Context: an optimization exercise on an open-source flow, tuned for small area. The choices shown serve that exercise and are no tape-out recipe. At most, simulation tests tie the RTL to the original design; equivalence was not proved. The series may have gaps, and a smaller design here may also do less where the tests do not look. No functional check of the RTL was part of runs 3 and 4. No driver is modelled on the clock port, so clocking that relies on it looks cheaper here than on a real chip.

==> flow/design.v <==
`timescale 1ns / 1ps
module clk_div(clk, rst, ce);
input clk;
input rst;
output ce;
reg clk_d;
reg count;
always @(posedge clk)
    begin
        if (rst) count <= 0;
        else if (count == 1)
            count <= 0;
        else
            count <= count + 1;
    end
always @(posedge clk)
    begin
        if (rst) clk_d <= 0;
        else if (count == 1)
            clk_d <= ~clk_d;
    end
assign ce = (count == 1) && !clk_d;
endmodule
module counter_10_bit(clk, rst, ce, count, trig);
input clk;
input rst;
input ce;
output [9:0] count;
output trig;
reg trig;
reg [9:0] count;
always @(posedge clk)
    begin
        if (rst) begin
            count <= 0;
            trig <= 0;
        end else if (ce) begin
            if (count <= 799)
                begin
                    count <= count + 1;
                    trig <= 0;
                end
            else
                begin
                    count <= 0;
                    trig <= 1;
                end
        end
    end
endmodule
module counter_10_bit1(clk, rst, ce, count, enable);
input clk;
input rst;
input ce;
input enable;
output [9:0] count;
reg [9:0] count;
always @(posedge clk)
    begin
        if (rst)
            count <= 0;
        else if (ce && enable == 1)
            begin
                if (count <= 523)
                    count <= count + 1;
                else
                    count <= 0;
            end
    end
endmodule
        module vga_sync(
            input [9:0] h_count,
            input [9:0] v_count,
            output h_sync,
            output v_sync,
            output video_on,
            output [9:0] x_loc,
            output [9:0] y_loc);
localparam HD = 640;
localparam HF = 16;
localparam HB = 48;
localparam HR = 96;
localparam VD = 480;
localparam VF = 10;
localparam VB = 33;
localparam VR = 2;
assign h_sync = ((h_count < (HD + HF)) || (h_count >= (HD + HF + HR)));
assign v_sync = ((v_count < (VD + VF)) || (v_count >= (VD + VF + VR)));
assign video_on = ((h_count < HD) && (v_count < VD));
assign x_loc = h_count;  
assign y_loc = v_count;  
endmodule
    module
    Keyboard(
        input CLK,
        input RST,
        input CE,
        input PS2_CLK,
        input PS2_DATA,
        output reg up, down, left, right, w, a, s, dk, enter, space  
    );
wire [7:0] ARROW_UP = 8'h75;  
wire [7:0] ARROW_DOWN = 8'h72;
wire [7:0] ARROW_LEFT = 8'h6B;
wire [7:0] ARROW_RIGHT = 8'h74;
wire [7:0] W_KEY = 8'h1D;  
wire [7:0] A_KEY = 8'h1C;
wire [7:0] S_KEY = 8'h1B;
wire [7:0] D_KEY = 8'h23;
wire [7:0] ENTER = 8'h5A;
wire [7:0] SPACE = 8'h29;
reg read;
reg [11:0] count_reading;
reg PREVIOUS_STATE;
reg scan_err;
reg [10:0] scan_code;
reg [7:0] CODEWORD;
reg TRIG_ARR;
reg [3:0] COUNT;
        always @(posedge CLK) if (RST) begin count_reading <= 0; end else if (CE) begin
    if (read)
        count_reading
    <= count_reading + 1;
else count_reading <= 0;
end
        always @(posedge CLK) if (RST) begin read <= 0; scan_err <= 0; scan_code <= 0; COUNT <= 0; TRIG_ARR <= 0; PREVIOUS_STATE <= 1; end else if (CE) begin
    if (PS2_CLK != PREVIOUS_STATE) begin
    if (!PS2_CLK) begin
    read
    <= 1;
scan_err <= 0;
scan_code [10:0] <= {PS2_DATA, scan_code [10:1]};
COUNT <= COUNT + 1;
end
        end else if (COUNT == 11) begin
            COUNT <= 0;
read <= 0;
TRIG_ARR <= 1;
if (!scan_code[10] || scan_code[0] || !(scan_code[1] ^ scan_code[2] ^ scan_code[3] ^ scan_code[4] ^ scan_code[5] ^ scan_code[6] ^ scan_code[7] ^ scan_code[8] ^ scan_code[9]))
  scan_err <= 1;
else
  scan_err <= 0;
end else begin
        TRIG_ARR <= 0;
if (COUNT < 11 && count_reading >= 4000)
  begin
          COUNT <= 0;
read <= 0;
end
        end
            PREVIOUS_STATE <= PS2_CLK;
end
        always @(posedge CLK) if (RST) begin CODEWORD <= 0; end else if (CE) begin
    if (1'b1) begin  
    if (TRIG_ARR) begin
    if (scan_err) begin
    CODEWORD
    <= 8'd0;
end else begin
        CODEWORD <= scan_code [8:1];
end
        end else CODEWORD <= 8'd0;
end else CODEWORD <= 8'd0;
end
        always @(posedge CLK) if (RST) begin up <= 0; down <= 0; right <= 0; left <= 0; w <= 0; a <= 0; s <= 0; dk <= 0; enter <= 0; space <= 0; end else if (CE) begin
    up
    <= 0;
down <= 0;
right <= 0;
left <= 0;
w <= 0;
a <= 0;
s <= 0;
dk <= 0;
enter <= 0;
space <= 0;
if (CODEWORD == ARROW_UP)
  begin
          up <= 1;
end if (CODEWORD == ARROW_DOWN)
        begin
            down <= 1;
end if (CODEWORD == ARROW_LEFT)
        begin
            left <= 1;
end if (CODEWORD == ARROW_RIGHT)
        begin
            right <= 1;
end if (CODEWORD == W_KEY)
        begin
            w <= 1;
end if (CODEWORD == A_KEY)
        begin
            a <= 1;
end if (CODEWORD == S_KEY)
        begin
            s <= 1;
end if (CODEWORD == D_KEY)
        begin
            dk <= 1;
end
    if (CODEWORD == ENTER)
        begin
            enter <= 1;
end
    if (CODEWORD == SPACE)
        begin
            space <= 1;
end
    end
        endmodule
            module pixel_gen(
                input [9:0] pixel_x,
                input [9:0] pixel_y,
                input clk_d,
                input rst,
                input video_on,
                output reg [3:0] red,
                output reg [3:0] blue,
                output reg [3:0] green,
                input circle_x,
                input circle_y,
                input clk_d2,
                input up,
                input down,
                input left,
                input right,
                input w,
                input a,
                input s,
                input dk,
                input enter,
                input space,
                output reg p1, p2, game_on, pause);
reg [2:0] score_1;
reg [2:0] score_2;
reg [23:0] cp;
reg [23:0] cm;
reg w1;
reg v1;
reg [10:0] pc_x;
reg [10:0] pc_y;
reg [10:0] upc_x;
reg [10:0] upc_y;
reg [10:0] dpc_x;
reg [10:0] dpc_y;
reg [3:0] a1;
reg [3:0] a2;
reg [3:0] a3;
reg [3:0] a4;
reg [3:0] a5;
reg [3:0] a6;
reg [3:0] a7;
reg [3:0] b1;
reg [3:0] b2;
reg [3:0] b3;
reg [3:0] b4;
reg [3:0] b5;
reg [3:0] b6;
reg [3:0] b7;
reg start;
parameter pc_x_init = 320;
parameter pc_y_init = 240;
parameter upc_x_init = 320;
parameter upc_y_init = 100;
parameter dpc_x_init = 320;
parameter dpc_y_init = 380;
reg x_mov;
reg y_mov;
reg [2:0] counter_m;
        always @(posedge clk_d) if (rst) begin
red <= 0;
blue <= 0;
green <= 0;
p1 <= 0;
p2 <= 0;
game_on <= 0;
pause <= 0;
score_1 <= 0;
score_2 <= 0;
cp <= 0;
cm <= 0;
w1 <= 1'b0;
v1 <= 1'b0;
pc_x <= 10'd320;
pc_y <= 10'd240;
upc_x <= 10'd320;
upc_y <= 10'd100;
dpc_x <= 10'd320;
dpc_y <= 10'd380;
a1 <= 4'h2;
a2 <= 4'h2;
a3 <= 4'h2;
a4 <= 4'h2;
a5 <= 4'h2;
a6 <= 4'h2;
a7 <= 4'h2;
b1 <= 4'h2;
b2 <= 4'h2;
b3 <= 4'h2;
b4 <= 4'h2;
b5 <= 4'h2;
b6 <= 4'h2;
b7 <= 4'h2;
start <= 1'b0;
x_mov <= 1'b0;
y_mov <= 1'b0;
counter_m <= 0;
end else begin
    if (enter && ~start) begin start
    <= 1;
end if (enter && ~game_on) begin start <= 0;
game_on <= 1;
score_1 <= 0;
score_2 <= 0;
pc_x <= pc_x_init;
pc_y <= pc_y;
upc_x <= upc_x_init;
upc_y <= upc_y_init;
dpc_y <= dpc_y_init;
dpc_x <= dpc_x_init;
end if (start && game_on) begin  
    if (up && dpc_y - 20 > 240) begin
        dpc_y <= dpc_y - 1;
end if (down && dpc_y + 20 < 460) begin
        dpc_y <= dpc_y + 1;
end if (left && dpc_x - 15 > 160) begin
        dpc_x <= dpc_x - 1;
end if (right && dpc_x + 15 < 480) begin
        dpc_x <= dpc_x + 1;
end if (w && upc_y - 20 > 20) begin
        upc_y <= upc_y - 1;
end if (s && upc_y + 20 < 240) begin
        upc_y <= upc_y + 1;
end if (a && upc_x - 15 > 160) begin
        upc_x <= upc_x - 1;
end if (dk && upc_x + 15 < 480) begin
        upc_x <= upc_x + 1;
end if (counter_m == 1) begin
    if (score_1 == 7 || score_2 == 7) begin
        game_on <= 0;
if (score_1 == 7)
  begin p1 <= 1;
end else if (score_2 == 7) begin p2 <= 1;
end
        pc_x <= 320;
pc_y <= 240;
end
        cm <= cm + 1;
cp <= cp + 1;
cp <= 0;
if (space && start)
  begin
          pause <= ~pause;
end else if (~pause && start) begin
    if (cm >= 31) begin
        cm <= 0;
if (x_mov && y_mov)
  begin
      if (~(pc_x - 9 >= 160)) begin w1 <= 1'b0;
pc_x <= pc_x + 2;
end if (~(pc_x + 9 <= 480)) begin w1 <= 1'b1;
pc_x <= pc_x - 2;
end if (~(pc_y - 12 >= 20)) begin v1 <= 1'b1;
pc_y <= pc_y + 2;
end if (~(pc_y + 12 <= 460)) begin v1 <= 1'b0;
pc_y <= pc_y - 2;
end
    if (~w1) begin pc_x <= pc_x + 1;
end if (w1) begin pc_x <= pc_x - 1;
end if (~v1) begin pc_y <= pc_y - 1;
end if (v1) begin pc_y <= pc_y + 1;
end
    if (pc_y + 12 == 460 && pc_x - 9 >= 290 && pc_x + 9 <= 350) begin
        score_2 <= score_2 + 1;
pc_x <= 320;
pc_y <= 280;
x_mov <= 0;
y_mov <= 0;
upc_x <= upc_x_init;
upc_y <= upc_y_init;
dpc_x <= dpc_x_init;
dpc_y <= dpc_y_init;
end else if (pc_y - 12 == 20 && pc_x - 9 >= 290 && pc_x + 9 <= 350) begin
        score_1 <= score_1 + 1;
x_mov <= 0;
y_mov <= 0;
pc_x <= 320;
pc_y <= 200;
upc_x <= upc_x_init;
upc_y <= upc_y_init;
dpc_x <= dpc_x_init;
dpc_y <= dpc_y_init;
end
        end
            end
                end
    if (((upc_x - 15 <= pc_x + 3 && pc_x + 3 <= upc_x - 4 && upc_y - 20 <= pc_y + 12 && pc_y + 12 <= upc_y - 5) || (upc_x - 15 <= pc_x + 9 && pc_x + 9 <= upc_x - 4 && upc_y - 20 <= pc_y + 4 && pc_y + 4 <= upc_y - 5))) begin if (~x_mov && ~y_mov) begin x_mov <= 1;
y_mov <= 1;
end w1 <= 1;
v1 <= 0;
pc_x <= pc_x - 2;
pc_y <= pc_y - 2;
end if (((upc_x + 4 <= pc_x - 9 && pc_x - 9 <= upc_x + 15 && upc_y + 5 <= pc_y - 4 && pc_y - 4 <= upc_y + 20) || (upc_x + 4 <= pc_x - 3 && pc_x - 3 <= upc_x + 15 && upc_y + 5 <= pc_y - 12 && pc_y - 12 <= upc_y + 20))) begin if (~x_mov && ~y_mov) begin x_mov <= 1;
y_mov <= 1;
end w1 <= 0;
v1 <= 1;
pc_x <= pc_x + 2;
pc_y <= pc_y + 2;
end if (((upc_x + 4 <= pc_x - 9 && pc_x - 9 <= upc_x + 15 && upc_y - 20 <= pc_y + 4 && pc_y + 4 <= upc_y - 5) || (upc_x + 4 <= pc_x - 3 && pc_x - 3 <= upc_x + 15 && upc_y - 20 <= pc_y + 12 && pc_y + 12 <= upc_y - 5))) begin if (~x_mov && ~y_mov) begin x_mov <= 1;
y_mov <= 1;
end w1 <= 0;
v1 <= 0;
pc_x <= pc_x + 2;
pc_y <= pc_y - 2;
end if (((upc_x - 15 <= pc_x + 3 && pc_x + 3 <= upc_x - 4 && upc_y + 5 <= pc_y - 12 && pc_y - 12 <= upc_y + 20) || (upc_x - 15 <= pc_x + 9 && pc_x + 9 <= upc_x - 4 && upc_y + 5 <= pc_y - 4 && pc_y - 4 <= upc_y + 20))) begin if (~x_mov && ~y_mov) begin x_mov <= 1;
y_mov <= 1;
end w1 <= 1;
v1 <= 1;
pc_x <= pc_x - 2;
pc_y <= pc_y - 2;
end if (((upc_x - 4 < pc_x + 3 && pc_x + 3 < upc_x + 4 && upc_y - 20 == pc_y + 12) || (upc_x - 4 < pc_x - 3 && pc_x - 3 < upc_x + 4 && upc_y - 20 == pc_y + 12))) begin v1 <= ~v1;
pc_y <= pc_y - 2;
end if (((upc_x - 4 < pc_x + 3 && pc_x + 3 < upc_x + 4 && upc_y + 20 == pc_y - 12) || (upc_x - 4 < pc_x - 3 && pc_x - 3 < upc_x + 4 && upc_y + 20 == pc_y - 12))) begin v1 <= ~v1;
pc_y <= pc_y + 2;
end if (((upc_y - 5 < pc_y - 4 && pc_y - 4 < upc_y + 5 && upc_x - 15 == pc_x + 9) || (upc_y - 5 < pc_y + 4 && pc_y + 4 < upc_y + 5 && upc_x - 15 == pc_x + 9))) begin w1 <= ~w1;
pc_x <= pc_x - 2;
end if (((upc_y - 5 < pc_y - 4 && pc_y - 4 < upc_y + 5 && upc_x + 15 == pc_x - 9) || (upc_y - 5 < pc_y + 4 && pc_y + 4 < upc_y + 5 && upc_x + 15 == pc_x - 9))) begin w1 <= ~w1;
pc_x <= pc_x + 2;
end
    if (((dpc_x - 15 <= pc_x + 3 && pc_x + 3 <= dpc_x - 4 && dpc_y - 20 <= pc_y + 12 && pc_y + 12 <= dpc_y - 5) || (dpc_x - 15 <= pc_x + 9 && pc_x + 9 <= dpc_x - 4 && dpc_y - 20 <= pc_y + 4 && pc_y + 4 <= dpc_y - 5))) begin if (~x_mov && ~y_mov) begin x_mov <= 1;
y_mov <= 1;
end w1 <= 1;
v1 <= 0;
pc_x <= pc_x - 2;
pc_y <= pc_y - 2;
end if (((dpc_x + 4 <= pc_x - 9 && pc_x - 9 <= dpc_x + 15 && dpc_y + 5 <= pc_y - 4 && pc_y - 4 <= dpc_y + 20) || (dpc_x + 4 <= pc_x - 3 && pc_x - 3 <= dpc_x + 15 && dpc_y + 5 <= pc_y - 12 && pc_y - 12 <= dpc_y + 20))) begin if (~x_mov && ~y_mov) begin x_mov <= 1;
y_mov <= 1;
end w1 <= 0;
v1 <= 1;
pc_x <= pc_x + 2;
pc_y <= pc_y + 2;
end if (((dpc_x + 4 <= pc_x - 9 && pc_x - 9 <= dpc_x + 15 && dpc_y - 20 <= pc_y + 4 && pc_y + 4 <= dpc_y - 5) || (dpc_x + 4 <= pc_x - 3 && pc_x - 3 <= dpc_x + 15 && dpc_y - 20 <= pc_y + 12 && pc_y + 12 <= dpc_y - 5))) begin if (~x_mov && ~y_mov) begin x_mov <= 1;
y_mov <= 1;
end w1 <= 0;
v1 <= 0;
pc_x <= pc_x + 2;
pc_y <= pc_y - 2;
end if (((dpc_x - 15 <= pc_x + 3 && pc_x + 3 <= dpc_x - 4 && dpc_y + 5 <= pc_y - 12 && pc_y - 12 <= dpc_y + 20) || (dpc_x - 15 <= pc_x + 9 && pc_x + 9 <= dpc_x - 4 && dpc_y + 5 <= pc_y - 4 && pc_y - 4 <= dpc_y + 20))) begin if (~x_mov && ~y_mov) begin x_mov <= 1;
y_mov <= 1;
end w1 <= 1;
v1 <= 1;
pc_x <= pc_x - 2;
pc_y <= pc_y - 2;
end if (((dpc_x - 4 < pc_x + 3 && pc_x + 3 < dpc_x + 4 && dpc_y - 20 == pc_y + 12) || (dpc_x - 4 < pc_x - 3 && pc_x - 3 < dpc_x + 4 && dpc_y - 20 == pc_y + 12))) begin if (~x_mov && ~y_mov) begin y_mov <= 1;
end v1 <= ~v1;
pc_y <= pc_y - 2;
end if (((dpc_x - 4 < pc_x + 3 && pc_x + 3 < dpc_x + 4 && dpc_y + 20 == pc_y - 12) || (dpc_x - 4 < pc_x - 3 && pc_x - 3 < dpc_x + 4 && dpc_y + 20 == pc_y - 12))) begin if (~x_mov && ~y_mov) begin y_mov <= 1;
end v1 <= ~v1;
pc_y <= pc_y + 2;
end if (((dpc_y - 5 < pc_y - 4 && pc_y - 4 < dpc_y + 5 && dpc_x - 15 == pc_x + 9) || (dpc_y - 5 < pc_y + 4 && pc_y + 4 < dpc_y + 5 && dpc_x - 15 == pc_x + 9))) begin if (~x_mov && ~y_mov) begin x_mov <= 1;
end w1 <= ~w1;
pc_x <= pc_x - 2;
end if (((dpc_y - 5 < pc_y - 4 && pc_y - 4 < dpc_y + 5 && dpc_x + 15 == pc_x - 9) || (dpc_y - 5 < pc_y + 4 && pc_y + 4 < dpc_y + 5 && dpc_x + 15 == pc_x - 9))) begin if (~x_mov && ~y_mov) begin x_mov <= 1;
end w1 <= ~w1;
pc_x <= pc_x + 2;
end
    if (score_1 == 2 || score_1 == 3 || score_1 == 5 || score_1 == 6 || score_1 == 7 || score_1 == 8 || score_1 == 0) begin a1 <= 4'hF;
end else begin a1 <= 4'h2;
end if (score_1 == 4 || score_1 == 5 || score_1 == 6 || score_1 == 8 || score_1 == 0) begin a2 <= 4'hF;
end else begin a2 <= 4'h2;
end if (score_1 == 1 || score_1 == 2 || score_1 == 3 || score_1 == 4 || score_1 == 7 || score_1 == 8 || score_1 == 0) begin a3 <= 4'hF;
end else begin a3 <= 4'h2;
end if (score_1 == 2 || score_1 == 3 || score_1 == 4 || score_1 == 5 || score_1 == 6 || score_1 == 8) begin a4 <= 4'hF;
end else begin a4 <= 4'h2;
end if (score_1 == 2 || score_1 == 6 || score_1 == 8 || score_1 == 0) begin a5 <= 4'hF;
end else begin a5 <= 4'h2;
end if (~(score_1 == 2)) begin a6 <= 4'hF;
end else begin a6 <= 4'h2;
end if (score_1 == 2 || score_1 == 3 || score_1 == 5 || score_1 == 6 || score_1 == 8 || score_1 == 0) begin a7 <= 4'hF;
end else begin a7 <= 4'h2;
end
    if (score_2 == 2 || score_2 == 3 || score_2 == 5 || score_2 == 6 || score_2 == 7 || score_2 == 8 || score_2 == 0) begin b1 <= 4'hF;
end else begin b1 <= 4'h2;
end if (score_2 == 4 || score_2 == 5 || score_2 == 6 || score_2 == 8 || score_2 == 0) begin b2 <= 4'hF;
end else begin b2 <= 4'h2;
end if (score_2 == 1 || score_2 == 2 || score_2 == 3 || score_2 == 4 || score_2 == 7 || score_2 == 8 || score_2 == 0) begin b3 <= 4'hF;
end else begin b3 <= 4'h2;
end if (score_2 == 2 || score_2 == 3 || score_2 == 4 || score_2 == 5 || score_2 == 6 || score_2 == 8) begin b4 <= 4'hF;
end else begin b4 <= 4'h2;
end if (score_2 == 2 || score_2 == 6 || score_2 == 8 || score_2 == 0) begin b5 <= 4'hF;
end else begin b5 <= 4'h2;
end if (~(score_2 == 2)) begin b6 <= 4'hF;
end else begin b6 <= 4'h2;
end if (score_2 == 2 || score_2 == 3 || score_2 == 5 || score_2 == 6 || score_2 == 8 || score_2 == 0) begin b7 <= 4'hF;
end else begin b7 <= 4'h2;
end
        end
            end
    if (((pixel_x <= 160) || (pixel_x >= 480)) || ((pixel_y <= 20) || (pixel_y >= 460))) begin
        red <= 4'h0;
blue <= 4'h0;
green <= 4'h0;
end
    if (50 <= pixel_x && pixel_x <= 110 && 120 <= pixel_y && pixel_y <= 140) begin
        red <= a1;
blue <= 4'h0;
green <= 4'h0;
end if (50 <= pixel_x && pixel_x <= 110 && 230 <= pixel_y && pixel_y <= 250) begin
        red <= a4;
blue <= 4'h0;
green <= 4'h0;
end if (50 <= pixel_x && pixel_x <= 110 && 340 <= pixel_y && pixel_y <= 360) begin
        red <= a7;
blue <= 4'h0;
green <= 4'h0;
end if (25 <= pixel_x && pixel_x <= 45 && 145 <= pixel_y && pixel_y <= 225) begin
        red <= a2;
blue <= 4'h0;
green <= 4'h0;
end if (25 <= pixel_x && pixel_x <= 45 && 255 <= pixel_y && pixel_y <= 335) begin
        red <= a5;
blue <= 4'h0;
green <= 4'h0;
end if (115 <= pixel_x && pixel_x <= 135 && 145 <= pixel_y && pixel_y <= 225) begin
        red <= a3;
blue <= 4'h0;
green <= 4'h0;
end if (115 <= pixel_x && pixel_x <= 135 && 255 <= pixel_y && pixel_y <= 335) begin
        red <= a6;
blue <= 4'h0;
green <= 4'h0;
end
    if (530 <= pixel_x && pixel_x <= 590 && 120 <= pixel_y && pixel_y <= 140) begin
        red <= b1;
blue <= 4'h0;
green <= 4'h0;
end if (530 <= pixel_x && pixel_x <= 590 && 230 <= pixel_y && pixel_y <= 250) begin
        red <= b4;
blue <= 4'h0;
green <= 4'h0;
end if (530 <= pixel_x && pixel_x <= 590 && 340 <= pixel_y && pixel_y <= 360) begin
        red <= b7;
blue <= 4'h0;
green <= 4'h0;
end if (505 <= pixel_x && pixel_x <= 525 && 145 <= pixel_y && pixel_y <= 225) begin
        red <= b2;
blue <= 4'h0;
green <= 4'h0;
end if (505 <= pixel_x && pixel_x <= 525 && 255 <= pixel_y && pixel_y <= 335) begin
        red <= b5;
blue <= 4'h0;
green <= 4'h0;
end if (595 <= pixel_x && pixel_x <= 615 && 145 <= pixel_y && pixel_y <= 225) begin
        red <= b3;
blue <= 4'h0;
green <= 4'h0;
end if (595 <= pixel_x && pixel_x <= 615 && 255 <= pixel_y && pixel_y <= 335) begin
        red <= b6;
blue <= 4'h0;
green <= 4'h0;
end
    if ((pixel_x > 160 && pixel_x < 480) && (pixel_y > 20 && pixel_y < 460)) begin
        red <= 4'h0;
blue <= 4'hF;
green <= 4'h0;
if ((pixel_x > 290 && pixel_x < 350) && ((pixel_y > 20 && pixel_y < 50) || (pixel_y > 430 && pixel_y < 460)))
  begin
          red <= 4'hF;
blue <= 4'hF;
green <= 4'hF;
end if ((pixel_x > 160 && pixel_x < 480) && (pixel_y > 238 && pixel_y < 241)) begin
        red <= 4'h0;
blue <= 4'h0;
green <= 4'h0;
end
    if ((18 * 18 * (pixel_y - 430) * (pixel_y - 430) <= ((18 * 18 * 24 * 24) - (24 * 24 * (pixel_x - 320) * (pixel_x - 320)))) && ((pixel_x > 302 && pixel_x < 338) && (pixel_y > 406 && pixel_y < 454))) begin
        red <= 4'hF;
green <= 4'hF;
blue <= 4'hF;
end if ((18 * 18 * (pixel_y - 50) * (pixel_y - 50) <= ((18 * 18 * 24 * 24) - (24 * 24 * (pixel_x - 320) * (pixel_x - 320)))) && ((pixel_x > 302 && pixel_x < 338) && (pixel_y > 26 && pixel_y < 74))) begin
        red <= 4'hF;
green <= 4'hF;
blue <= 4'hF;
end if (circle_x && circle_y) begin if (((9 * 9 * (pixel_y - pc_y) * (pixel_y - pc_y)) <= ((12 * 12 * 9 * 9) - ((12 * 12 * (pixel_x - pc_x) * (pixel_x - pc_x))))) && ((pixel_x > pc_x - 9 && pixel_x < pc_x + 9) && (pixel_y > pc_y - 12 && pixel_y < pc_y + 12))) begin
        red <= 4'hF;
green <= 4'h0;
blue <= 4'h0;
end
        end else begin
            score_1 <= 0;
score_2 <= 0;
if (((9 * 9 * (pixel_y - pc_y_init) * (pixel_y - pc_y_init)) <= ((12 * 12 * 9 * 9) - ((12 * 12 * (pixel_x - pc_x_init) * (pixel_x - pc_x_init))))) && ((pixel_x > pc_x_init - 9 && pixel_x < pc_x_init + 9) && (pixel_y > pc_y_init - 12 && pixel_y < pc_y_init + 12)))
  begin
          red <= 4'hF;
green <= 4'h0;
blue <= 4'h0;
pc_y <= pc_y_init;
pc_x <= pc_x_init;
end
        end
            end if (circle_x && circle_y) begin if ((15 * 15 * (pixel_y - upc_y) * (pixel_y - upc_y) <= ((15 * 15 * 20 * 20) - (20 * 20 * (pixel_x - upc_x) * (pixel_x - upc_x)))) && ((pixel_x > upc_x - 15 && pixel_x < upc_x + 15) && (pixel_y > upc_y - 20 && pixel_y < upc_y + 20))) begin
                red <= 4'hF;
green <= 4'hF;
blue <= 4'h0;
end
        end else begin if ((15 * 15 * (pixel_y - upc_y_init) * (pixel_y - upc_y_init) <= ((15 * 15 * 20 * 20) - (20 * 20 * (pixel_x - upc_x_init) * (pixel_x - upc_x_init)))) && ((pixel_x > upc_x_init - 15 && pixel_x < upc_x_init + 15) && (pixel_y > upc_y_init - 20 && pixel_y < upc_y_init + 20))) begin
            red <= 4'hF;
green <= 4'hF;
blue <= 4'h0;
upc_y <= upc_y_init;
upc_x <= upc_x_init;
end
        end
    if (circle_x && circle_y) begin if ((15 * 15 * (pixel_y - dpc_y) * (pixel_y - dpc_y) <= ((15 * 15 * 20 * 20) - (20 * 20 * (pixel_x - dpc_x) * (pixel_x - dpc_x)))) && ((pixel_x > dpc_x - 15 && pixel_x < dpc_x + 15) && (pixel_y > dpc_y - 20 && pixel_y < dpc_y + 20))) begin
        red <= 4'hF;
green <= 4'hF;
blue <= 4'h0;
end
        end else begin if ((15 * 15 * (pixel_y - dpc_y_init) * (pixel_y - dpc_y_init) <= ((20 * 20 * 15 * 15) - (20 * 20 * (pixel_x - dpc_x_init) * (pixel_x - dpc_x_init)))) && ((pixel_x > dpc_x_init - 15 && pixel_x < dpc_x_init + 15) && (pixel_y > dpc_y_init - 20 && pixel_y < dpc_y_init + 20))) begin
            red <= 4'hF;
green <= 4'hF;
blue <= 4'h0;
dpc_y <= dpc_y_init;
dpc_x <= dpc_x_init;
end
        end
    if (~start) begin if (pixel_x > 160 && pixel_x < 480 && pixel_y > 223 && pixel_y < 257) begin
        red <= 4'h2;
green <= 4'h2;
blue <= 4'h2;
end
    if (281 <= pixel_x && pixel_x <= 291 && 226 <= pixel_y && pixel_y <= 227) begin red <= 4'hF;
green <= 4'h0;
blue <= 4'h0;
end if (279 <= pixel_x && pixel_x <= 280 && 228 <= pixel_y && pixel_y <= 238) begin red <= 4'hF;
green <= 4'h0;
blue <= 4'h0;
end if (281 <= pixel_x && pixel_x <= 291 && 239 <= pixel_y && pixel_y <= 240) begin red <= 4'hF;
green <= 4'h0;
blue <= 4'h0;
end if (292 <= pixel_x && pixel_x <= 293 && 241 <= pixel_y && pixel_y <= 251) begin red <= 4'hF;
green <= 4'h0;
blue <= 4'h0;
end if (281 <= pixel_x && pixel_x <= 291 && 252 <= pixel_y && pixel_y <= 253) begin red <= 4'hF;
green <= 4'h0;
blue <= 4'h0;
end
    if (293 <= pixel_x && pixel_x <= 307 && 226 <= pixel_y && pixel_y <= 227) begin red <= 4'hF;
green <= 4'h0;
blue <= 4'h0;
end if (300 <= pixel_x && pixel_x <= 301 && 226 <= pixel_y && pixel_y <= 253) begin red <= 4'hF;
green <= 4'h0;
blue <= 4'h0;
end
    if (312 <= pixel_x && pixel_x <= 322 && 226 <= pixel_y && pixel_y <= 227) begin red <= 4'hF;
green <= 4'h0;
blue <= 4'h0;
end if (310 <= pixel_x && pixel_x <= 311 && 228 <= pixel_y && pixel_y <= 238) begin red <= 4'hF;
green <= 4'h0;
blue <= 4'h0;
end if (310 <= pixel_x && pixel_x <= 311 && 241 <= pixel_y && pixel_y <= 251) begin red <= 4'hF;
green <= 4'h0;
blue <= 4'h0;
end if (312 <= pixel_x && pixel_x <= 322 && 239 <= pixel_y && pixel_y <= 240) begin red <= 4'hF;
green <= 4'h0;
blue <= 4'h0;
end if (323 <= pixel_x && pixel_x <= 324 && 228 <= pixel_y && pixel_y <= 238) begin red <= 4'hF;
green <= 4'h0;
blue <= 4'h0;
end if (323 <= pixel_x && pixel_x <= 324 && 241 <= pixel_y && pixel_y <= 251) begin red <= 4'hF;
green <= 4'h0;
blue <= 4'h0;
end
    if (329 <= pixel_x && pixel_x <= 339 && 226 <= pixel_y && pixel_y <= 227) begin red <= 4'hF;
green <= 4'h0;
blue <= 4'h0;
end if (327 <= pixel_x && pixel_x <= 328 && 228 <= pixel_y && pixel_y <= 238) begin red <= 4'hF;
green <= 4'h0;
blue <= 4'h0;
end if (327 <= pixel_x && pixel_x <= 328 && 241 <= pixel_y && pixel_y <= 251) begin red <= 4'hF;
green <= 4'h0;
blue <= 4'h0;
end if (329 <= pixel_x && pixel_x <= 339 && 239 <= pixel_y && pixel_y <= 240) begin red <= 4'hF;
green <= 4'h0;
blue <= 4'h0;
end if (340 <= pixel_x && pixel_x <= 341 && 228 <= pixel_y && pixel_y <= 238) begin red <= 4'hF;
green <= 4'h0;
blue <= 4'h0;
end if (337 <= pixel_x && pixel_x <= 338 && 241 <= pixel_y && pixel_y <= 251) begin red <= 4'hF;
green <= 4'h0;
blue <= 4'h0;
end
    if (344 <= pixel_x && pixel_x <= 358 && 226 <= pixel_y && pixel_y <= 227) begin red <= 4'hF;
green <= 4'h0;
blue <= 4'h0;
end if (351 <= pixel_x && pixel_x <= 352 && 226 <= pixel_y && pixel_y <= 253) begin red <= 4'hF;
green <= 4'h0;
blue <= 4'h0;
end
        end
    else if (pause) begin if (pixel_x > 160 && pixel_x < 480 && pixel_y > 223 && pixel_y < 257) begin
        red <= 4'h2;
green <= 4'h2;
blue <= 4'h2;
end
    if (281 <= pixel_x && pixel_x <= 291 && 226 <= pixel_y && pixel_y <= 227) begin red <= 4'hF;
green <= 4'h0;
blue <= 4'h0;
end if (279 <= pixel_x && pixel_x <= 280 && 228 <= pixel_y && pixel_y <= 238) begin red <= 4'hF;
green <= 4'h0;
blue <= 4'h0;
end if (281 <= pixel_x && pixel_x <= 291 && 239 <= pixel_y && pixel_y <= 240) begin red <= 4'hF;
green <= 4'h0;
blue <= 4'h0;
end if (279 <= pixel_x && pixel_x <= 280 && 241 <= pixel_y && pixel_y <= 251) begin red <= 4'hF;
green <= 4'h0;
blue <= 4'h0;
end if (292 <= pixel_x && pixel_x <= 293 && 228 <= pixel_y && pixel_y <= 238) begin red <= 4'hF;
green <= 4'h0;
blue <= 4'h0;
end
    if (298 <= pixel_x && pixel_x <= 308 && 226 <= pixel_y && pixel_y <= 227) begin red <= 4'hF;
green <= 4'h0;
blue <= 4'h0;
end if (296 <= pixel_x && pixel_x <= 297 && 228 <= pixel_y && pixel_y <= 238) begin red <= 4'hF;
green <= 4'h0;
blue <= 4'h0;
end if (298 <= pixel_x && pixel_x <= 308 && 239 <= pixel_y && pixel_y <= 240) begin red <= 4'hF;
green <= 4'h0;
blue <= 4'h0;
end if (296 <= pixel_x && pixel_x <= 297 && 241 <= pixel_y && pixel_y <= 251) begin red <= 4'hF;
green <= 4'h0;
blue <= 4'h0;
end if (309 <= pixel_x && pixel_x <= 310 && 228 <= pixel_y && pixel_y <= 238) begin red <= 4'hF;
green <= 4'h0;
blue <= 4'h0;
end if (309 <= pixel_x && pixel_x <= 310 && 241 <= pixel_y && pixel_y <= 251) begin red <= 4'hF;
green <= 4'h0;
blue <= 4'h0;
end
    if (315 <= pixel_x && pixel_x <= 325 && 252 <= pixel_y && pixel_y <= 253) begin red <= 4'hF;
green <= 4'h0;
blue <= 4'h0;
end if (313 <= pixel_x && pixel_x <= 314 && 228 <= pixel_y && pixel_y <= 238) begin red <= 4'hF;
green <= 4'h0;
blue <= 4'h0;
end if (313 <= pixel_x && pixel_x <= 314 && 241 <= pixel_y && pixel_y <= 251) begin red <= 4'hF;
green <= 4'h0;
blue <= 4'h0;
end if (326 <= pixel_x && pixel_x <= 327 && 228 <= pixel_y && pixel_y <= 238) begin red <= 4'hF;
green <= 4'h0;
blue <= 4'h0;
end if (326 <= pixel_x && pixel_x <= 327 && 241 <= pixel_y && pixel_y <= 251) begin red <= 4'hF;
green <= 4'h0;
blue <= 4'h0;
end
    if (332 <= pixel_x && pixel_x <= 342 && 226 <= pixel_y && pixel_y <= 227) begin red <= 4'hF;
green <= 4'h0;
blue <= 4'h0;
end if (330 <= pixel_x && pixel_x <= 331 && 228 <= pixel_y && pixel_y <= 238) begin red <= 4'hF;
green <= 4'h0;
blue <= 4'h0;
end if (332 <= pixel_x && pixel_x <= 342 && 239 <= pixel_y && pixel_y <= 240) begin red <= 4'hF;
green <= 4'h0;
blue <= 4'h0;
end if (332 <= pixel_x && pixel_x <= 342 && 252 <= pixel_y && pixel_y <= 253) begin red <= 4'hF;
green <= 4'h0;
blue <= 4'h0;
end if (343 <= pixel_x && pixel_x <= 344 && 241 <= pixel_y && pixel_y <= 251) begin red <= 4'hF;
green <= 4'h0;
blue <= 4'h0;
end
    if (349 <= pixel_x && pixel_x <= 359 && 226 <= pixel_y && pixel_y <= 227) begin red <= 4'hF;
green <= 4'h0;
blue <= 4'h0;
end if (347 <= pixel_x && pixel_x <= 348 && 228 <= pixel_y && pixel_y <= 238) begin red <= 4'hF;
green <= 4'h0;
blue <= 4'h0;
end if (349 <= pixel_x && pixel_x <= 359 && 239 <= pixel_y && pixel_y <= 240) begin red <= 4'hF;
green <= 4'h0;
blue <= 4'h0;
end if (349 <= pixel_x && pixel_x <= 359 && 252 <= pixel_y && pixel_y <= 253) begin red <= 4'hF;
green <= 4'h0;
blue <= 4'h0;
end if (347 <= pixel_x && pixel_x <= 348 && 241 <= pixel_y && pixel_y <= 251) begin red <= 4'hF;
green <= 4'h0;
blue <= 4'h0;
end
        end
    else if (~game_on) begin if (pixel_x > 160 && pixel_x < 480 && pixel_y > 223 && pixel_y < 257) begin
        red <= 4'h2;
green <= 4'h2;
blue <= 4'h2;
end
    if (281 <= pixel_x && pixel_x <= 291 && 226 <= pixel_y && pixel_y <= 227) begin red <= 4'hF;
green <= 4'h0;
blue <= 4'h0;
end if (279 <= pixel_x && pixel_x <= 280 && 228 <= pixel_y && pixel_y <= 238) begin red <= 4'hF;
green <= 4'h0;
blue <= 4'h0;
end if (281 <= pixel_x && pixel_x <= 291 && 239 <= pixel_y && pixel_y <= 240) begin red <= 4'hF;
green <= 4'h0;
blue <= 4'h0;
end if (279 <= pixel_x && pixel_x <= 280 && 241 <= pixel_y && pixel_y <= 251) begin red <= 4'hF;
green <= 4'h0;
blue <= 4'h0;
end if (292 <= pixel_x && pixel_x <= 293 && 228 <= pixel_y && pixel_y <= 238) begin red <= 4'hF;
green <= 4'h0;
blue <= 4'h0;
end
    if (p1) begin if (298 <= pixel_x && pixel_x <= 308 && 226 <= pixel_y && pixel_y <= 227) begin red <= 4'hF;
green <= 4'h0;
blue <= 4'h0;
end if (309 <= pixel_x && pixel_x <= 310 && 228 <= pixel_y && pixel_y <= 238) begin red <= 4'hF;
green <= 4'h0;
blue <= 4'h0;
end if (298 <= pixel_x && pixel_x <= 308 && 239 <= pixel_y && pixel_y <= 240) begin red <= 4'hF;
green <= 4'h0;
blue <= 4'h0;
end if (298 <= pixel_x && pixel_x <= 308 && 252 <= pixel_y && pixel_y <= 253) begin red <= 4'hF;
green <= 4'h0;
blue <= 4'h0;
end if (296 <= pixel_x && pixel_x <= 297 && 241 <= pixel_y && pixel_y <= 251) begin red <= 4'hF;
green <= 4'h0;
blue <= 4'h0;
end
        end
    else if (p2) begin if (309 <= pixel_x && pixel_x <= 310 && 228 <= pixel_y && pixel_y <= 238) begin red <= 4'hF;
green <= 4'h0;
blue <= 4'h0;
end if (309 <= pixel_x && pixel_x <= 310 && 241 <= pixel_y && pixel_y <= 251) begin red <= 4'hF;
green <= 4'h0;
blue <= 4'h0;
end
        end
    if (315 <= pixel_x && pixel_x <= 325 && 252 <= pixel_y && pixel_y <= 253) begin red <= 4'hF;
green <= 4'h0;
blue <= 4'h0;
end if (313 <= pixel_x && pixel_x <= 314 && 228 <= pixel_y && pixel_y <= 238) begin red <= 4'hF;
green <= 4'h0;
blue <= 4'h0;
end if (313 <= pixel_x && pixel_x <= 314 && 241 <= pixel_y && pixel_y <= 251) begin red <= 4'hF;
green <= 4'h0;
blue <= 4'h0;
end if (326 <= pixel_x && pixel_x <= 327 && 228 <= pixel_y && pixel_y <= 238) begin red <= 4'hF;
green <= 4'h0;
blue <= 4'h0;
end if (326 <= pixel_x && pixel_x <= 327 && 241 <= pixel_y && pixel_y <= 251) begin red <= 4'hF;
green <= 4'h0;
blue <= 4'h0;
end if (328 <= pixel_x && pixel_x <= 338 && 252 <= pixel_y && pixel_y <= 253) begin red <= 4'hF;
green <= 4'h0;
blue <= 4'h0;
end if (339 <= pixel_x && pixel_x <= 340 && 228 <= pixel_y && pixel_y <= 238) begin red <= 4'hF;
green <= 4'h0;
blue <= 4'h0;
end if (339 <= pixel_x && pixel_x <= 340 && 241 <= pixel_y && pixel_y <= 251) begin red <= 4'hF;
green <= 4'h0;
blue <= 4'h0;
end
    if (345 <= pixel_x && pixel_x <= 355 && 226 <= pixel_y && pixel_y <= 227) begin red <= 4'hF;
green <= 4'h0;
blue <= 4'h0;
end if (345 <= pixel_x && pixel_x <= 355 && 252 <= pixel_y && pixel_y <= 253) begin red <= 4'hF;
green <= 4'h0;
blue <= 4'h0;
end if (343 <= pixel_x && pixel_x <= 344 && 228 <= pixel_y && pixel_y <= 238) begin red <= 4'hF;
green <= 4'h0;
blue <= 4'h0;
end if (343 <= pixel_x && pixel_x <= 344 && 241 <= pixel_y && pixel_y <= 251) begin red <= 4'hF;
green <= 4'h0;
blue <= 4'h0;
end if (356 <= pixel_x && pixel_x <= 357 && 228 <= pixel_y && pixel_y <= 238) begin red <= 4'hF;
green <= 4'h0;
blue <= 4'h0;
end if (356 <= pixel_x && pixel_x <= 357 && 241 <= pixel_y && pixel_y <= 251) begin red <= 4'hF;
green <= 4'h0;
blue <= 4'h0;
end
    if (362 <= pixel_x && pixel_x <= 372 && 226 <= pixel_y && pixel_y <= 227) begin red <= 4'hF;
green <= 4'h0;
blue <= 4'h0;
end if (360 <= pixel_x && pixel_x <= 361 && 228 <= pixel_y && pixel_y <= 238) begin red <= 4'hF;
green <= 4'h0;
blue <= 4'h0;
end if (360 <= pixel_x && pixel_x <= 361 && 241 <= pixel_y && pixel_y <= 251) begin red <= 4'hF;
green <= 4'h0;
blue <= 4'h0;
end if (373 <= pixel_x && pixel_x <= 374 && 228 <= pixel_y && pixel_y <= 238) begin red <= 4'hF;
green <= 4'h0;
blue <= 4'h0;
end if (373 <= pixel_x && pixel_x <= 374 && 241 <= pixel_y && pixel_y <= 251) begin red <= 4'hF;
green <= 4'h0;
blue <= 4'h0;
end
        end
            counter_m <= counter_m + 1;
end
    endmodule
module top_module1(clk_i, rst, h_sync, v_sync, red_o, green_o, blue_o, x_in, y_in, ps2clk, ps2data, ld1);
input clk_i;
input rst;
input x_in;
input y_in;
output h_sync;
output v_sync;
output [3:0] red_o;
output [3:0] green_o;
output [3:0] blue_o;
input ps2clk;
input ps2data;
output ld1;
wire ce;
wire [9:0] h_count;
wire [9:0] v_count;
wire trig_o;
wire video_on;
wire [9:0] x_loc;
wire [9:0] y_loc;
wire u, d, l, r;
wire w, a, s, d1, C, D;
wire p1, p2, game_on, pause;
clk_div g1(.clk(clk_i), .rst(rst), .ce(ce));
counter_10_bit h_1(.clk(clk_i), .rst(rst), .ce(ce), .count(h_count), .trig(trig_o));
counter_10_bit1 v_1(.clk(clk_i), .rst(rst), .ce(ce), .enable(trig_o), .count(v_count));
vga_sync vga_sync1(.h_count(h_count), .v_count(v_count), .h_sync(h_sync), .v_sync(v_sync), .video_on(video_on), .x_loc(x_loc), .y_loc(y_loc));
Keyboard k1(clk_i, rst, ce, ps2clk, ps2data, u, d, l, r, w, a, s, d1, C, D);
assign ld1 = u;
pixel_gen pixel_gen1(.clk_d(clk_i), .rst(rst), .pixel_x(x_loc), .pixel_y(y_loc), .video_on(video_on), .red(red_o), .green(green_o), .blue(blue_o), .circle_x(x_in), .circle_y(y_in), .clk_d2(1'b0), .up(u), .left(l), .right(r), .down(d), .w(w), .a(a), .s(s), .dk(d1), .enter(C), .space(D), .p1(p1), .p2(p2), .game_on(game_on), .pause(pause));
endmodule
==> flow/run.sh <==
#!/bin/bash
# synth_recipe.tcl (not shown) runs the flow's synth.tcl, then flattens the netlist and writes it again
# the make line also repeats each setting of config.mk as NAME=value (left out here)
make -C /OpenROAD-flow-scripts/flow DESIGN_CONFIG=/design/flow/config.mk WORK_HOME=/design/flow/orfs CLKGATE_MAP_FILE= SYNTH_SCRIPT=/design/flow/synth_recipe.tcl finish
==> flow/config.mk <==
export PLATFORM = sky130hd
export DESIGN_NAME = top_module1
export DESIGN_NICKNAME = top_module1
export VERILOG_FILES = /design/flow/design.v
export SDC_FILE = /design/flow/constraint.sdc
export NUM_CORES = 4
export LEC_CHECK = 0
export CAP_MARGIN = 20
export CORE_MARGIN = 2
export CORE_UTILIZATION = 40
export SLEW_MARGIN = 20
==> flow/constraint.sdc <==
create_clock -name core_clock -period 20.0 [get_ports {clk_i}]
set_input_delay 4.0000 -clock core_clock [delete_from_list [all_inputs] [get_ports {clk_i}]]
set_output_delay 4.0000 -clock core_clock [all_outputs]
set_load 0.01 [all_outputs]
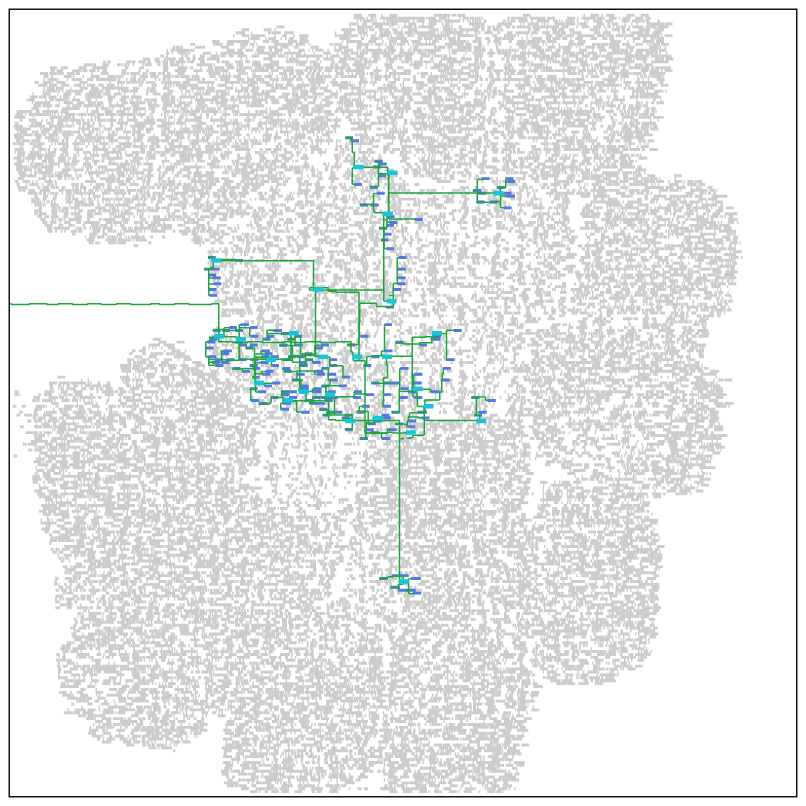
**Above:** run 1 (clock distribution).
legend:
  blue:
    item: flip-flops
    count: 206
  cyan:
    item: clock drivers
    count: 26
  green:
    item: clock wires
    length: 4190 microns
flops lie: centre
routed clock nets: 27
Worst Skew: 0.0549 ns
clock latency (worst-skew pair): 0.64 ns

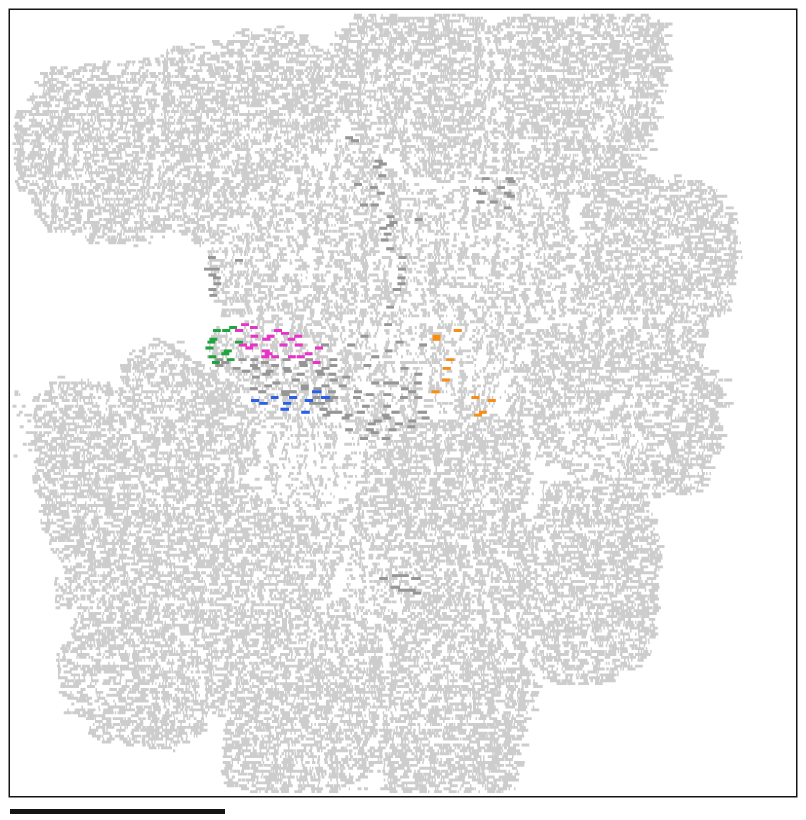
**Above:** run 1 (sequential cells grouped by signal name).
Scale bar: 200 microns. Other sequential cells in the stronger grey, the rest of the logic in the fainter grey.
legend:
  orange:
    name_in_the_netlist: pixel_gen1.pc_y
    sequential_cells: 11
    where: centre
  blue:
    name_in_the_netlist: h_1.count
    sequential_cells: 10
  magenta:
    name_in_the_netlist: pixel_gen1.cm
    sequential_cells: 24
  green:
    name_in_the_netlist: k1.count_reading
    sequential_cells: 12
    where: middle left
not coloured: 149

==> impl_metrics.tcl, run 1 <==
set metrics [dict create \
    r2r_end "pixel_gen1.blue[1]" \
    syn_area_sq_um 212000 \
    setup_viol 0 \
    crit_buf_inv 10 \
    die_area_sq_um 536000 \
    ys_ff_latch 206 \
    clkTransAtPathRegs_ns 0.06 \
    critPathLaunch "v_1.count[3]" \
    nWellTaps 6994 \
    met2_usage_pct 39.6 \
    syn_inst 24798 \
    cts.sinks 206 \
    setup_tns_ns 0 \
    cp.arrival_ns 18.49 \
    nNonClkInverters 6220 \
    met1_usage_pct 34.1 \
    largest_registers "pixel_gen1.cm: 24 flops, k1.count_reading: 12 flops" \
    min_period_ns 17.96 \
    busiest_layer "met2" \
    status "finished clean" \
    nonClkBufAreaFrac_pct 1.33 \
    portBuffers 20 \
    yosysMostFrequentCell "inv_1" \
    critPathKind "flop to flop" \
    nClkBuffers 37 \
    numCtsBuffers 26 \
    endpoint "pixel_gen1.blue[1]" \
    seq_share_pct 1.87 \
    dieWidth_microns 732 \
    cp_top_family "adder cells" \
    slew_violations 0 \
    final_util_pct 42.1 \
    routed_via_density 5.22 \
    num_vias 164468 \
    fillers 53111 \
    drt_iter0_drc 12259 \
    fin_nets 31733 \
    finalNonFillerCells 31499 \
]
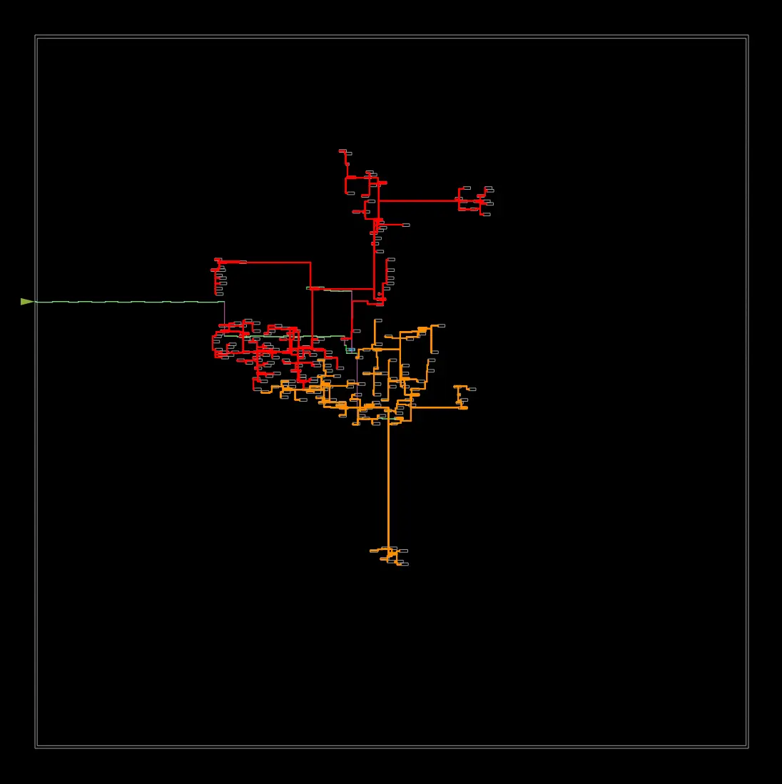
**Above:** run 1 (clock tree after CTS).
H-tree Lvls: 1
sequential cells: 206

## Run 2: files that changed since run 1, shown whole
==> flow/design.v <==
`timescale 1ns / 1ps
module top_module1(clk_i, rst, h_sync, v_sync, red_o, green_o, blue_o, x_in, y_in, ps2clk, ps2data, ld1);
input clk_i;
input rst;
input x_in;
input y_in;
output h_sync;
output v_sync;
output [3:0] red_o;
output [3:0] green_o;
output [3:0] blue_o;
input ps2clk;
input ps2data;
output ld1;
function [6:0] xpred;
    input [5:0] d;
    case (d)
        6'd0: xpred = 7'd16;
        6'd1: xpred = 7'd16;
        6'd2: xpred = 7'd16;
        6'd3: xpred = 7'd16;
        6'd4: xpred = 7'd16;
        6'd5: xpred = 7'd16;
        6'd6: xpred = 7'd16;
        6'd7: xpred = 7'd8;
        6'd8: xpred = 7'd8;
        6'd9: xpred = 7'd8;
        6'd10: xpred = 7'd8;
        6'd11: xpred = 7'd8;
        6'd12: xpred = 7'd8;
        6'd13: xpred = 7'd12;
        6'd14: xpred = 7'd12;
        6'd15: xpred = 7'd12;
        6'd16: xpred = 7'd12;
        6'd17: xpred = 7'd12;
        6'd18: xpred = 7'd12;
        6'd19: xpred = 7'd4;
        6'd20: xpred = 7'd4;
        6'd21: xpred = 7'd4;
        6'd22: xpred = 7'd4;
        6'd23: xpred = 7'd4;
        6'd24: xpred = 7'd68;
        6'd25: xpred = 7'd0;
        6'd26: xpred = 7'd0;
        6'd27: xpred = 7'd0;
        6'd28: xpred = 7'd0;
        6'd29: xpred = 7'd0;
        6'd30: xpred = 7'd0;
        6'd31: xpred = 7'd0;
        6'd32: xpred = 7'd0;
        6'd33: xpred = 7'd0;
        6'd34: xpred = 7'd0;
        6'd35: xpred = 7'd0;
        6'd36: xpred = 7'd0;
        6'd37: xpred = 7'd0;
        6'd38: xpred = 7'd0;
        6'd39: xpred = 7'd0;
        6'd40: xpred = 7'd34;
        6'd41: xpred = 7'd2;
        6'd42: xpred = 7'd2;
        6'd43: xpred = 7'd2;
        6'd44: xpred = 7'd2;
        6'd45: xpred = 7'd2;
        6'd46: xpred = 7'd3;
        6'd47: xpred = 7'd3;
        6'd48: xpred = 7'd3;
        6'd49: xpred = 7'd3;
        6'd50: xpred = 7'd3;
        6'd51: xpred = 7'd3;
        6'd52: xpred = 7'd1;
        6'd53: xpred = 7'd1;
        6'd54: xpred = 7'd1;
        6'd55: xpred = 7'd1;
        6'd56: xpred = 7'd1;
        6'd57: xpred = 7'd1;
        6'd58: xpred = 7'd16;
        6'd59: xpred = 7'd16;
        6'd60: xpred = 7'd16;
        6'd61: xpred = 7'd16;
        6'd62: xpred = 7'd16;
        6'd63: xpred = 7'd16;
    endcase
endfunction
function [6:0] ypred;
    input [6:0] d;
    case (d)
        7'd0: ypred = 7'd16;
        7'd1: ypred = 7'd16;
        7'd2: ypred = 7'd16;
        7'd3: ypred = 7'd16;
        7'd4: ypred = 7'd16;
        7'd5: ypred = 7'd16;
        7'd6: ypred = 7'd16;
        7'd7: ypred = 7'd16;
        7'd8: ypred = 7'd16;
        7'd9: ypred = 7'd4;
        7'd10: ypred = 7'd4;
        7'd11: ypred = 7'd4;
        7'd12: ypred = 7'd4;
        7'd13: ypred = 7'd4;
        7'd14: ypred = 7'd4;
        7'd15: ypred = 7'd4;
        7'd16: ypred = 7'd4;
        7'd17: ypred = 7'd12;
        7'd18: ypred = 7'd12;
        7'd19: ypred = 7'd12;
        7'd20: ypred = 7'd12;
        7'd21: ypred = 7'd12;
        7'd22: ypred = 7'd12;
        7'd23: ypred = 7'd12;
        7'd24: ypred = 7'd12;
        7'd25: ypred = 7'd8;
        7'd26: ypred = 7'd8;
        7'd27: ypred = 7'd8;
        7'd28: ypred = 7'd8;
        7'd29: ypred = 7'd8;
        7'd30: ypred = 7'd8;
        7'd31: ypred = 7'd8;
        7'd32: ypred = 7'd72;
        7'd33: ypred = 7'd0;
        7'd34: ypred = 7'd0;
        7'd35: ypred = 7'd0;
        7'd36: ypred = 7'd0;
        7'd37: ypred = 7'd0;
        7'd38: ypred = 7'd0;
        7'd39: ypred = 7'd0;
        7'd40: ypred = 7'd0;
        7'd41: ypred = 7'd0;
        7'd42: ypred = 7'd0;
        7'd43: ypred = 7'd0;
        7'd44: ypred = 7'd0;
        7'd45: ypred = 7'd0;
        7'd46: ypred = 7'd0;
        7'd47: ypred = 7'd0;
        7'd48: ypred = 7'd0;
        7'd49: ypred = 7'd0;
        7'd50: ypred = 7'd0;
        7'd51: ypred = 7'd0;
        7'd52: ypred = 7'd0;
        7'd53: ypred = 7'd0;
        7'd54: ypred = 7'd0;
        7'd55: ypred = 7'd0;
        7'd56: ypred = 7'd0;
        7'd57: ypred = 7'd0;
        7'd58: ypred = 7'd0;
        7'd59: ypred = 7'd0;
        7'd60: ypred = 7'd0;
        7'd61: ypred = 7'd0;
        7'd62: ypred = 7'd0;
        7'd63: ypred = 7'd0;
        7'd64: ypred = 7'd0;
        7'd65: ypred = 7'd0;
        7'd66: ypred = 7'd0;
        7'd67: ypred = 7'd0;
        7'd68: ypred = 7'd0;
        7'd69: ypred = 7'd0;
        7'd70: ypred = 7'd0;
        7'd71: ypred = 7'd0;
        7'd72: ypred = 7'd0;
        7'd73: ypred = 7'd0;
        7'd74: ypred = 7'd0;
        7'd75: ypred = 7'd0;
        7'd76: ypred = 7'd0;
        7'd77: ypred = 7'd0;
        7'd78: ypred = 7'd0;
        7'd79: ypred = 7'd0;
        7'd80: ypred = 7'd0;
        7'd81: ypred = 7'd0;
        7'd82: ypred = 7'd0;
        7'd83: ypred = 7'd0;
        7'd84: ypred = 7'd0;
        7'd85: ypred = 7'd0;
        7'd86: ypred = 7'd0;
        7'd87: ypred = 7'd0;
        7'd88: ypred = 7'd0;
        7'd89: ypred = 7'd0;
        7'd90: ypred = 7'd0;
        7'd91: ypred = 7'd0;
        7'd92: ypred = 7'd0;
        7'd93: ypred = 7'd0;
        7'd94: ypred = 7'd0;
        7'd95: ypred = 7'd0;
        7'd96: ypred = 7'd33;
        7'd97: ypred = 7'd1;
        7'd98: ypred = 7'd1;
        7'd99: ypred = 7'd1;
        7'd100: ypred = 7'd1;
        7'd101: ypred = 7'd1;
        7'd102: ypred = 7'd1;
        7'd103: ypred = 7'd1;
        7'd104: ypred = 7'd3;
        7'd105: ypred = 7'd3;
        7'd106: ypred = 7'd3;
        7'd107: ypred = 7'd3;
        7'd108: ypred = 7'd3;
        7'd109: ypred = 7'd3;
        7'd110: ypred = 7'd3;
        7'd111: ypred = 7'd3;
        7'd112: ypred = 7'd2;
        7'd113: ypred = 7'd2;
        7'd114: ypred = 7'd2;
        7'd115: ypred = 7'd2;
        7'd116: ypred = 7'd2;
        7'd117: ypred = 7'd2;
        7'd118: ypred = 7'd2;
        7'd119: ypred = 7'd2;
        7'd120: ypred = 7'd16;
        7'd121: ypred = 7'd16;
        7'd122: ypred = 7'd16;
        7'd123: ypred = 7'd16;
        7'd124: ypred = 7'd16;
        7'd125: ypred = 7'd16;
        7'd126: ypred = 7'd16;
        7'd127: ypred = 7'd16;
    endcase
endfunction
function [4:0] pad_row;
    input [4:0] d;
    case (d)
        5'd0: pad_row = 5'd20;
        5'd1: pad_row = 5'd20;
        5'd2: pad_row = 5'd20;
        5'd3: pad_row = 5'd20;
        5'd4: pad_row = 5'd20;
        5'd5: pad_row = 5'd19;
        5'd6: pad_row = 5'd19;
        5'd7: pad_row = 5'd18;
        5'd8: pad_row = 5'd17;
        5'd9: pad_row = 5'd17;
        5'd10: pad_row = 5'd15;
        5'd11: pad_row = 5'd14;
        5'd12: pad_row = 5'd13;
        5'd13: pad_row = 5'd10;
        5'd14: pad_row = 5'd8;
        5'd15: pad_row = 5'd0;
        5'd16: pad_row = 5'd0;
        5'd17: pad_row = 5'd0;
        5'd18: pad_row = 5'd8;
        5'd19: pad_row = 5'd10;
        5'd20: pad_row = 5'd13;
        5'd21: pad_row = 5'd14;
        5'd22: pad_row = 5'd15;
        5'd23: pad_row = 5'd17;
        5'd24: pad_row = 5'd17;
        5'd25: pad_row = 5'd18;
        5'd26: pad_row = 5'd19;
        5'd27: pad_row = 5'd19;
        5'd28: pad_row = 5'd20;
        5'd29: pad_row = 5'd20;
        5'd30: pad_row = 5'd20;
        5'd31: pad_row = 5'd20;
    endcase
endfunction
function [3:0] puck_row;
    input [4:0] d;
    case (d)
        5'd0: puck_row = 4'd12;
        5'd1: puck_row = 4'd12;
        5'd2: puck_row = 4'd12;
        5'd3: puck_row = 4'd12;
        5'd4: puck_row = 4'd11;
        5'd5: puck_row = 4'd10;
        5'd6: puck_row = 4'd9;
        5'd7: puck_row = 4'd8;
        5'd8: puck_row = 4'd6;
        5'd9: puck_row = 4'd0;
        5'd10: puck_row = 4'd0;
        5'd11: puck_row = 4'd0;
        5'd12: puck_row = 4'd0;
        5'd13: puck_row = 4'd0;
        5'd14: puck_row = 4'd0;
        5'd15: puck_row = 4'd0;
        5'd16: puck_row = 4'd0;
        5'd17: puck_row = 4'd0;
        5'd18: puck_row = 4'd0;
        5'd19: puck_row = 4'd0;
        5'd20: puck_row = 4'd0;
        5'd21: puck_row = 4'd0;
        5'd22: puck_row = 4'd0;
        5'd23: puck_row = 4'd0;
        5'd24: puck_row = 4'd6;
        5'd25: puck_row = 4'd8;
        5'd26: puck_row = 4'd9;
        5'd27: puck_row = 4'd10;
        5'd28: puck_row = 4'd11;
        5'd29: puck_row = 4'd12;
        5'd30: puck_row = 4'd12;
        5'd31: puck_row = 4'd12;
    endcase
endfunction
function [4:0] arc_row;
    input [5:0] d;
    case (d)
        6'd0: arc_row = 5'd24;
        6'd1: arc_row = 5'd24;
        6'd2: arc_row = 5'd24;
        6'd3: arc_row = 5'd24;
        6'd4: arc_row = 5'd24;
        6'd5: arc_row = 5'd24;
        6'd6: arc_row = 5'd23;
        6'd7: arc_row = 5'd23;
        6'd8: arc_row = 5'd22;
        6'd9: arc_row = 5'd21;
        6'd10: arc_row = 5'd20;
        6'd11: arc_row = 5'd19;
        6'd12: arc_row = 5'd18;
        6'd13: arc_row = 5'd17;
        6'd14: arc_row = 5'd16;
        6'd15: arc_row = 5'd14;
        6'd16: arc_row = 5'd11;
        6'd17: arc_row = 5'd8;
        6'd18: arc_row = 5'd0;
        6'd19: arc_row = 5'd0;
        6'd20: arc_row = 5'd0;
        6'd21: arc_row = 5'd0;
        6'd22: arc_row = 5'd0;
        6'd23: arc_row = 5'd0;
        6'd24: arc_row = 5'd0;
        6'd25: arc_row = 5'd0;
        6'd26: arc_row = 5'd0;
        6'd27: arc_row = 5'd0;
        6'd28: arc_row = 5'd0;
        6'd29: arc_row = 5'd0;
        6'd30: arc_row = 5'd0;
        6'd31: arc_row = 5'd0;
        6'd32: arc_row = 5'd0;
        6'd33: arc_row = 5'd0;
        6'd34: arc_row = 5'd0;
        6'd35: arc_row = 5'd0;
        6'd36: arc_row = 5'd0;
        6'd37: arc_row = 5'd0;
        6'd38: arc_row = 5'd0;
        6'd39: arc_row = 5'd0;
        6'd40: arc_row = 5'd0;
        6'd41: arc_row = 5'd0;
        6'd42: arc_row = 5'd0;
        6'd43: arc_row = 5'd0;
        6'd44: arc_row = 5'd0;
        6'd45: arc_row = 5'd0;
        6'd46: arc_row = 5'd0;
        6'd47: arc_row = 5'd8;
        6'd48: arc_row = 5'd11;
        6'd49: arc_row = 5'd14;
        6'd50: arc_row = 5'd16;
        6'd51: arc_row = 5'd17;
        6'd52: arc_row = 5'd18;
        6'd53: arc_row = 5'd19;
        6'd54: arc_row = 5'd20;
        6'd55: arc_row = 5'd21;
        6'd56: arc_row = 5'd22;
        6'd57: arc_row = 5'd23;
        6'd58: arc_row = 5'd23;
        6'd59: arc_row = 5'd24;
        6'd60: arc_row = 5'd24;
        6'd61: arc_row = 5'd24;
        6'd62: arc_row = 5'd24;
        6'd63: arc_row = 5'd24;
    endcase
endfunction
reg [2:0] ph;
wire ce = (ph[1:0] == 2'b01);
wire gtick = (ph == 3'd1);
reg [9:0] hc;    
reg [9:0] vc;    
reg trig;
wire h_end = hc[9] & hc[8] & hc[5];         
wire v_end = vc[9] & vc[3] & vc[2];         
always @(posedge clk_i)
    if (rst) ph <= 3'd0;
    else ph <= ph + 3'd1;
always @(posedge clk_i)
    if (rst) begin
        hc <= 10'd0;
        trig <= 1'b0;
    end else if (ce) begin
        hc <= h_end ? 10'd0 : hc + 10'd1;
        trig <= h_end;
    end
always @(posedge clk_i)
    if (rst) vc <= 10'd0;
    else if (ce && trig) vc <= v_end ? 10'd0 : vc + 10'd1;
assign h_sync = (hc < 10'd656) || (hc >= 10'd752);
assign v_sync = (vc < 10'd490) || (vc >= 10'd492);
reg read;
reg [11:0] count_reading;
reg prev_clk;
reg scan_err;
reg [10:0] scan_code;
reg trig_arr;
reg [3:0] kcount;
reg [3:0] code_id;
reg [3:0] key_id;
function [3:0] key_of;
    input [7:0] c;
    case (c)
        8'h75: key_of = 4'b0100;
        8'h72: key_of = 4'b0101;
        8'h6B: key_of = 4'b0110;
        8'h74: key_of = 4'b0111;
        8'h1D: key_of = 4'b1000;
        8'h1B: key_of = 4'b1001;
        8'h1C: key_of = 4'b1010;
        8'h23: key_of = 4'b1011;
        8'h5A: key_of = 4'b1100;
        8'h29: key_of = 4'b1101;
        default: key_of = 4'b0000;
    endcase
endfunction
always @(posedge clk_i)
    if (rst) count_reading <= 12'd0;
    else if (ce) count_reading <= read ? count_reading + 12'd1 : 12'd0;
always @(posedge clk_i)
    if (rst) begin
        read <= 1'b0;
        scan_err <= 1'b0;
        scan_code <= 11'd0;
        kcount <= 4'd0;
        trig_arr <= 1'b0;
        prev_clk <= 1'b1;
    end else if (ce) begin
        if (ps2clk != prev_clk) begin
            if (!ps2clk) begin
                read <= 1'b1;
                scan_err <= 1'b0;
                scan_code <= {ps2data, scan_code[10:1]};
                kcount <= kcount + 4'd1;
            end
        end else if (kcount == 4'd11) begin
            kcount <= 4'd0;
            read <= 1'b0;
            trig_arr <= 1'b1;
            scan_err <= !scan_code[10] || scan_code[0] || !(^scan_code[9:1]);
        end else begin
            trig_arr <= 1'b0;
            if (kcount < 4'd11 && count_reading >= 12'd4000) begin
                kcount <= 4'd0;
                read <= 1'b0;
            end
        end
        prev_clk <= ps2clk;
    end
always @(posedge clk_i)
    if (rst) begin
        code_id <= 4'd0;
        key_id <= 4'd0;
    end else if (ce) begin
        code_id <= (trig_arr && !scan_err) ? key_of(scan_code[8:1]) : 4'd0;
        key_id <= code_id;
    end
wire k_dn_pad = (key_id[3:2] == 2'b01);
wire k_up_pad = (key_id[3:2] == 2'b10);
wire k_up    = (key_id == 4'b0100);
wire enter   = (key_id == 4'b1100);
wire space   = (key_id == 4'b1101);
assign ld1 = k_up;
reg [2:0] score_1;
reg [2:0] score_2;
reg [23:0] cm;
reg w1, v1, x_mov, y_mov;
reg [10:0] pc_x;
reg [10:0] pc_y;
reg [8:0] upc_x;     
reg [7:0] upc_y;     
reg [8:0] dpc_x;     
reg [7:0] dpy;       
reg start, game_on, pause, p1, p2;
reg seg_v;           
reg [2:0] seg_s1;    
reg [2:0] seg_s2;
wire [8:0] dpc_y = {1'b1, dpy};
wire xy = x_in & y_in;
wire [9:0] px = hc;
wire [9:0] py = vc;
wire [11:0] cux = {1'b0, pc_x} - {3'b0, upc_x};
wire [11:0] cuy = {1'b0, pc_y} - {4'b0, upc_y};
wire [11:0] cdx = {1'b0, pc_x} - {3'b0, dpc_x};
wire [11:0] cdy = {1'b0, pc_y} - {3'b0, dpc_y};
function [7:0] coll;
    input [11:0] dx;
    input [11:0] dy;
    reg [6:0] xp, yp;
    reg near;
    begin
        near = ((dx[11:5] == 7'h00) || (dx[11:5] == 7'h7f)) &&
               ((dy[11:6] == 6'h00) || (dy[11:6] == 6'h3f));
        xp = near ? xpred(dx[5:0]) : 7'd0;
        yp = ypred(dy[6:0]);
        coll[0] = (xp[0] & yp[0]) | (xp[1] & yp[1]);
        coll[1] = (xp[2] & yp[2]) | (xp[3] & yp[3]);
        coll[2] = (xp[2] & yp[1]) | (xp[3] & yp[0]);
        coll[3] = (xp[0] & yp[3]) | (xp[1] & yp[2]);
        coll[4] = xp[4] & yp[5];
        coll[5] = xp[4] & yp[6];
        coll[6] = yp[4] & xp[5];
        coll[7] = yp[4] & xp[6];
    end
endfunction
wire [7:0] cu = coll(cux, cuy);
wire [7:0] cd = coll(cdx, cdy);
function in_row;
    input [5:0] r;
    input [5:0] dy;      
    reg [5:0] m;
    begin
        m = dy[5] ? ~dy : dy;    
        in_row = dy[5] ? (m + 6'd1 < r) : (m < r);
    end
endfunction
wire [11:0] px320 = {2'b0, px} - 12'd320;
wire near320 = (px320[11:4] == 8'h00) || (px320[11:4] == 8'hff);
wire [11:0] ppx_m = {2'b0, px} - {1'b0, pc_x};
wire [11:0] ppy_m = {2'b0, py} - {1'b0, pc_y};
wire [11:0] ppy_i = {2'b0, py} - 12'd240;
wire ppx_near = xy ? ((ppx_m[11:4] == 8'h00) || (ppx_m[11:4] == 8'hff)) && (pc_x >= 11'd9) : near320;
wire [4:0] ppx = xy ? ppx_m[4:0] : px320[4:0];
wire [11:0] ppy_w = xy ? ppy_m : ppy_i;
wire ppy_near = ((ppy_w[11:4] == 8'h00) || (ppy_w[11:4] == 8'hff)) && (!xy || pc_y >= 11'd12);
wire puck_on = ppx_near && ppy_near && in_row({2'b0, puck_row(ppx)}, {ppy_w[4], ppy_w[4:0]});
wire [10:0] upx_m = {1'b0, px} - {2'b0, upc_x};
wire [9:0] upy_m = py - {2'b0, upc_y};
wire [9:0] upy_i = py - 10'd100;
wire upx_near = xy ? ((upx_m[10:4] == 7'h00) || (upx_m[10:4] == 7'h7f)) : near320;
wire [4:0] upx = xy ? upx_m[4:0] : px320[4:0];
wire [9:0] upy_w = xy ? upy_m : upy_i;
wire upy_near = (upy_w[9:5] == 5'h00) || (upy_w[9:5] == 5'h1f);
wire up_on = upx_near && upy_near && in_row({1'b0, pad_row(upx)}, upy_w[5:0]);
wire [10:0] dpx_m = {1'b0, px} - {2'b0, dpc_x};
wire [9:0] dpy_m = py - {1'b0, dpc_y};
wire [9:0] dpy_i = py - 10'd380;
wire dpx_near = xy ? ((dpx_m[10:4] == 7'h00) || (dpx_m[10:4] == 7'h7f)) : near320;
wire [4:0] dpx = xy ? dpx_m[4:0] : px320[4:0];
wire [9:0] dpy_w = xy ? dpy_m : dpy_i;
wire dpy_near = (dpy_w[9:5] == 5'h00) || (dpy_w[9:5] == 5'h1f);
wire dn_on = dpx_near && dpy_near && in_row({1'b0, pad_row(dpx)}, dpy_w[5:0]);
wire near320w = (px320[11:5] == 7'h00) || (px320[11:5] == 7'h7f);
wire [5:0] arc_r = near320w ? {1'b0, arc_row(px320[5:0])} : 6'd0;
wire [9:0] ab = py - 10'd430;
wire [9:0] at = py - 10'd50;
wire arc_b = ((ab[9:5] == 5'h00) || (ab[9:5] == 5'h1f)) && in_row(arc_r, ab[5:0]);
wire arc_t = ((at[9:5] == 5'h00) || (at[9:5] == 5'h1f)) && in_row(arc_r, at[5:0]);
wire side = (px <= 10'd160) || (px >= 10'd480) || (py <= 10'd20) || (py >= 10'd460);
wire sg = start & game_on;
wire s7 = (score_1 == 3'd7) || (score_2 == 3'd7);
wire step = sg & gtick & ~space & ~pause & (cm >= 24'd31);
wire move = step & x_mov & y_mov;
wire gx = (pc_x <= 11'd341) && ((pc_x >= 11'd299) || (pc_x < 11'd9));
wire goal_b = move && (pc_y == 11'd448) && gx;
wire goal_t = move && (pc_y == 11'd32) && gx && !goal_b;
wire init_puck = !xy && !side && puck_on;
wire init_up = !xy && up_on;
wire init_dn = !xy && dn_on;
wire cg = sg & gtick;    
wire [7:0] ccu = cg ? cu : 8'd0;
wire [7:0] ccd = cg ? cd : 8'd0;
wire cxd = ccd[7] | ccd[6] | ccd[3] | ccd[2] | ccd[1] | ccd[0];
wire cxu = ccu[7] | ccu[6] | ccu[3] | ccu[2] | ccu[1] | ccu[0];
wire cx = cxd | cxu;
wire cx_pos = cxd ? (ccd[7] | (~ccd[6] & ~ccd[3] & (ccd[2] | ccd[1])))
                  : (ccu[7] | (~ccu[6] & ~ccu[3] & (ccu[2] | ccu[1])));
wire cyd = |ccd[5:0];
wire cyu = |ccu[5:0];
wire cy = cyd | cyu;
wire cy_pos = cyd ? (ccd[5] | (~ccd[4] & ~ccd[3] & ~ccd[2] & ccd[1]))
                  : (ccu[5] | (~ccu[4] & ~ccu[3] & ~ccu[2] & ccu[1]));
wire wall_l = (pc_x >= 11'd9) && (pc_x < 11'd169);
wire wall_r = pc_x > 11'd471;
wire wall_t = (pc_y >= 11'd12) && (pc_y < 11'd32);
wire wall_b = pc_y > 11'd448;
wire w_m = (move & wall_l) ? 1'b0 : (move & wall_r) ? 1'b1 : w1;
wire v_m = (move & wall_t) ? 1'b1 : (move & wall_b) ? 1'b0 : v1;
reg nw1, nv1;
always @* begin
    nw1 = w_m;
    if (ccu[0]) nw1 = 1'b1;
    if (ccu[1]) nw1 = 1'b0;
    if (ccu[2]) nw1 = 1'b0;
    if (ccu[3]) nw1 = 1'b1;
    if (ccu[6]) nw1 = ~w1;
    if (ccu[7]) nw1 = ~w1;
    if (ccd[0]) nw1 = 1'b1;
    if (ccd[1]) nw1 = 1'b0;
    if (ccd[2]) nw1 = 1'b0;
    if (ccd[3]) nw1 = 1'b1;
    if (ccd[6]) nw1 = ~w1;
    if (ccd[7]) nw1 = ~w1;
    nv1 = v_m;
    if (ccu[0]) nv1 = 1'b0;
    if (ccu[1]) nv1 = 1'b1;
    if (ccu[2]) nv1 = 1'b0;
    if (ccu[3]) nv1 = 1'b1;
    if (ccu[4]) nv1 = ~v1;
    if (ccu[5]) nv1 = ~v1;
    if (ccd[0]) nv1 = 1'b0;
    if (ccd[1]) nv1 = 1'b1;
    if (ccd[2]) nv1 = 1'b0;
    if (ccd[3]) nv1 = 1'b1;
    if (ccd[4]) nv1 = ~v1;
    if (ccd[5]) nv1 = ~v1;
end
wire idle = ~x_mov & ~y_mov;
wire goal = goal_b | goal_t;
wire nxm = ~goal & (x_mov | (idle & ((|ccu[3:0]) | (|ccd[3:0]) | ccd[6] | ccd[7])));
wire nym = ~goal & (y_mov | (idle & ((|ccu[3:0]) | (|ccd[3:0]) | ccd[4] | ccd[5])));
wire xc = init_puck | (~cx & ((enter & ~game_on) | goal | (cg & s7 & ~move)));
wire yc = init_puck | (~cy & (goal | (cg & s7 & ~move)));
wire [10:0] ycv = init_puck ? 11'd240 : goal_b ? 11'd280 : goal_t ? 11'd200 : 11'd240;
wire [2:0] xd = cx ? (cx_pos ? 3'b010 : 3'b110) : move ? (w1 ? 3'b111 : 3'b001) : 3'b000;
wire [2:0] yd = cy ? (cy_pos ? 3'b010 : 3'b110) : move ? (v1 ? 3'b001 : 3'b111) : 3'b000;
wire [10:0] pc_x_add = pc_x + {{8{xd[2]}}, xd};
wire [10:0] pc_y_add = pc_y + {{8{yd[2]}}, yd};
wire pad_rst = (enter & ~game_on) | goal_b | goal_t;
wire mv = sg & (key_id[3:2] != 2'b00) & (key_id[3:2] != 2'b11);
wire kdir = key_id[0];           
wire khor = key_id[1];
wire upc_x_mv = mv & k_up_pad & khor & (kdir ? (upc_x < 9'd465) : (upc_x > 9'd175));
wire upc_y_mv = mv & k_up_pad & ~khor & (kdir ? (upc_y < 8'd220) : (upc_y > 8'd40));
wire dpc_x_mv = mv & k_dn_pad & khor & (kdir ? (dpc_x < 9'd465) : (dpc_x > 9'd175));
wire dpy_mv = mv & k_dn_pad & ~khor & (kdir ? (dpy < 8'd184) : (dpy > 8'd4));
always @(posedge clk_i)
    if (rst) begin
        p1 <= 1'b0;
        p2 <= 1'b0;
        game_on <= 1'b0;
        pause <= 1'b0;
        score_1 <= 3'd0;
        score_2 <= 3'd0;
        cm <= 24'd0;
        w1 <= 1'b0;
        v1 <= 1'b0;
        pc_x <= 11'd320;
        pc_y <= 11'd240;
        upc_x <= 9'd320;
        upc_y <= 8'd100;
        dpc_x <= 9'd320;
        dpy <= 8'd124;
        start <= 1'b0;
        x_mov <= 1'b0;
        y_mov <= 1'b0;
        seg_v <= 1'b0;
        seg_s1 <= 3'd0;
        seg_s2 <= 3'd0;
    end else begin
        if (enter && ~start) start <= 1'b1;
        if (enter && ~game_on) begin
            start <= 1'b0;
            game_on <= 1'b1;
        end
        if (cg) begin
            if (s7) begin
                game_on <= 1'b0;
                if (score_1 == 3'd7) p1 <= 1'b1;
                else p2 <= 1'b1;
            end
            if (space) pause <= ~pause;
            seg_v <= 1'b1;
            seg_s1 <= score_1;
            seg_s2 <= score_2;
        end
        if (step) cm <= 24'd0;
        else if (cg) cm <= cm + 24'd1;
        if ((enter && ~game_on) || (!xy && !side)) begin
            score_1 <= 3'd0;
            score_2 <= 3'd0;
        end else begin
            if (goal_b) score_2 <= score_2 + 3'd1;
            if (goal_t) score_1 <= score_1 + 3'd1;
        end
        w1 <= nw1;
        v1 <= nv1;
        x_mov <= nxm;
        y_mov <= nym;
        pc_x <= xc ? 11'd320 : pc_x_add;
        pc_y <= yc ? ycv : pc_y_add;
        if (pad_rst || init_up) begin
            upc_x <= 9'd320;
            upc_y <= 8'd100;
        end else begin
            if (upc_x_mv) upc_x <= kdir ? upc_x + 9'd1 : upc_x - 9'd1;
            if (upc_y_mv) upc_y <= kdir ? upc_y + 8'd1 : upc_y - 8'd1;
        end
        if (pad_rst || init_dn) begin
            dpc_x <= 9'd320;
            dpy <= 8'd124;
        end else begin
            if (dpc_x_mv) dpc_x <= kdir ? dpc_x + 9'd1 : dpc_x - 9'd1;
            if (dpy_mv) dpy <= kdir ? dpy + 8'd1 : dpy - 8'd1;
        end
    end
function [6:0] segs;
    input [2:0] s;
    case (s)
        3'd0: segs = 7'b1110111;
        3'd1: segs = 7'b0100100;
        3'd2: segs = 7'b1011101;
        3'd3: segs = 7'b1101101;
        3'd4: segs = 7'b0101110;
        3'd5: segs = 7'b1101011;
        3'd6: segs = 7'b1111011;
        default: segs = 7'b0100101;
    endcase
endfunction
wire [6:0] sa = seg_v ? segs(seg_s1) : 7'd0;
wire [6:0] sb = seg_v ? segs(seg_s2) : 7'd0;
function in_box;
    input [9:0] v;
    input [9:0] lo;
    input [9:0] hi;
    in_box = (v >= lo) && (v <= hi);
endfunction
reg seg_hit, seg_lit;
always @* begin
    seg_hit = 1'b0;
    seg_lit = 1'b0;
    if (in_box(px, 50, 110) && in_box(py, 120, 140)) begin seg_hit = 1'b1; seg_lit = sa[0]; end
    if (in_box(px, 50, 110) && in_box(py, 230, 250)) begin seg_hit = 1'b1; seg_lit = sa[3]; end
    if (in_box(px, 50, 110) && in_box(py, 340, 360)) begin seg_hit = 1'b1; seg_lit = sa[6]; end
    if (in_box(px, 25, 45) && in_box(py, 145, 225)) begin seg_hit = 1'b1; seg_lit = sa[1]; end
    if (in_box(px, 25, 45) && in_box(py, 255, 335)) begin seg_hit = 1'b1; seg_lit = sa[4]; end
    if (in_box(px, 115, 135) && in_box(py, 145, 225)) begin seg_hit = 1'b1; seg_lit = sa[2]; end
    if (in_box(px, 115, 135) && in_box(py, 255, 335)) begin seg_hit = 1'b1; seg_lit = sa[5]; end
    if (in_box(px, 530, 590) && in_box(py, 120, 140)) begin seg_hit = 1'b1; seg_lit = sb[0]; end
    if (in_box(px, 530, 590) && in_box(py, 230, 250)) begin seg_hit = 1'b1; seg_lit = sb[3]; end
    if (in_box(px, 530, 590) && in_box(py, 340, 360)) begin seg_hit = 1'b1; seg_lit = sb[6]; end
    if (in_box(px, 505, 525) && in_box(py, 145, 225)) begin seg_hit = 1'b1; seg_lit = sb[1]; end
    if (in_box(px, 505, 525) && in_box(py, 255, 335)) begin seg_hit = 1'b1; seg_lit = sb[4]; end
    if (in_box(px, 595, 615) && in_box(py, 145, 225)) begin seg_hit = 1'b1; seg_lit = sb[2]; end
    if (in_box(px, 595, 615) && in_box(py, 255, 335)) begin seg_hit = 1'b1; seg_lit = sb[5]; end
end
reg txt;
always @* begin
    txt = 1'b0;
    if (~start) begin
        if (in_box(px, 281, 291) && in_box(py, 226, 227)) txt = 1'b1;
        if (in_box(px, 279, 280) && in_box(py, 228, 238)) txt = 1'b1;
        if (in_box(px, 281, 291) && in_box(py, 239, 240)) txt = 1'b1;
        if (in_box(px, 292, 293) && in_box(py, 241, 251)) txt = 1'b1;
        if (in_box(px, 281, 291) && in_box(py, 252, 253)) txt = 1'b1;
        if (in_box(px, 293, 307) && in_box(py, 226, 227)) txt = 1'b1;
        if (in_box(px, 300, 301) && in_box(py, 226, 253)) txt = 1'b1;
        if (in_box(px, 312, 322) && in_box(py, 226, 227)) txt = 1'b1;
        if (in_box(px, 310, 311) && in_box(py, 228, 238)) txt = 1'b1;
        if (in_box(px, 310, 311) && in_box(py, 241, 251)) txt = 1'b1;
        if (in_box(px, 312, 322) && in_box(py, 239, 240)) txt = 1'b1;
        if (in_box(px, 323, 324) && in_box(py, 228, 238)) txt = 1'b1;
        if (in_box(px, 323, 324) && in_box(py, 241, 251)) txt = 1'b1;
        if (in_box(px, 329, 339) && in_box(py, 226, 227)) txt = 1'b1;
        if (in_box(px, 327, 328) && in_box(py, 228, 238)) txt = 1'b1;
        if (in_box(px, 327, 328) && in_box(py, 241, 251)) txt = 1'b1;
        if (in_box(px, 329, 339) && in_box(py, 239, 240)) txt = 1'b1;
        if (in_box(px, 340, 341) && in_box(py, 228, 238)) txt = 1'b1;
        if (in_box(px, 337, 338) && in_box(py, 241, 251)) txt = 1'b1;
        if (in_box(px, 344, 358) && in_box(py, 226, 227)) txt = 1'b1;
        if (in_box(px, 351, 352) && in_box(py, 226, 253)) txt = 1'b1;
    end else if (pause) begin
        if (in_box(px, 281, 291) && in_box(py, 226, 227)) txt = 1'b1;
        if (in_box(px, 279, 280) && in_box(py, 228, 238)) txt = 1'b1;
        if (in_box(px, 281, 291) && in_box(py, 239, 240)) txt = 1'b1;
        if (in_box(px, 279, 280) && in_box(py, 241, 251)) txt = 1'b1;
        if (in_box(px, 292, 293) && in_box(py, 228, 238)) txt = 1'b1;
        if (in_box(px, 298, 308) && in_box(py, 226, 227)) txt = 1'b1;
        if (in_box(px, 296, 297) && in_box(py, 228, 238)) txt = 1'b1;
        if (in_box(px, 298, 308) && in_box(py, 239, 240)) txt = 1'b1;
        if (in_box(px, 296, 297) && in_box(py, 241, 251)) txt = 1'b1;
        if (in_box(px, 309, 310) && in_box(py, 228, 238)) txt = 1'b1;
        if (in_box(px, 309, 310) && in_box(py, 241, 251)) txt = 1'b1;
        if (in_box(px, 315, 325) && in_box(py, 252, 253)) txt = 1'b1;
        if (in_box(px, 313, 314) && in_box(py, 228, 238)) txt = 1'b1;
        if (in_box(px, 313, 314) && in_box(py, 241, 251)) txt = 1'b1;
        if (in_box(px, 326, 327) && in_box(py, 228, 238)) txt = 1'b1;
        if (in_box(px, 326, 327) && in_box(py, 241, 251)) txt = 1'b1;
        if (in_box(px, 332, 342) && in_box(py, 226, 227)) txt = 1'b1;
        if (in_box(px, 330, 331) && in_box(py, 228, 238)) txt = 1'b1;
        if (in_box(px, 332, 342) && in_box(py, 239, 240)) txt = 1'b1;
        if (in_box(px, 332, 342) && in_box(py, 252, 253)) txt = 1'b1;
        if (in_box(px, 343, 344) && in_box(py, 241, 251)) txt = 1'b1;
        if (in_box(px, 349, 359) && in_box(py, 226, 227)) txt = 1'b1;
        if (in_box(px, 347, 348) && in_box(py, 228, 238)) txt = 1'b1;
        if (in_box(px, 349, 359) && in_box(py, 239, 240)) txt = 1'b1;
        if (in_box(px, 349, 359) && in_box(py, 252, 253)) txt = 1'b1;
        if (in_box(px, 347, 348) && in_box(py, 241, 251)) txt = 1'b1;
    end else if (~game_on) begin
        if (in_box(px, 281, 291) && in_box(py, 226, 227)) txt = 1'b1;
        if (in_box(px, 279, 280) && in_box(py, 228, 238)) txt = 1'b1;
        if (in_box(px, 281, 291) && in_box(py, 239, 240)) txt = 1'b1;
        if (in_box(px, 279, 280) && in_box(py, 241, 251)) txt = 1'b1;
        if (in_box(px, 292, 293) && in_box(py, 228, 238)) txt = 1'b1;
        if (p1) begin
            if (in_box(px, 298, 308) && in_box(py, 226, 227)) txt = 1'b1;
            if (in_box(px, 309, 310) && in_box(py, 228, 238)) txt = 1'b1;
            if (in_box(px, 298, 308) && in_box(py, 239, 240)) txt = 1'b1;
            if (in_box(px, 298, 308) && in_box(py, 252, 253)) txt = 1'b1;
            if (in_box(px, 296, 297) && in_box(py, 241, 251)) txt = 1'b1;
        end else if (p2) begin
            if (in_box(px, 309, 310) && in_box(py, 228, 238)) txt = 1'b1;
            if (in_box(px, 309, 310) && in_box(py, 241, 251)) txt = 1'b1;
        end
        if (in_box(px, 315, 325) && in_box(py, 252, 253)) txt = 1'b1;
        if (in_box(px, 313, 314) && in_box(py, 228, 238)) txt = 1'b1;
        if (in_box(px, 313, 314) && in_box(py, 241, 251)) txt = 1'b1;
        if (in_box(px, 326, 327) && in_box(py, 228, 238)) txt = 1'b1;
        if (in_box(px, 326, 327) && in_box(py, 241, 251)) txt = 1'b1;
        if (in_box(px, 328, 338) && in_box(py, 252, 253)) txt = 1'b1;
        if (in_box(px, 339, 340) && in_box(py, 228, 238)) txt = 1'b1;
        if (in_box(px, 339, 340) && in_box(py, 241, 251)) txt = 1'b1;
        if (in_box(px, 345, 355) && in_box(py, 226, 227)) txt = 1'b1;
        if (in_box(px, 345, 355) && in_box(py, 252, 253)) txt = 1'b1;
        if (in_box(px, 343, 344) && in_box(py, 228, 238)) txt = 1'b1;
        if (in_box(px, 343, 344) && in_box(py, 241, 251)) txt = 1'b1;
        if (in_box(px, 356, 357) && in_box(py, 228, 238)) txt = 1'b1;
        if (in_box(px, 356, 357) && in_box(py, 241, 251)) txt = 1'b1;
        if (in_box(px, 362, 372) && in_box(py, 226, 227)) txt = 1'b1;
        if (in_box(px, 360, 361) && in_box(py, 228, 238)) txt = 1'b1;
        if (in_box(px, 360, 361) && in_box(py, 241, 251)) txt = 1'b1;
        if (in_box(px, 373, 374) && in_box(py, 228, 238)) txt = 1'b1;
        if (in_box(px, 373, 374) && in_box(py, 241, 251)) txt = 1'b1;
    end
end
wire banner = ~(start & ~pause & game_on);
wire gray = banner && (py > 10'd223) && (py < 10'd257);
reg r_f, r_n, g_f, g_n, b_f, b_n;
reg nr_f, nr_n, ng_f, ng_n, nb_f, nb_n;
always @* begin
    if (side) begin
        nr_f = seg_hit & seg_lit;
        nr_n = seg_hit;
        ng_f = 1'b0; ng_n = 1'b0;
        nb_f = 1'b0; nb_n = 1'b0;
    end else begin
        nr_f = 1'b0; ng_f = 1'b0; nb_f = 1'b1;
        if ((px > 10'd290) && (px < 10'd350) && ((py < 10'd50) || (py > 10'd430))) begin
            nr_f = 1'b1; ng_f = 1'b1; nb_f = 1'b1;
        end
        if ((py == 10'd239) || (py == 10'd240)) begin
            nr_f = 1'b0; ng_f = 1'b0; nb_f = 1'b0;
        end
        if (arc_b || arc_t) begin
            nr_f = 1'b1; ng_f = 1'b1; nb_f = 1'b1;
        end
        if (puck_on) begin
            nr_f = 1'b1; ng_f = 1'b0; nb_f = 1'b0;
        end
        if (up_on || dn_on) begin
            nr_f = 1'b1; ng_f = 1'b1; nb_f = 1'b0;
        end
        nr_n = nr_f; ng_n = ng_f; nb_n = nb_f;
        if (gray) begin
            nr_f = 1'b0; ng_f = 1'b0; nb_f = 1'b0;
            nr_n = 1'b1; ng_n = 1'b1; nb_n = 1'b1;
        end
        if (txt) begin
            nr_f = 1'b1; ng_f = 1'b0; nb_f = 1'b0;
            nr_n = 1'b1; ng_n = 1'b0; nb_n = 1'b0;
        end
    end
end
always @(posedge clk_i)
    if (rst) begin
        r_f <= 1'b0; r_n <= 1'b0;
        g_f <= 1'b0; g_n <= 1'b0;
        b_f <= 1'b0; b_n <= 1'b0;
    end else begin
        r_f <= nr_f; r_n <= nr_n;
        g_f <= ng_f; g_n <= ng_n;
        b_f <= nb_f; b_n <= nb_n;
    end
assign red_o = {r_f, r_f, r_n, r_f};
assign green_o = {g_f, g_f, g_n, g_f};
assign blue_o = {b_f, b_f, b_n, b_f};
endmodule
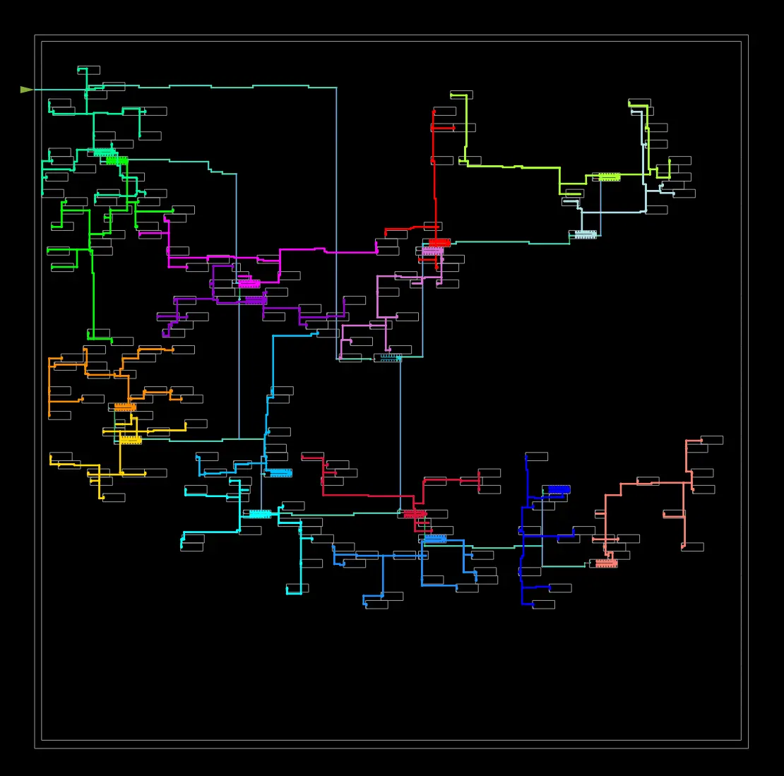
**Above:** run 2 (clock tree after CTS).
CTS Sinks: 171
cts bufs inserted: 17
root buffer cell: clkbuf_16
sequential cells: 171

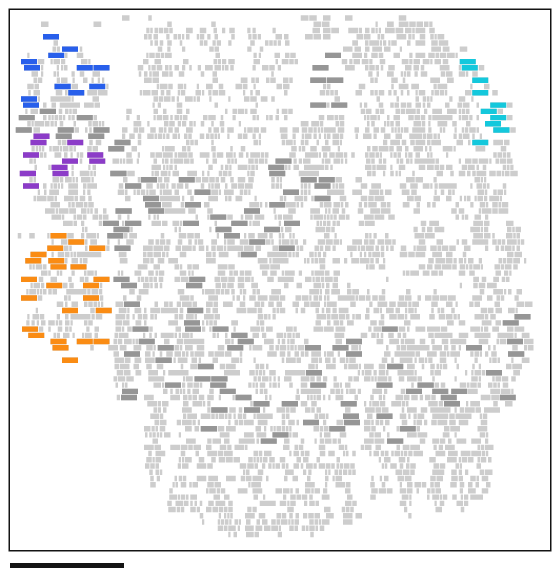
**Above:** run 2 (sequential cells grouped by signal name).
Scale bar: 50 microns. Other sequential cells in the stronger grey, the rest of the logic in the fainter grey.
legend:
  blue:
    name_in_the_netlist: count_reading
    sequential_cells: 12
    where: upper left
  orange:
    name_in_the_netlist: cm
    sequential_cells: 24
    where: middle left
  cyan:
    name_in_the_netlist: vc
    sequential_cells: 10
    where: upper right
  purple:
    name_in_the_netlist: scan_code
    sequential_cells: 11
    where: upper left
sequential share of cell area: 14.9%
Core Util, Final: 42.9%

==> run 2 against run 1 <==
Against the previous run:
- still clean on timing, DRC and antenna
- cell count shrank 89%
- first-iteration DRC count shrank 84%
- worst setup slack gained 9.1 ns
- non-clock buffer count shrank 331
- clock skew shrank 0.041 ns
- synthesized area shrank 90%
==> impl_metrics.tcl, run 2 <==
set metrics [dict create \
    slew_violations 0 \
    worstSkewPairLatency_ns 0.47 \
    syn_area_sq_um 21500 \
    nonClkBufAreaFrac_pct 2.06 \
    die_area_sq_um 55700 \
    dieWidth_microns 236 \
    stdcell_area_sq_um 22900 \
    drt_iter0_drc 1922 \
    nClkBuffers 17 \
    min_period_ns 8.90 \
    cp_top_family "compound AO/OA/AOI/OAI gates" \
    r2r_end "pc_x[10]" \
    met2_usage_pct 40.0 \
    nWellTaps 696 \
    critical_path_cell_count 21 \
    ys_ff_latch 171 \
    endpoint "r_f" \
    portBuffers 20 \
    busiest_layer "met2" \
    clkTransAtPathRegs_ns 0.07 \
    finClkSkew_ns 0.0142 \
    status "finished clean" \
    critPathLaunch "x_in" \
    met1_usage_pct 34.0 \
    postCtsResizedCells 0 \
    maxCapViolCount 0 \
    syn_inst 2944 \
    setup_tns_ns 0 \
    whs_ns 0.456 \
    largest_registers "cm: 24 flops, count_reading: 12 flops" \
    fin_nets 3137 \
    fp.dieH_microns 236 \
    cp.arrival_ns 9.25 \
    post_cts.repair.setup_buffers 0 \
    largest-register "cm" \
    yosysMostFrequentCell "nor2_1" \
    wl_per_cell_microns 20.0 \
    gp_congestion 0.939 \
    num_vias 22020 \
    htreeDepth 4 \
    nNonClkInverters 157 \
    fillers 5481 \
    setup_viol 0 \
    crit_buf_inv 3 \
    finalNonFillerCells 3588 \
    met1_length_microns 32700 \
]
--- run 3 (changed files replaced; the others as in run 2) ---
removed: flow/run.sh
==> flow/design.v <==
`timescale 1ns / 1ps
module top_module1(clk_i, rst, h_sync, v_sync, red_o, green_o, blue_o, x_in, y_in, ps2clk, ps2data, ld1);
input clk_i;
input rst;
input x_in;
input y_in;
output h_sync;
output v_sync;
output [3:0] red_o;
output [3:0] green_o;
output [3:0] blue_o;
input ps2clk;
input ps2data;
output ld1;
function [6:0] xpred;
    input [5:0] d;
    case (d)
        6'd0: xpred = 7'd16;
        6'd1: xpred = 7'd16;
        6'd2: xpred = 7'd16;
        6'd3: xpred = 7'd16;
        6'd4: xpred = 7'd16;
        6'd5: xpred = 7'd16;
        6'd6: xpred = 7'd16;
        6'd7: xpred = 7'd8;
        6'd8: xpred = 7'd8;
        6'd9: xpred = 7'd8;
        6'd10: xpred = 7'd8;
        6'd11: xpred = 7'd8;
        6'd12: xpred = 7'd8;
        6'd13: xpred = 7'd12;
        6'd14: xpred = 7'd12;
        6'd15: xpred = 7'd12;
        6'd16: xpred = 7'd12;
        6'd17: xpred = 7'd12;
        6'd18: xpred = 7'd12;
        6'd19: xpred = 7'd4;
        6'd20: xpred = 7'd4;
        6'd21: xpred = 7'd4;
        6'd22: xpred = 7'd4;
        6'd23: xpred = 7'd4;
        6'd24: xpred = 7'd68;
        6'd25: xpred = 7'd0;
        6'd26: xpred = 7'd0;
        6'd27: xpred = 7'd0;
        6'd28: xpred = 7'd0;
        6'd29: xpred = 7'd0;
        6'd30: xpred = 7'd0;
        6'd31: xpred = 7'd0;
        6'd32: xpred = 7'd0;
        6'd33: xpred = 7'd0;
        6'd34: xpred = 7'd0;
        6'd35: xpred = 7'd0;
        6'd36: xpred = 7'd0;
        6'd37: xpred = 7'd0;
        6'd38: xpred = 7'd0;
        6'd39: xpred = 7'd0;
        6'd40: xpred = 7'd34;
        6'd41: xpred = 7'd2;
        6'd42: xpred = 7'd2;
        6'd43: xpred = 7'd2;
        6'd44: xpred = 7'd2;
        6'd45: xpred = 7'd2;
        6'd46: xpred = 7'd3;
        6'd47: xpred = 7'd3;
        6'd48: xpred = 7'd3;
        6'd49: xpred = 7'd3;
        6'd50: xpred = 7'd3;
        6'd51: xpred = 7'd3;
        6'd52: xpred = 7'd1;
        6'd53: xpred = 7'd1;
        6'd54: xpred = 7'd1;
        6'd55: xpred = 7'd1;
        6'd56: xpred = 7'd1;
        6'd57: xpred = 7'd1;
        6'd58: xpred = 7'd16;
        6'd59: xpred = 7'd16;
        6'd60: xpred = 7'd16;
        6'd61: xpred = 7'd16;
        6'd62: xpred = 7'd16;
        6'd63: xpred = 7'd16;
    endcase
endfunction
function [6:0] ypred;
    input [6:0] d;
    case (d)
        7'd0: ypred = 7'd16;
        7'd1: ypred = 7'd16;
        7'd2: ypred = 7'd16;
        7'd3: ypred = 7'd16;
        7'd4: ypred = 7'd16;
        7'd5: ypred = 7'd16;
        7'd6: ypred = 7'd16;
        7'd7: ypred = 7'd16;
        7'd8: ypred = 7'd16;
        7'd9: ypred = 7'd4;
        7'd10: ypred = 7'd4;
        7'd11: ypred = 7'd4;
        7'd12: ypred = 7'd4;
        7'd13: ypred = 7'd4;
        7'd14: ypred = 7'd4;
        7'd15: ypred = 7'd4;
        7'd16: ypred = 7'd4;
        7'd17: ypred = 7'd12;
        7'd18: ypred = 7'd12;
        7'd19: ypred = 7'd12;
        7'd20: ypred = 7'd12;
        7'd21: ypred = 7'd12;
        7'd22: ypred = 7'd12;
        7'd23: ypred = 7'd12;
        7'd24: ypred = 7'd12;
        7'd25: ypred = 7'd8;
        7'd26: ypred = 7'd8;
        7'd27: ypred = 7'd8;
        7'd28: ypred = 7'd8;
        7'd29: ypred = 7'd8;
        7'd30: ypred = 7'd8;
        7'd31: ypred = 7'd8;
        7'd32: ypred = 7'd72;
        7'd33: ypred = 7'd0;
        7'd34: ypred = 7'd0;
        7'd35: ypred = 7'd0;
        7'd36: ypred = 7'd0;
        7'd37: ypred = 7'd0;
        7'd38: ypred = 7'd0;
        7'd39: ypred = 7'd0;
        7'd40: ypred = 7'd0;
        7'd41: ypred = 7'd0;
        7'd42: ypred = 7'd0;
        7'd43: ypred = 7'd0;
        7'd44: ypred = 7'd0;
        7'd45: ypred = 7'd0;
        7'd46: ypred = 7'd0;
        7'd47: ypred = 7'd0;
        7'd48: ypred = 7'd0;
        7'd49: ypred = 7'd0;
        7'd50: ypred = 7'd0;
        7'd51: ypred = 7'd0;
        7'd52: ypred = 7'd0;
        7'd53: ypred = 7'd0;
        7'd54: ypred = 7'd0;
        7'd55: ypred = 7'd0;
        7'd56: ypred = 7'd0;
        7'd57: ypred = 7'd0;
        7'd58: ypred = 7'd0;
        7'd59: ypred = 7'd0;
        7'd60: ypred = 7'd0;
        7'd61: ypred = 7'd0;
        7'd62: ypred = 7'd0;
        7'd63: ypred = 7'd0;
        7'd64: ypred = 7'd0;
        7'd65: ypred = 7'd0;
        7'd66: ypred = 7'd0;
        7'd67: ypred = 7'd0;
        7'd68: ypred = 7'd0;
        7'd69: ypred = 7'd0;
        7'd70: ypred = 7'd0;
        7'd71: ypred = 7'd0;
        7'd72: ypred = 7'd0;
        7'd73: ypred = 7'd0;
        7'd74: ypred = 7'd0;
        7'd75: ypred = 7'd0;
        7'd76: ypred = 7'd0;
        7'd77: ypred = 7'd0;
        7'd78: ypred = 7'd0;
        7'd79: ypred = 7'd0;
        7'd80: ypred = 7'd0;
        7'd81: ypred = 7'd0;
        7'd82: ypred = 7'd0;
        7'd83: ypred = 7'd0;
        7'd84: ypred = 7'd0;
        7'd85: ypred = 7'd0;
        7'd86: ypred = 7'd0;
        7'd87: ypred = 7'd0;
        7'd88: ypred = 7'd0;
        7'd89: ypred = 7'd0;
        7'd90: ypred = 7'd0;
        7'd91: ypred = 7'd0;
        7'd92: ypred = 7'd0;
        7'd93: ypred = 7'd0;
        7'd94: ypred = 7'd0;
        7'd95: ypred = 7'd0;
        7'd96: ypred = 7'd33;
        7'd97: ypred = 7'd1;
        7'd98: ypred = 7'd1;
        7'd99: ypred = 7'd1;
        7'd100: ypred = 7'd1;
        7'd101: ypred = 7'd1;
        7'd102: ypred = 7'd1;
        7'd103: ypred = 7'd1;
        7'd104: ypred = 7'd3;
        7'd105: ypred = 7'd3;
        7'd106: ypred = 7'd3;
        7'd107: ypred = 7'd3;
        7'd108: ypred = 7'd3;
        7'd109: ypred = 7'd3;
        7'd110: ypred = 7'd3;
        7'd111: ypred = 7'd3;
        7'd112: ypred = 7'd2;
        7'd113: ypred = 7'd2;
        7'd114: ypred = 7'd2;
        7'd115: ypred = 7'd2;
        7'd116: ypred = 7'd2;
        7'd117: ypred = 7'd2;
        7'd118: ypred = 7'd2;
        7'd119: ypred = 7'd2;
        7'd120: ypred = 7'd16;
        7'd121: ypred = 7'd16;
        7'd122: ypred = 7'd16;
        7'd123: ypred = 7'd16;
        7'd124: ypred = 7'd16;
        7'd125: ypred = 7'd16;
        7'd126: ypred = 7'd16;
        7'd127: ypred = 7'd16;
    endcase
endfunction
function [4:0] pad_w;
    input [5:0] d;
    case (d)
        6'd0: pad_w = 5'd15;
        6'd1: pad_w = 5'd15;
        6'd2: pad_w = 5'd15;
        6'd3: pad_w = 5'd15;
        6'd4: pad_w = 5'd15;
        6'd5: pad_w = 5'd15;
        6'd6: pad_w = 5'd15;
        6'd7: pad_w = 5'd15;
        6'd8: pad_w = 5'd14;
        6'd9: pad_w = 5'd14;
        6'd10: pad_w = 5'd13;
        6'd11: pad_w = 5'd13;
        6'd12: pad_w = 5'd13;
        6'd13: pad_w = 5'd12;
        6'd14: pad_w = 5'd11;
        6'd15: pad_w = 5'd10;
        6'd16: pad_w = 5'd10;
        6'd17: pad_w = 5'd8;
        6'd18: pad_w = 5'd7;
        6'd19: pad_w = 5'd5;
        6'd20: pad_w = 5'd0;
        6'd21: pad_w = 5'd0;
        6'd22: pad_w = 5'd0;
        6'd23: pad_w = 5'd0;
        6'd24: pad_w = 5'd0;
        6'd25: pad_w = 5'd0;
        6'd26: pad_w = 5'd0;
        6'd27: pad_w = 5'd0;
        6'd28: pad_w = 5'd0;
        6'd29: pad_w = 5'd0;
        6'd30: pad_w = 5'd0;
        6'd31: pad_w = 5'd0;
        6'd32: pad_w = 5'd0;
        6'd33: pad_w = 5'd0;
        6'd34: pad_w = 5'd0;
        6'd35: pad_w = 5'd0;
        6'd36: pad_w = 5'd0;
        6'd37: pad_w = 5'd0;
        6'd38: pad_w = 5'd0;
        6'd39: pad_w = 5'd0;
        6'd40: pad_w = 5'd0;
        6'd41: pad_w = 5'd0;
        6'd42: pad_w = 5'd0;
        6'd43: pad_w = 5'd0;
        6'd44: pad_w = 5'd0;
        6'd45: pad_w = 5'd5;
        6'd46: pad_w = 5'd7;
        6'd47: pad_w = 5'd8;
        6'd48: pad_w = 5'd10;
        6'd49: pad_w = 5'd10;
        6'd50: pad_w = 5'd11;
        6'd51: pad_w = 5'd12;
        6'd52: pad_w = 5'd13;
        6'd53: pad_w = 5'd13;
        6'd54: pad_w = 5'd13;
        6'd55: pad_w = 5'd14;
        6'd56: pad_w = 5'd14;
        6'd57: pad_w = 5'd15;
        6'd58: pad_w = 5'd15;
        6'd59: pad_w = 5'd15;
        6'd60: pad_w = 5'd15;
        6'd61: pad_w = 5'd15;
        6'd62: pad_w = 5'd15;
        6'd63: pad_w = 5'd15;
    endcase
endfunction
function [3:0] puck_w;
    input [4:0] d;
    case (d)
        5'd0: puck_w = 4'd9;
        5'd1: puck_w = 4'd9;
        5'd2: puck_w = 4'd9;
        5'd3: puck_w = 4'd9;
        5'd4: puck_w = 4'd9;
        5'd5: puck_w = 4'd9;
        5'd6: puck_w = 4'd8;
        5'd7: puck_w = 4'd8;
        5'd8: puck_w = 4'd7;
        5'd9: puck_w = 4'd6;
        5'd10: puck_w = 4'd5;
        5'd11: puck_w = 4'd4;
        5'd12: puck_w = 4'd0;
        5'd13: puck_w = 4'd0;
        5'd14: puck_w = 4'd0;
        5'd15: puck_w = 4'd0;
        5'd16: puck_w = 4'd0;
        5'd17: puck_w = 4'd0;
        5'd18: puck_w = 4'd0;
        5'd19: puck_w = 4'd0;
        5'd20: puck_w = 4'd0;
        5'd21: puck_w = 4'd4;
        5'd22: puck_w = 4'd5;
        5'd23: puck_w = 4'd6;
        5'd24: puck_w = 4'd7;
        5'd25: puck_w = 4'd8;
        5'd26: puck_w = 4'd8;
        5'd27: puck_w = 4'd9;
        5'd28: puck_w = 4'd9;
        5'd29: puck_w = 4'd9;
        5'd30: puck_w = 4'd9;
        5'd31: puck_w = 4'd9;
    endcase
endfunction
function [4:0] arc_w;
    input [5:0] d;
    case (d)
        6'd0: arc_w = 5'd18;
        6'd1: arc_w = 5'd18;
        6'd2: arc_w = 5'd18;
        6'd3: arc_w = 5'd18;
        6'd4: arc_w = 5'd18;
        6'd5: arc_w = 5'd18;
        6'd6: arc_w = 5'd18;
        6'd7: arc_w = 5'd18;
        6'd8: arc_w = 5'd17;
        6'd9: arc_w = 5'd17;
        6'd10: arc_w = 5'd17;
        6'd11: arc_w = 5'd16;
        6'd12: arc_w = 5'd16;
        6'd13: arc_w = 5'd16;
        6'd14: arc_w = 5'd15;
        6'd15: arc_w = 5'd15;
        6'd16: arc_w = 5'd14;
        6'd17: arc_w = 5'd13;
        6'd18: arc_w = 5'd12;
        6'd19: arc_w = 5'd11;
        6'd20: arc_w = 5'd10;
        6'd21: arc_w = 5'd9;
        6'd22: arc_w = 5'd8;
        6'd23: arc_w = 5'd6;
        6'd24: arc_w = 5'd0;
        6'd25: arc_w = 5'd0;
        6'd26: arc_w = 5'd0;
        6'd27: arc_w = 5'd0;
        6'd28: arc_w = 5'd0;
        6'd29: arc_w = 5'd0;
        6'd30: arc_w = 5'd0;
        6'd31: arc_w = 5'd0;
        6'd32: arc_w = 5'd0;
        6'd33: arc_w = 5'd0;
        6'd34: arc_w = 5'd0;
        6'd35: arc_w = 5'd0;
        6'd36: arc_w = 5'd0;
        6'd37: arc_w = 5'd0;
        6'd38: arc_w = 5'd0;
        6'd39: arc_w = 5'd0;
        6'd40: arc_w = 5'd0;
        6'd41: arc_w = 5'd6;
        6'd42: arc_w = 5'd8;
        6'd43: arc_w = 5'd9;
        6'd44: arc_w = 5'd10;
        6'd45: arc_w = 5'd11;
        6'd46: arc_w = 5'd12;
        6'd47: arc_w = 5'd13;
        6'd48: arc_w = 5'd14;
        6'd49: arc_w = 5'd15;
        6'd50: arc_w = 5'd15;
        6'd51: arc_w = 5'd16;
        6'd52: arc_w = 5'd16;
        6'd53: arc_w = 5'd16;
        6'd54: arc_w = 5'd17;
        6'd55: arc_w = 5'd17;
        6'd56: arc_w = 5'd17;
        6'd57: arc_w = 5'd18;
        6'd58: arc_w = 5'd18;
        6'd59: arc_w = 5'd18;
        6'd60: arc_w = 5'd18;
        6'd61: arc_w = 5'd18;
        6'd62: arc_w = 5'd18;
        6'd63: arc_w = 5'd18;
    endcase
endfunction
function [11:0] rsub;
    input [11:0] a;
    input [11:0] b;
    reg br;
    integer k;
    begin
        br = 1'b0;
        for (k = 0; k < 12; k = k + 1) begin
            rsub[k] = a[k] ^ b[k] ^ br;
            br = (~a[k] & b[k]) | (~(a[k] ^ b[k]) & br);
        end
    end
endfunction
function ult;
    input [11:0] a;
    input [11:0] b;
    reg br;
    integer k;
    begin
        br = 1'b0;
        for (k = 0; k < 12; k = k + 1)
            br = (~a[k] & b[k]) | (~(a[k] ^ b[k]) & br);
        ult = br;
    end
endfunction
function [11:0] radd;
    input [11:0] a;
    input [11:0] b;
    reg c;
    integer k;
    begin
        c = 1'b0;
        for (k = 0; k < 12; k = k + 1) begin
            radd[k] = a[k] ^ b[k] ^ c;
            c = (a[k] & b[k]) | ((a[k] ^ b[k]) & c);
        end
    end
endfunction
reg [2:0] ph;
wire ce = (ph[1:0] == 2'b01);
wire gtick = (ph == 3'd1);
reg [9:0] hc;    
reg [9:0] vc;    
reg trig;
wire h_end = hc[9] & hc[8] & hc[5];         
wire v_end = vc[9] & vc[3] & vc[2];         
always @(posedge clk_i)
    if (rst) ph <= 3'd0;
    else ph <= ph + 3'd1;
always @(posedge clk_i)
    if (rst) begin
        hc <= 10'd0;
        trig <= 1'b0;
    end else if (ce) begin
        hc <= h_end ? 10'd0 : hc + 10'd1;
        trig <= h_end;
    end
always @(posedge clk_i)
    if (rst) vc <= 10'd0;
    else if (ce && trig) vc <= v_end ? 10'd0 : vc + 10'd1;
assign h_sync = ult(hc, 656) || !ult(hc, 752);
assign v_sync = ult(vc, 490) || !ult(vc, 492);
reg read;
reg [11:0] count_reading;
reg prev_clk;
reg scan_err;
reg [10:0] scan_code;
reg trig_arr;
reg [3:0] kcount;
reg [3:0] code_id;
reg [3:0] key_id;
function [3:0] key_of;
    input [7:0] c;
    case (c)
        8'h75: key_of = 4'b0100;
        8'h72: key_of = 4'b0101;
        8'h6B: key_of = 4'b0110;
        8'h74: key_of = 4'b0111;
        8'h1D: key_of = 4'b1000;
        8'h1B: key_of = 4'b1001;
        8'h1C: key_of = 4'b1010;
        8'h23: key_of = 4'b1011;
        8'h5A: key_of = 4'b1100;
        8'h29: key_of = 4'b1101;
        default: key_of = 4'b0000;
    endcase
endfunction
always @(posedge clk_i)
    if (ce) count_reading <= read ? count_reading + 12'd1 : 12'd0;
always @(posedge clk_i)
    if (ce && ps2clk != prev_clk && !ps2clk) scan_code <= {ps2data, scan_code[10:1]};
always @(posedge clk_i)
    if (ce) begin
        if (ps2clk != prev_clk) begin
            if (!ps2clk) scan_err <= 1'b0;
        end else if (kcount == 4'd11)
            scan_err <= !scan_code[10] || scan_code[0] || !(^scan_code[9:1]);
    end
always @(posedge clk_i)
    if (rst) begin
        read <= 1'b0;
        kcount <= 4'd0;
        trig_arr <= 1'b0;
        prev_clk <= 1'b1;
    end else if (ce) begin
        if (ps2clk != prev_clk) begin
            if (!ps2clk) begin
                read <= 1'b1;
                kcount <= kcount + 4'd1;
            end
        end else if (kcount == 4'd11) begin
            kcount <= 4'd0;
            read <= 1'b0;
            trig_arr <= 1'b1;
        end else begin
            trig_arr <= 1'b0;
            if (ult(kcount, 11) && !ult(count_reading, 4000)) begin
                kcount <= 4'd0;
                read <= 1'b0;
            end
        end
        prev_clk <= ps2clk;
    end
always @(posedge clk_i)
    if (rst) begin
        code_id <= 4'd0;
        key_id <= 4'd0;
    end else if (ce) begin
        code_id <= (trig_arr && !scan_err) ? key_of(scan_code[8:1]) : 4'd0;
        key_id <= code_id;
    end
wire k_dn_pad = (key_id[3:2] == 2'b01);
wire k_up_pad = (key_id[3:2] == 2'b10);
wire k_up    = (key_id == 4'b0100);
wire enter   = (key_id == 4'b1100);
wire space   = (key_id == 4'b1101);
assign ld1 = k_up;
reg [2:0] score_1;
reg [2:0] score_2;
reg [23:0] cm;
reg w1, v1, x_mov, y_mov;
reg [10:0] pc_x;
reg [10:0] pc_y;
reg [8:0] upc_x;     
reg [7:0] upc_y;     
reg [8:0] dpc_x;     
reg [7:0] dpy;       
reg start, game_on, pause, p1, p2;
reg seg_v;           
reg [2:0] seg_s1;    
reg [2:0] seg_s2;
wire [8:0] dpc_y = {1'b1, dpy};
wire xy = x_in & y_in;
wire [9:0] px = hc;
wire [9:0] py = vc;
wire pc_lo_x = (pc_x[10:9] == 2'b00);
wire pc_lo_y = (pc_y[10:9] == 2'b00);
wire [11:0] cux = rsub({3'b0, pc_x[8:0]}, {3'b0, upc_x});
wire [11:0] cuy = rsub({3'b0, pc_y[8:0]}, {4'b0, upc_y});
wire [11:0] cdx = rsub({3'b0, pc_x[8:0]}, {3'b0, dpc_x});
wire [11:0] cdy = rsub({3'b0, pc_y[8:0]}, {3'b0, dpc_y});
wire cux_n = pc_lo_x && ((cux[9:5] == 5'h00) || (cux[9:5] == 5'h1f));
wire cuy_n = pc_lo_y && ((cuy[9:6] == 4'h0) || (cuy[9:6] == 4'hf));
wire cdx_n = pc_lo_x && ((cdx[9:5] == 5'h00) || (cdx[9:5] == 5'h1f));
wire cdy_n = pc_lo_y && ((cdy[9:6] == 4'h0) || (cdy[9:6] == 4'hf));
function [7:0] coll;
    input near;
    input [5:0] dx;
    input [6:0] dy;
    reg [6:0] xp, yp;
    begin
        xp = near ? xpred(dx) : 7'd0;
        yp = ypred(dy);
        coll[0] = (xp[0] & yp[0]) | (xp[1] & yp[1]);
        coll[1] = (xp[2] & yp[2]) | (xp[3] & yp[3]);
        coll[2] = (xp[2] & yp[1]) | (xp[3] & yp[0]);
        coll[3] = (xp[0] & yp[3]) | (xp[1] & yp[2]);
        coll[4] = xp[4] & yp[5];
        coll[5] = xp[4] & yp[6];
        coll[6] = yp[4] & xp[5];
        coll[7] = yp[4] & xp[6];
    end
endfunction
wire [7:0] cu = coll(cux_n & cuy_n, cux[5:0], cuy[6:0]);
wire [7:0] cd = coll(cdx_n & cdy_n, cdx[5:0], cdy[6:0]);
function in_row;
    input [5:0] r;
    input [5:0] dy;      
    reg [5:0] m;
    begin
        m = dy[5] ? ~dy : dy;    
        in_row = dy[5] ? ult(m + 6'd1, r) : ult(m, r);
    end
endfunction
wire [10:0] pk_x = xy ? pc_x : 11'd320;
wire [10:0] pk_y = xy ? pc_y : 11'd240;
wire [8:0] ux = xy ? upc_x : 9'd320;
wire [7:0] uy = xy ? upc_y : 8'd100;
wire [8:0] dx_ = xy ? dpc_x : 9'd320;
wire [7:0] dyl = xy ? dpy : 8'd124;
wire [11:0] ppx = rsub({2'b0, px}, {2'b0, pk_x[9:0]});
wire [11:0] ppy = rsub({2'b0, py}, {2'b0, pk_y[9:0]});
wire ppx_near = !pk_x[10] && ((ppx[10:4] == 7'h00) || (ppx[10:4] == 7'h7f)) && !ult(pk_x, 9);
wire ppy_near = !pk_y[10] && ((ppy[10:4] == 7'h00) || (ppy[10:4] == 7'h7f)) && !ult(pk_y, 12);
wire [4:0] ppx_a = ppx[4] ? 5'd0 - ppx[4:0] : ppx[4:0];
wire puck_on = ppx_near && ppy_near && ult(ppx_a, puck_w(ppy[4:0]));
wire [11:0] upx = rsub({3'b0, px[8:0]}, {3'b0, ux});
wire [11:0] upy = rsub({4'b0, py[7:0]}, {4'b0, uy});
wire upx_near = !px[9] && ((upx[9:4] == 6'h00) || (upx[9:4] == 6'h3f));
wire upy_near = (py[9:8] == 2'b00) && ((upy[8:5] == 4'h0) || (upy[8:5] == 4'hf));
wire [4:0] upx_a = upx[4] ? 5'd0 - upx[4:0] : upx[4:0];
wire up_on = upx_near && upy_near && ult(upx_a, pad_w(upy[5:0]));
wire [11:0] dpx = rsub({3'b0, px[8:0]}, {3'b0, dx_});
wire [11:0] dpy_d = rsub({3'b0, py[8:0]}, {3'b001, dyl});
wire dpx_near = !px[9] && ((dpx[9:4] == 6'h00) || (dpx[9:4] == 6'h3f));
wire dpy_near = !py[9] && ((dpy_d[9:5] == 5'h00) || (dpy_d[9:5] == 5'h1f));
wire [4:0] dpx_a = dpx[4] ? 5'd0 - dpx[4:0] : dpx[4:0];
wire dn_on = dpx_near && dpy_near && ult(dpx_a, pad_w(dpy_d[5:0]));
wire [11:0] px320 = {2'b0, px} - 12'd320;
wire arc_rb = !ult(py, 407) && ult(py, 454);
wire arc_rt = !ult(py, 27) && ult(py, 74);
wire [5:0] arc_dy = arc_rb ? py[5:0] - 6'd46 : py[5:0] - 6'd50;
wire [4:0] arc_ax = px[5] ? 5'd0 - px[4:0] : px[4:0];     
wire arc_on = (arc_rb | arc_rt) && !ult(px, 303) && ult(px, 338) && ult(arc_ax, arc_w(arc_dy));
wire side = ult(px, 161) || !ult(px, 480) || ult(py, 21) || !ult(py, 460);
wire sg = start & game_on;
wire s7 = (score_1 == 3'd7) || (score_2 == 3'd7);
wire step = sg & gtick & ~space & ~pause & ((|cm[23:5]) | (&cm[4:0]));
wire move = step & x_mov & y_mov;
wire gx = ult(pc_x, 342) && (!ult(pc_x, 299) || ult(pc_x, 9));
wire goal_b = move && (pc_y == 11'd448) && gx;
wire goal_t = move && (pc_y == 11'd32) && gx && !goal_b;
wire init_puck = !xy && !side && puck_on;
wire init_up = !xy && up_on;
wire init_dn = !xy && dn_on;
wire cg = sg & gtick;    
wire [7:0] ccu = cg ? cu : 8'd0;
wire [7:0] ccd = cg ? cd : 8'd0;
wire cxd = ccd[7] | ccd[6] | ccd[3] | ccd[2] | ccd[1] | ccd[0];
wire cxu = ccu[7] | ccu[6] | ccu[3] | ccu[2] | ccu[1] | ccu[0];
wire cx = cxd | cxu;
wire cx_pos = cxd ? (ccd[7] | (~ccd[6] & ~ccd[3] & (ccd[2] | ccd[1])))
                  : (ccu[7] | (~ccu[6] & ~ccu[3] & (ccu[2] | ccu[1])));
wire cyd = |ccd[5:0];
wire cyu = |ccu[5:0];
wire cy = cyd | cyu;
wire cy_pos = cyd ? (ccd[5] | (~ccd[4] & ~ccd[3] & ~ccd[2] & ccd[1]))
                  : (ccu[5] | (~ccu[4] & ~ccu[3] & ~ccu[2] & ccu[1]));
wire wall_l = !ult(pc_x, 9) && ult(pc_x, 169);
wire wall_r = ult(471, pc_x);
wire wall_t = !ult(pc_y, 12) && ult(pc_y, 32);
wire wall_b = ult(448, pc_y);
wire w_m = (move & wall_l) ? 1'b0 : (move & wall_r) ? 1'b1 : w1;
wire v_m = (move & wall_t) ? 1'b1 : (move & wall_b) ? 1'b0 : v1;
reg nw1, nv1;
always @* begin
    nw1 = w_m;
    if (ccu[0]) nw1 = 1'b1;
    if (ccu[1]) nw1 = 1'b0;
    if (ccu[2]) nw1 = 1'b0;
    if (ccu[3]) nw1 = 1'b1;
    if (ccu[6]) nw1 = ~w1;
    if (ccu[7]) nw1 = ~w1;
    if (ccd[0]) nw1 = 1'b1;
    if (ccd[1]) nw1 = 1'b0;
    if (ccd[2]) nw1 = 1'b0;
    if (ccd[3]) nw1 = 1'b1;
    if (ccd[6]) nw1 = ~w1;
    if (ccd[7]) nw1 = ~w1;
    nv1 = v_m;
    if (ccu[0]) nv1 = 1'b0;
    if (ccu[1]) nv1 = 1'b1;
    if (ccu[2]) nv1 = 1'b0;
    if (ccu[3]) nv1 = 1'b1;
    if (ccu[4]) nv1 = ~v1;
    if (ccu[5]) nv1 = ~v1;
    if (ccd[0]) nv1 = 1'b0;
    if (ccd[1]) nv1 = 1'b1;
    if (ccd[2]) nv1 = 1'b0;
    if (ccd[3]) nv1 = 1'b1;
    if (ccd[4]) nv1 = ~v1;
    if (ccd[5]) nv1 = ~v1;
end
wire idle = ~x_mov & ~y_mov;
wire goal = goal_b | goal_t;
wire nxm = ~goal & (x_mov | (idle & ((|ccu[3:0]) | (|ccd[3:0]) | ccd[6] | ccd[7])));
wire nym = ~goal & (y_mov | (idle & ((|ccu[3:0]) | (|ccd[3:0]) | ccd[4] | ccd[5])));
wire xc = init_puck | (~cx & ((enter & ~game_on) | goal | (cg & s7 & ~move)));
wire yc = init_puck | (~cy & (goal | (cg & s7 & ~move)));
wire [10:0] ycv = init_puck ? 11'd240 : goal_b ? 11'd280 : goal_t ? 11'd200 : 11'd240;
wire [2:0] xd = cx ? (cx_pos ? 3'b010 : 3'b110) : move ? (w1 ? 3'b111 : 3'b001) : 3'b000;
wire [2:0] yd = cy ? (cy_pos ? 3'b010 : 3'b110) : move ? (v1 ? 3'b001 : 3'b111) : 3'b000;
wire [11:0] pc_x_sum = radd({1'b0, pc_x}, {{9{xd[2]}}, xd});
wire [10:0] pc_x_add = pc_x_sum[10:0];
wire [11:0] pc_y_sum = radd({1'b0, pc_y}, {{9{yd[2]}}, yd});
wire [10:0] pc_y_add = pc_y_sum[10:0];
wire pad_rst = (enter & ~game_on) | goal_b | goal_t;
wire mv = sg & (key_id[3:2] != 2'b00) & (key_id[3:2] != 2'b11);
wire kdir = key_id[0];           
wire khor = key_id[1];
wire [8:0] pad_sel = k_up_pad ? (khor ? upc_x : {1'b0, upc_y}) : (khor ? dpc_x : {1'b0, dpy});
wire [11:0] pad_sum = radd({3'b0, pad_sel}, {{11{~kdir}}, 1'b1});
wire [8:0] pad_nxt = pad_sum[8:0];
wire upc_x_mv = mv & k_up_pad & khor & (kdir ? ult(upc_x, 465) : ult(175, upc_x));
wire upc_y_mv = mv & k_up_pad & ~khor & (kdir ? ult(upc_y, 220) : ult(40, upc_y));
wire dpc_x_mv = mv & k_dn_pad & khor & (kdir ? ult(dpc_x, 465) : ult(175, dpc_x));
wire dpy_mv = mv & k_dn_pad & ~khor & (kdir ? ult(dpy, 184) : ult(4, dpy));
always @(posedge clk_i)
    if (rst) begin
        p1 <= 1'b0;
        p2 <= 1'b0;
        game_on <= 1'b0;
        pause <= 1'b0;
        score_1 <= 3'd0;
        score_2 <= 3'd0;
        cm <= 24'd0;
        w1 <= 1'b0;
        v1 <= 1'b0;
        pc_x <= 11'd320;
        pc_y <= 11'd240;
        upc_x <= 9'd320;
        upc_y <= 8'd100;
        dpc_x <= 9'd320;
        dpy <= 8'd124;
        start <= 1'b0;
        x_mov <= 1'b0;
        y_mov <= 1'b0;
        seg_v <= 1'b0;
    end else begin
        if (enter && ~start) start <= 1'b1;
        if (enter && ~game_on) begin
            start <= 1'b0;
            game_on <= 1'b1;
        end
        if (cg) begin
            if (s7) begin
                game_on <= 1'b0;
                if (score_1 == 3'd7) p1 <= 1'b1;
                else p2 <= 1'b1;
            end
            if (space) pause <= ~pause;
            seg_v <= 1'b1;
        end
        if (step) cm <= 24'd0;
        else if (cg) cm <= cm + 24'd1;
        if ((enter && ~game_on) || (!xy && !side)) begin
            score_1 <= 3'd0;
            score_2 <= 3'd0;
        end else begin
            if (goal_b) score_2 <= score_2 + 3'd1;
            if (goal_t) score_1 <= score_1 + 3'd1;
        end
        w1 <= nw1;
        v1 <= nv1;
        x_mov <= nxm;
        y_mov <= nym;
        pc_x <= xc ? 11'd320 : pc_x_add;
        pc_y <= yc ? ycv : pc_y_add;
        if (pad_rst || init_up) begin
            upc_x <= 9'd320;
            upc_y <= 8'd100;
        end else begin
            if (upc_x_mv) upc_x <= pad_nxt;
            if (upc_y_mv) upc_y <= pad_nxt[7:0];
        end
        if (pad_rst || init_dn) begin
            dpc_x <= 9'd320;
            dpy <= 8'd124;
        end else begin
            if (dpc_x_mv) dpc_x <= pad_nxt;
            if (dpy_mv) dpy <= pad_nxt[7:0];
        end
    end
function [6:0] segs;
    input [2:0] s;
    case (s)
        3'd0: segs = 7'b1110111;
        3'd1: segs = 7'b0100100;
        3'd2: segs = 7'b1011101;
        3'd3: segs = 7'b1101101;
        3'd4: segs = 7'b0101110;
        3'd5: segs = 7'b1101011;
        3'd6: segs = 7'b1111011;
        default: segs = 7'b0100101;
    endcase
endfunction
always @(posedge clk_i)
    if (cg) begin
        seg_s1 <= score_1;
        seg_s2 <= score_2;
    end
wire [6:0] sa = seg_v ? segs(seg_s1) : 7'd0;
wire [6:0] sb = seg_v ? segs(seg_s2) : 7'd0;
function in_box;
    input [9:0] v;
    input [9:0] lo;
    input [9:0] hi;
    in_box = !ult(v, lo) && !ult(hi, v);
endfunction
reg seg_hit, seg_lit;
always @* begin
    seg_hit = 1'b0;
    seg_lit = 1'b0;
    if (in_box(px, 50, 110) && in_box(py, 120, 140)) begin seg_hit = 1'b1; seg_lit = sa[0]; end
    if (in_box(px, 50, 110) && in_box(py, 230, 250)) begin seg_hit = 1'b1; seg_lit = sa[3]; end
    if (in_box(px, 50, 110) && in_box(py, 340, 360)) begin seg_hit = 1'b1; seg_lit = sa[6]; end
    if (in_box(px, 25, 45) && in_box(py, 145, 225)) begin seg_hit = 1'b1; seg_lit = sa[1]; end
    if (in_box(px, 25, 45) && in_box(py, 255, 335)) begin seg_hit = 1'b1; seg_lit = sa[4]; end
    if (in_box(px, 115, 135) && in_box(py, 145, 225)) begin seg_hit = 1'b1; seg_lit = sa[2]; end
    if (in_box(px, 115, 135) && in_box(py, 255, 335)) begin seg_hit = 1'b1; seg_lit = sa[5]; end
    if (in_box(px, 530, 590) && in_box(py, 120, 140)) begin seg_hit = 1'b1; seg_lit = sb[0]; end
    if (in_box(px, 530, 590) && in_box(py, 230, 250)) begin seg_hit = 1'b1; seg_lit = sb[3]; end
    if (in_box(px, 530, 590) && in_box(py, 340, 360)) begin seg_hit = 1'b1; seg_lit = sb[6]; end
    if (in_box(px, 505, 525) && in_box(py, 145, 225)) begin seg_hit = 1'b1; seg_lit = sb[1]; end
    if (in_box(px, 505, 525) && in_box(py, 255, 335)) begin seg_hit = 1'b1; seg_lit = sb[4]; end
    if (in_box(px, 595, 615) && in_box(py, 145, 225)) begin seg_hit = 1'b1; seg_lit = sb[2]; end
    if (in_box(px, 595, 615) && in_box(py, 255, 335)) begin seg_hit = 1'b1; seg_lit = sb[5]; end
end
reg txt;
always @* begin
    txt = 1'b0;
    if (~start) begin
        if (in_box(px, 281, 291) && in_box(py, 226, 227)) txt = 1'b1;
        if (in_box(px, 279, 280) && in_box(py, 228, 238)) txt = 1'b1;
        if (in_box(px, 281, 291) && in_box(py, 239, 240)) txt = 1'b1;
        if (in_box(px, 292, 293) && in_box(py, 241, 251)) txt = 1'b1;
        if (in_box(px, 281, 291) && in_box(py, 252, 253)) txt = 1'b1;
        if (in_box(px, 293, 307) && in_box(py, 226, 227)) txt = 1'b1;
        if (in_box(px, 300, 301) && in_box(py, 226, 253)) txt = 1'b1;
        if (in_box(px, 312, 322) && in_box(py, 226, 227)) txt = 1'b1;
        if (in_box(px, 310, 311) && in_box(py, 228, 238)) txt = 1'b1;
        if (in_box(px, 310, 311) && in_box(py, 241, 251)) txt = 1'b1;
        if (in_box(px, 312, 322) && in_box(py, 239, 240)) txt = 1'b1;
        if (in_box(px, 323, 324) && in_box(py, 228, 238)) txt = 1'b1;
        if (in_box(px, 323, 324) && in_box(py, 241, 251)) txt = 1'b1;
        if (in_box(px, 329, 339) && in_box(py, 226, 227)) txt = 1'b1;
        if (in_box(px, 327, 328) && in_box(py, 228, 238)) txt = 1'b1;
        if (in_box(px, 327, 328) && in_box(py, 241, 251)) txt = 1'b1;
        if (in_box(px, 329, 339) && in_box(py, 239, 240)) txt = 1'b1;
        if (in_box(px, 340, 341) && in_box(py, 228, 238)) txt = 1'b1;
        if (in_box(px, 337, 338) && in_box(py, 241, 251)) txt = 1'b1;
        if (in_box(px, 344, 358) && in_box(py, 226, 227)) txt = 1'b1;
        if (in_box(px, 351, 352) && in_box(py, 226, 253)) txt = 1'b1;
    end else if (pause) begin
        if (in_box(px, 281, 291) && in_box(py, 226, 227)) txt = 1'b1;
        if (in_box(px, 279, 280) && in_box(py, 228, 238)) txt = 1'b1;
        if (in_box(px, 281, 291) && in_box(py, 239, 240)) txt = 1'b1;
        if (in_box(px, 279, 280) && in_box(py, 241, 251)) txt = 1'b1;
        if (in_box(px, 292, 293) && in_box(py, 228, 238)) txt = 1'b1;
        if (in_box(px, 298, 308) && in_box(py, 226, 227)) txt = 1'b1;
        if (in_box(px, 296, 297) && in_box(py, 228, 238)) txt = 1'b1;
        if (in_box(px, 298, 308) && in_box(py, 239, 240)) txt = 1'b1;
        if (in_box(px, 296, 297) && in_box(py, 241, 251)) txt = 1'b1;
        if (in_box(px, 309, 310) && in_box(py, 228, 238)) txt = 1'b1;
        if (in_box(px, 309, 310) && in_box(py, 241, 251)) txt = 1'b1;
        if (in_box(px, 315, 325) && in_box(py, 252, 253)) txt = 1'b1;
        if (in_box(px, 313, 314) && in_box(py, 228, 238)) txt = 1'b1;
        if (in_box(px, 313, 314) && in_box(py, 241, 251)) txt = 1'b1;
        if (in_box(px, 326, 327) && in_box(py, 228, 238)) txt = 1'b1;
        if (in_box(px, 326, 327) && in_box(py, 241, 251)) txt = 1'b1;
        if (in_box(px, 332, 342) && in_box(py, 226, 227)) txt = 1'b1;
        if (in_box(px, 330, 331) && in_box(py, 228, 238)) txt = 1'b1;
        if (in_box(px, 332, 342) && in_box(py, 239, 240)) txt = 1'b1;
        if (in_box(px, 332, 342) && in_box(py, 252, 253)) txt = 1'b1;
        if (in_box(px, 343, 344) && in_box(py, 241, 251)) txt = 1'b1;
        if (in_box(px, 349, 359) && in_box(py, 226, 227)) txt = 1'b1;
        if (in_box(px, 347, 348) && in_box(py, 228, 238)) txt = 1'b1;
        if (in_box(px, 349, 359) && in_box(py, 239, 240)) txt = 1'b1;
        if (in_box(px, 349, 359) && in_box(py, 252, 253)) txt = 1'b1;
        if (in_box(px, 347, 348) && in_box(py, 241, 251)) txt = 1'b1;
    end else if (~game_on) begin
        if (in_box(px, 281, 291) && in_box(py, 226, 227)) txt = 1'b1;
        if (in_box(px, 279, 280) && in_box(py, 228, 238)) txt = 1'b1;
        if (in_box(px, 281, 291) && in_box(py, 239, 240)) txt = 1'b1;
        if (in_box(px, 279, 280) && in_box(py, 241, 251)) txt = 1'b1;
        if (in_box(px, 292, 293) && in_box(py, 228, 238)) txt = 1'b1;
        if (p1) begin
            if (in_box(px, 298, 308) && in_box(py, 226, 227)) txt = 1'b1;
            if (in_box(px, 309, 310) && in_box(py, 228, 238)) txt = 1'b1;
            if (in_box(px, 298, 308) && in_box(py, 239, 240)) txt = 1'b1;
            if (in_box(px, 298, 308) && in_box(py, 252, 253)) txt = 1'b1;
            if (in_box(px, 296, 297) && in_box(py, 241, 251)) txt = 1'b1;
        end else if (p2) begin
            if (in_box(px, 309, 310) && in_box(py, 228, 238)) txt = 1'b1;
            if (in_box(px, 309, 310) && in_box(py, 241, 251)) txt = 1'b1;
        end
        if (in_box(px, 315, 325) && in_box(py, 252, 253)) txt = 1'b1;
        if (in_box(px, 313, 314) && in_box(py, 228, 238)) txt = 1'b1;
        if (in_box(px, 313, 314) && in_box(py, 241, 251)) txt = 1'b1;
        if (in_box(px, 326, 327) && in_box(py, 228, 238)) txt = 1'b1;
        if (in_box(px, 326, 327) && in_box(py, 241, 251)) txt = 1'b1;
        if (in_box(px, 328, 338) && in_box(py, 252, 253)) txt = 1'b1;
        if (in_box(px, 339, 340) && in_box(py, 228, 238)) txt = 1'b1;
        if (in_box(px, 339, 340) && in_box(py, 241, 251)) txt = 1'b1;
        if (in_box(px, 345, 355) && in_box(py, 226, 227)) txt = 1'b1;
        if (in_box(px, 345, 355) && in_box(py, 252, 253)) txt = 1'b1;
        if (in_box(px, 343, 344) && in_box(py, 228, 238)) txt = 1'b1;
        if (in_box(px, 343, 344) && in_box(py, 241, 251)) txt = 1'b1;
        if (in_box(px, 356, 357) && in_box(py, 228, 238)) txt = 1'b1;
        if (in_box(px, 356, 357) && in_box(py, 241, 251)) txt = 1'b1;
        if (in_box(px, 362, 372) && in_box(py, 226, 227)) txt = 1'b1;
        if (in_box(px, 360, 361) && in_box(py, 228, 238)) txt = 1'b1;
        if (in_box(px, 360, 361) && in_box(py, 241, 251)) txt = 1'b1;
        if (in_box(px, 373, 374) && in_box(py, 228, 238)) txt = 1'b1;
        if (in_box(px, 373, 374) && in_box(py, 241, 251)) txt = 1'b1;
    end
end
wire banner = ~(start & ~pause & game_on);
wire gray = banner && ult(223, py) && ult(py, 257);
reg r_f, r_n, g_f, g_n, b_f, b_n;
reg nr_f, nr_n, ng_f, ng_n, nb_f, nb_n;
always @* begin
    if (side) begin
        nr_f = seg_hit & seg_lit;
        nr_n = seg_hit;
        ng_f = 1'b0; ng_n = 1'b0;
        nb_f = 1'b0; nb_n = 1'b0;
    end else begin
        nr_f = 1'b0; ng_f = 1'b0; nb_f = 1'b1;
        if (ult(290, px) && ult(px, 350) && (ult(py, 50) || ult(430, py))) begin
            nr_f = 1'b1; ng_f = 1'b1; nb_f = 1'b1;
        end
        if ((py == 10'd239) || (py == 10'd240)) begin
            nr_f = 1'b0; ng_f = 1'b0; nb_f = 1'b0;
        end
        if (arc_on) begin
            nr_f = 1'b1; ng_f = 1'b1; nb_f = 1'b1;
        end
        if (puck_on) begin
            nr_f = 1'b1; ng_f = 1'b0; nb_f = 1'b0;
        end
        if (up_on || dn_on) begin
            nr_f = 1'b1; ng_f = 1'b1; nb_f = 1'b0;
        end
        nr_n = nr_f; ng_n = ng_f; nb_n = nb_f;
        if (gray) begin
            nr_f = 1'b0; ng_f = 1'b0; nb_f = 1'b0;
            nr_n = 1'b1; ng_n = 1'b1; nb_n = 1'b1;
        end
        if (txt) begin
            nr_f = 1'b1; ng_f = 1'b0; nb_f = 1'b0;
            nr_n = 1'b1; ng_n = 1'b0; nb_n = 1'b0;
        end
    end
end
always @(posedge clk_i)
    if (rst) begin
        r_f <= 1'b0; r_n <= 1'b0;
        g_f <= 1'b0; g_n <= 1'b0;
        b_f <= 1'b0; b_n <= 1'b0;
    end else begin
        r_f <= nr_f; r_n <= nr_n;
        g_f <= ng_f; g_n <= ng_n;
        b_f <= nb_f; b_n <= nb_n;
    end
assign red_o = {r_f, r_f, r_n, r_f};
assign green_o = {g_f, g_f, g_n, g_f};
assign blue_o = {b_f, b_f, b_n, b_f};
endmodule
==> flow/flow/run.sh <==
#!/bin/bash
# Own layout flow: the standard flow (standard.sh) unchanged, except that
# the synthesis maps the combinational logic with an area-oriented ABC script
# (flow/area.abc) instead of ORFS's delay-oriented one. Registers, their
# names and cells are those of the standard synthesis (ABC maps only the
# logic between them).
set -euo pipefail
W=$(pwd)
export OWN_ABC_SCRIPT="$W/flow/area.abc"
# The standard flow's synthesis script, with every abc call given the script above
{
  echo 'proc abc {args} {'
  echo '  set i [lsearch -exact $args -script]'
  echo '  if {$i >= 0} { lset args [expr {$i + 1}] $::env(OWN_ABC_SCRIPT) }'
  echo '  yosys abc {*}$args'
  echo '}'
  cat "$W/synth_recipe.tcl"
} > "$W/own_synth.tcl"
sed -E "s#SYNTH_SCRIPT=[^ ]*synth_recipe\.tcl'?#SYNTH_SCRIPT=$W/own_synth.tcl#" "$W/standard.sh" > "$W/own_standard.sh"
grep -q "SYNTH_SCRIPT=$W/own_synth.tcl" "$W/own_standard.sh"
bash "$W/own_standard.sh" > "$W/own_flow.log" 2>&1
cp "$W"/orfs/logs/*/top_module1/base/1_2_yosys.log "$W/yosys.log" 2>/dev/null || true
==> flow/flow/area.abc <==
strash
balance -l
resub -K 6 -l
rewrite -l
resub -K 6 -N 2 -l
refactor -l
resub -K 8 -l
balance -l
resub -K 8 -N 2 -l
rewrite -l
resub -K 10 -l
rewrite -z -l
resub -K 10 -N 2 -l
balance -l
resub -K 12 -l
refactor -z -l
resub -K 12 -N 2 -l
rewrite -z -l
balance -l
&get -n
&deepsyn -T 60
&put
balance -l
resub -K 6 -l
rewrite -l
resub -K 6 -N 2 -l
refactor -l
resub -K 8 -l
balance -l
resub -K 8 -N 2 -l
rewrite -l
resub -K 10 -l
rewrite -z -l
resub -K 10 -N 2 -l
balance -l
resub -K 12 -l
refactor -z -l
resub -K 12 -N 2 -l
rewrite -z -l
balance -l
dch -f
amap
topo
==> flow/standard.sh <==
#!/bin/bash
# synth_recipe.tcl (not shown) runs the flow's synth.tcl, then flattens the netlist and writes it again
# the make line also repeats each setting of config.mk as NAME=value (left out here)
make -C /OpenROAD-flow-scripts/flow DESIGN_CONFIG=/design/flow/config.mk WORK_HOME=/design/flow/orfs CLKGATE_MAP_FILE= SYNTH_SCRIPT=/design/flow/synth_recipe.tcl "${@:-finish}"
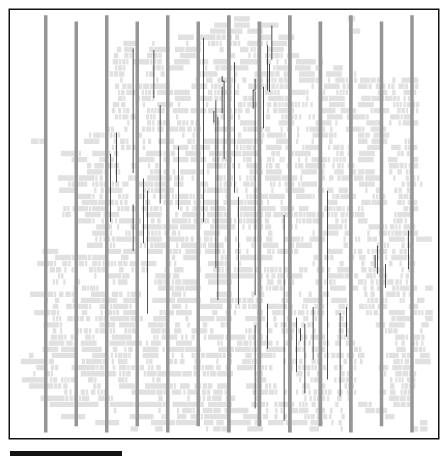
**Above:** run 3 (metal 4).
Scale bar: 50 microns. Supply wires on this layer in grey.
longest straight run: 91.1 microns
share of all routed wire: 3.0%
wire length on this layer: 1280 microns
nets with wire on the layer: 33

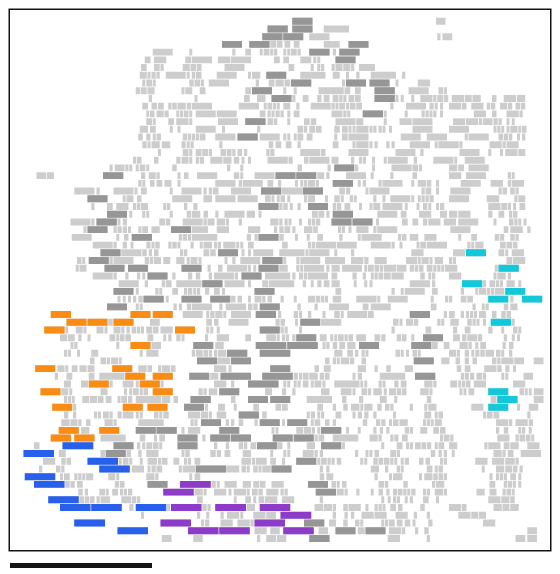
**Above:** run 3 (sequential cells grouped by signal name).
Scale bar: 50 microns. Other sequential cells in the stronger grey, the rest of the logic in the fainter grey.
legend:
  blue:
    name_in_the_netlist: count_reading
    sequential_cells: 12
    where: lower left
  cyan:
    name_in_the_netlist: vc
    sequential_cells: 10
    where: middle right
  purple:
    name_in_the_netlist: scan_code
    sequential_cells: 11
    where: bottom centre
  orange:
    name_in_the_netlist: cm
    sequential_cells: 24
not coloured: 114
Core Util, Final: 44.2%

==> run 3 against run 2 <==
Against the previous run:
- non-clock buffer count fell by 29
- routed wire length fell by 42%
- flip-flop and latch count did not move
- sequential share of layout area rose by 9.6 points
- cell area fell by 34%
- synthesized area fell by 36%
- hold slack got worse by 0.0098 ns
- largest cell class unchanged
==> impl_metrics.tcl, run 3 <==
set metrics [dict create \
    status "finished clean" \
    seq_share_pct 24.5 \
    nNonClkInverters 295 \
    post_cts.repair.setup_buffers 0 \
    slew_violations 0 \
    die_area_sq_um 36200 \
    min_period_ns 10.56 \
    met1_length_microns 19400 \
    r2r_end "pc_y[10]" \
    largest-register "cm" \
    cts.sinks 171 \
    fillers 3472 \
    worstSkewPairLatency_ns 0.45 \
    syn_area_sq_um 13900 \
    endpoint "r_n" \
    setup_tns_ns 0 \
    syn_inst 1757 \
    dieWidth_microns 190 \
    met2_usage_pct 37.5 \
    num_vias 13040 \
    seq_cells 171 \
    ctsRootBufferMaster "clkbuf_16" \
    ys_ff_latch 171 \
    drt_iter0_drc 1240 \
    setup_viol 0 \
    portBuffers 20 \
    yosysMostFrequentCell "clkinv_1" \
    busiest_layer "met2" \
    gp_congestion 0.916 \
    fin_nets 1995 \
    stdcell_area_sq_um 15200 \
    largest_registers "cm: 24 flops, count_reading: 12 flops" \
]
==> run 4, diff against run 3 <==
--- a/flow/design.v
+++ b/flow/design.v
@@ -528,7 +528,9 @@
 assign ld1 = k_up;
 reg [2:0] score_1;
 reg [2:0] score_2;
-reg [23:0] cm;
+reg [4:0] cml;
+reg [18:0] cmh;
+wire cmh_fb = cmh[18] ^ cmh[5] ^ cmh[1] ^ cmh[0] ^ (cmh[17:0] == 18'd0);
 reg w1, v1, x_mov, y_mov;
 reg [10:0] pc_x;
 reg [10:0] pc_y;
@@ -616,7 +618,7 @@
 wire side = ult(px, 161) || !ult(px, 480) || ult(py, 21) || !ult(py, 460);
 wire sg = start & game_on;
 wire s7 = (score_1 == 3'd7) || (score_2 == 3'd7);
-wire step = sg & gtick & ~space & ~pause & ((|cm[23:5]) | (&cm[4:0]));
+wire step = sg & gtick & ~space & ~pause & ((|cmh) | (&cml));
 wire move = step & x_mov & y_mov;
 wire gx = ult(pc_x, 342) && (!ult(pc_x, 299) || ult(pc_x, 9));
 wire goal_b = move && (pc_y == 11'd448) && gx;
@@ -704,7 +706,8 @@
         pause <= 1'b0;
         score_1 <= 3'd0;
         score_2 <= 3'd0;
-        cm <= 24'd0;
+        cml <= 5'd0;
+        cmh <= 19'd0;
         w1 <= 1'b0;
         v1 <= 1'b0;
         pc_x <= 11'd320;
@@ -732,8 +735,13 @@
             if (space) pause <= ~pause;
             seg_v <= 1'b1;
         end
-        if (step) cm <= 24'd0;
-        else if (cg) cm <= cm + 24'd1;
+        if (step) begin
+            cml <= 5'd0;
+            cmh <= 19'd0;
+        end else if (cg) begin
+            cml <= cml + 5'd1;
+            if (&cml) cmh <= {cmh[17:0], cmh_fb};
+        end
         if ((enter && ~game_on) || (!xy && !side)) begin
             score_1 <= 3'd0;
             score_2 <= 3'd0;
@@ -788,25 +796,21 @@
     input [9:0] hi;
     in_box = !ult(v, lo) && !ult(hi, v);
 endfunction
-reg seg_hit, seg_lit;
-always @* begin
-    seg_hit = 1'b0;
-    seg_lit = 1'b0;
-    if (in_box(px, 50, 110) && in_box(py, 120, 140)) begin seg_hit = 1'b1; seg_lit = sa[0]; end
-    if (in_box(px, 50, 110) && in_box(py, 230, 250)) begin seg_hit = 1'b1; seg_lit = sa[3]; end
-    if (in_box(px, 50, 110) && in_box(py, 340, 360)) begin seg_hit = 1'b1; seg_lit = sa[6]; end
-    if (in_box(px, 25, 45) && in_box(py, 145, 225)) begin seg_hit = 1'b1; seg_lit = sa[1]; end
-    if (in_box(px, 25, 45) && in_box(py, 255, 335)) begin seg_hit = 1'b1; seg_lit = sa[4]; end
-    if (in_box(px, 115, 135) && in_box(py, 145, 225)) begin seg_hit = 1'b1; seg_lit = sa[2]; end
-    if (in_box(px, 115, 135) && in_box(py, 255, 335)) begin seg_hit = 1'b1; seg_lit = sa[5]; end
-    if (in_box(px, 530, 590) && in_box(py, 120, 140)) begin seg_hit = 1'b1; seg_lit = sb[0]; end
-    if (in_box(px, 530, 590) && in_box(py, 230, 250)) begin seg_hit = 1'b1; seg_lit = sb[3]; end
-    if (in_box(px, 530, 590) && in_box(py, 340, 360)) begin seg_hit = 1'b1; seg_lit = sb[6]; end
-    if (in_box(px, 505, 525) && in_box(py, 145, 225)) begin seg_hit = 1'b1; seg_lit = sb[1]; end
-    if (in_box(px, 505, 525) && in_box(py, 255, 335)) begin seg_hit = 1'b1; seg_lit = sb[4]; end
-    if (in_box(px, 595, 615) && in_box(py, 145, 225)) begin seg_hit = 1'b1; seg_lit = sb[2]; end
-    if (in_box(px, 595, 615) && in_box(py, 255, 335)) begin seg_hit = 1'b1; seg_lit = sb[5]; end
-end
+wire seg_r = !ult(px, 480);
+wire [4:0] seg_xh = px[9:5] - 5'd15;
+wire [9:0] seg_x = seg_r ? {seg_xh, px[4:0]} : px;
+wire [6:0] seg_d = seg_r ? sb : sa;
+wire sx1 = in_box(seg_x, 25, 45);
+wire sx2 = in_box(seg_x, 50, 110);
+wire sx3 = in_box(seg_x, 115, 135);
+wire sy1 = in_box(py, 120, 140);
+wire sy2 = in_box(py, 145, 225);
+wire sy3 = in_box(py, 230, 250);
+wire sy4 = in_box(py, 255, 335);
+wire sy5 = in_box(py, 340, 360);
+wire seg_hit = (sx2 & (sy1 | sy3 | sy5)) | ((sx1 | sx3) & (sy2 | sy4));
+wire seg_lit = (sx2 & sy1 & seg_d[0]) | (sx2 & sy3 & seg_d[3]) | (sx2 & sy5 & seg_d[6]) |
+               (sx1 & sy2 & seg_d[1]) | (sx1 & sy4 & seg_d[4]) | (sx3 & sy2 & seg_d[2]) | (sx3 & sy4 & seg_d[5]);
 reg txt;
 always @* begin
     txt = 1'b0;
--- a/flow/config.mk
+++ b/flow/config.mk
@@ -7,5 +7,6 @@
 export LEC_CHECK = 0
 export CAP_MARGIN = 20
 export CORE_MARGIN = 2
-export CORE_UTILIZATION = 40
+export CORE_UTILIZATION = 60
+export CTS_BUF_LIST = sky130_fd_sc_hd__clkbuf_2 sky130_fd_sc_hd__clkbuf_4 sky130_fd_sc_hd__clkbuf_8
 export SLEW_MARGIN = 20
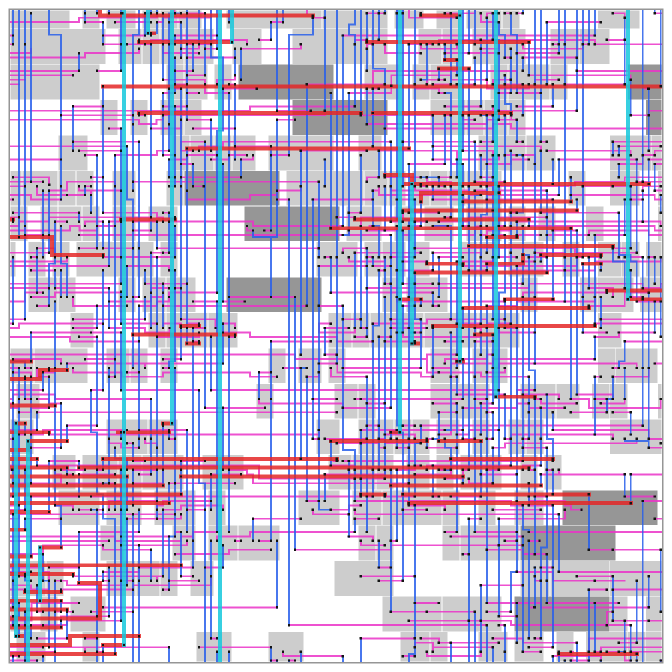
**Above:** run 4 (layout detail).
Region (92, 14) to (142, 64) microns. Cells in grey, sequential cells in the stronger grey; small squares are vias.
legend:
  blue:
    layer: metal 2
  magenta:
    layer: metal 1
  cyan:
    layer: metal 4
  red:
    layer: metal 3
most frequent: nor2_1 (45), clkinv_1 (31), nand2_1 (25)
cells with their middle in the window: 233
netlist names of flops here include: vc (3)
sequential cells in the window: 8

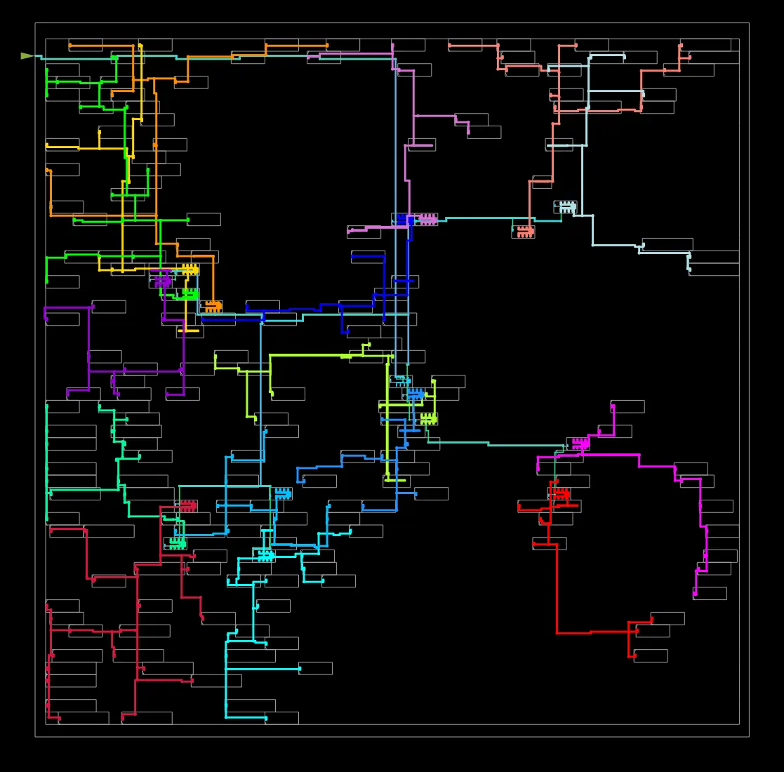
**Above:** run 4 (clock tree after CTS).
root buffer cell: clkbuf_8
H-tree Lvls: 4

==> run 4 against run 3 <==
Against the previous run:
- global-route usage up 11 points
- largest cell class unchanged
- clock skew grew 0.0052 ns
- critical endpoint is now pc_y[10]
- via count rose by 0.40%
==> impl_metrics.tcl, run 4 <==
set metrics [dict create \
    min_period_ns 10.20 \
    worstHoldStart "cml[3]" \
    seq_cells 171 \
    setup_viol 0 \
    setup_tns_ns 0 \
    syn_inst 1735 \
    final_util_pct 65.5 \
    yosysMostFrequentCell "clkinv_1" \
    portBuffers 20 \
    status "finished clean" \
    cts.sinks 171 \
    drt_iter0_drc 1571 \
    slew_violations 0 \
    met1_length_microns 17600 \
    synthDistinctLibCells 63 \
    post_cts.repair.setup_buffers 0 \
    nNonClkInverters 299 \
    regArea_sq_um 3720 \
    largest_registers "cmh: 19 flops, count_reading: 12 flops" \
    ys_ff_latch 171 \
    worstSkewPairLatency_ns 0.49 \
    stdcell_area_sq_um 14800 \
    met2_usage_pct 54.6 \
    gp_congestion 1.03 \
    endpoint "pc_y[10]" \
    fin_nets 1978 \
    hp-class "flop to flop" \
    seq_share_pct 25.1 \
    dieWidth_microns 156 \
    largest-register "cmh" \
    maxCapViolCount 0 \
    fillers 1993 \
    yosys.area_share.simple_pct 19.9 \
    r2r_end "pc_y[10]" \
    met1_usage_pct 49.8 \
    postSynthAreaPerCell_sq_um 7.97 \
    num_vias 13092 \
    syn_area_sq_um 13800 \
    highest_layer "met4" \
    final_common_cell "clkinv_1" \
    busiest_layer "met2" \
    clk_path_buf_depth 2 \
    layout-drive-gt1-share_pct 2.46 \
    synthAdderAreaFrac_pct 23.7 \
]
==> run 5, diff against run 4 <==
--- a/flow/design.v
+++ b/flow/design.v
@@ -439,16 +439,15 @@
     if (rst) ph <= 3'd0;
     else ph <= ph + 3'd1;
 always @(posedge clk_i)
-    if (rst) begin
-        hc <= 10'd0;
-        trig <= 1'b0;
-    end else if (ce) begin
-        hc <= h_end ? 10'd0 : hc + 10'd1;
-        trig <= h_end;
-    end
+    if (rst || (ce && h_end)) hc <= 10'd0;
+    else hc <= hc + {9'd0, ce};
 always @(posedge clk_i)
-    if (rst) vc <= 10'd0;
-    else if (ce && trig) vc <= v_end ? 10'd0 : vc + 10'd1;
+    if (rst) trig <= 1'b0;
+    else if (ce) trig <= h_end;
+wire vinc = ce & trig;
+always @(posedge clk_i)
+    if (rst || (vinc && v_end)) vc <= 10'd0;
+    else vc <= vc + {9'd0, vinc};
 assign h_sync = ult(hc, 656) || !ult(hc, 752);
 assign v_sync = ult(vc, 490) || !ult(vc, 492);
 reg read;
@@ -477,7 +476,8 @@
     endcase
 endfunction
 always @(posedge clk_i)
-    if (ce) count_reading <= read ? count_reading + 12'd1 : 12'd0;
+    if (ce && !read) count_reading <= 12'd0;
+    else count_reading <= count_reading + {11'd0, ce};
 always @(posedge clk_i)
     if (ce && ps2clk != prev_clk && !ps2clk) scan_code <= {ps2data, scan_code[10:1]};
 always @(posedge clk_i)
@@ -487,28 +487,27 @@
         end else if (kcount == 4'd11)
             scan_err <= !scan_code[10] || scan_code[0] || !(^scan_code[9:1]);
     end
+wire ps_edge = ps2clk != prev_clk;
+wire ps_fall = ce & ps_edge & !ps2clk;
+wire ps_chk = ce & !ps_edge & (kcount == 4'd11);
+wire ps_tmo = ce & !ps_edge & ult(kcount, 11) && !ult(count_reading, 4000);
+always @(posedge clk_i)
+    if (rst || ps_chk || ps_tmo) kcount <= 4'd0;
+    else kcount <= kcount + {3'd0, ps_fall};
 always @(posedge clk_i)
     if (rst) begin
         read <= 1'b0;
-        kcount <= 4'd0;
         trig_arr <= 1'b0;
         prev_clk <= 1'b1;
     end else if (ce) begin
-        if (ps2clk != prev_clk) begin
-            if (!ps2clk) begin
-                read <= 1'b1;
-                kcount <= kcount + 4'd1;
-            end
+        if (ps_edge) begin
+            if (!ps2clk) read <= 1'b1;
         end else if (kcount == 4'd11) begin
-            kcount <= 4'd0;
             read <= 1'b0;
             trig_arr <= 1'b1;
         end else begin
             trig_arr <= 1'b0;
-            if (ult(kcount, 11) && !ult(count_reading, 4000)) begin
-                kcount <= 4'd0;
-                read <= 1'b0;
-            end
+            if (ps_tmo) read <= 1'b0;
         end
         prev_clk <= ps2clk;
     end
@@ -528,9 +527,7 @@
 assign ld1 = k_up;
 reg [2:0] score_1;
 reg [2:0] score_2;
-reg [4:0] cml;
-reg [18:0] cmh;
-wire cmh_fb = cmh[18] ^ cmh[5] ^ cmh[1] ^ cmh[0] ^ (cmh[17:0] == 18'd0);
+reg [23:0] cm;
 reg w1, v1, x_mov, y_mov;
 reg [10:0] pc_x;
 reg [10:0] pc_y;
@@ -618,7 +615,7 @@
 wire side = ult(px, 161) || !ult(px, 480) || ult(py, 21) || !ult(py, 460);
 wire sg = start & game_on;
 wire s7 = (score_1 == 3'd7) || (score_2 == 3'd7);
-wire step = sg & gtick & ~space & ~pause & ((|cmh) | (&cml));
+wire step = sg & gtick & ~space & ~pause & ((|cm[23:5]) | (&cm[4:0]));
 wire move = step & x_mov & y_mov;
 wire gx = ult(pc_x, 342) && (!ult(pc_x, 299) || ult(pc_x, 9));
 wire goal_b = move && (pc_y == 11'd448) && gx;
@@ -704,10 +701,6 @@
         p2 <= 1'b0;
         game_on <= 1'b0;
         pause <= 1'b0;
-        score_1 <= 3'd0;
-        score_2 <= 3'd0;
-        cml <= 5'd0;
-        cmh <= 19'd0;
         w1 <= 1'b0;
         v1 <= 1'b0;
         pc_x <= 11'd320;
@@ -735,20 +728,6 @@
             if (space) pause <= ~pause;
             seg_v <= 1'b1;
         end
-        if (step) begin
-            cml <= 5'd0;
-            cmh <= 19'd0;
-        end else if (cg) begin
-            cml <= cml + 5'd1;
-            if (&cml) cmh <= {cmh[17:0], cmh_fb};
-        end
-        if ((enter && ~game_on) || (!xy && !side)) begin
-            score_1 <= 3'd0;
-            score_2 <= 3'd0;
-        end else begin
-            if (goal_b) score_2 <= score_2 + 3'd1;
-            if (goal_t) score_1 <= score_1 + 3'd1;
-        end
         w1 <= nw1;
         v1 <= nv1;
         x_mov <= nxm;
@@ -770,6 +749,18 @@
             if (dpy_mv) dpy <= pad_nxt[7:0];
         end
     end
+always @(posedge clk_i)
+    if (rst || step) cm <= 24'd0;
+    else cm <= cm + {23'd0, cg};
+wire score_clr = rst || (enter && ~game_on) || (!xy && !side);
+always @(posedge clk_i)
+    if (score_clr) begin
+        score_1 <= 3'd0;
+        score_2 <= 3'd0;
+    end else begin
+        score_1 <= score_1 + {2'd0, goal_t};
+        score_2 <= score_2 + {2'd0, goal_b};
+    end
 function [6:0] segs;
     input [2:0] s;
     case (s)
==> flow/flow/run.sh (replaced) <==
#!/bin/bash
# Own layout flow: the standard flow (standard.sh) unchanged, except that
# the synthesis maps the combinational logic with an area-oriented ABC script
# (flow/area.abc) instead of ORFS's delay-oriented one, and the port buffers
# are the smallest buffer cell. Registers, their names and cells are those of
# the standard synthesis (ABC maps only the logic between them).
set -euo pipefail
W=$(pwd)
export OWN_ABC_SCRIPT="$W/flow/area.abc"
# The standard flow's synthesis script, with every abc call given the script above
{
  echo 'proc abc {args} {'
  echo '  set i [lsearch -exact $args -script]'
  echo '  if {$i >= 0} { lset args [expr {$i + 1}] $::env(OWN_ABC_SCRIPT) }'
  echo '  yosys abc {*}$args'
  echo '}'
  cat "$W/synth_recipe.tcl"
} > "$W/own_synth.tcl"
sed -E -e "s#SYNTH_SCRIPT=[^ ]*synth_recipe\.tcl'?#SYNTH_SCRIPT=$W/own_synth.tcl#" \
  -e "s#CLKGATE_MAP_FILE= #CLKGATE_MAP_FILE= 'BUFFER_PORTS_ARGS=-buffer_cell sky130_fd_sc_hd__buf_1' 'CTS_ARGS=-sink_clustering_enable -repair_clock_nets -dont_use_dummy_load -root_buf sky130_fd_sc_hd__clkbuf_16 -buf_list sky130_fd_sc_hd__clkbuf_8' #" \
  "$W/standard.sh" > "$W/own_standard.sh"
grep -q "SYNTH_SCRIPT=$W/own_synth.tcl" "$W/own_standard.sh"
grep -q "BUFFER_PORTS_ARGS" "$W/own_standard.sh"
bash "$W/own_standard.sh" > "$W/own_flow.log" 2>&1
cp "$W"/orfs/logs/*/top_module1/base/1_2_yosys.log "$W/yosys.log" 2>/dev/null || true
--- a/flow/config.mk
+++ b/flow/config.mk
@@ -7,6 +7,5 @@
 export LEC_CHECK = 0
 export CAP_MARGIN = 20
 export CORE_MARGIN = 2
-export CORE_UTILIZATION = 60
-export CTS_BUF_LIST = sky130_fd_sc_hd__clkbuf_2 sky130_fd_sc_hd__clkbuf_4 sky130_fd_sc_hd__clkbuf_8
+export CORE_UTILIZATION = 65
 export SLEW_MARGIN = 20
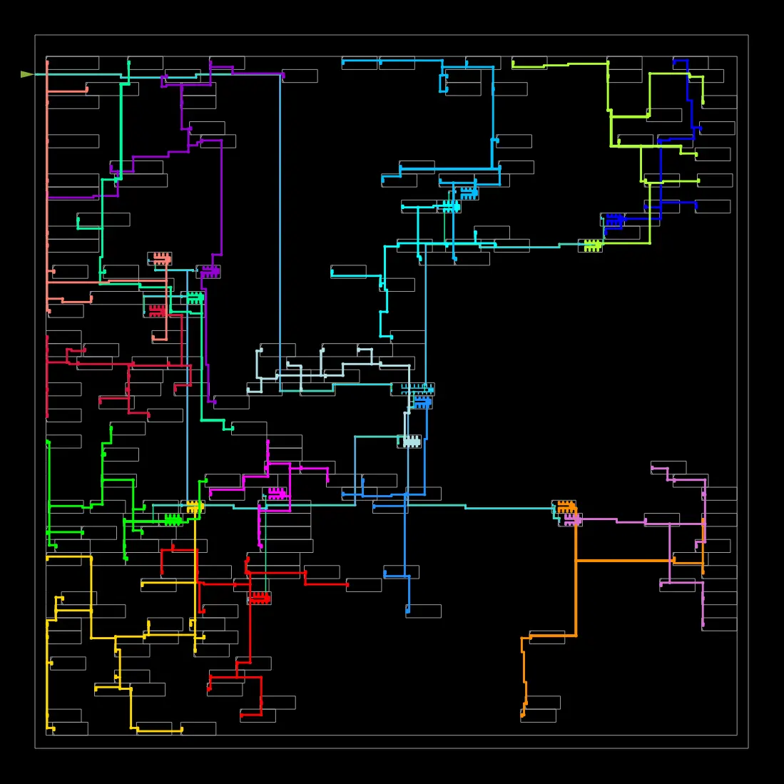
**Above:** run 5 (clock tree after CTS).
root buffer cell: clkbuf_16

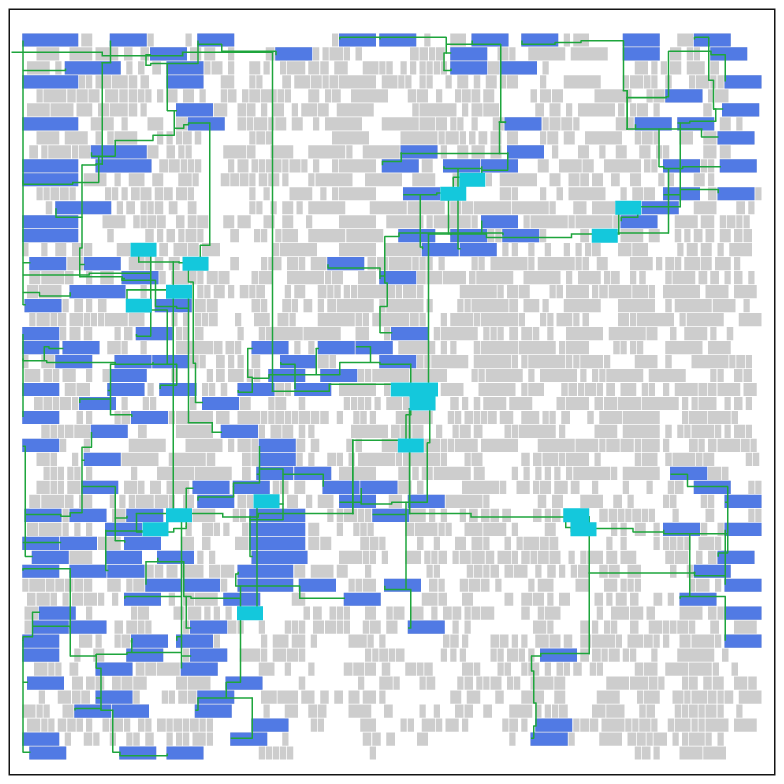
**Above:** run 5 (clock distribution).
legend:
  blue:
    item: flip-flops
    count: 171
  cyan:
    item: clock drivers
    count: 17
  green:
    item: clock wires
    length: 2220 microns
flops lie: all over the die

==> run 5 against run 4 <==
Against the previous run:
- utilization increased by 4.3 points
- hold slack improved by 0.0020 ns
- maximum frequency decreased by 5.1%
- highest routed layer unchanged
- count of clock-buffer cells in the layout unchanged
- flip-flop and latch count unchanged
- sequential share of layout area increased by 0.22 points
- largest cell class unchanged
==> impl_metrics.tcl, run 5 <==
set metrics [dict create \
    status "finished clean" \
    busiest_layer "met2" \
    nClkBuffers 17 \
    rows 52 \
    layout-drive-gt1-share_pct 1.42 \
    postRouteAntennaNets 0 \
    met2_usage_pct 55.7 \
    postSynthAreaPerCell_sq_um 7.85 \
    maxCapViolCount 0 \
    nNonClkInverters 264 \
    critical_path_cell_count 36 \
    hp-class "flop to flop" \
    drt_iter0_drc 1323 \
    ys_ff_latch 171 \
    num_vias 12829 \
    htreeDepth 4 \
    syn_area_sq_um 13600 \
    portBuffers 20 \
    setup_viol 0 \
    regArea_sq_um 3600 \
    clk_path_buf_depth 2 \
    fillers 1741 \
    multi_input_area_share_pct 62.7 \
    final_util_pct 69.8 \
    yosys.area_share.simple_pct 22.7 \
    stdcell_area_sq_um 14200 \
    syn_inst 1733 \
    synthAdderAreaFrac_pct 24.1 \
    worstHoldStart "ph[0]" \
    gp_congestion 0.973 \
    met1_length_microns 16100 \
    endpoint "pc_y[10]" \
    dieWidth_microns 149 \
    largest_registers "cm: 24 flops, count_reading: 12 flops" \
    setup_tns_ns 0 \
    met1_usage_pct 48.5 \
    fin_nets 1972 \
    slew_violations 0 \
    r2r_end "pc_y[10]" \
    cp_top_family "adder cells" \
    min_period_ns 10.74 \
    cts.sinks 171 \
    yosys.area.top_type_share_pct 22.5 \
    final_common_cell "nor2_1" \
    highest_layer "met4" \
    seq_cells 171 \
    synthDistinctLibCells 57 \
    post_cts.repair.setup_buffers 0 \
]
==> run 6, diff against run 5 <==
--- a/flow/flow/run.sh
+++ b/flow/flow/run.sh
@@ -17,7 +17,7 @@
   cat "$W/synth_recipe.tcl"
 } > "$W/own_synth.tcl"
 sed -E -e "s#SYNTH_SCRIPT=[^ ]*synth_recipe\.tcl'?#SYNTH_SCRIPT=$W/own_synth.tcl#" \
-  -e "s#CLKGATE_MAP_FILE= #CLKGATE_MAP_FILE= 'BUFFER_PORTS_ARGS=-buffer_cell sky130_fd_sc_hd__buf_1' 'CTS_ARGS=-sink_clustering_enable -repair_clock_nets -dont_use_dummy_load -root_buf sky130_fd_sc_hd__clkbuf_16 -buf_list sky130_fd_sc_hd__clkbuf_8' #" \
+  -e "s#CLKGATE_MAP_FILE= #CLKGATE_MAP_FILE= 'BUFFER_PORTS_ARGS=-buffer_cell sky130_fd_sc_hd__buf_1' 'CTS_ARGS=-sink_clustering_enable -repair_clock_nets -dont_use_dummy_load -root_buf sky130_fd_sc_hd__clkbuf_16 -buf_list sky130_fd_sc_hd__clkbuf_8 -sink_buffer_max_cap_derate 0.5' #" \
   "$W/standard.sh" > "$W/own_standard.sh"
 grep -q "SYNTH_SCRIPT=$W/own_synth.tcl" "$W/own_standard.sh"
 grep -q "BUFFER_PORTS_ARGS" "$W/own_standard.sh"
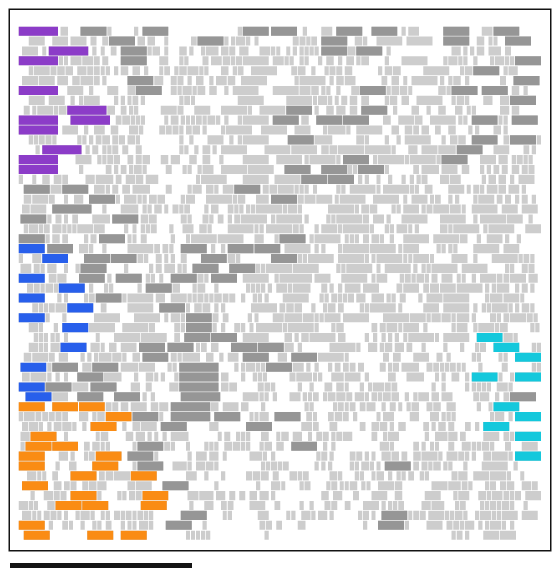
**Above:** run 6 (sequential cells grouped by signal name).
Scale bar: 50 microns. Other sequential cells in the stronger grey, the rest of the logic in the fainter grey.
legend:
  orange:
    name_in_the_netlist: cm
    sequential_cells: 24
    where: lower left
  cyan:
    name_in_the_netlist: vc
    sequential_cells: 10
  blue:
    name_in_the_netlist: count_reading
    sequential_cells: 12
    where: middle left
  purple:
    name_in_the_netlist: scan_code
    sequential_cells: 11
    where: upper left
Reg area: 3600 sq um
sequential share of cell area: 25.3%
Core Util, Final: 69.8%

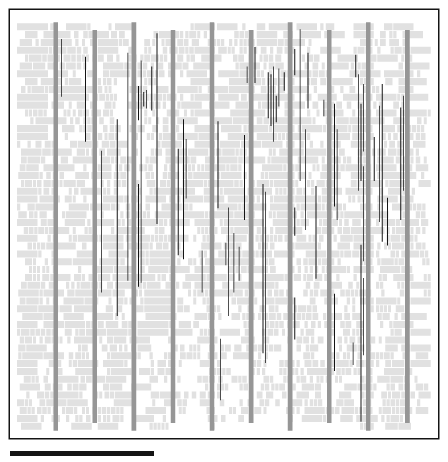
**Above:** run 6 (metal 4).
Scale bar: 50 microns. Supply wires on this layer in grey.
wire length on this layer: 1650 microns
share of all routed wire: 4.3%
main direction: vertical
nets with wire on the layer: 53
longest straight run: 78.9 microns
Post-Route WL: 38400 microns
via count: 12829

==> run 6 against run 5 <==
Against the previous run:
- clock skew did not move
- first-iteration DRC count unchanged
- hold slack is the same
- critical endpoint unchanged
==> impl_metrics.tcl, run 6 <==
set metrics [dict create \
    status "finished clean" \
    slew_violations 0 \
    dieWidth_microns 149 \
    postRouteAntennaNets 0 \
    worstHoldStart "ph[0]" \
    postSynthAreaPerCell_sq_um 7.85 \
    seq_cells 171 \
    fin_nets 1972 \
    gp_congestion 0.973 \
    clk_path_buf_depth 2 \
    r2r_cells 36 \
    layout-drive-gt1-share_pct 1.42 \
    syn_area_sq_um 13600 \
    syn_inst 1733 \
    die_area_sq_um 22100 \
    dominantRegCellSynth "dfxtp_1" \
    synthAdderAreaFrac_pct 24.1 \
    met2_usage_pct 55.7 \
    nClkBuffers 17 \
    ctsRootBufferMaster "clkbuf_16" \
    portBuffers 20 \
    cts.sinks 171 \
    multi_input_area_share_pct 62.7 \
    stdcell_area_sq_um 14200 \
    largest_registers "cm: 24 flops, count_reading: 12 flops" \
    setup_tns_ns 0 \
    cp_top_family "adder cells" \
    hp-class "flop to flop" \
    rows 52 \
    busiest_layer "met2" \
    synthDistinctLibCells 57 \
    met1_usage_pct 48.5 \
    htreeDepth 4 \
    yosysMostFrequentCell "nor2_1" \
    yosys.area.top_type_share_pct 22.5 \
    min_period_ns 10.74 \
    endpoint "pc_y[10]" \
    setup_viol 0 \
    r2r_end "pc_y[10]" \
    fillers 1741 \
    maxCapViolCount 0 \
    final_common_cell "nor2_1" \
    drt_iter0_drc 1323 \
    critical_path_cell_count 36 \
]
==> run 7, diff against run 6 <==
--- a/flow/flow/run.sh
+++ b/flow/flow/run.sh
@@ -17,7 +17,7 @@
   cat "$W/synth_recipe.tcl"
 } > "$W/own_synth.tcl"
 sed -E -e "s#SYNTH_SCRIPT=[^ ]*synth_recipe\.tcl'?#SYNTH_SCRIPT=$W/own_synth.tcl#" \
-  -e "s#CLKGATE_MAP_FILE= #CLKGATE_MAP_FILE= 'BUFFER_PORTS_ARGS=-buffer_cell sky130_fd_sc_hd__buf_1' 'CTS_ARGS=-sink_clustering_enable -repair_clock_nets -dont_use_dummy_load -root_buf sky130_fd_sc_hd__clkbuf_16 -buf_list sky130_fd_sc_hd__clkbuf_8 -sink_buffer_max_cap_derate 0.5' #" \
+  -e "s#CLKGATE_MAP_FILE= #CLKGATE_MAP_FILE= 'BUFFER_PORTS_ARGS=-buffer_cell sky130_fd_sc_hd__buf_1' 'CTS_ARGS=-sink_clustering_enable -repair_clock_nets -dont_use_dummy_load -root_buf sky130_fd_sc_hd__clkbuf_16 -buf_list sky130_fd_sc_hd__clkbuf_8 -sink_clustering_size 10 -sink_clustering_max_diameter 40' #" \
   "$W/standard.sh" > "$W/own_standard.sh"
 grep -q "SYNTH_SCRIPT=$W/own_synth.tcl" "$W/own_standard.sh"
 grep -q "BUFFER_PORTS_ARGS" "$W/own_standard.sh"
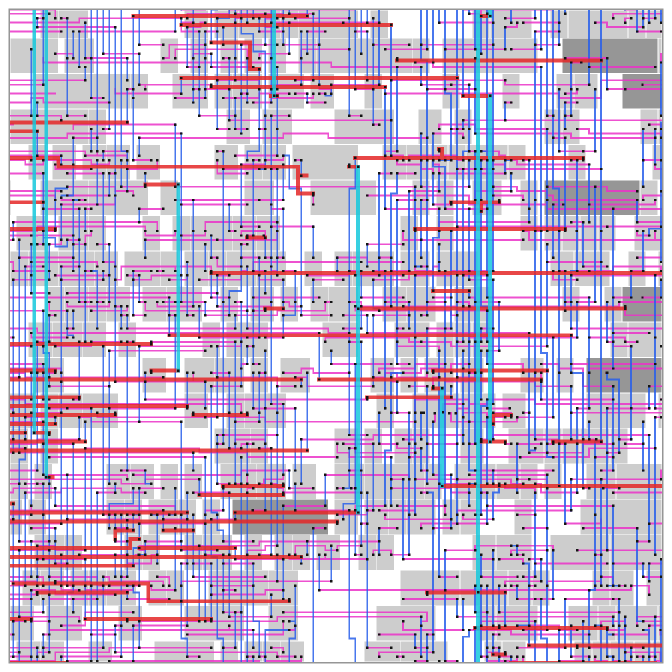
**Above:** run 7 (layout detail).
Region (86, 12) to (136, 62) microns. Cells in grey, sequential cells in the stronger grey; small squares are vias.
legend:
  blue:
    layer: metal 2
  cyan:
    layer: metal 4
  magenta:
    layer: metal 1
  red:
    layer: metal 3
cells with their middle in the window: 271
netlist names of flops here include: vc (3), r_n (1)
sequential cells in the window: 4
most frequent: nor2_1 (55), clkinv_1 (41), nand2_1 (25)

==> run 7 against run 6 <==
Against the previous run:
- still clean
- non-clock buffer count stayed put
- sequential share of layout area stayed put
- utilization stayed put
- first-iteration DRC count stayed put
- global-route usage stayed put
- synthesized cell count stayed put
- critical endpoint unchanged
==> impl_metrics.tcl, run 7 <==
set metrics [dict create \
    status "finished clean" \
    setup_viol 0 \
    gp_congestion 0.973 \
    slew_violations 0 \
    portBuffers 20 \
    num_vias 12829 \
    busiest_layer "met2" \
    syn_area_sq_um 13600 \
    r2r_end "pc_y[10]" \
    maxCapViolCount 0 \
    clk_path_buf_depth 2 \
    drt_wl_total_microns 38400 \
    regArea_sq_um 3600 \
    rows 52 \
    met1_usage_pct 48.5 \
    seq_share_pct 25.3 \
    yosysMostFrequentCell "nor2_1" \
    multi_input_area_share_pct 62.7 \
    synthAdderAreaFrac_pct 24.1 \
    critical_path_cell_count 36 \
    layout-drive-gt1-share_pct 1.42 \
    postSynthAreaPerCell_sq_um 7.85 \
    final_common_cell "nor2_1" \
    die_area_sq_um 22100 \
    dieWidth_microns 149 \
    largest_registers "cm: 24 flops, count_reading: 12 flops" \
    final_util_pct 69.8 \
    fin_nets 1972 \
    r2r_cells 36 \
    seq_cells 171 \
    htreeDepth 4 \
    hp-class "flop to flop" \
    met2_usage_pct 55.7 \
    endpoint "pc_y[10]" \
    syn_inst 1733 \
    postRouteAntennaNets 0 \
]
==> run 8, diff against run 7 <==
==> flow/flow/run.sh (replaced) <==
#!/bin/bash
# Own layout flow: the standard flow (standard.sh), with three changes:
# the synthesis maps the combinational logic with an area-oriented ABC script
# (flow/area.abc) instead of ORFS's delay-oriented one; the port buffers are
# the smallest buffer cell; and clock tree synthesis inserts no dummy loads
# and uses smaller clock buffers. Registers, their names and cells are those
# of the standard synthesis (ABC maps only the logic between them).
set -euo pipefail
W=$(pwd)
export OWN_ABC_SCRIPT="$W/flow/area.abc"
export BUFFER_PORTS_ARGS="-buffer_cell sky130_fd_sc_hd__buf_1"
export CTS_ARGS="-sink_clustering_enable -repair_clock_nets -dont_use_dummy_load -root_buf sky130_fd_sc_hd__clkbuf_16 -buf_list {sky130_fd_sc_hd__clkbuf_8 sky130_fd_sc_hd__clkbuf_16}"
# The standard flow's synthesis script, with every abc call given the script above
{
  echo 'proc abc {args} {'
  echo '  set i [lsearch -exact $args -script]'
  echo '  if {$i >= 0} { lset args [expr {$i + 1}] $::env(OWN_ABC_SCRIPT) }'
  echo '  yosys abc {*}$args'
  echo '}'
  cat "$W/synth_recipe.tcl"
} > "$W/own_synth.tcl"
sed -E "s#SYNTH_SCRIPT=[^ ]*synth_recipe\.tcl'?#SYNTH_SCRIPT=$W/own_synth.tcl#" "$W/standard.sh" > "$W/own_standard.sh"
grep -q "SYNTH_SCRIPT=$W/own_synth.tcl" "$W/own_standard.sh"
bash "$W/own_standard.sh" > "$W/own_flow.log" 2>&1
cp "$W"/orfs/logs/*/top_module1/base/1_2_yosys.log "$W/yosys.log" 2>/dev/null || true
cp "$W"/orfs/logs/*/top_module1/base/4_1_cts.log "$W/cts.log" 2>/dev/null || true
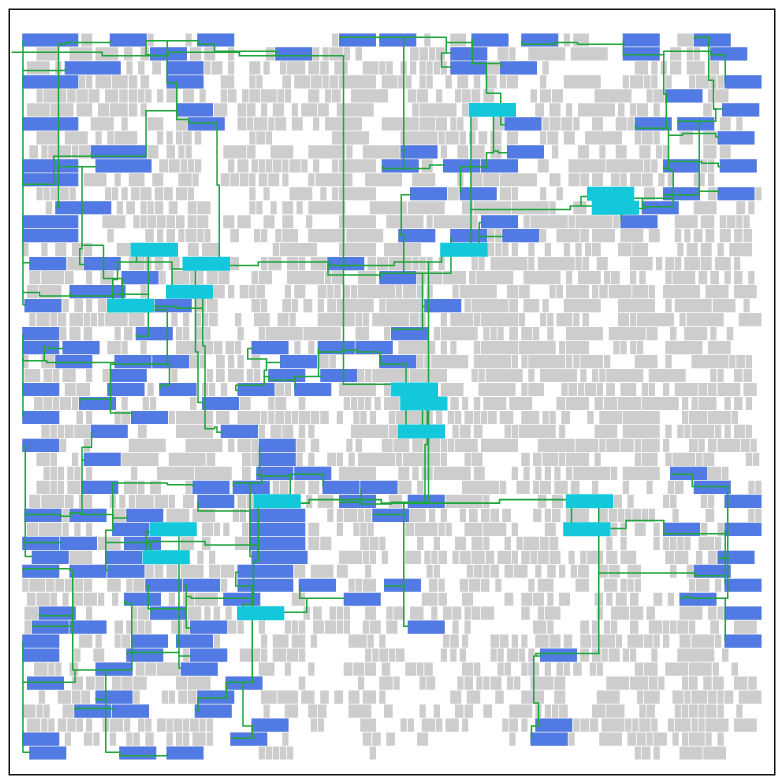
**Above:** run 8 (clock distribution).
legend:
  cyan:
    item: clock drivers
    count: 17
  blue:
    item: flip-flops
    count: 171
  green:
    item: clock wires
    length: 2230 microns
routed clock nets: 18

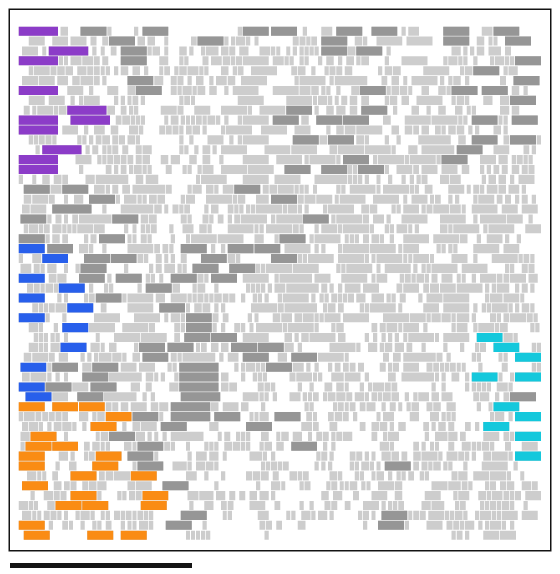
**Above:** run 8 (sequential cells grouped by signal name).
Scale bar: 50 microns. Other sequential cells in the stronger grey, the rest of the logic in the fainter grey.
legend:
  blue:
    name_in_the_netlist: count_reading
    sequential_cells: 12
    where: middle left
  cyan:
    name_in_the_netlist: vc
    sequential_cells: 10
  orange:
    name_in_the_netlist: cm
    sequential_cells: 24
    where: lower left
  purple:
    name_in_the_netlist: scan_code
    sequential_cells: 11
    where: upper left

==> run 8 against run 7 <==
Against the previous run:
- count of clock-buffer cells in the layout is the same
- highest routed layer is now met5
- critical endpoint unchanged
- still clean on timing, DRC and antenna
- clock skew shrank 0.019 ns
- cell count did not move
- largest cell class unchanged
==> impl_metrics.tcl, run 8 <==
set metrics [dict create \
    busiest_layer "met2" \
    synthAdderAreaFrac_pct 24.1 \
    setup_tns_ns 0 \
    r2r_end "pc_y[10]" \
    largest_reg_flops 24 \
    met1_usage_pct 46.9 \
    r2r_cells 36 \
    fin_nets 1972 \
    wl_per_cell_microns 18.8 \
    largest_registers "cm: 24 flops, count_reading: 12 flops" \
    setup_viol 0 \
    maxCapViolCount 0 \
    postRouteAntennaNets 0 \
    clk_path_buf_depth 2 \
    critPathKind "flop to flop" \
    final_util_pct 70.7 \
    nClkBuffers 17 \
    met2_usage_pct 55.0 \
    syn_inst 1733 \
    num_vias 12820 \
    seq_cells 171 \
    regArea_sq_um 3600 \
    min_period_ns 10.73 \
    largest-register "cm" \
    final_common_cell "nor2_1" \
    multi_input_gates 1286 \
    postSynthAreaPerCell_sq_um 7.85 \
    rsz0062_at_grt "no" \
    ys_ff_latch 171 \
    layout-drive-gt1-share_pct 1.42 \
    die_area_sq_um 22100 \
    wl_met3_microns 3770 \
    buffers_excl_clock 27 \
    syn_area_sq_um 13600 \
    htreeDepth 4 \
    dieWidth_microns 149 \
    grt.overflow.total 0 \
    endpoint "pc_y[10]" \
    status "finished clean" \
    grtUsageMet3_pct 9.91 \
    drt_wl_total_microns 38300 \
    hp-class "flop to flop" \
    gp_congestion 0.973 \
    seq_share_pct 25.0 \
    cp-start-kind "flop" \
    slew_violations 0 \
    yosysMostFrequentCell "nor2_1" \
    clk_share_pct 2.95 \
    portBuffers 20 \
]
==> run 9, diff against run 8 <==
--- a/flow/flow/run.sh
+++ b/flow/flow/run.sh
@@ -9,7 +9,7 @@
 W=$(pwd)
 export OWN_ABC_SCRIPT="$W/flow/area.abc"
 export BUFFER_PORTS_ARGS="-buffer_cell sky130_fd_sc_hd__buf_1"
-export CTS_ARGS="-sink_clustering_enable -repair_clock_nets -dont_use_dummy_load -root_buf sky130_fd_sc_hd__clkbuf_16 -buf_list {sky130_fd_sc_hd__clkbuf_8 sky130_fd_sc_hd__clkbuf_16}"
+export CTS_ARGS="-sink_clustering_enable -repair_clock_nets -dont_use_dummy_load -buf_list sky130_fd_sc_hd__clkbuf_16"
 # The standard flow's synthesis script, with every abc call given the script above
 {
   echo 'proc abc {args} {'
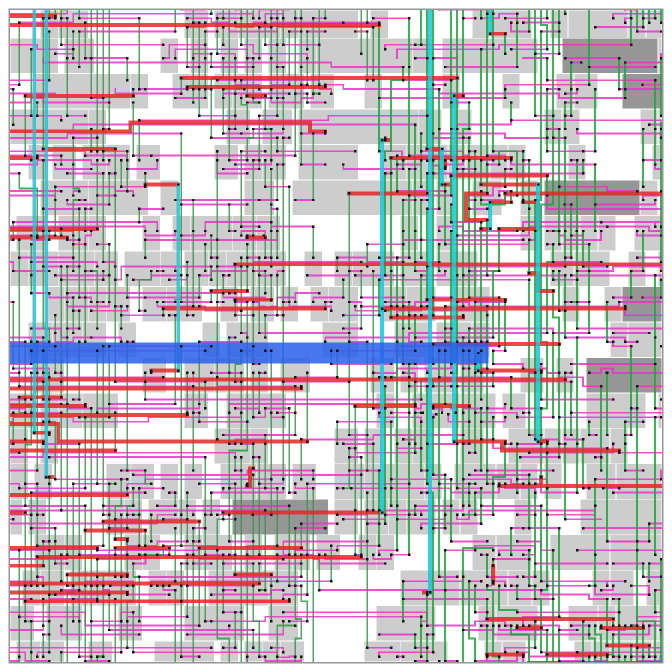
**Above:** run 9 (layout detail).
Region (86, 12) to (136, 62) microns. Cells in grey, sequential cells in the stronger grey; small squares are vias.
legend:
  magenta:
    layer: metal 1
  blue:
    layer: metal 5
  cyan:
    layer: metal 4
  red:
    layer: metal 3
  green:
    layer: metal 2
sequential cells in the window: 4
cells with their middle in the window: 271
netlist names of flops here include: vc (3), r_n (1)
most frequent: nor2_1 (55), clkinv_1 (41), nand2_1 (25)

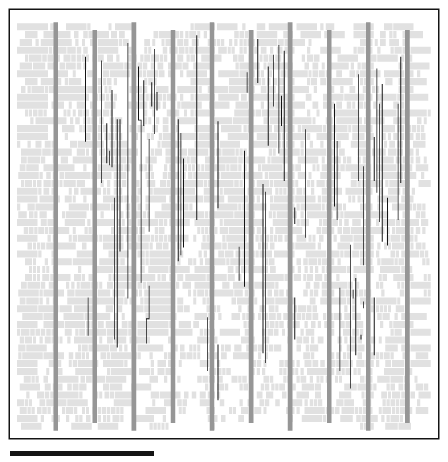
**Above:** run 9 (metal 4).
Scale bar: 50 microns. Supply wires on this layer in grey.
share of all routed wire: 4.5%
nets with wire on the layer: 52
longest straight run: 88.4 microns
via count: 12820
Post-Route WL: 38300 microns

==> run 9 against run 8 <==
Against the previous run:
- routed wire length stayed put
- highest routed layer unchanged
- still clean
- largest cell class unchanged
- first-iteration DRC count stayed put
- critical endpoint unchanged
==> impl_metrics.tcl, run 9 <==
set metrics [dict create \
    final_util_pct 70.7 \
    fin_nets 1972 \
    largest_registers "cm: 24 flops, count_reading: 12 flops" \
    seq_cells 171 \
    rsz0062_at_grt "no" \
    status "finished clean" \
    met1_usage_pct 46.9 \
    clk_path_buf_depth 2 \
    buffers_excl_clock 27 \
    nClkBuffers 17 \
    grtUsageMet3_pct 9.91 \
    slew_violations 0 \
    synthAdderAreaFrac_pct 24.1 \
    regArea_sq_um 3600 \
    busiest_layer "met2" \
    r2r_cells 36 \
    layout-drive-gt1-share_pct 1.42 \
    clk_share_pct 2.95 \
    dieWidth_microns 149 \
    multi_input_gates 1286 \
    cp-start-kind "flop" \
    wl_met3_microns 3770 \
    final_common_cell "nor2_1" \
    yosysMostFrequentCell "nor2_1" \
    wl_per_cell_microns 18.8 \
    min_period_ns 10.73 \
    die_area_sq_um 22100 \
    gp_congestion 0.973 \
    postRouteAntennaNets 0 \
]
==> run 10, diff against run 9 <==
--- a/flow/design.v
+++ b/flow/design.v
@@ -427,6 +427,19 @@
         end
     end
 endfunction
+function [23:0] rinc;
+    input [23:0] a;
+    input ci;
+    reg c;
+    integer k;
+    begin
+        c = ci;
+        for (k = 0; k < 24; k = k + 1) begin
+            rinc[k] = a[k] ^ c;
+            c = a[k] & c;
+        end
+    end
+endfunction
 reg [2:0] ph;
 wire ce = (ph[1:0] == 2'b01);
 wire gtick = (ph == 3'd1);
@@ -437,17 +450,17 @@
 wire v_end = vc[9] & vc[3] & vc[2];         
 always @(posedge clk_i)
     if (rst) ph <= 3'd0;
-    else ph <= ph + 3'd1;
+    else ph <= rinc({21'd0, ph}, 1'b1);
 always @(posedge clk_i)
     if (rst || (ce && h_end)) hc <= 10'd0;
-    else hc <= hc + {9'd0, ce};
+    else hc <= rinc({14'd0, hc}, ce);
 always @(posedge clk_i)
     if (rst) trig <= 1'b0;
     else if (ce) trig <= h_end;
 wire vinc = ce & trig;
 always @(posedge clk_i)
     if (rst || (vinc && v_end)) vc <= 10'd0;
-    else vc <= vc + {9'd0, vinc};
+    else vc <= rinc({14'd0, vc}, vinc);
 assign h_sync = ult(hc, 656) || !ult(hc, 752);
 assign v_sync = ult(vc, 490) || !ult(vc, 492);
 reg read;
@@ -477,7 +490,7 @@
 endfunction
 always @(posedge clk_i)
     if (ce && !read) count_reading <= 12'd0;
-    else count_reading <= count_reading + {11'd0, ce};
+    else count_reading <= rinc({12'd0, count_reading}, ce);
 always @(posedge clk_i)
     if (ce && ps2clk != prev_clk && !ps2clk) scan_code <= {ps2data, scan_code[10:1]};
 always @(posedge clk_i)
@@ -493,7 +506,7 @@
 wire ps_tmo = ce & !ps_edge & ult(kcount, 11) && !ult(count_reading, 4000);
 always @(posedge clk_i)
     if (rst || ps_chk || ps_tmo) kcount <= 4'd0;
-    else kcount <= kcount + {3'd0, ps_fall};
+    else kcount <= rinc({20'd0, kcount}, ps_fall);
 always @(posedge clk_i)
     if (rst) begin
         read <= 1'b0;
@@ -573,15 +586,6 @@
 endfunction
 wire [7:0] cu = coll(cux_n & cuy_n, cux[5:0], cuy[6:0]);
 wire [7:0] cd = coll(cdx_n & cdy_n, cdx[5:0], cdy[6:0]);
-function in_row;
-    input [5:0] r;
-    input [5:0] dy;      
-    reg [5:0] m;
-    begin
-        m = dy[5] ? ~dy : dy;    
-        in_row = dy[5] ? ult(m + 6'd1, r) : ult(m, r);
-    end
-endfunction
 wire [10:0] pk_x = xy ? pc_x : 11'd320;
 wire [10:0] pk_y = xy ? pc_y : 11'd240;
 wire [8:0] ux = xy ? upc_x : 9'd320;
@@ -592,25 +596,30 @@
 wire [11:0] ppy = rsub({2'b0, py}, {2'b0, pk_y[9:0]});
 wire ppx_near = !pk_x[10] && ((ppx[10:4] == 7'h00) || (ppx[10:4] == 7'h7f)) && !ult(pk_x, 9);
 wire ppy_near = !pk_y[10] && ((ppy[10:4] == 7'h00) || (ppy[10:4] == 7'h7f)) && !ult(pk_y, 12);
-wire [4:0] ppx_a = ppx[4] ? 5'd0 - ppx[4:0] : ppx[4:0];
+wire [23:0] ppx_n = rinc({19'd0, ~ppx[4:0]}, 1'b1);
+wire [4:0] ppx_a = ppx[4] ? ppx_n[4:0] : ppx[4:0];
 wire puck_on = ppx_near && ppy_near && ult(ppx_a, puck_w(ppy[4:0]));
 wire [11:0] upx = rsub({3'b0, px[8:0]}, {3'b0, ux});
 wire [11:0] upy = rsub({4'b0, py[7:0]}, {4'b0, uy});
 wire upx_near = !px[9] && ((upx[9:4] == 6'h00) || (upx[9:4] == 6'h3f));
 wire upy_near = (py[9:8] == 2'b00) && ((upy[8:5] == 4'h0) || (upy[8:5] == 4'hf));
-wire [4:0] upx_a = upx[4] ? 5'd0 - upx[4:0] : upx[4:0];
+wire [23:0] upx_n = rinc({19'd0, ~upx[4:0]}, 1'b1);
+wire [4:0] upx_a = upx[4] ? upx_n[4:0] : upx[4:0];
 wire up_on = upx_near && upy_near && ult(upx_a, pad_w(upy[5:0]));
 wire [11:0] dpx = rsub({3'b0, px[8:0]}, {3'b0, dx_});
 wire [11:0] dpy_d = rsub({3'b0, py[8:0]}, {3'b001, dyl});
 wire dpx_near = !px[9] && ((dpx[9:4] == 6'h00) || (dpx[9:4] == 6'h3f));
 wire dpy_near = !py[9] && ((dpy_d[9:5] == 5'h00) || (dpy_d[9:5] == 5'h1f));
-wire [4:0] dpx_a = dpx[4] ? 5'd0 - dpx[4:0] : dpx[4:0];
+wire [23:0] dpx_n = rinc({19'd0, ~dpx[4:0]}, 1'b1);
+wire [4:0] dpx_a = dpx[4] ? dpx_n[4:0] : dpx[4:0];
 wire dn_on = dpx_near && dpy_near && ult(dpx_a, pad_w(dpy_d[5:0]));
-wire [11:0] px320 = {2'b0, px} - 12'd320;
 wire arc_rb = !ult(py, 407) && ult(py, 454);
 wire arc_rt = !ult(py, 27) && ult(py, 74);
-wire [5:0] arc_dy = arc_rb ? py[5:0] - 6'd46 : py[5:0] - 6'd50;
-wire [4:0] arc_ax = px[5] ? 5'd0 - px[4:0] : px[4:0];     
+wire [11:0] arc_db = rsub({6'd0, py[5:0]}, 12'd46);
+wire [11:0] arc_dt = rsub({6'd0, py[5:0]}, 12'd50);
+wire [5:0] arc_dy = arc_rb ? arc_db[5:0] : arc_dt[5:0];
+wire [23:0] arc_n = rinc({19'd0, ~px[4:0]}, 1'b1);
+wire [4:0] arc_ax = px[5] ? arc_n[4:0] : px[4:0];     
 wire arc_on = (arc_rb | arc_rt) && !ult(px, 303) && ult(px, 338) && ult(arc_ax, arc_w(arc_dy));
 wire side = ult(px, 161) || !ult(px, 480) || ult(py, 21) || !ult(py, 460);
 wire sg = start & game_on;
@@ -751,15 +760,15 @@
     end
 always @(posedge clk_i)
     if (rst || step) cm <= 24'd0;
-    else cm <= cm + {23'd0, cg};
+    else cm <= rinc(cm, cg);
 wire score_clr = rst || (enter && ~game_on) || (!xy && !side);
 always @(posedge clk_i)
     if (score_clr) begin
         score_1 <= 3'd0;
         score_2 <= 3'd0;
     end else begin
-        score_1 <= score_1 + {2'd0, goal_t};
-        score_2 <= score_2 + {2'd0, goal_b};
+        score_1 <= rinc({21'd0, score_1}, goal_t);
+        score_2 <= rinc({21'd0, score_2}, goal_b);
     end
 function [6:0] segs;
     input [2:0] s;
@@ -788,7 +797,8 @@
     in_box = !ult(v, lo) && !ult(hi, v);
 endfunction
 wire seg_r = !ult(px, 480);
-wire [4:0] seg_xh = px[9:5] - 5'd15;
+wire [11:0] seg_xf = rsub({7'd0, px[9:5]}, 12'd15);
+wire [4:0] seg_xh = seg_xf[4:0];
 wire [9:0] seg_x = seg_r ? {seg_xh, px[4:0]} : px;
 wire [6:0] seg_d = seg_r ? sb : sa;
 wire sx1 = in_box(seg_x, 25, 45);
==> flow/flow/run.sh (replaced) <==
#!/bin/bash
# Own layout flow: the standard flow (standard.sh), with these changes:
# - synthesis leaves adders to ABC (no full/half adder extraction) and maps
#   the combinational logic with an area-oriented ABC script (flow/area.abc)
#   instead of ORFS's delay-oriented one; the registers, their names and
#   cells are those of the standard synthesis (ABC maps only the logic
#   between them);
# - the port buffers are the smallest buffer cell;
# - clock tree synthesis inserts no dummy loads.
set -euo pipefail
W=$(pwd)
export OWN_ABC_SCRIPT="$W/flow/area.abc"
export BUFFER_PORTS_ARGS="-buffer_cell sky130_fd_sc_hd__buf_1"
export CTS_ARGS="-sink_clustering_enable -repair_clock_nets -dont_use_dummy_load -buf_list sky130_fd_sc_hd__clkbuf_16"
# The standard flow's synthesis script, with every abc call given the script above
{
  echo 'proc abc {args} {'
  echo '  set i [lsearch -exact $args -script]'
  echo '  if {$i >= 0} { lset args [expr {$i + 1}] $::env(OWN_ABC_SCRIPT) }'
  echo '  yosys abc {*}$args'
  echo '}'
  cat "$W/synth_recipe.tcl"
} > "$W/own_synth.tcl"
sed -E -e "s#SYNTH_SCRIPT=[^ ]*synth_recipe\.tcl'?#SYNTH_SCRIPT=$W/own_synth.tcl ADDER_MAP_FILE=#" \
  "$W/standard.sh" > "$W/own_standard.sh"
grep -q "SYNTH_SCRIPT=$W/own_synth.tcl ADDER_MAP_FILE=" "$W/own_standard.sh"
bash "$W/own_standard.sh" > "$W/own_flow.log" 2>&1
cp "$W"/orfs/logs/*/top_module1/base/1_2_yosys.log "$W/yosys.log" 2>/dev/null || true
cp "$W"/orfs/logs/*/top_module1/base/4_1_cts.log "$W/cts.log" 2>/dev/null || true
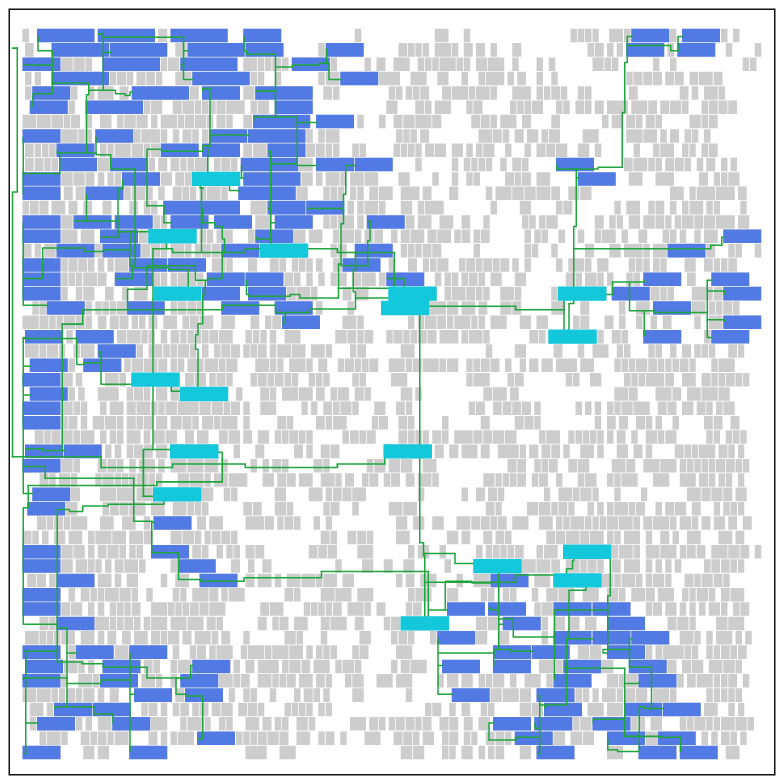
**Above:** run 10 (clock distribution).
legend:
  blue:
    item: flip-flops
    count: 171
  cyan:
    item: clock drivers
    count: 17
  green:
    item: clock wires
    length: 2160 microns
flops lie: all over the die
clock latency (worst-skew pair): 0.45 ns

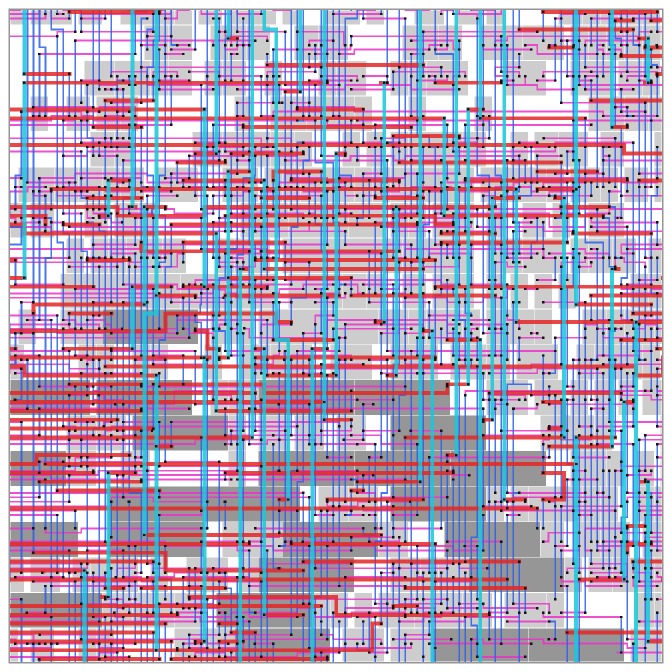
**Above:** run 10 (layout detail).
Region (84, 11) to (134, 61) microns. Cells in grey, sequential cells in the stronger grey; small squares are vias.
legend:
  blue:
    layer: metal 2
  cyan:
    layer: metal 4
  magenta:
    layer: metal 1
  red:
    layer: metal 3
sequential cells in the window: 25
most frequent: nor2_1 (52), nand2_1 (28), clkinv_1 (26)
netlist names of flops here include: upc_x (9), upc_y (8), dpy (5)
cells with their middle in the window: 263

==> run 10 against run 9 <==
Against the previous run:
- flip-flop and latch count unchanged
- count of clock-buffer cells in the layout is the same
- still clean on timing, DRC and antenna
- first-iteration DRC count grew 120%
- via count is 26% higher
- clock skew about the same
- die area down 4.9%
- hold slack lost 0.0053 ns
- critical endpoint is now upc_x[6]
- synthesized cell count increased by 15%
==> impl_metrics.tcl, run 10 <==
set metrics [dict create \
    status "finished clean" \
    postRouteAntennaNets 0 \
    gp_congestion 1.10 \
    fin_nets 2041 \
    nClkBuffers 17 \
    diodes 0 \
    clk_share_pct 3.10 \
    synthAdderAreaFrac_pct 0 \
    met1_usage_pct 57.8 \
    netlist_top_cells_count "nor2_1 (457), clkinv_1 (247), nand2_1 (169)" \
    r2r_cells 41 \
    multi_input_gates 1570 \
    busiest_layer "met2" \
    wl_per_cell_microns 22.0 \
    yosys.area.top_type_share_pct 23.7 \
    layout-drive-gt1-share_pct 1.38 \
    min_period_ns 10.30 \
    worst_pin_slew_ns 1.05 \
    grtUsageMet3_pct 14.9 \
    buffers_excl_clock 28 \
    slew_violations 0 \
    num_vias 16195 \
    setup_tns_ns 0 \
    dieWidth_microns 145 \
    regArea_sq_um 3600 \
    multi_input_area_share_pct 60.5 \
    seq_cells 171 \
    clk_path_buf_depth 2 \
    reg2reg_from "pc_x[3]" \
    die_area_sq_um 21000 \
    wl_met3_microns 7500 \
    hold_path_depth 1 \
    rsz0062_at_grt "no" \
    nNonClkInverters 247 \
    syn_area_sq_um 12900 \
    yosysWarnings 1 \
    end_kind "flop" \
    yosysMostFrequentCell "nor2_1" \
    final_util_pct 70.5 \
    stdcell_area_sq_um 13700 \
    cp-start-kind "input port" \
    dominantRegCellSynth "dfxtp_1" \
    final_common_cell "nor2_1" \
    largest_registers "cm: 24 flops, count_reading: 12 flops" \
    drt_wl_total_microns 50500 \
]
==> run 11, diff against run 10 <==
--- a/flow/design.v
+++ b/flow/design.v
@@ -427,19 +427,6 @@
         end
     end
 endfunction
-function [23:0] rinc;
-    input [23:0] a;
-    input ci;
-    reg c;
-    integer k;
-    begin
-        c = ci;
-        for (k = 0; k < 24; k = k + 1) begin
-            rinc[k] = a[k] ^ c;
-            c = a[k] & c;
-        end
-    end
-endfunction
 reg [2:0] ph;
 wire ce = (ph[1:0] == 2'b01);
 wire gtick = (ph == 3'd1);
@@ -450,17 +437,18 @@
 wire v_end = vc[9] & vc[3] & vc[2];         
 always @(posedge clk_i)
     if (rst) ph <= 3'd0;
-    else ph <= rinc({21'd0, ph}, 1'b1);
+    else ph <= ph + 3'd1;
 always @(posedge clk_i)
-    if (rst || (ce && h_end)) hc <= 10'd0;
-    else hc <= rinc({14'd0, hc}, ce);
-always @(posedge clk_i)
-    if (rst) trig <= 1'b0;
-    else if (ce) trig <= h_end;
-wire vinc = ce & trig;
+    if (rst) begin
+        hc <= 10'd0;
+        trig <= 1'b0;
+    end else if (ce) begin
+        hc <= h_end ? 10'd0 : hc + 10'd1;
+        trig <= h_end;
+    end
 always @(posedge clk_i)
-    if (rst || (vinc && v_end)) vc <= 10'd0;
-    else vc <= rinc({14'd0, vc}, vinc);
+    if (rst) vc <= 10'd0;
+    else if (ce && trig) vc <= v_end ? 10'd0 : vc + 10'd1;
 assign h_sync = ult(hc, 656) || !ult(hc, 752);
 assign v_sync = ult(vc, 490) || !ult(vc, 492);
 reg read;
@@ -489,8 +477,7 @@
     endcase
 endfunction
 always @(posedge clk_i)
-    if (ce && !read) count_reading <= 12'd0;
-    else count_reading <= rinc({12'd0, count_reading}, ce);
+    if (ce) count_reading <= read ? count_reading + 12'd1 : 12'd0;
 always @(posedge clk_i)
     if (ce && ps2clk != prev_clk && !ps2clk) scan_code <= {ps2data, scan_code[10:1]};
 always @(posedge clk_i)
@@ -500,27 +487,28 @@
         end else if (kcount == 4'd11)
             scan_err <= !scan_code[10] || scan_code[0] || !(^scan_code[9:1]);
     end
-wire ps_edge = ps2clk != prev_clk;
-wire ps_fall = ce & ps_edge & !ps2clk;
-wire ps_chk = ce & !ps_edge & (kcount == 4'd11);
-wire ps_tmo = ce & !ps_edge & ult(kcount, 11) && !ult(count_reading, 4000);
-always @(posedge clk_i)
-    if (rst || ps_chk || ps_tmo) kcount <= 4'd0;
-    else kcount <= rinc({20'd0, kcount}, ps_fall);
 always @(posedge clk_i)
     if (rst) begin
         read <= 1'b0;
+        kcount <= 4'd0;
         trig_arr <= 1'b0;
         prev_clk <= 1'b1;
     end else if (ce) begin
-        if (ps_edge) begin
-            if (!ps2clk) read <= 1'b1;
+        if (ps2clk != prev_clk) begin
+            if (!ps2clk) begin
+                read <= 1'b1;
+                kcount <= kcount + 4'd1;
+            end
         end else if (kcount == 4'd11) begin
+            kcount <= 4'd0;
             read <= 1'b0;
             trig_arr <= 1'b1;
         end else begin
             trig_arr <= 1'b0;
-            if (ps_tmo) read <= 1'b0;
+            if (ult(kcount, 11) && !ult(count_reading, 4000)) begin
+                kcount <= 4'd0;
+                read <= 1'b0;
+            end
         end
         prev_clk <= ps2clk;
     end
@@ -556,24 +544,20 @@
 wire xy = x_in & y_in;
 wire [9:0] px = hc;
 wire [9:0] py = vc;
-wire pc_lo_x = (pc_x[10:9] == 2'b00);
-wire pc_lo_y = (pc_y[10:9] == 2'b00);
-wire [11:0] cux = rsub({3'b0, pc_x[8:0]}, {3'b0, upc_x});
-wire [11:0] cuy = rsub({3'b0, pc_y[8:0]}, {4'b0, upc_y});
-wire [11:0] cdx = rsub({3'b0, pc_x[8:0]}, {3'b0, dpc_x});
-wire [11:0] cdy = rsub({3'b0, pc_y[8:0]}, {3'b0, dpc_y});
-wire cux_n = pc_lo_x && ((cux[9:5] == 5'h00) || (cux[9:5] == 5'h1f));
-wire cuy_n = pc_lo_y && ((cuy[9:6] == 4'h0) || (cuy[9:6] == 4'hf));
-wire cdx_n = pc_lo_x && ((cdx[9:5] == 5'h00) || (cdx[9:5] == 5'h1f));
-wire cdy_n = pc_lo_y && ((cdy[9:6] == 4'h0) || (cdy[9:6] == 4'hf));
+wire [11:0] cux = rsub({1'b0, pc_x}, {3'b0, upc_x});
+wire [11:0] cuy = rsub({1'b0, pc_y}, {4'b0, upc_y});
+wire [11:0] cdx = rsub({1'b0, pc_x}, {3'b0, dpc_x});
+wire [11:0] cdy = rsub({1'b0, pc_y}, {3'b0, dpc_y});
 function [7:0] coll;
-    input near;
-    input [5:0] dx;
-    input [6:0] dy;
+    input [11:0] dx;
+    input [11:0] dy;
     reg [6:0] xp, yp;
+    reg near;
     begin
-        xp = near ? xpred(dx) : 7'd0;
-        yp = ypred(dy);
+        near = ((dx[11:5] == 7'h00) || (dx[11:5] == 7'h7f)) &&
+               ((dy[11:6] == 6'h00) || (dy[11:6] == 6'h3f));
+        xp = near ? xpred(dx[5:0]) : 7'd0;
+        yp = ypred(dy[6:0]);
         coll[0] = (xp[0] & yp[0]) | (xp[1] & yp[1]);
         coll[1] = (xp[2] & yp[2]) | (xp[3] & yp[3]);
         coll[2] = (xp[2] & yp[1]) | (xp[3] & yp[0]);
@@ -584,42 +568,50 @@
         coll[7] = yp[4] & xp[6];
     end
 endfunction
-wire [7:0] cu = coll(cux_n & cuy_n, cux[5:0], cuy[6:0]);
-wire [7:0] cd = coll(cdx_n & cdy_n, cdx[5:0], cdy[6:0]);
+wire [7:0] cu = coll(cux, cuy);
+wire [7:0] cd = coll(cdx, cdy);
+function in_row;
+    input [5:0] r;
+    input [5:0] dy;      
+    reg [5:0] m;
+    begin
+        m = dy[5] ? ~dy : dy;    
+        in_row = dy[5] ? ult(m + 6'd1, r) : ult(m, r);
+    end
+endfunction
 wire [10:0] pk_x = xy ? pc_x : 11'd320;
 wire [10:0] pk_y = xy ? pc_y : 11'd240;
 wire [8:0] ux = xy ? upc_x : 9'd320;
 wire [7:0] uy = xy ? upc_y : 8'd100;
 wire [8:0] dx_ = xy ? dpc_x : 9'd320;
 wire [7:0] dyl = xy ? dpy : 8'd124;
-wire [11:0] ppx = rsub({2'b0, px}, {2'b0, pk_x[9:0]});
-wire [11:0] ppy = rsub({2'b0, py}, {2'b0, pk_y[9:0]});
-wire ppx_near = !pk_x[10] && ((ppx[10:4] == 7'h00) || (ppx[10:4] == 7'h7f)) && !ult(pk_x, 9);
-wire ppy_near = !pk_y[10] && ((ppy[10:4] == 7'h00) || (ppy[10:4] == 7'h7f)) && !ult(pk_y, 12);
-wire [23:0] ppx_n = rinc({19'd0, ~ppx[4:0]}, 1'b1);
-wire [4:0] ppx_a = ppx[4] ? ppx_n[4:0] : ppx[4:0];
+wire [11:0] ppx = rsub({2'b0, px}, {1'b0, pk_x});
+wire [11:0] ppy = rsub({2'b0, py}, {1'b0, pk_y});
+wire ppx_near = ((ppx[11:4] == 8'h00) || (ppx[11:4] == 8'hff)) && !ult(pk_x, 9);
+wire ppy_near = ((ppy[11:4] == 8'h00) || (ppy[11:4] == 8'hff)) && !ult(pk_y, 12);
+wire [4:0] ppx_a = ppx[4] ? 5'd0 - ppx[4:0] : ppx[4:0];
 wire puck_on = ppx_near && ppy_near && ult(ppx_a, puck_w(ppy[4:0]));
-wire [11:0] upx = rsub({3'b0, px[8:0]}, {3'b0, ux});
-wire [11:0] upy = rsub({4'b0, py[7:0]}, {4'b0, uy});
-wire upx_near = !px[9] && ((upx[9:4] == 6'h00) || (upx[9:4] == 6'h3f));
-wire upy_near = (py[9:8] == 2'b00) && ((upy[8:5] == 4'h0) || (upy[8:5] == 4'hf));
-wire [23:0] upx_n = rinc({19'd0, ~upx[4:0]}, 1'b1);
-wire [4:0] upx_a = upx[4] ? upx_n[4:0] : upx[4:0];
+wire [11:0] upx_f = rsub({2'b0, px}, {3'b0, ux});
+wire [10:0] upx = upx_f[10:0];
+wire [11:0] upy_f = rsub({2'b0, py}, {4'b0, uy});
+wire [9:0] upy = upy_f[9:0];
+wire upx_near = (upx[10:4] == 7'h00) || (upx[10:4] == 7'h7f);
+wire upy_near = (upy[9:5] == 5'h00) || (upy[9:5] == 5'h1f);
+wire [4:0] upx_a = upx[4] ? 5'd0 - upx[4:0] : upx[4:0];
 wire up_on = upx_near && upy_near && ult(upx_a, pad_w(upy[5:0]));
-wire [11:0] dpx = rsub({3'b0, px[8:0]}, {3'b0, dx_});
-wire [11:0] dpy_d = rsub({3'b0, py[8:0]}, {3'b001, dyl});
-wire dpx_near = !px[9] && ((dpx[9:4] == 6'h00) || (dpx[9:4] == 6'h3f));
-wire dpy_near = !py[9] && ((dpy_d[9:5] == 5'h00) || (dpy_d[9:5] == 5'h1f));
-wire [23:0] dpx_n = rinc({19'd0, ~dpx[4:0]}, 1'b1);
-wire [4:0] dpx_a = dpx[4] ? dpx_n[4:0] : dpx[4:0];
+wire [11:0] dpx_f = rsub({2'b0, px}, {3'b0, dx_});
+wire [10:0] dpx = dpx_f[10:0];
+wire [11:0] dpy_f = rsub({2'b0, py}, {3'b001, dyl});
+wire [9:0] dpy_d = dpy_f[9:0];
+wire dpx_near = (dpx[10:4] == 7'h00) || (dpx[10:4] == 7'h7f);
+wire dpy_near = (dpy_d[9:5] == 5'h00) || (dpy_d[9:5] == 5'h1f);
+wire [4:0] dpx_a = dpx[4] ? 5'd0 - dpx[4:0] : dpx[4:0];
 wire dn_on = dpx_near && dpy_near && ult(dpx_a, pad_w(dpy_d[5:0]));
+wire [11:0] px320 = {2'b0, px} - 12'd320;
 wire arc_rb = !ult(py, 407) && ult(py, 454);
 wire arc_rt = !ult(py, 27) && ult(py, 74);
-wire [11:0] arc_db = rsub({6'd0, py[5:0]}, 12'd46);
-wire [11:0] arc_dt = rsub({6'd0, py[5:0]}, 12'd50);
-wire [5:0] arc_dy = arc_rb ? arc_db[5:0] : arc_dt[5:0];
-wire [23:0] arc_n = rinc({19'd0, ~px[4:0]}, 1'b1);
-wire [4:0] arc_ax = px[5] ? arc_n[4:0] : px[4:0];     
+wire [5:0] arc_dy = arc_rb ? py[5:0] - 6'd46 : py[5:0] - 6'd50;
+wire [4:0] arc_ax = px[5] ? 5'd0 - px[4:0] : px[4:0];     
 wire arc_on = (arc_rb | arc_rt) && !ult(px, 303) && ult(px, 338) && ult(arc_ax, arc_w(arc_dy));
 wire side = ult(px, 161) || !ult(px, 480) || ult(py, 21) || !ult(py, 460);
 wire sg = start & game_on;
@@ -710,6 +702,9 @@
         p2 <= 1'b0;
         game_on <= 1'b0;
         pause <= 1'b0;
+        score_1 <= 3'd0;
+        score_2 <= 3'd0;
+        cm <= 24'd0;
         w1 <= 1'b0;
         v1 <= 1'b0;
         pc_x <= 11'd320;
@@ -737,6 +732,15 @@
             if (space) pause <= ~pause;
             seg_v <= 1'b1;
         end
+        if (step) cm <= 24'd0;
+        else if (cg) cm <= cm + 24'd1;
+        if ((enter && ~game_on) || (!xy && !side)) begin
+            score_1 <= 3'd0;
+            score_2 <= 3'd0;
+        end else begin
+            if (goal_b) score_2 <= score_2 + 3'd1;
+            if (goal_t) score_1 <= score_1 + 3'd1;
+        end
         w1 <= nw1;
         v1 <= nv1;
         x_mov <= nxm;
@@ -758,18 +762,6 @@
             if (dpy_mv) dpy <= pad_nxt[7:0];
         end
     end
-always @(posedge clk_i)
-    if (rst || step) cm <= 24'd0;
-    else cm <= rinc(cm, cg);
-wire score_clr = rst || (enter && ~game_on) || (!xy && !side);
-always @(posedge clk_i)
-    if (score_clr) begin
-        score_1 <= 3'd0;
-        score_2 <= 3'd0;
-    end else begin
-        score_1 <= rinc({21'd0, score_1}, goal_t);
-        score_2 <= rinc({21'd0, score_2}, goal_b);
-    end
 function [6:0] segs;
     input [2:0] s;
     case (s)
@@ -796,22 +788,25 @@
     input [9:0] hi;
     in_box = !ult(v, lo) && !ult(hi, v);
 endfunction
-wire seg_r = !ult(px, 480);
-wire [11:0] seg_xf = rsub({7'd0, px[9:5]}, 12'd15);
-wire [4:0] seg_xh = seg_xf[4:0];
-wire [9:0] seg_x = seg_r ? {seg_xh, px[4:0]} : px;
-wire [6:0] seg_d = seg_r ? sb : sa;
-wire sx1 = in_box(seg_x, 25, 45);
-wire sx2 = in_box(seg_x, 50, 110);
-wire sx3 = in_box(seg_x, 115, 135);
-wire sy1 = in_box(py, 120, 140);
-wire sy2 = in_box(py, 145, 225);
-wire sy3 = in_box(py, 230, 250);
-wire sy4 = in_box(py, 255, 335);
-wire sy5 = in_box(py, 340, 360);
-wire seg_hit = (sx2 & (sy1 | sy3 | sy5)) | ((sx1 | sx3) & (sy2 | sy4));
-wire seg_lit = (sx2 & sy1 & seg_d[0]) | (sx2 & sy3 & seg_d[3]) | (sx2 & sy5 & seg_d[6]) |
-               (sx1 & sy2 & seg_d[1]) | (sx1 & sy4 & seg_d[4]) | (sx3 & sy2 & seg_d[2]) | (sx3 & sy4 & seg_d[5]);
+reg seg_hit, seg_lit;
+always @* begin
+    seg_hit = 1'b0;
+    seg_lit = 1'b0;
+    if (in_box(px, 50, 110) && in_box(py, 120, 140)) begin seg_hit = 1'b1; seg_lit = sa[0]; end
+    if (in_box(px, 50, 110) && in_box(py, 230, 250)) begin seg_hit = 1'b1; seg_lit = sa[3]; end
+    if (in_box(px, 50, 110) && in_box(py, 340, 360)) begin seg_hit = 1'b1; seg_lit = sa[6]; end
+    if (in_box(px, 25, 45) && in_box(py, 145, 225)) begin seg_hit = 1'b1; seg_lit = sa[1]; end
+    if (in_box(px, 25, 45) && in_box(py, 255, 335)) begin seg_hit = 1'b1; seg_lit = sa[4]; end
+    if (in_box(px, 115, 135) && in_box(py, 145, 225)) begin seg_hit = 1'b1; seg_lit = sa[2]; end
+    if (in_box(px, 115, 135) && in_box(py, 255, 335)) begin seg_hit = 1'b1; seg_lit = sa[5]; end
+    if (in_box(px, 530, 590) && in_box(py, 120, 140)) begin seg_hit = 1'b1; seg_lit = sb[0]; end
+    if (in_box(px, 530, 590) && in_box(py, 230, 250)) begin seg_hit = 1'b1; seg_lit = sb[3]; end
+    if (in_box(px, 530, 590) && in_box(py, 340, 360)) begin seg_hit = 1'b1; seg_lit = sb[6]; end
+    if (in_box(px, 505, 525) && in_box(py, 145, 225)) begin seg_hit = 1'b1; seg_lit = sb[1]; end
+    if (in_box(px, 505, 525) && in_box(py, 255, 335)) begin seg_hit = 1'b1; seg_lit = sb[4]; end
+    if (in_box(px, 595, 615) && in_box(py, 145, 225)) begin seg_hit = 1'b1; seg_lit = sb[2]; end
+    if (in_box(px, 595, 615) && in_box(py, 255, 335)) begin seg_hit = 1'b1; seg_lit = sb[5]; end
+end
 reg txt;
 always @* begin
     txt = 1'b0;
==> flow/run.sh (new file) <==
#!/bin/bash
# synth_recipe.tcl (not shown) runs the flow's synth.tcl, then flattens the netlist and writes it again
# the make line also repeats each setting of config.mk as NAME=value (left out here)
make -C /OpenROAD-flow-scripts/flow DESIGN_CONFIG=/design/flow/config.mk WORK_HOME=/design/flow/orfs CLKGATE_MAP_FILE= SYNTH_SCRIPT=/design/flow/synth_recipe.tcl finish
--- a/flow/config.mk
+++ b/flow/config.mk
@@ -7,5 +7,5 @@
 export LEC_CHECK = 0
 export CAP_MARGIN = 20
 export CORE_MARGIN = 2
-export CORE_UTILIZATION = 65
+export CORE_UTILIZATION = 40
 export SLEW_MARGIN = 20
removed: flow/flow/run.sh
removed: flow/flow/area.abc
removed: flow/standard.sh
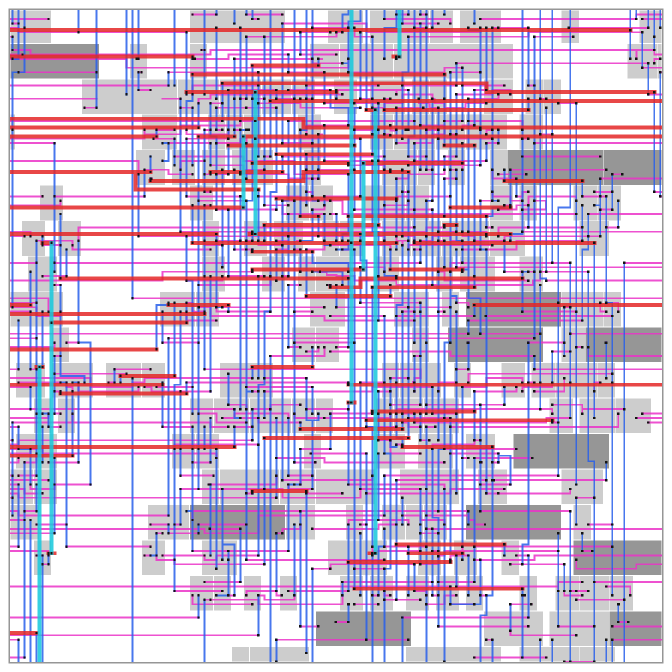
**Above:** run 11 (layout detail).
Region (127, 26) to (177, 76) microns. Cells in grey, sequential cells in the stronger grey; small squares are vias.
legend:
  blue:
    layer: metal 2
  cyan:
    layer: metal 4
  magenta:
    layer: metal 1
  red:
    layer: metal 3
most frequent: o21ai_0 (18), nand2_1 (18), nor2_1 (15)
cells with their middle in the window: 172
sequential cells in the window: 12
netlist names of flops here include: vc (10)

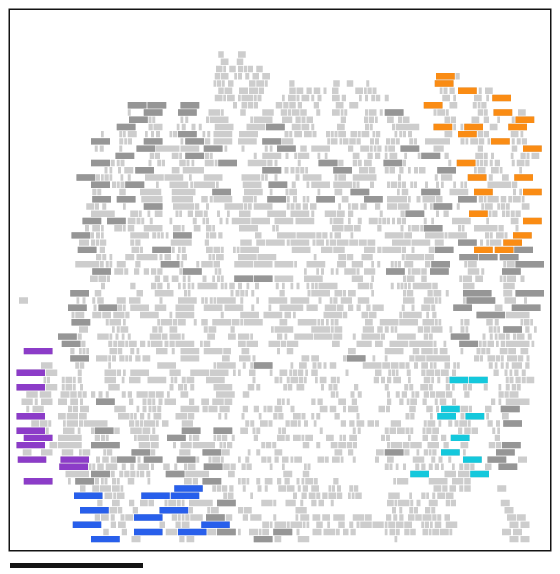
**Above:** run 11 (sequential cells grouped by signal name).
Scale bar: 50 microns. Other sequential cells in the stronger grey, the rest of the logic in the fainter grey.
legend:
  orange:
    name_in_the_netlist: cm
    sequential_cells: 24
    where: upper right
  purple:
    name_in_the_netlist: scan_code
    sequential_cells: 11
    where: lower left
  blue:
    name_in_the_netlist: count_reading
    sequential_cells: 12
    where: lower left
  cyan:
    name_in_the_netlist: vc
    sequential_cells: 10
    where: lower right
not coloured: 114

==> run 11 against run 10 <==
Against the previous run:
- still clean on timing, DRC and antenna
- count of clock-buffer cells in the layout grew 4
- flip-flop and latch count is the same
- synthesized area grew 23%
- die area grew 96%
- highest routed layer unchanged
==> impl_metrics.tcl, run 11 <==
set metrics [dict create \
    status "finished clean" \
    buffers_excl_clock 39 \
    multi_input_gates 1494 \
    slew_violations 0 \
    nClkBuffers 21 \
    largest_registers "cm: 24 flops, count_reading: 12 flops" \
    synthAdderAreaFrac_pct 21.8 \
    setup_tns_ns 0 \
    wl_met3_microns 3410 \
    layout-drive-gt1-share_pct 4.70 \
    final_common_cell "nor2_1" \
    regArea_sq_um 3720 \
    yosysMostFrequentCell "nor2_1" \
    min_period_ns 10.22 \
    dieWidth_microns 203 \
    diodes 0 \
    grtUsageMet3_pct 4.62 \
    clk_path_buf_depth 2 \
    multi_input_area_share_pct 64.9 \
    netlist_top_cells_count "nor2_1 (214), nand2_1 (200), inv_1 (174)" \
    reg2reg_from "pc_x[0]" \
    postRouteAntennaNets 0 \
    wl_per_cell_microns 19.7 \
    stdcell_area_sq_um 17000 \
    cp-start-kind "input port" \
    fin_nets 2119 \
    clk_share_pct 3.56 \
    worstSkewPairLatency_ns 0.47 \
    hold_path_depth 1 \
    worst_pin_slew_ns 1.13 \
    dominantRegCellSynth "dfxtp_1" \
    num_vias 14161 \
    nNonClkInverters 177 \
    r2r_cells 32 \
]
--- run 12: outline of the changes from run 11 ---
flow/design.v: 950 -> 967 lines; modules unchanged: 0
  top_module1: edited, 949 -> 966 lines
==> flow/flow/run.sh (new file) <==
#!/bin/bash
# Own layout flow: the standard flow (standard.sh), with these changes:
# - synthesis leaves adders to ABC (no full/half adder extraction) and maps
#   the combinational logic with an area-oriented ABC script (flow/area.abc)
#   instead of ORFS's delay-oriented one; the registers, their names and
#   cells are those of the standard synthesis (ABC maps only the logic
#   between them);
# - the port buffers are the smallest buffer cell;
# - clock tree synthesis inserts no dummy loads.
set -euo pipefail
W=$(pwd)
export OWN_ABC_SCRIPT="$W/flow/area.abc"
export BUFFER_PORTS_ARGS="-buffer_cell sky130_fd_sc_hd__buf_1"
export CTS_ARGS="-sink_clustering_enable -repair_clock_nets -dont_use_dummy_load -buf_list sky130_fd_sc_hd__clkbuf_16"
# The standard flow's synthesis script, with every abc call given the script above
{
  echo 'proc abc {args} {'
  echo '  set i [lsearch -exact $args -script]'
  echo '  if {$i >= 0} { lset args [expr {$i + 1}] $::env(OWN_ABC_SCRIPT) }'
  echo '  yosys abc {*}$args'
  echo '}'
  cat "$W/synth_recipe.tcl"
} > "$W/own_synth.tcl"
sed -E -e "s#SYNTH_SCRIPT=[^ ]*synth_recipe\.tcl'?#SYNTH_SCRIPT=$W/own_synth.tcl ADDER_MAP_FILE=#" \
  "$W/standard.sh" > "$W/own_standard.sh"
grep -q "SYNTH_SCRIPT=$W/own_synth.tcl ADDER_MAP_FILE=" "$W/own_standard.sh"
bash "$W/own_standard.sh" > "$W/own_flow.log" 2>&1
cp "$W"/orfs/logs/*/top_module1/base/1_2_yosys.log "$W/yosys.log" 2>/dev/null || true
cp "$W"/orfs/logs/*/top_module1/base/4_1_cts.log "$W/cts.log" 2>/dev/null || true
==> flow/flow/area.abc (new file) <==
strash
balance -l
resub -K 6 -l
rewrite -l
resub -K 6 -N 2 -l
refactor -l
resub -K 8 -l
balance -l
resub -K 8 -N 2 -l
rewrite -l
resub -K 10 -l
rewrite -z -l
resub -K 10 -N 2 -l
balance -l
resub -K 12 -l
refactor -z -l
resub -K 12 -N 2 -l
rewrite -z -l
balance -l
&get -n
&deepsyn -T 60
&put
balance -l
resub -K 6 -l
rewrite -l
resub -K 6 -N 2 -l
refactor -l
resub -K 8 -l
balance -l
resub -K 8 -N 2 -l
rewrite -l
resub -K 10 -l
rewrite -z -l
resub -K 10 -N 2 -l
balance -l
resub -K 12 -l
refactor -z -l
resub -K 12 -N 2 -l
rewrite -z -l
balance -l
dch -f
amap
topo
==> flow/standard.sh (new file) <==
#!/bin/bash
# synth_recipe.tcl (not shown) runs the flow's synth.tcl, then flattens the netlist and writes it again
# the make line also repeats each setting of config.mk as NAME=value (left out here)
make -C /OpenROAD-flow-scripts/flow DESIGN_CONFIG=/design/flow/config.mk WORK_HOME=/design/flow/orfs CLKGATE_MAP_FILE= SYNTH_SCRIPT=/design/flow/synth_recipe.tcl "${@:-finish}"
--- a/flow/config.mk
+++ b/flow/config.mk
@@ -6,6 +6,6 @@
 export NUM_CORES = 4
 export LEC_CHECK = 0
-export CAP_MARGIN = 20
+export CAP_MARGIN = 0
 export CORE_MARGIN = 2
-export CORE_UTILIZATION = 40
-export SLEW_MARGIN = 20
+export CORE_UTILIZATION = 65
+export SLEW_MARGIN = 0
removed: flow/run.sh
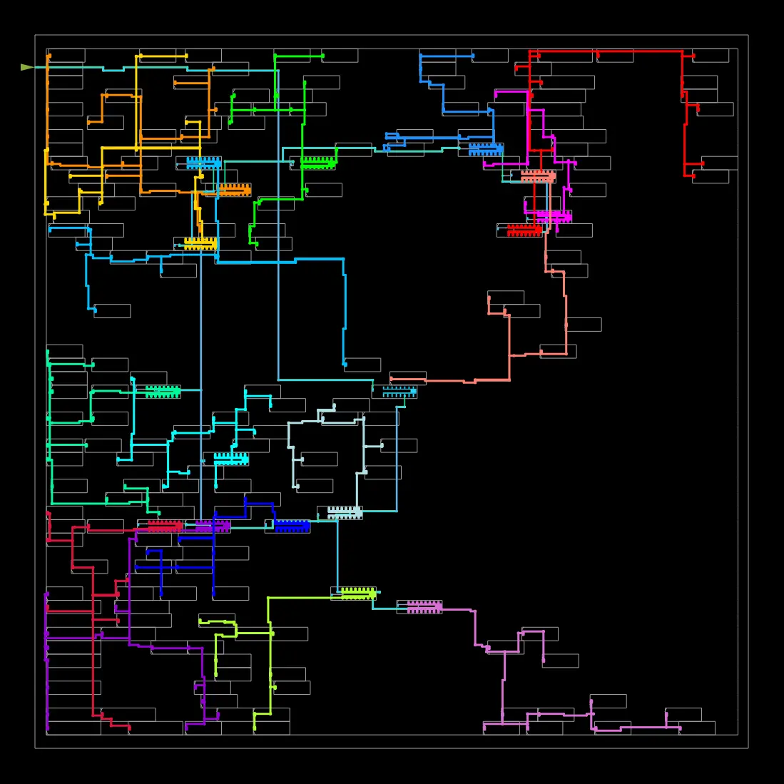
**Above:** run 12 (clock tree after CTS).
sequential cells: 179
CTS Sinks: 179

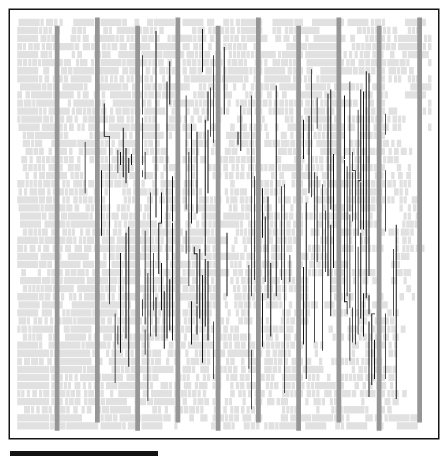
**Above:** run 12 (metal 4).
Scale bar: 50 microns. Supply wires on this layer in grey.
longest straight run: 86.4 microns
main direction: vertical
wire length on this layer: 3130 microns
via count: 15273
Post-Route WL: 42300 microns

==> run 12 against run 11 <==
Against the previous run:
- critical path depth is 53 higher
- critical endpoint is now pc_x[10]
- cell count fell by 5.3%
- global-route usage is 17 points higher
- utilization rose by 27 points
- worst setup slack worse by 7.9 ns
==> impl_metrics.tcl, run 12 <==
set metrics [dict create \
    syn_nets 1993 \
    multi_input_area_sq_um 8120 \
    regArea_sq_um 3760 \
    yosysMostFrequentCell "nor2_1" \
    stdcell_area_sq_um 13700 \
    grt_pass1_wl_microns 66900 \
    synthAdderAreaFrac_pct 0 \
    clk_path_buf_depth 2 \
    worstSkewPairLatency_ns 0.44 \
    syn_inst 1987 \
    yosysWarnings 1 \
    grtUsageMet3_pct 7.52 \
    diodes 1 \
    fin_nets 2043 \
    reg2reg_setup_slack_ns 4.70 \
    clk_share_pct 3.10 \
    status "finished clean" \
    layout-drive-gt1-share_pct 2.16 \
    cp-start-kind "input port" \
    synthMuxAreaShare_pct 0 \
    hold_buffers 0 \
    first_pass_iters 12 \
    crit_buf_inv 7 \
    clkTransAtPathRegs_ns 0.07 \
    busiest_layer "met2" \
    reg2reg_from "vc[1]" \
    postRouteAntennaNets 0 \
    multi_input_gates 1577 \
    final_common_cell "nor2_1" \
    wl_per_cell_microns 18.4 \
    nClkBuffers 17 \
    wl_met3_microns 4330 \
    slew_violations 0 \
    dominantRegCellSynth "dfxtp_1" \
    netlist_top_cells_count "nor2_1 (444), nand2_1 (221), clkinv_1 (219)" \
    buffers_excl_clock 43 \
    hold_path_depth 2 \
    nNonClkInverters 219 \
    cts_tree "yes" \
    area_delta_synth_final_pct 7.28 \
    setup_tns_ns 0 \
    worst_pin_slew_ns 1.16 \
    multi_input_area_share_pct 59.2 \
    min_period_ns 18.14 \
    r2r_cells 76 \
    largest_registers "cm: 24 flops, count_reading: 12 flops" \
    dieWidth_microns 144 \
]
==> run 13, diff against run 12 <==
--- a/flow/config.mk
+++ b/flow/config.mk
@@ -5,7 +5,7 @@
 export SDC_FILE = /design/flow/constraint.sdc
 export NUM_CORES = 4
 export LEC_CHECK = 0
-export CAP_MARGIN = 0
+export CAP_MARGIN = 20
 export CORE_MARGIN = 2
 export CORE_UTILIZATION = 65
-export SLEW_MARGIN = 0
+export SLEW_MARGIN = 20
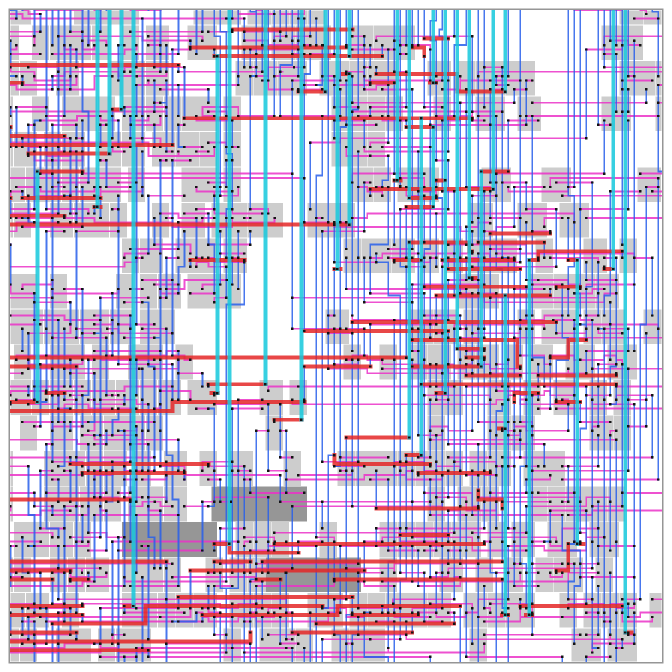
**Above:** run 13 (layout detail).
Region (83, 11) to (133, 61) microns. Cells in grey, sequential cells in the stronger grey; small squares are vias.
legend:
  red:
    layer: metal 3
  magenta:
    layer: metal 1
  blue:
    layer: metal 2
  cyan:
    layer: metal 4
netlist names of flops here include: hc (2), trig (1)
cells with their middle in the window: 263
most frequent: nor2_1 (52), o21ai_0 (39), nand2_1 (35)
sequential cells in the window: 3

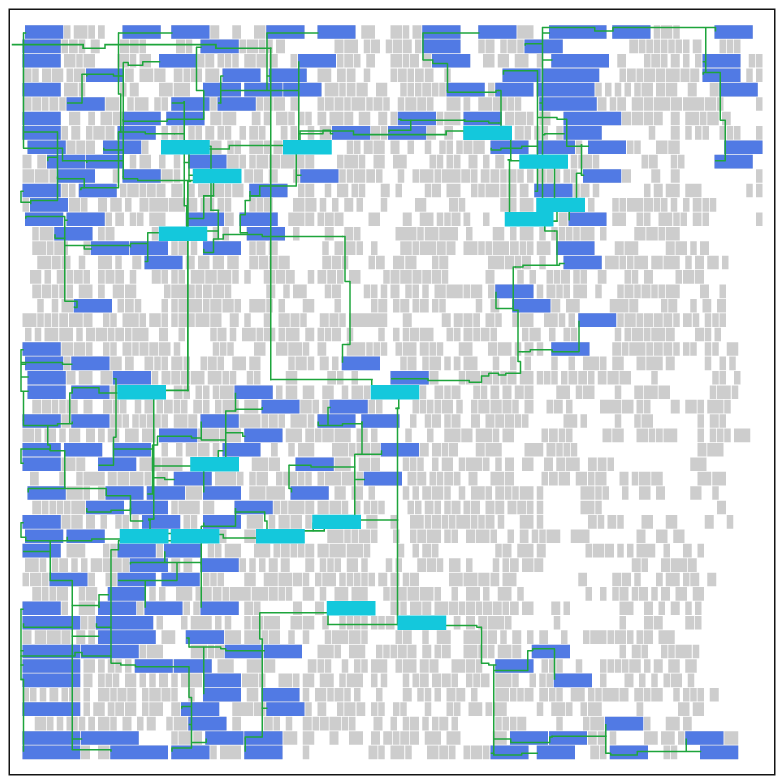
**Above:** run 13 (clock distribution).
legend:
  blue:
    item: flip-flops
    count: 179
  cyan:
    item: clock drivers
    count: 17
  green:
    item: clock wires
    length: 2190 microns
routed clock nets: 18
flops lie: all over the die
Worst Skew: 0.0339 ns

==> run 13 against run 12 <==
Against the previous run:
- global-route usage is the same
- largest cell class unchanged
- via count is essentially flat
- clock skew grew 0.0060 ns
- critical endpoint unchanged
==> impl_metrics.tcl, run 13 <==
set metrics [dict create \
    yosysWarnings 1 \
    cts.sinks 179 \
    yosysMostFrequentCell "nor2_1" \
    reg2reg_setup_slack_ns 4.65 \
    multi_input_area_sq_um 8130 \
    status "finished clean" \
    drt_wl_total_microns 42400 \
    hold_path_depth 2 \
    cp-start-kind "input port" \
    crit_buf_inv 7 \
    stdcell_area_sq_um 13700 \
    busiest_layer "met2" \
    dieWidth_microns 144 \
    r2r_cells 76 \
    dominantRegCellSynth "dfxtp_1" \
    min_period_ns 18.15 \
    multi_input_area_share_pct 59.2 \
    grt_pass1_wl_microns 66900 \
    nNonClkInverters 219 \
    grtUsageMet3_pct 7.52 \
    final_common_cell "nor2_1" \
    diodes 1 \
    syn_nets 1993 \
    seq_cells 179 \
    layout-drive-gt1-share_pct 2.16 \
    syn_inst 1987 \
    postRouteAntennaNets 0 \
    clk_path_buf_depth 2 \
    fin_nets 2043 \
    first_pass_iters 7 \
    reg2reg_from "vc[1]" \
    worst_pin_slew_ns 1.06 \
    regArea_sq_um 3760 \
    wl_per_cell_microns 18.4 \
    netlist_top_cells_count "nor2_1 (444), nand2_1 (221), clkinv_1 (219)" \
    synthAdderAreaFrac_pct 0 \
    num_vias 15281 \
]
==> run 14, diff against run 13 <==
--- a/flow/flow/area.abc
+++ b/flow/flow/area.abc
@@ -18,7 +18,7 @@
 rewrite -z -l
 balance -l
 &get -n
-&deepsyn -T 60
+&deepsyn -T 150
 &put
 balance -l
 resub -K 6 -l
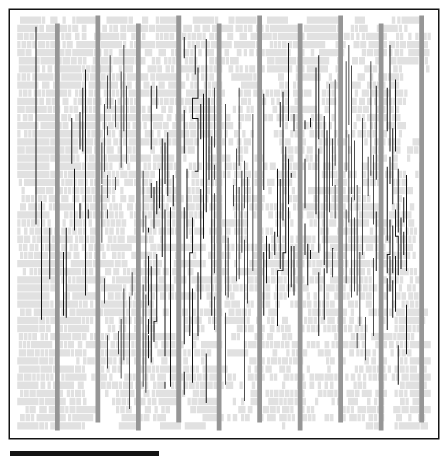
**Above:** run 14 (metal 4).
Scale bar: 50 microns. Supply wires on this layer in grey.
share of all routed wire: 7.6%
longest straight run: 75.5 microns

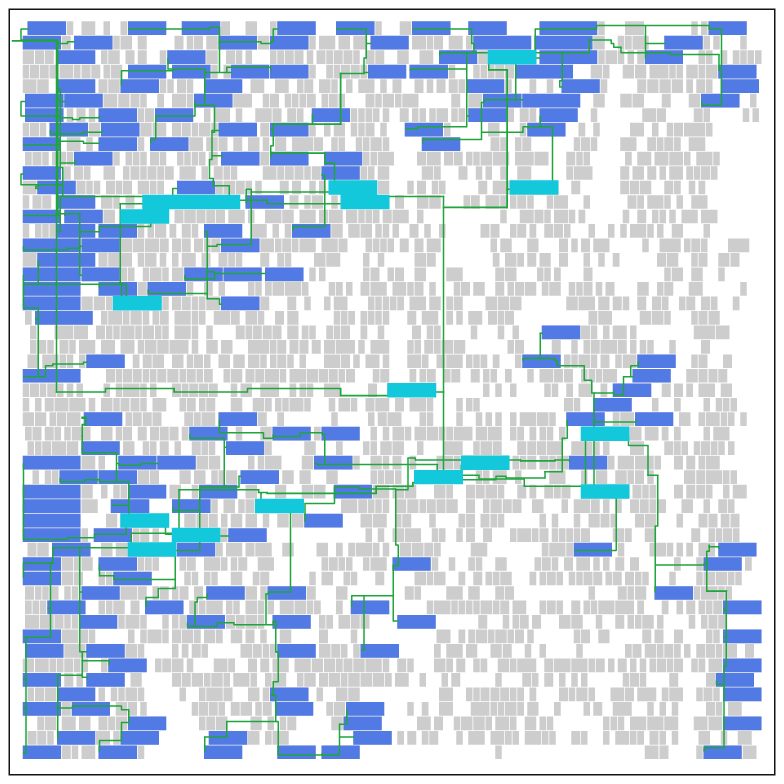
**Above:** run 14 (clock distribution).
legend:
  green:
    item: clock wires
    length: 2230 microns
  blue:
    item: flip-flops
    count: 179
  cyan:
    item: clock drivers
    count: 17
flops lie: all over the die

==> run 14 against run 13 <==
Against the previous run:
- critical path depth decreased by 16
- first-iteration DRC count is 71% higher
- routed wire length is 14% higher
- cell area is 1.7% lower
- highest routed layer unchanged
==> impl_metrics.tcl, run 14 <==
set metrics [dict create \
    reg2reg_from "ph[0]" \
    finClkSkew_ns 0.0277 \
    seq_cells 179 \
    busiest_layer "met2" \
    drt_wl_total_microns 48500 \
    cp-start-kind "input port" \
    regArea_sq_um 3760 \
    grtUsageMet3_pct 15.3 \
    grt_pass1_wl_microns 75300 \
    nNonClkInverters 230 \
    cts.sinks 179 \
    reg2reg_setup_slack_ns 5.32 \
    num_vias 15822 \
    multi_input_area_sq_um 7940 \
    dieWidth_microns 144 \
    postRouteAntennaNets 0 \
    first_pass_iters 14 \
    status "finished clean" \
    yosysMostFrequentCell "nor2_1" \
    fin_nets 1998 \
    worst_pin_slew_ns 1.15 \
    hold_path_depth 2 \
    r2r_cells 66 \
    syn_nets 1959 \
    syn_inst 1953 \
    final_common_cell "nor2_1" \
    cp_slowest_stage_delay_ns 0.79 \
    netlist_top_cells_count "nor2_1 (479), clkinv_1 (230), dfxtp_1 (161)" \
]
==> run 15, diff against run 14 <==
--- a/flow/flow/run.sh
+++ b/flow/flow/run.sh
@@ -11,7 +11,7 @@
 W=$(pwd)
 export OWN_ABC_SCRIPT="$W/flow/area.abc"
 export BUFFER_PORTS_ARGS="-buffer_cell sky130_fd_sc_hd__buf_1"
-export CTS_ARGS="-sink_clustering_enable -repair_clock_nets -dont_use_dummy_load -buf_list sky130_fd_sc_hd__clkbuf_16"
+export CTS_ARGS="-sink_clustering_enable -repair_clock_nets -dont_use_dummy_load -root_buf sky130_fd_sc_hd__clkbuf_16 -buf_list sky130_fd_sc_hd__clkbuf_8"
 # The standard flow's synthesis script, with every abc call given the script above
 {
   echo 'proc abc {args} {'
--- a/flow/flow/area.abc
+++ b/flow/flow/area.abc
@@ -18,7 +18,7 @@
 rewrite -z -l
 balance -l
 &get -n
-&deepsyn -T 150
+&deepsyn -T 60
 &put
 balance -l
 resub -K 6 -l
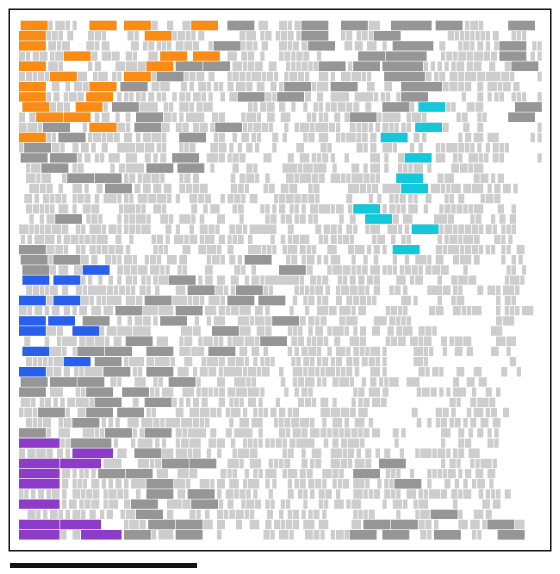
**Above:** run 15 (sequential cells grouped by signal name).
Scale bar: 50 microns. Other sequential cells in the stronger grey, the rest of the logic in the fainter grey.
legend:
  purple:
    name_in_the_netlist: scan_code
    sequential_cells: 11
    where: lower left
  blue:
    name_in_the_netlist: count_reading
    sequential_cells: 12
    where: middle left
  orange:
    name_in_the_netlist: cm
    sequential_cells: 24
    where: upper left
  cyan:
    name_in_the_netlist: vc
    sequential_cells: 10
not coloured: 122
Core Util, Final: 69.8%
Reg area: 3760 sq um
sequential share of cell area: 27.8%

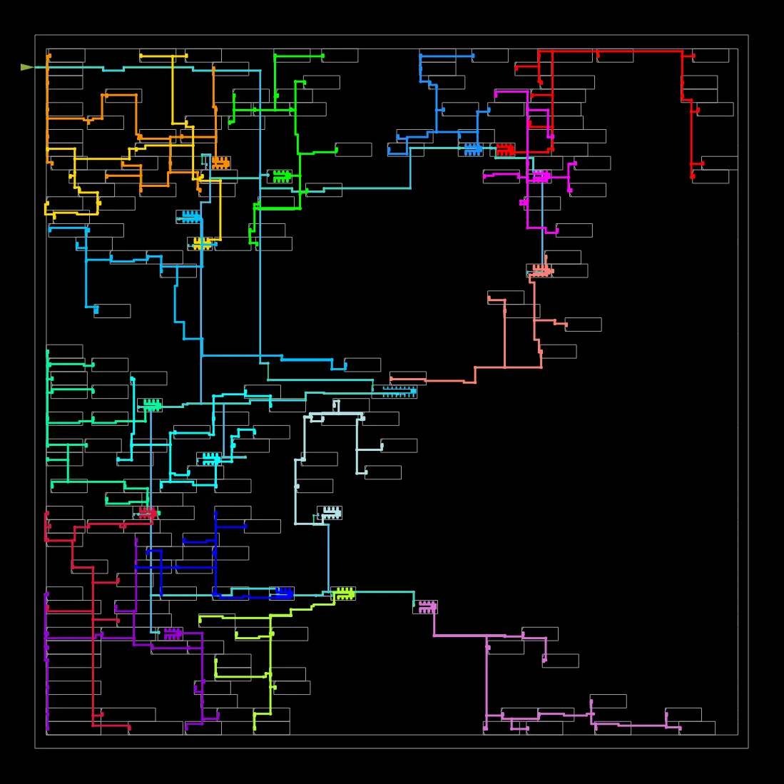
**Above:** run 15 (clock tree after CTS).

==> run 15 against run 14 <==
Against the previous run:
- register-to-register slack worse by 0.59 ns
- sequential share of layout area is 0.10 points lower
- worst setup slack worse by 2.4 ns
- cell area is 0.37% higher
- via count is 3.8% lower
- count of clock-buffer cells in the layout stayed put
- non-clock buffer count is 11 higher
- largest cell class unchanged
==> impl_metrics.tcl, run 15 <==
set metrics [dict create \
    hp-class "flop to flop" \
    grt.overflow.total 0 \
    num_vias 15228 \
    worst_pin_slew_ns 1.09 \
    cts.sinks 179 \
    cp-start-kind "input port" \
    netlist_top_cells_count "nor2_1 (444), nand2_1 (221), clkinv_1 (219)" \
    grt_pass1_wl_microns 66200 \
    busiest_layer "met2" \
    postRouteAntennaNets 0 \
    synth_compound_area_share_pct 32.1 \
    r2r_cells 76 \
    design.core.area_sq_um 19400 \
    yosysMostFrequentCell "nor2_1" \
    hold_path_depth 1 \
    post-place-ws_ns 2.06 \
    drt_wl_total_microns 41800 \
    syn_inst 1987 \
    status "finished clean" \
    nNonClkInverters 219 \
    final_common_cell "nor2_1" \
    seq_cells 179 \
    multi_input_area_sq_um 8130 \
    yosys.area.top_type "dfxtp_1" \
    cp_slowest_stage_delay_ns 0.61 \
    grtUsageMet3_pct 7.05 \
]
==> run 16, diff against run 15 <==
--- a/flow/flow/run.sh
+++ b/flow/flow/run.sh
@@ -6,7 +6,8 @@
 #   cells are those of the standard synthesis (ABC maps only the logic
 #   between them);
 # - the port buffers are the smallest buffer cell;
-# - clock tree synthesis inserts no dummy loads.
+# - clock tree synthesis inserts no dummy loads and uses clkbuf_8 below a
+#   clkbuf_16 root.
 set -euo pipefail
 W=$(pwd)
 export OWN_ABC_SCRIPT="$W/flow/area.abc"
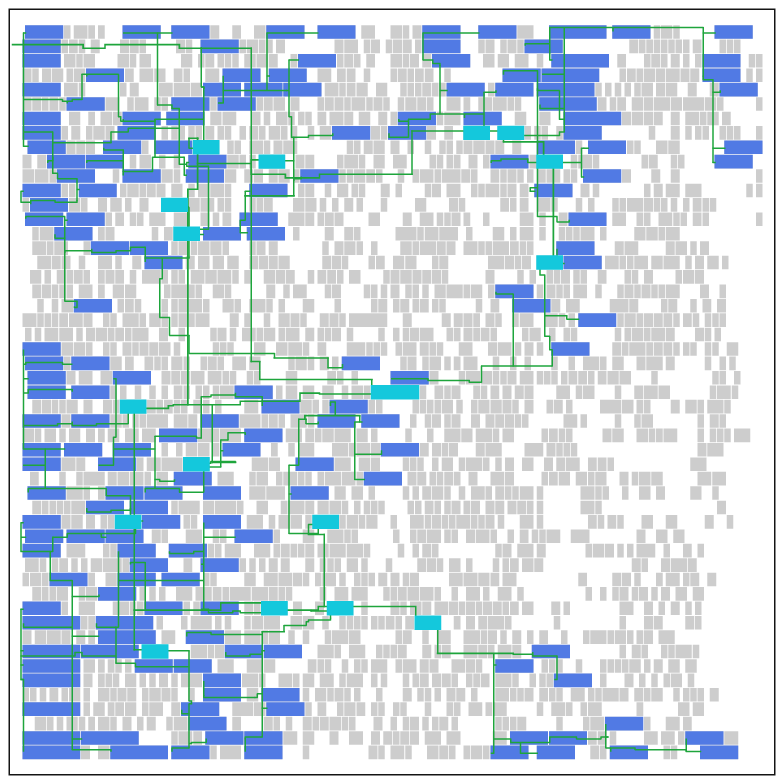
**Above:** run 16 (clock distribution).
legend:
  blue:
    item: flip-flops
    count: 179
  green:
    item: clock wires
    length: 2180 microns
  cyan:
    item: clock drivers
    count: 17
flops lie: all over the die
routed clock nets: 18
clock latency (worst-skew pair): 0.41 ns
Worst Skew: 0.0334 ns

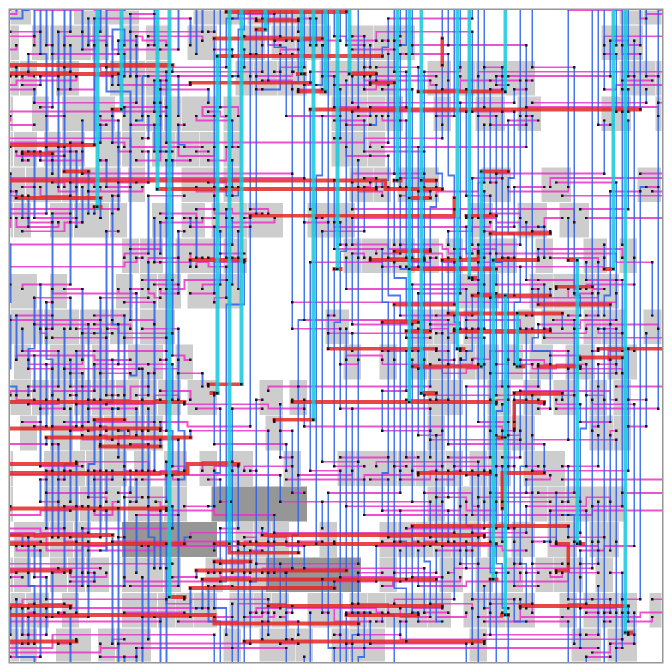
**Above:** run 16 (layout detail).
Region (83, 11) to (133, 61) microns. Cells in grey, sequential cells in the stronger grey; small squares are vias.
legend:
  red:
    layer: metal 3
  blue:
    layer: metal 2
  cyan:
    layer: metal 4
  magenta:
    layer: metal 1
most frequent: nor2_1 (52), o21ai_0 (39), nand2_1 (35)
cells with their middle in the window: 263
sequential cells in the window: 3
netlist names of flops here include: hc (2), trig (1)

==> run 16 against run 15 <==
Against the previous run:
- still clean on timing, DRC and antenna
- non-clock buffer count stayed put
- cell area unchanged
- count of clock-buffer cells in the layout did not move
- routed wire length did not move
- global-route usage did not move
- utilization unchanged
- flip-flop and latch count is the same
- via count unchanged
- hold slack stayed put
- clock skew unchanged
==> impl_metrics.tcl, run 16 <==
set metrics [dict create \
    cts.sinks 179 \
    seq_cells 179 \
    yosysMostFrequentCell "nor2_1" \
    design.core.area_sq_um 19400 \
    synth_compound_area_share_pct 32.1 \
    syn_inst 1987 \
    final_util_pct 69.8 \
    r2r_cells 76 \
    worst_pin_slew_ns 1.09 \
    hold_path_depth 1 \
    seq_share_pct 27.8 \
    post-place-ws_ns 2.06 \
    drt_wl_total_microns 41800 \
    busiest_layer "met2" \
    multi_input_area_sq_um 8130 \
    hp-class "flop to flop" \
    grtUsageMet3_pct 7.05 \
    regArea_sq_um 3760 \
    status "finished clean" \
    num_vias 15228 \
    nNonClkInverters 219 \
    yosys.area.top_type "dfxtp_1" \
]
==> run 17, diff against run 16 <==
--- a/flow/flow/area.abc
+++ b/flow/flow/area.abc
@@ -18,7 +18,7 @@
 rewrite -z -l
 balance -l
 &get -n
-&deepsyn -T 60
+&deepsyn -T 150
 &put
 balance -l
 resub -K 6 -l
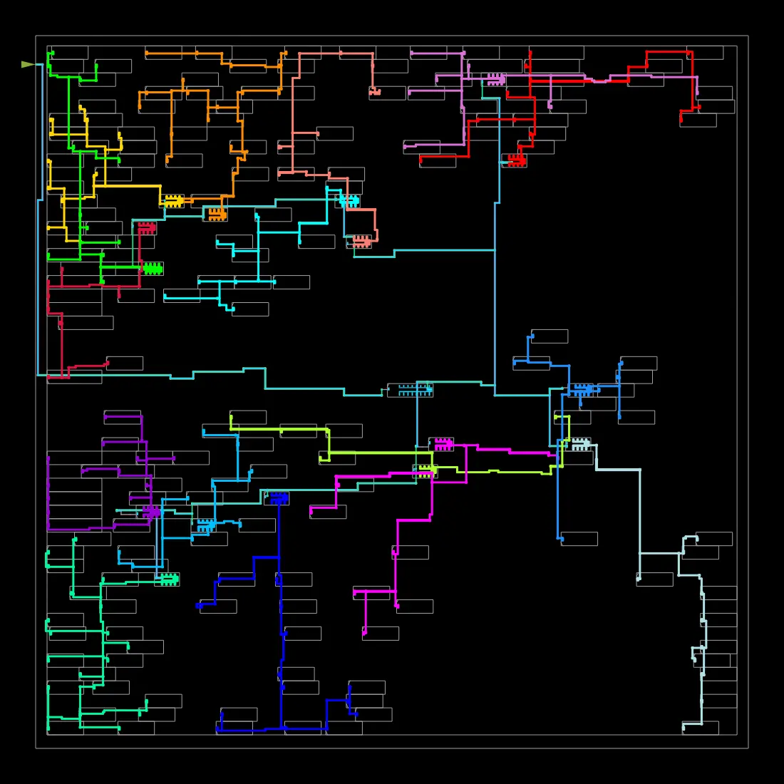
**Above:** run 17 (clock tree after CTS).

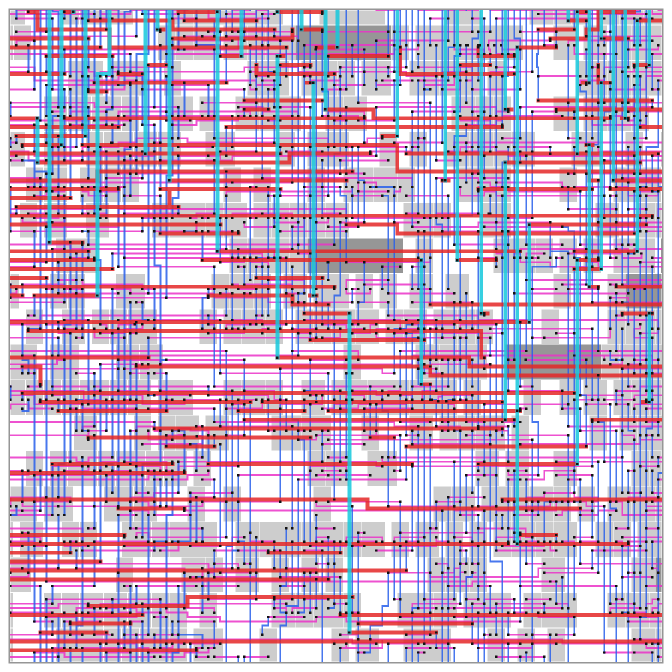
**Above:** run 17 (layout detail).
Region (83, 11) to (133, 61) microns. Cells in grey, sequential cells in the stronger grey; small squares are vias.
legend:
  blue:
    layer: metal 2
  magenta:
    layer: metal 1
  cyan:
    layer: metal 4
  red:
    layer: metal 3
sequential cells in the window: 3
cells with their middle in the window: 297
most frequent: nor2_1 (75), clkinv_1 (40), o21ai_0 (35)

==> run 17 against run 16 <==
Against the previous run:
- first-iteration DRC count increased by 73%
- cell count decreased by 2.0%
- highest routed layer unchanged
- worst setup slack improved by 2.4 ns
- critical endpoint is now pc_y[10]
- maximum frequency increased by 15%
- synthesized area decreased by 1.0%
- still clean
- hold slack improved by 0.016 ns
- via count increased by 3.3%
- non-clock buffer count decreased by 11
- die area decreased by 1.0%
==> impl_metrics.tcl, run 17 <==
set metrics [dict create \
    status "finished clean" \
    num_vias 15727 \
    yosysWarnings 1 \
    r2r_end "pc_y[10]" \
    cts.sinks 179 \
    grtUsageMet3_pct 15.1 \
    nNonClkInverters 230 \
    end_kind "flop" \
    synth_top_family_by_area "compound AO/OA/AOI/OAI gates" \
    synth_compound_area_share_pct 31.8 \
    design.core.area_sq_um 19300 \
    drt_iter0_drc 2638 \
    multi_input_area_sq_um 7940 \
    r2r_cells 66 \
    synthDistinctLibCells 56 \
    yosysMostFrequentCell "nor2_1" \
    post-place-ws_ns 4.51 \
    syn_inst 1953 \
    regArea_sq_um 3760 \
    worst_pin_slew_ns 1.18 \
    cp-start-kind "input port" \
    hp-class "flop to flop" \
    yosys.area.top_type "dfxtp_1" \
    reg2reg_from "ph[0]" \
    critPathKind "input port to flop" \
    grt_pass1_vias 13955 \
    finClkSkew_ns 0.0437 \
    whs_ns 0.455 \
    worstSkewPairLatency_ns 0.41 \
    final_util_pct 69.1 \
    seq_share_pct 28.3 \
    antenna_found_initial 0 \
]
==> run 18, diff against run 17 <==
--- a/flow/flow/area.abc
+++ b/flow/flow/area.abc
@@ -18,7 +18,7 @@
 rewrite -z -l
 balance -l
 &get -n
-&deepsyn -T 150
+&deepsyn -T 300
 &put
 balance -l
 resub -K 6 -l
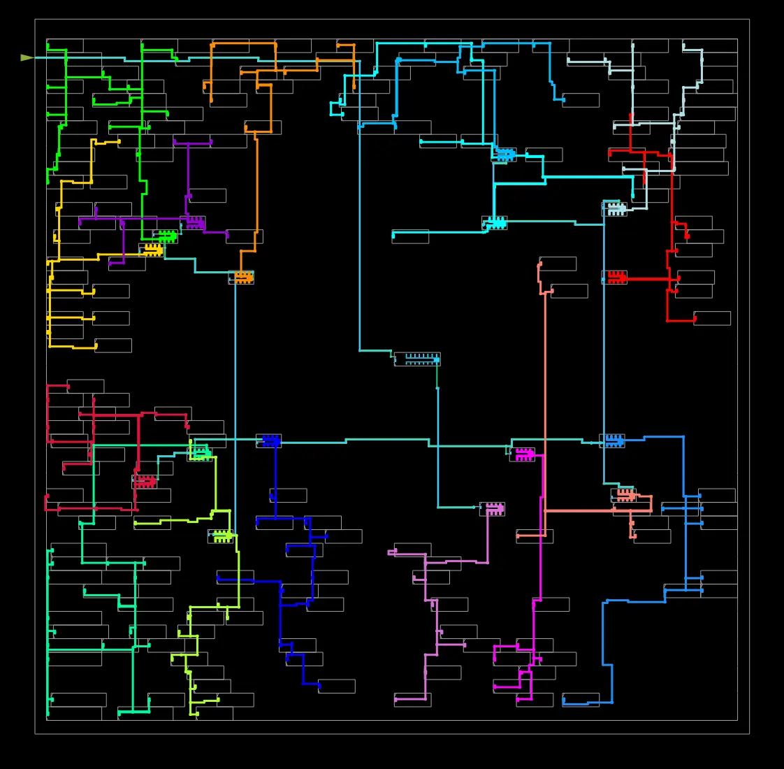
**Above:** run 18 (clock tree after CTS).

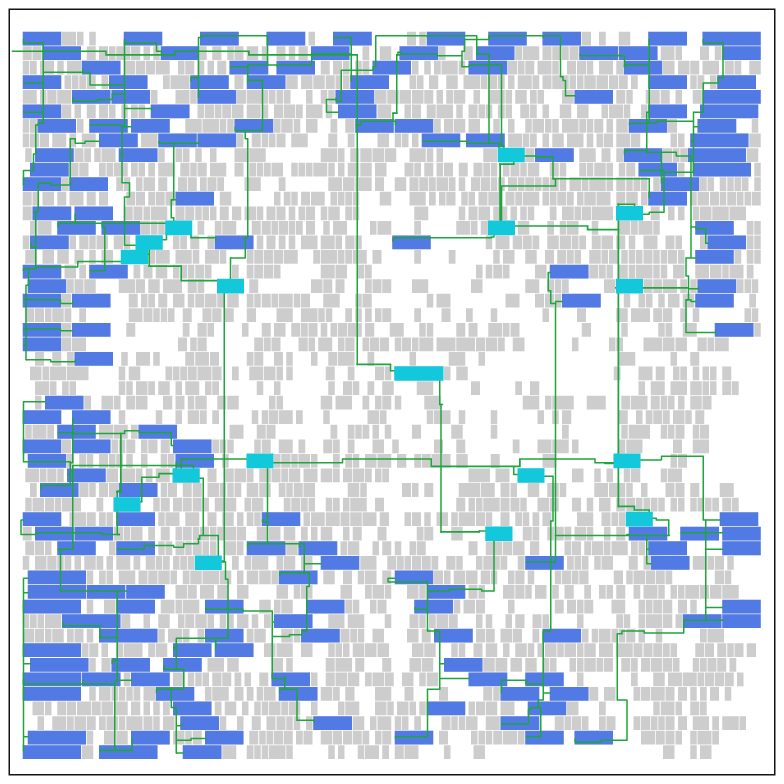
**Above:** run 18 (clock distribution).
legend:
  cyan:
    item: clock drivers
    count: 17
  green:
    item: clock wires
    length: 2310 microns
  blue:
    item: flip-flops
    count: 179
routed clock nets: 18
Worst Skew: 0.0495 ns

==> run 18 against run 17 <==
Against the previous run:
- cell count down 2.1%
- largest cell class unchanged
==> impl_metrics.tcl, run 18 <==
set metrics [dict create \
    status "finished clean" \
    yosysMostFrequentCell "nor2_1" \
    grtUsageMet3_pct 10.6 \
    cp-start-kind "input port" \
    worstSkewPairLatency_ns 0.42 \
    whs_ns 0.467 \
    seq_share_pct 28.7 \
    regArea_sq_um 3760 \
    grt_pass1_vias 13559 \
    post-place-ws_ns 4.11 \
    synth_top_family_by_area "compound AO/OA/AOI/OAI gates" \
    stdcell_area_sq_um 13100 \
    cts.sinks 179 \
    critPathKind "input port to flop" \
    syn_inst 1936 \
    antenna_found_initial 0 \
    hp-class "flop to flop" \
    r2r_cells 68 \
    clk_share_pct 1.87 \
    r2r_end "pc_x[8]" \
    num_vias 15155 \
    yosys.area.top_type "dfxtp_1" \
    drt_iter0_drc 2463 \
    multi_input_area_sq_um 7760 \
    nNonClkInverters 239 \
    design.core.area_sq_um 18800 \
    grt.overflow.total 0 \
    synthDistinctLibCells 53 \
    yosysWarnings 1 \
    reg2reg_from "ph[0]" \
]

==> screenshots <==
Clock distribution.
panel A
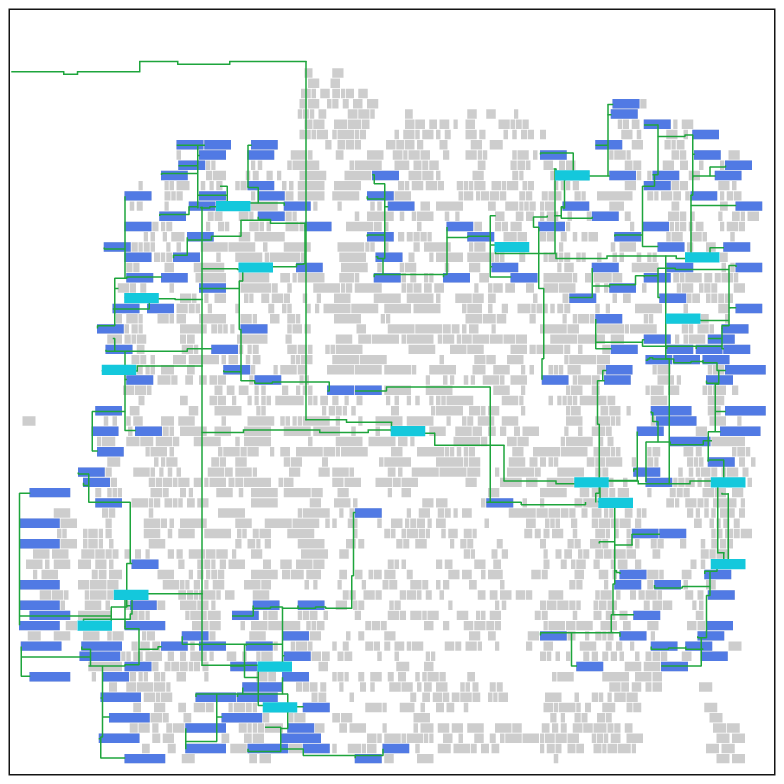
panel B
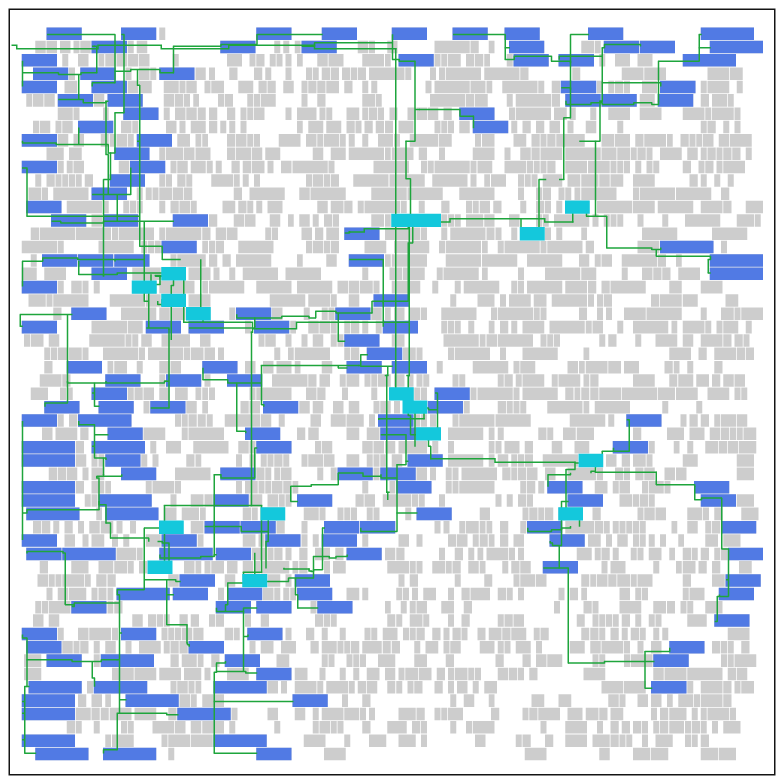
panel C
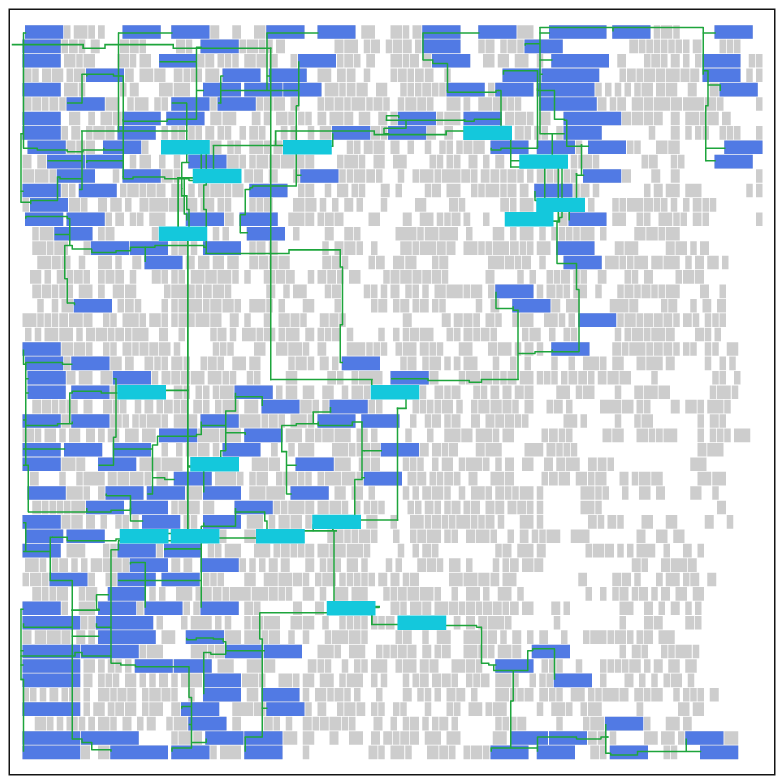
panel D
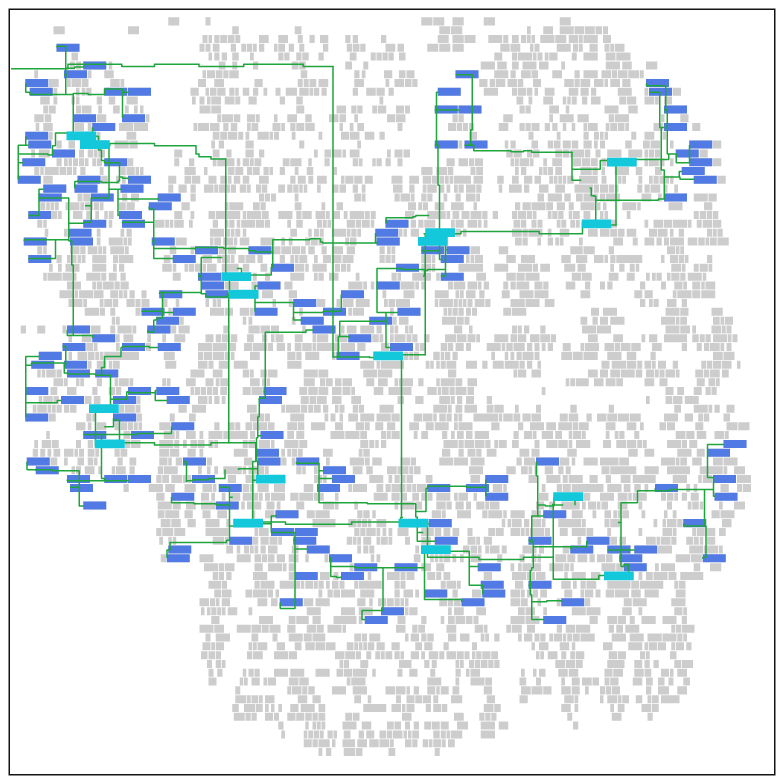
panel E
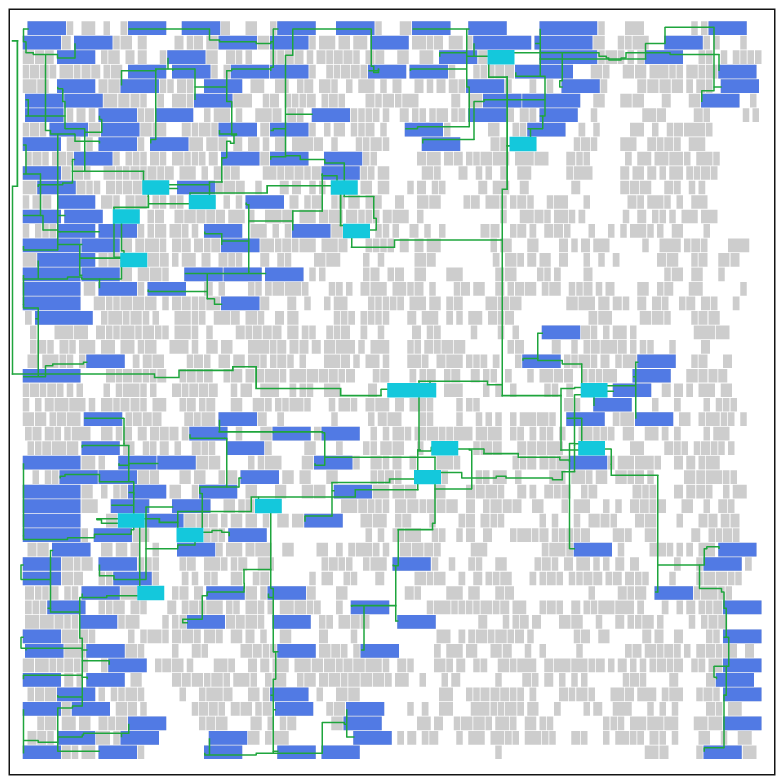
panel F
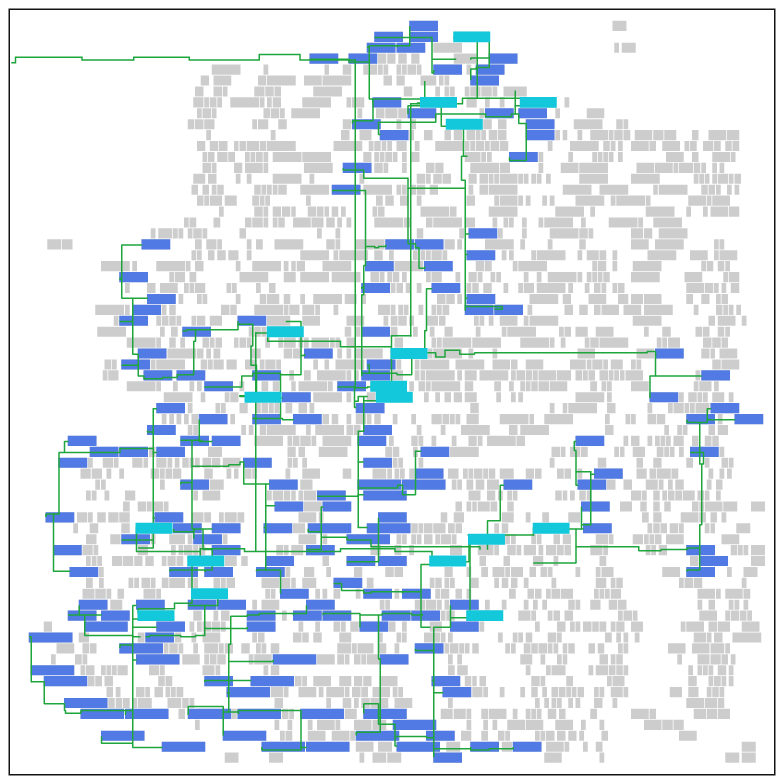
Run 11 is panel A.
Run 17 is panel E.
Run 3 is panel F.
Run 4 is panel B.
Run 12 is panel C.
Run 2 is panel D.

Key to panel A:
legend:
  cyan:
    item: clock drivers
    count: 17
  blue:
    item: flip-flops
    count: 171
  green:
    item: clock wires
    length: 2680 microns
flops lie: all over the die
routed clock nets: 18

[static timing again, ports no longer ideal]
No port has a modelled driver above. Below, the same layouts with a new extraction and two added sets of constraints.
Step 1 assumes that a clkbuf_16 drives the clock port and a buf_2 every other input.
Step 2 moves the port delays by t, midway between the first and last clock arrival at a register: inputs arrive t later, outputs are due t later. That takes back most of the time a late clock gives input paths.
a / b / c = ideal / step 1 / step 2; a / b = the first two.
run	t (ns)	setup slack, ns	worst setup path after step 2
run 1	0.694	2.045 / 2.045 / 2.045	register to register
run 2	0.530	11.104 / 11.139 / 10.610	input to register
run 3	0.495	9.438 / 9.467 / 8.972	input to register
run 4	0.518	9.803 / 9.803 / 9.380	input to register
run 5	0.435	9.256 / 9.256 / 9.256	register to register
run 6	0.435	9.256 / 9.256 / 9.256	register to register
run 7	0.435	9.256 / 9.256 / 9.256	register to register
run 8	0.480	9.269 / 9.269 / 9.269	register to register
run 9	0.480	9.269 / 9.269 / 9.269	register to register
run 10	0.481	9.703 / 9.731 / 9.250	input to register
run 11	0.518	9.779 / 9.788 / 9.270	input to register
run 12	0.477	1.863 / 1.887 / 1.410	input to register
run 13	0.477	1.847 / 1.872 / 1.395	input to register
run 14	0.487	4.291 / 4.322 / 3.835	input to register
run 15	0.446	1.885 / 1.910 / 1.464	input to register
run 16	0.446	1.885 / 1.910 / 1.464	input to register
run 17	0.441	4.306 / 4.333 / 3.892	input to register
run 18	0.447	3.999 / 4.025 / 3.578	input to register
After both steps setup and hold are still met in every run listed. The setup slack of run 11, which loses most, moves by +0.009 ns with the drivers and by -0.509 ns with both steps.
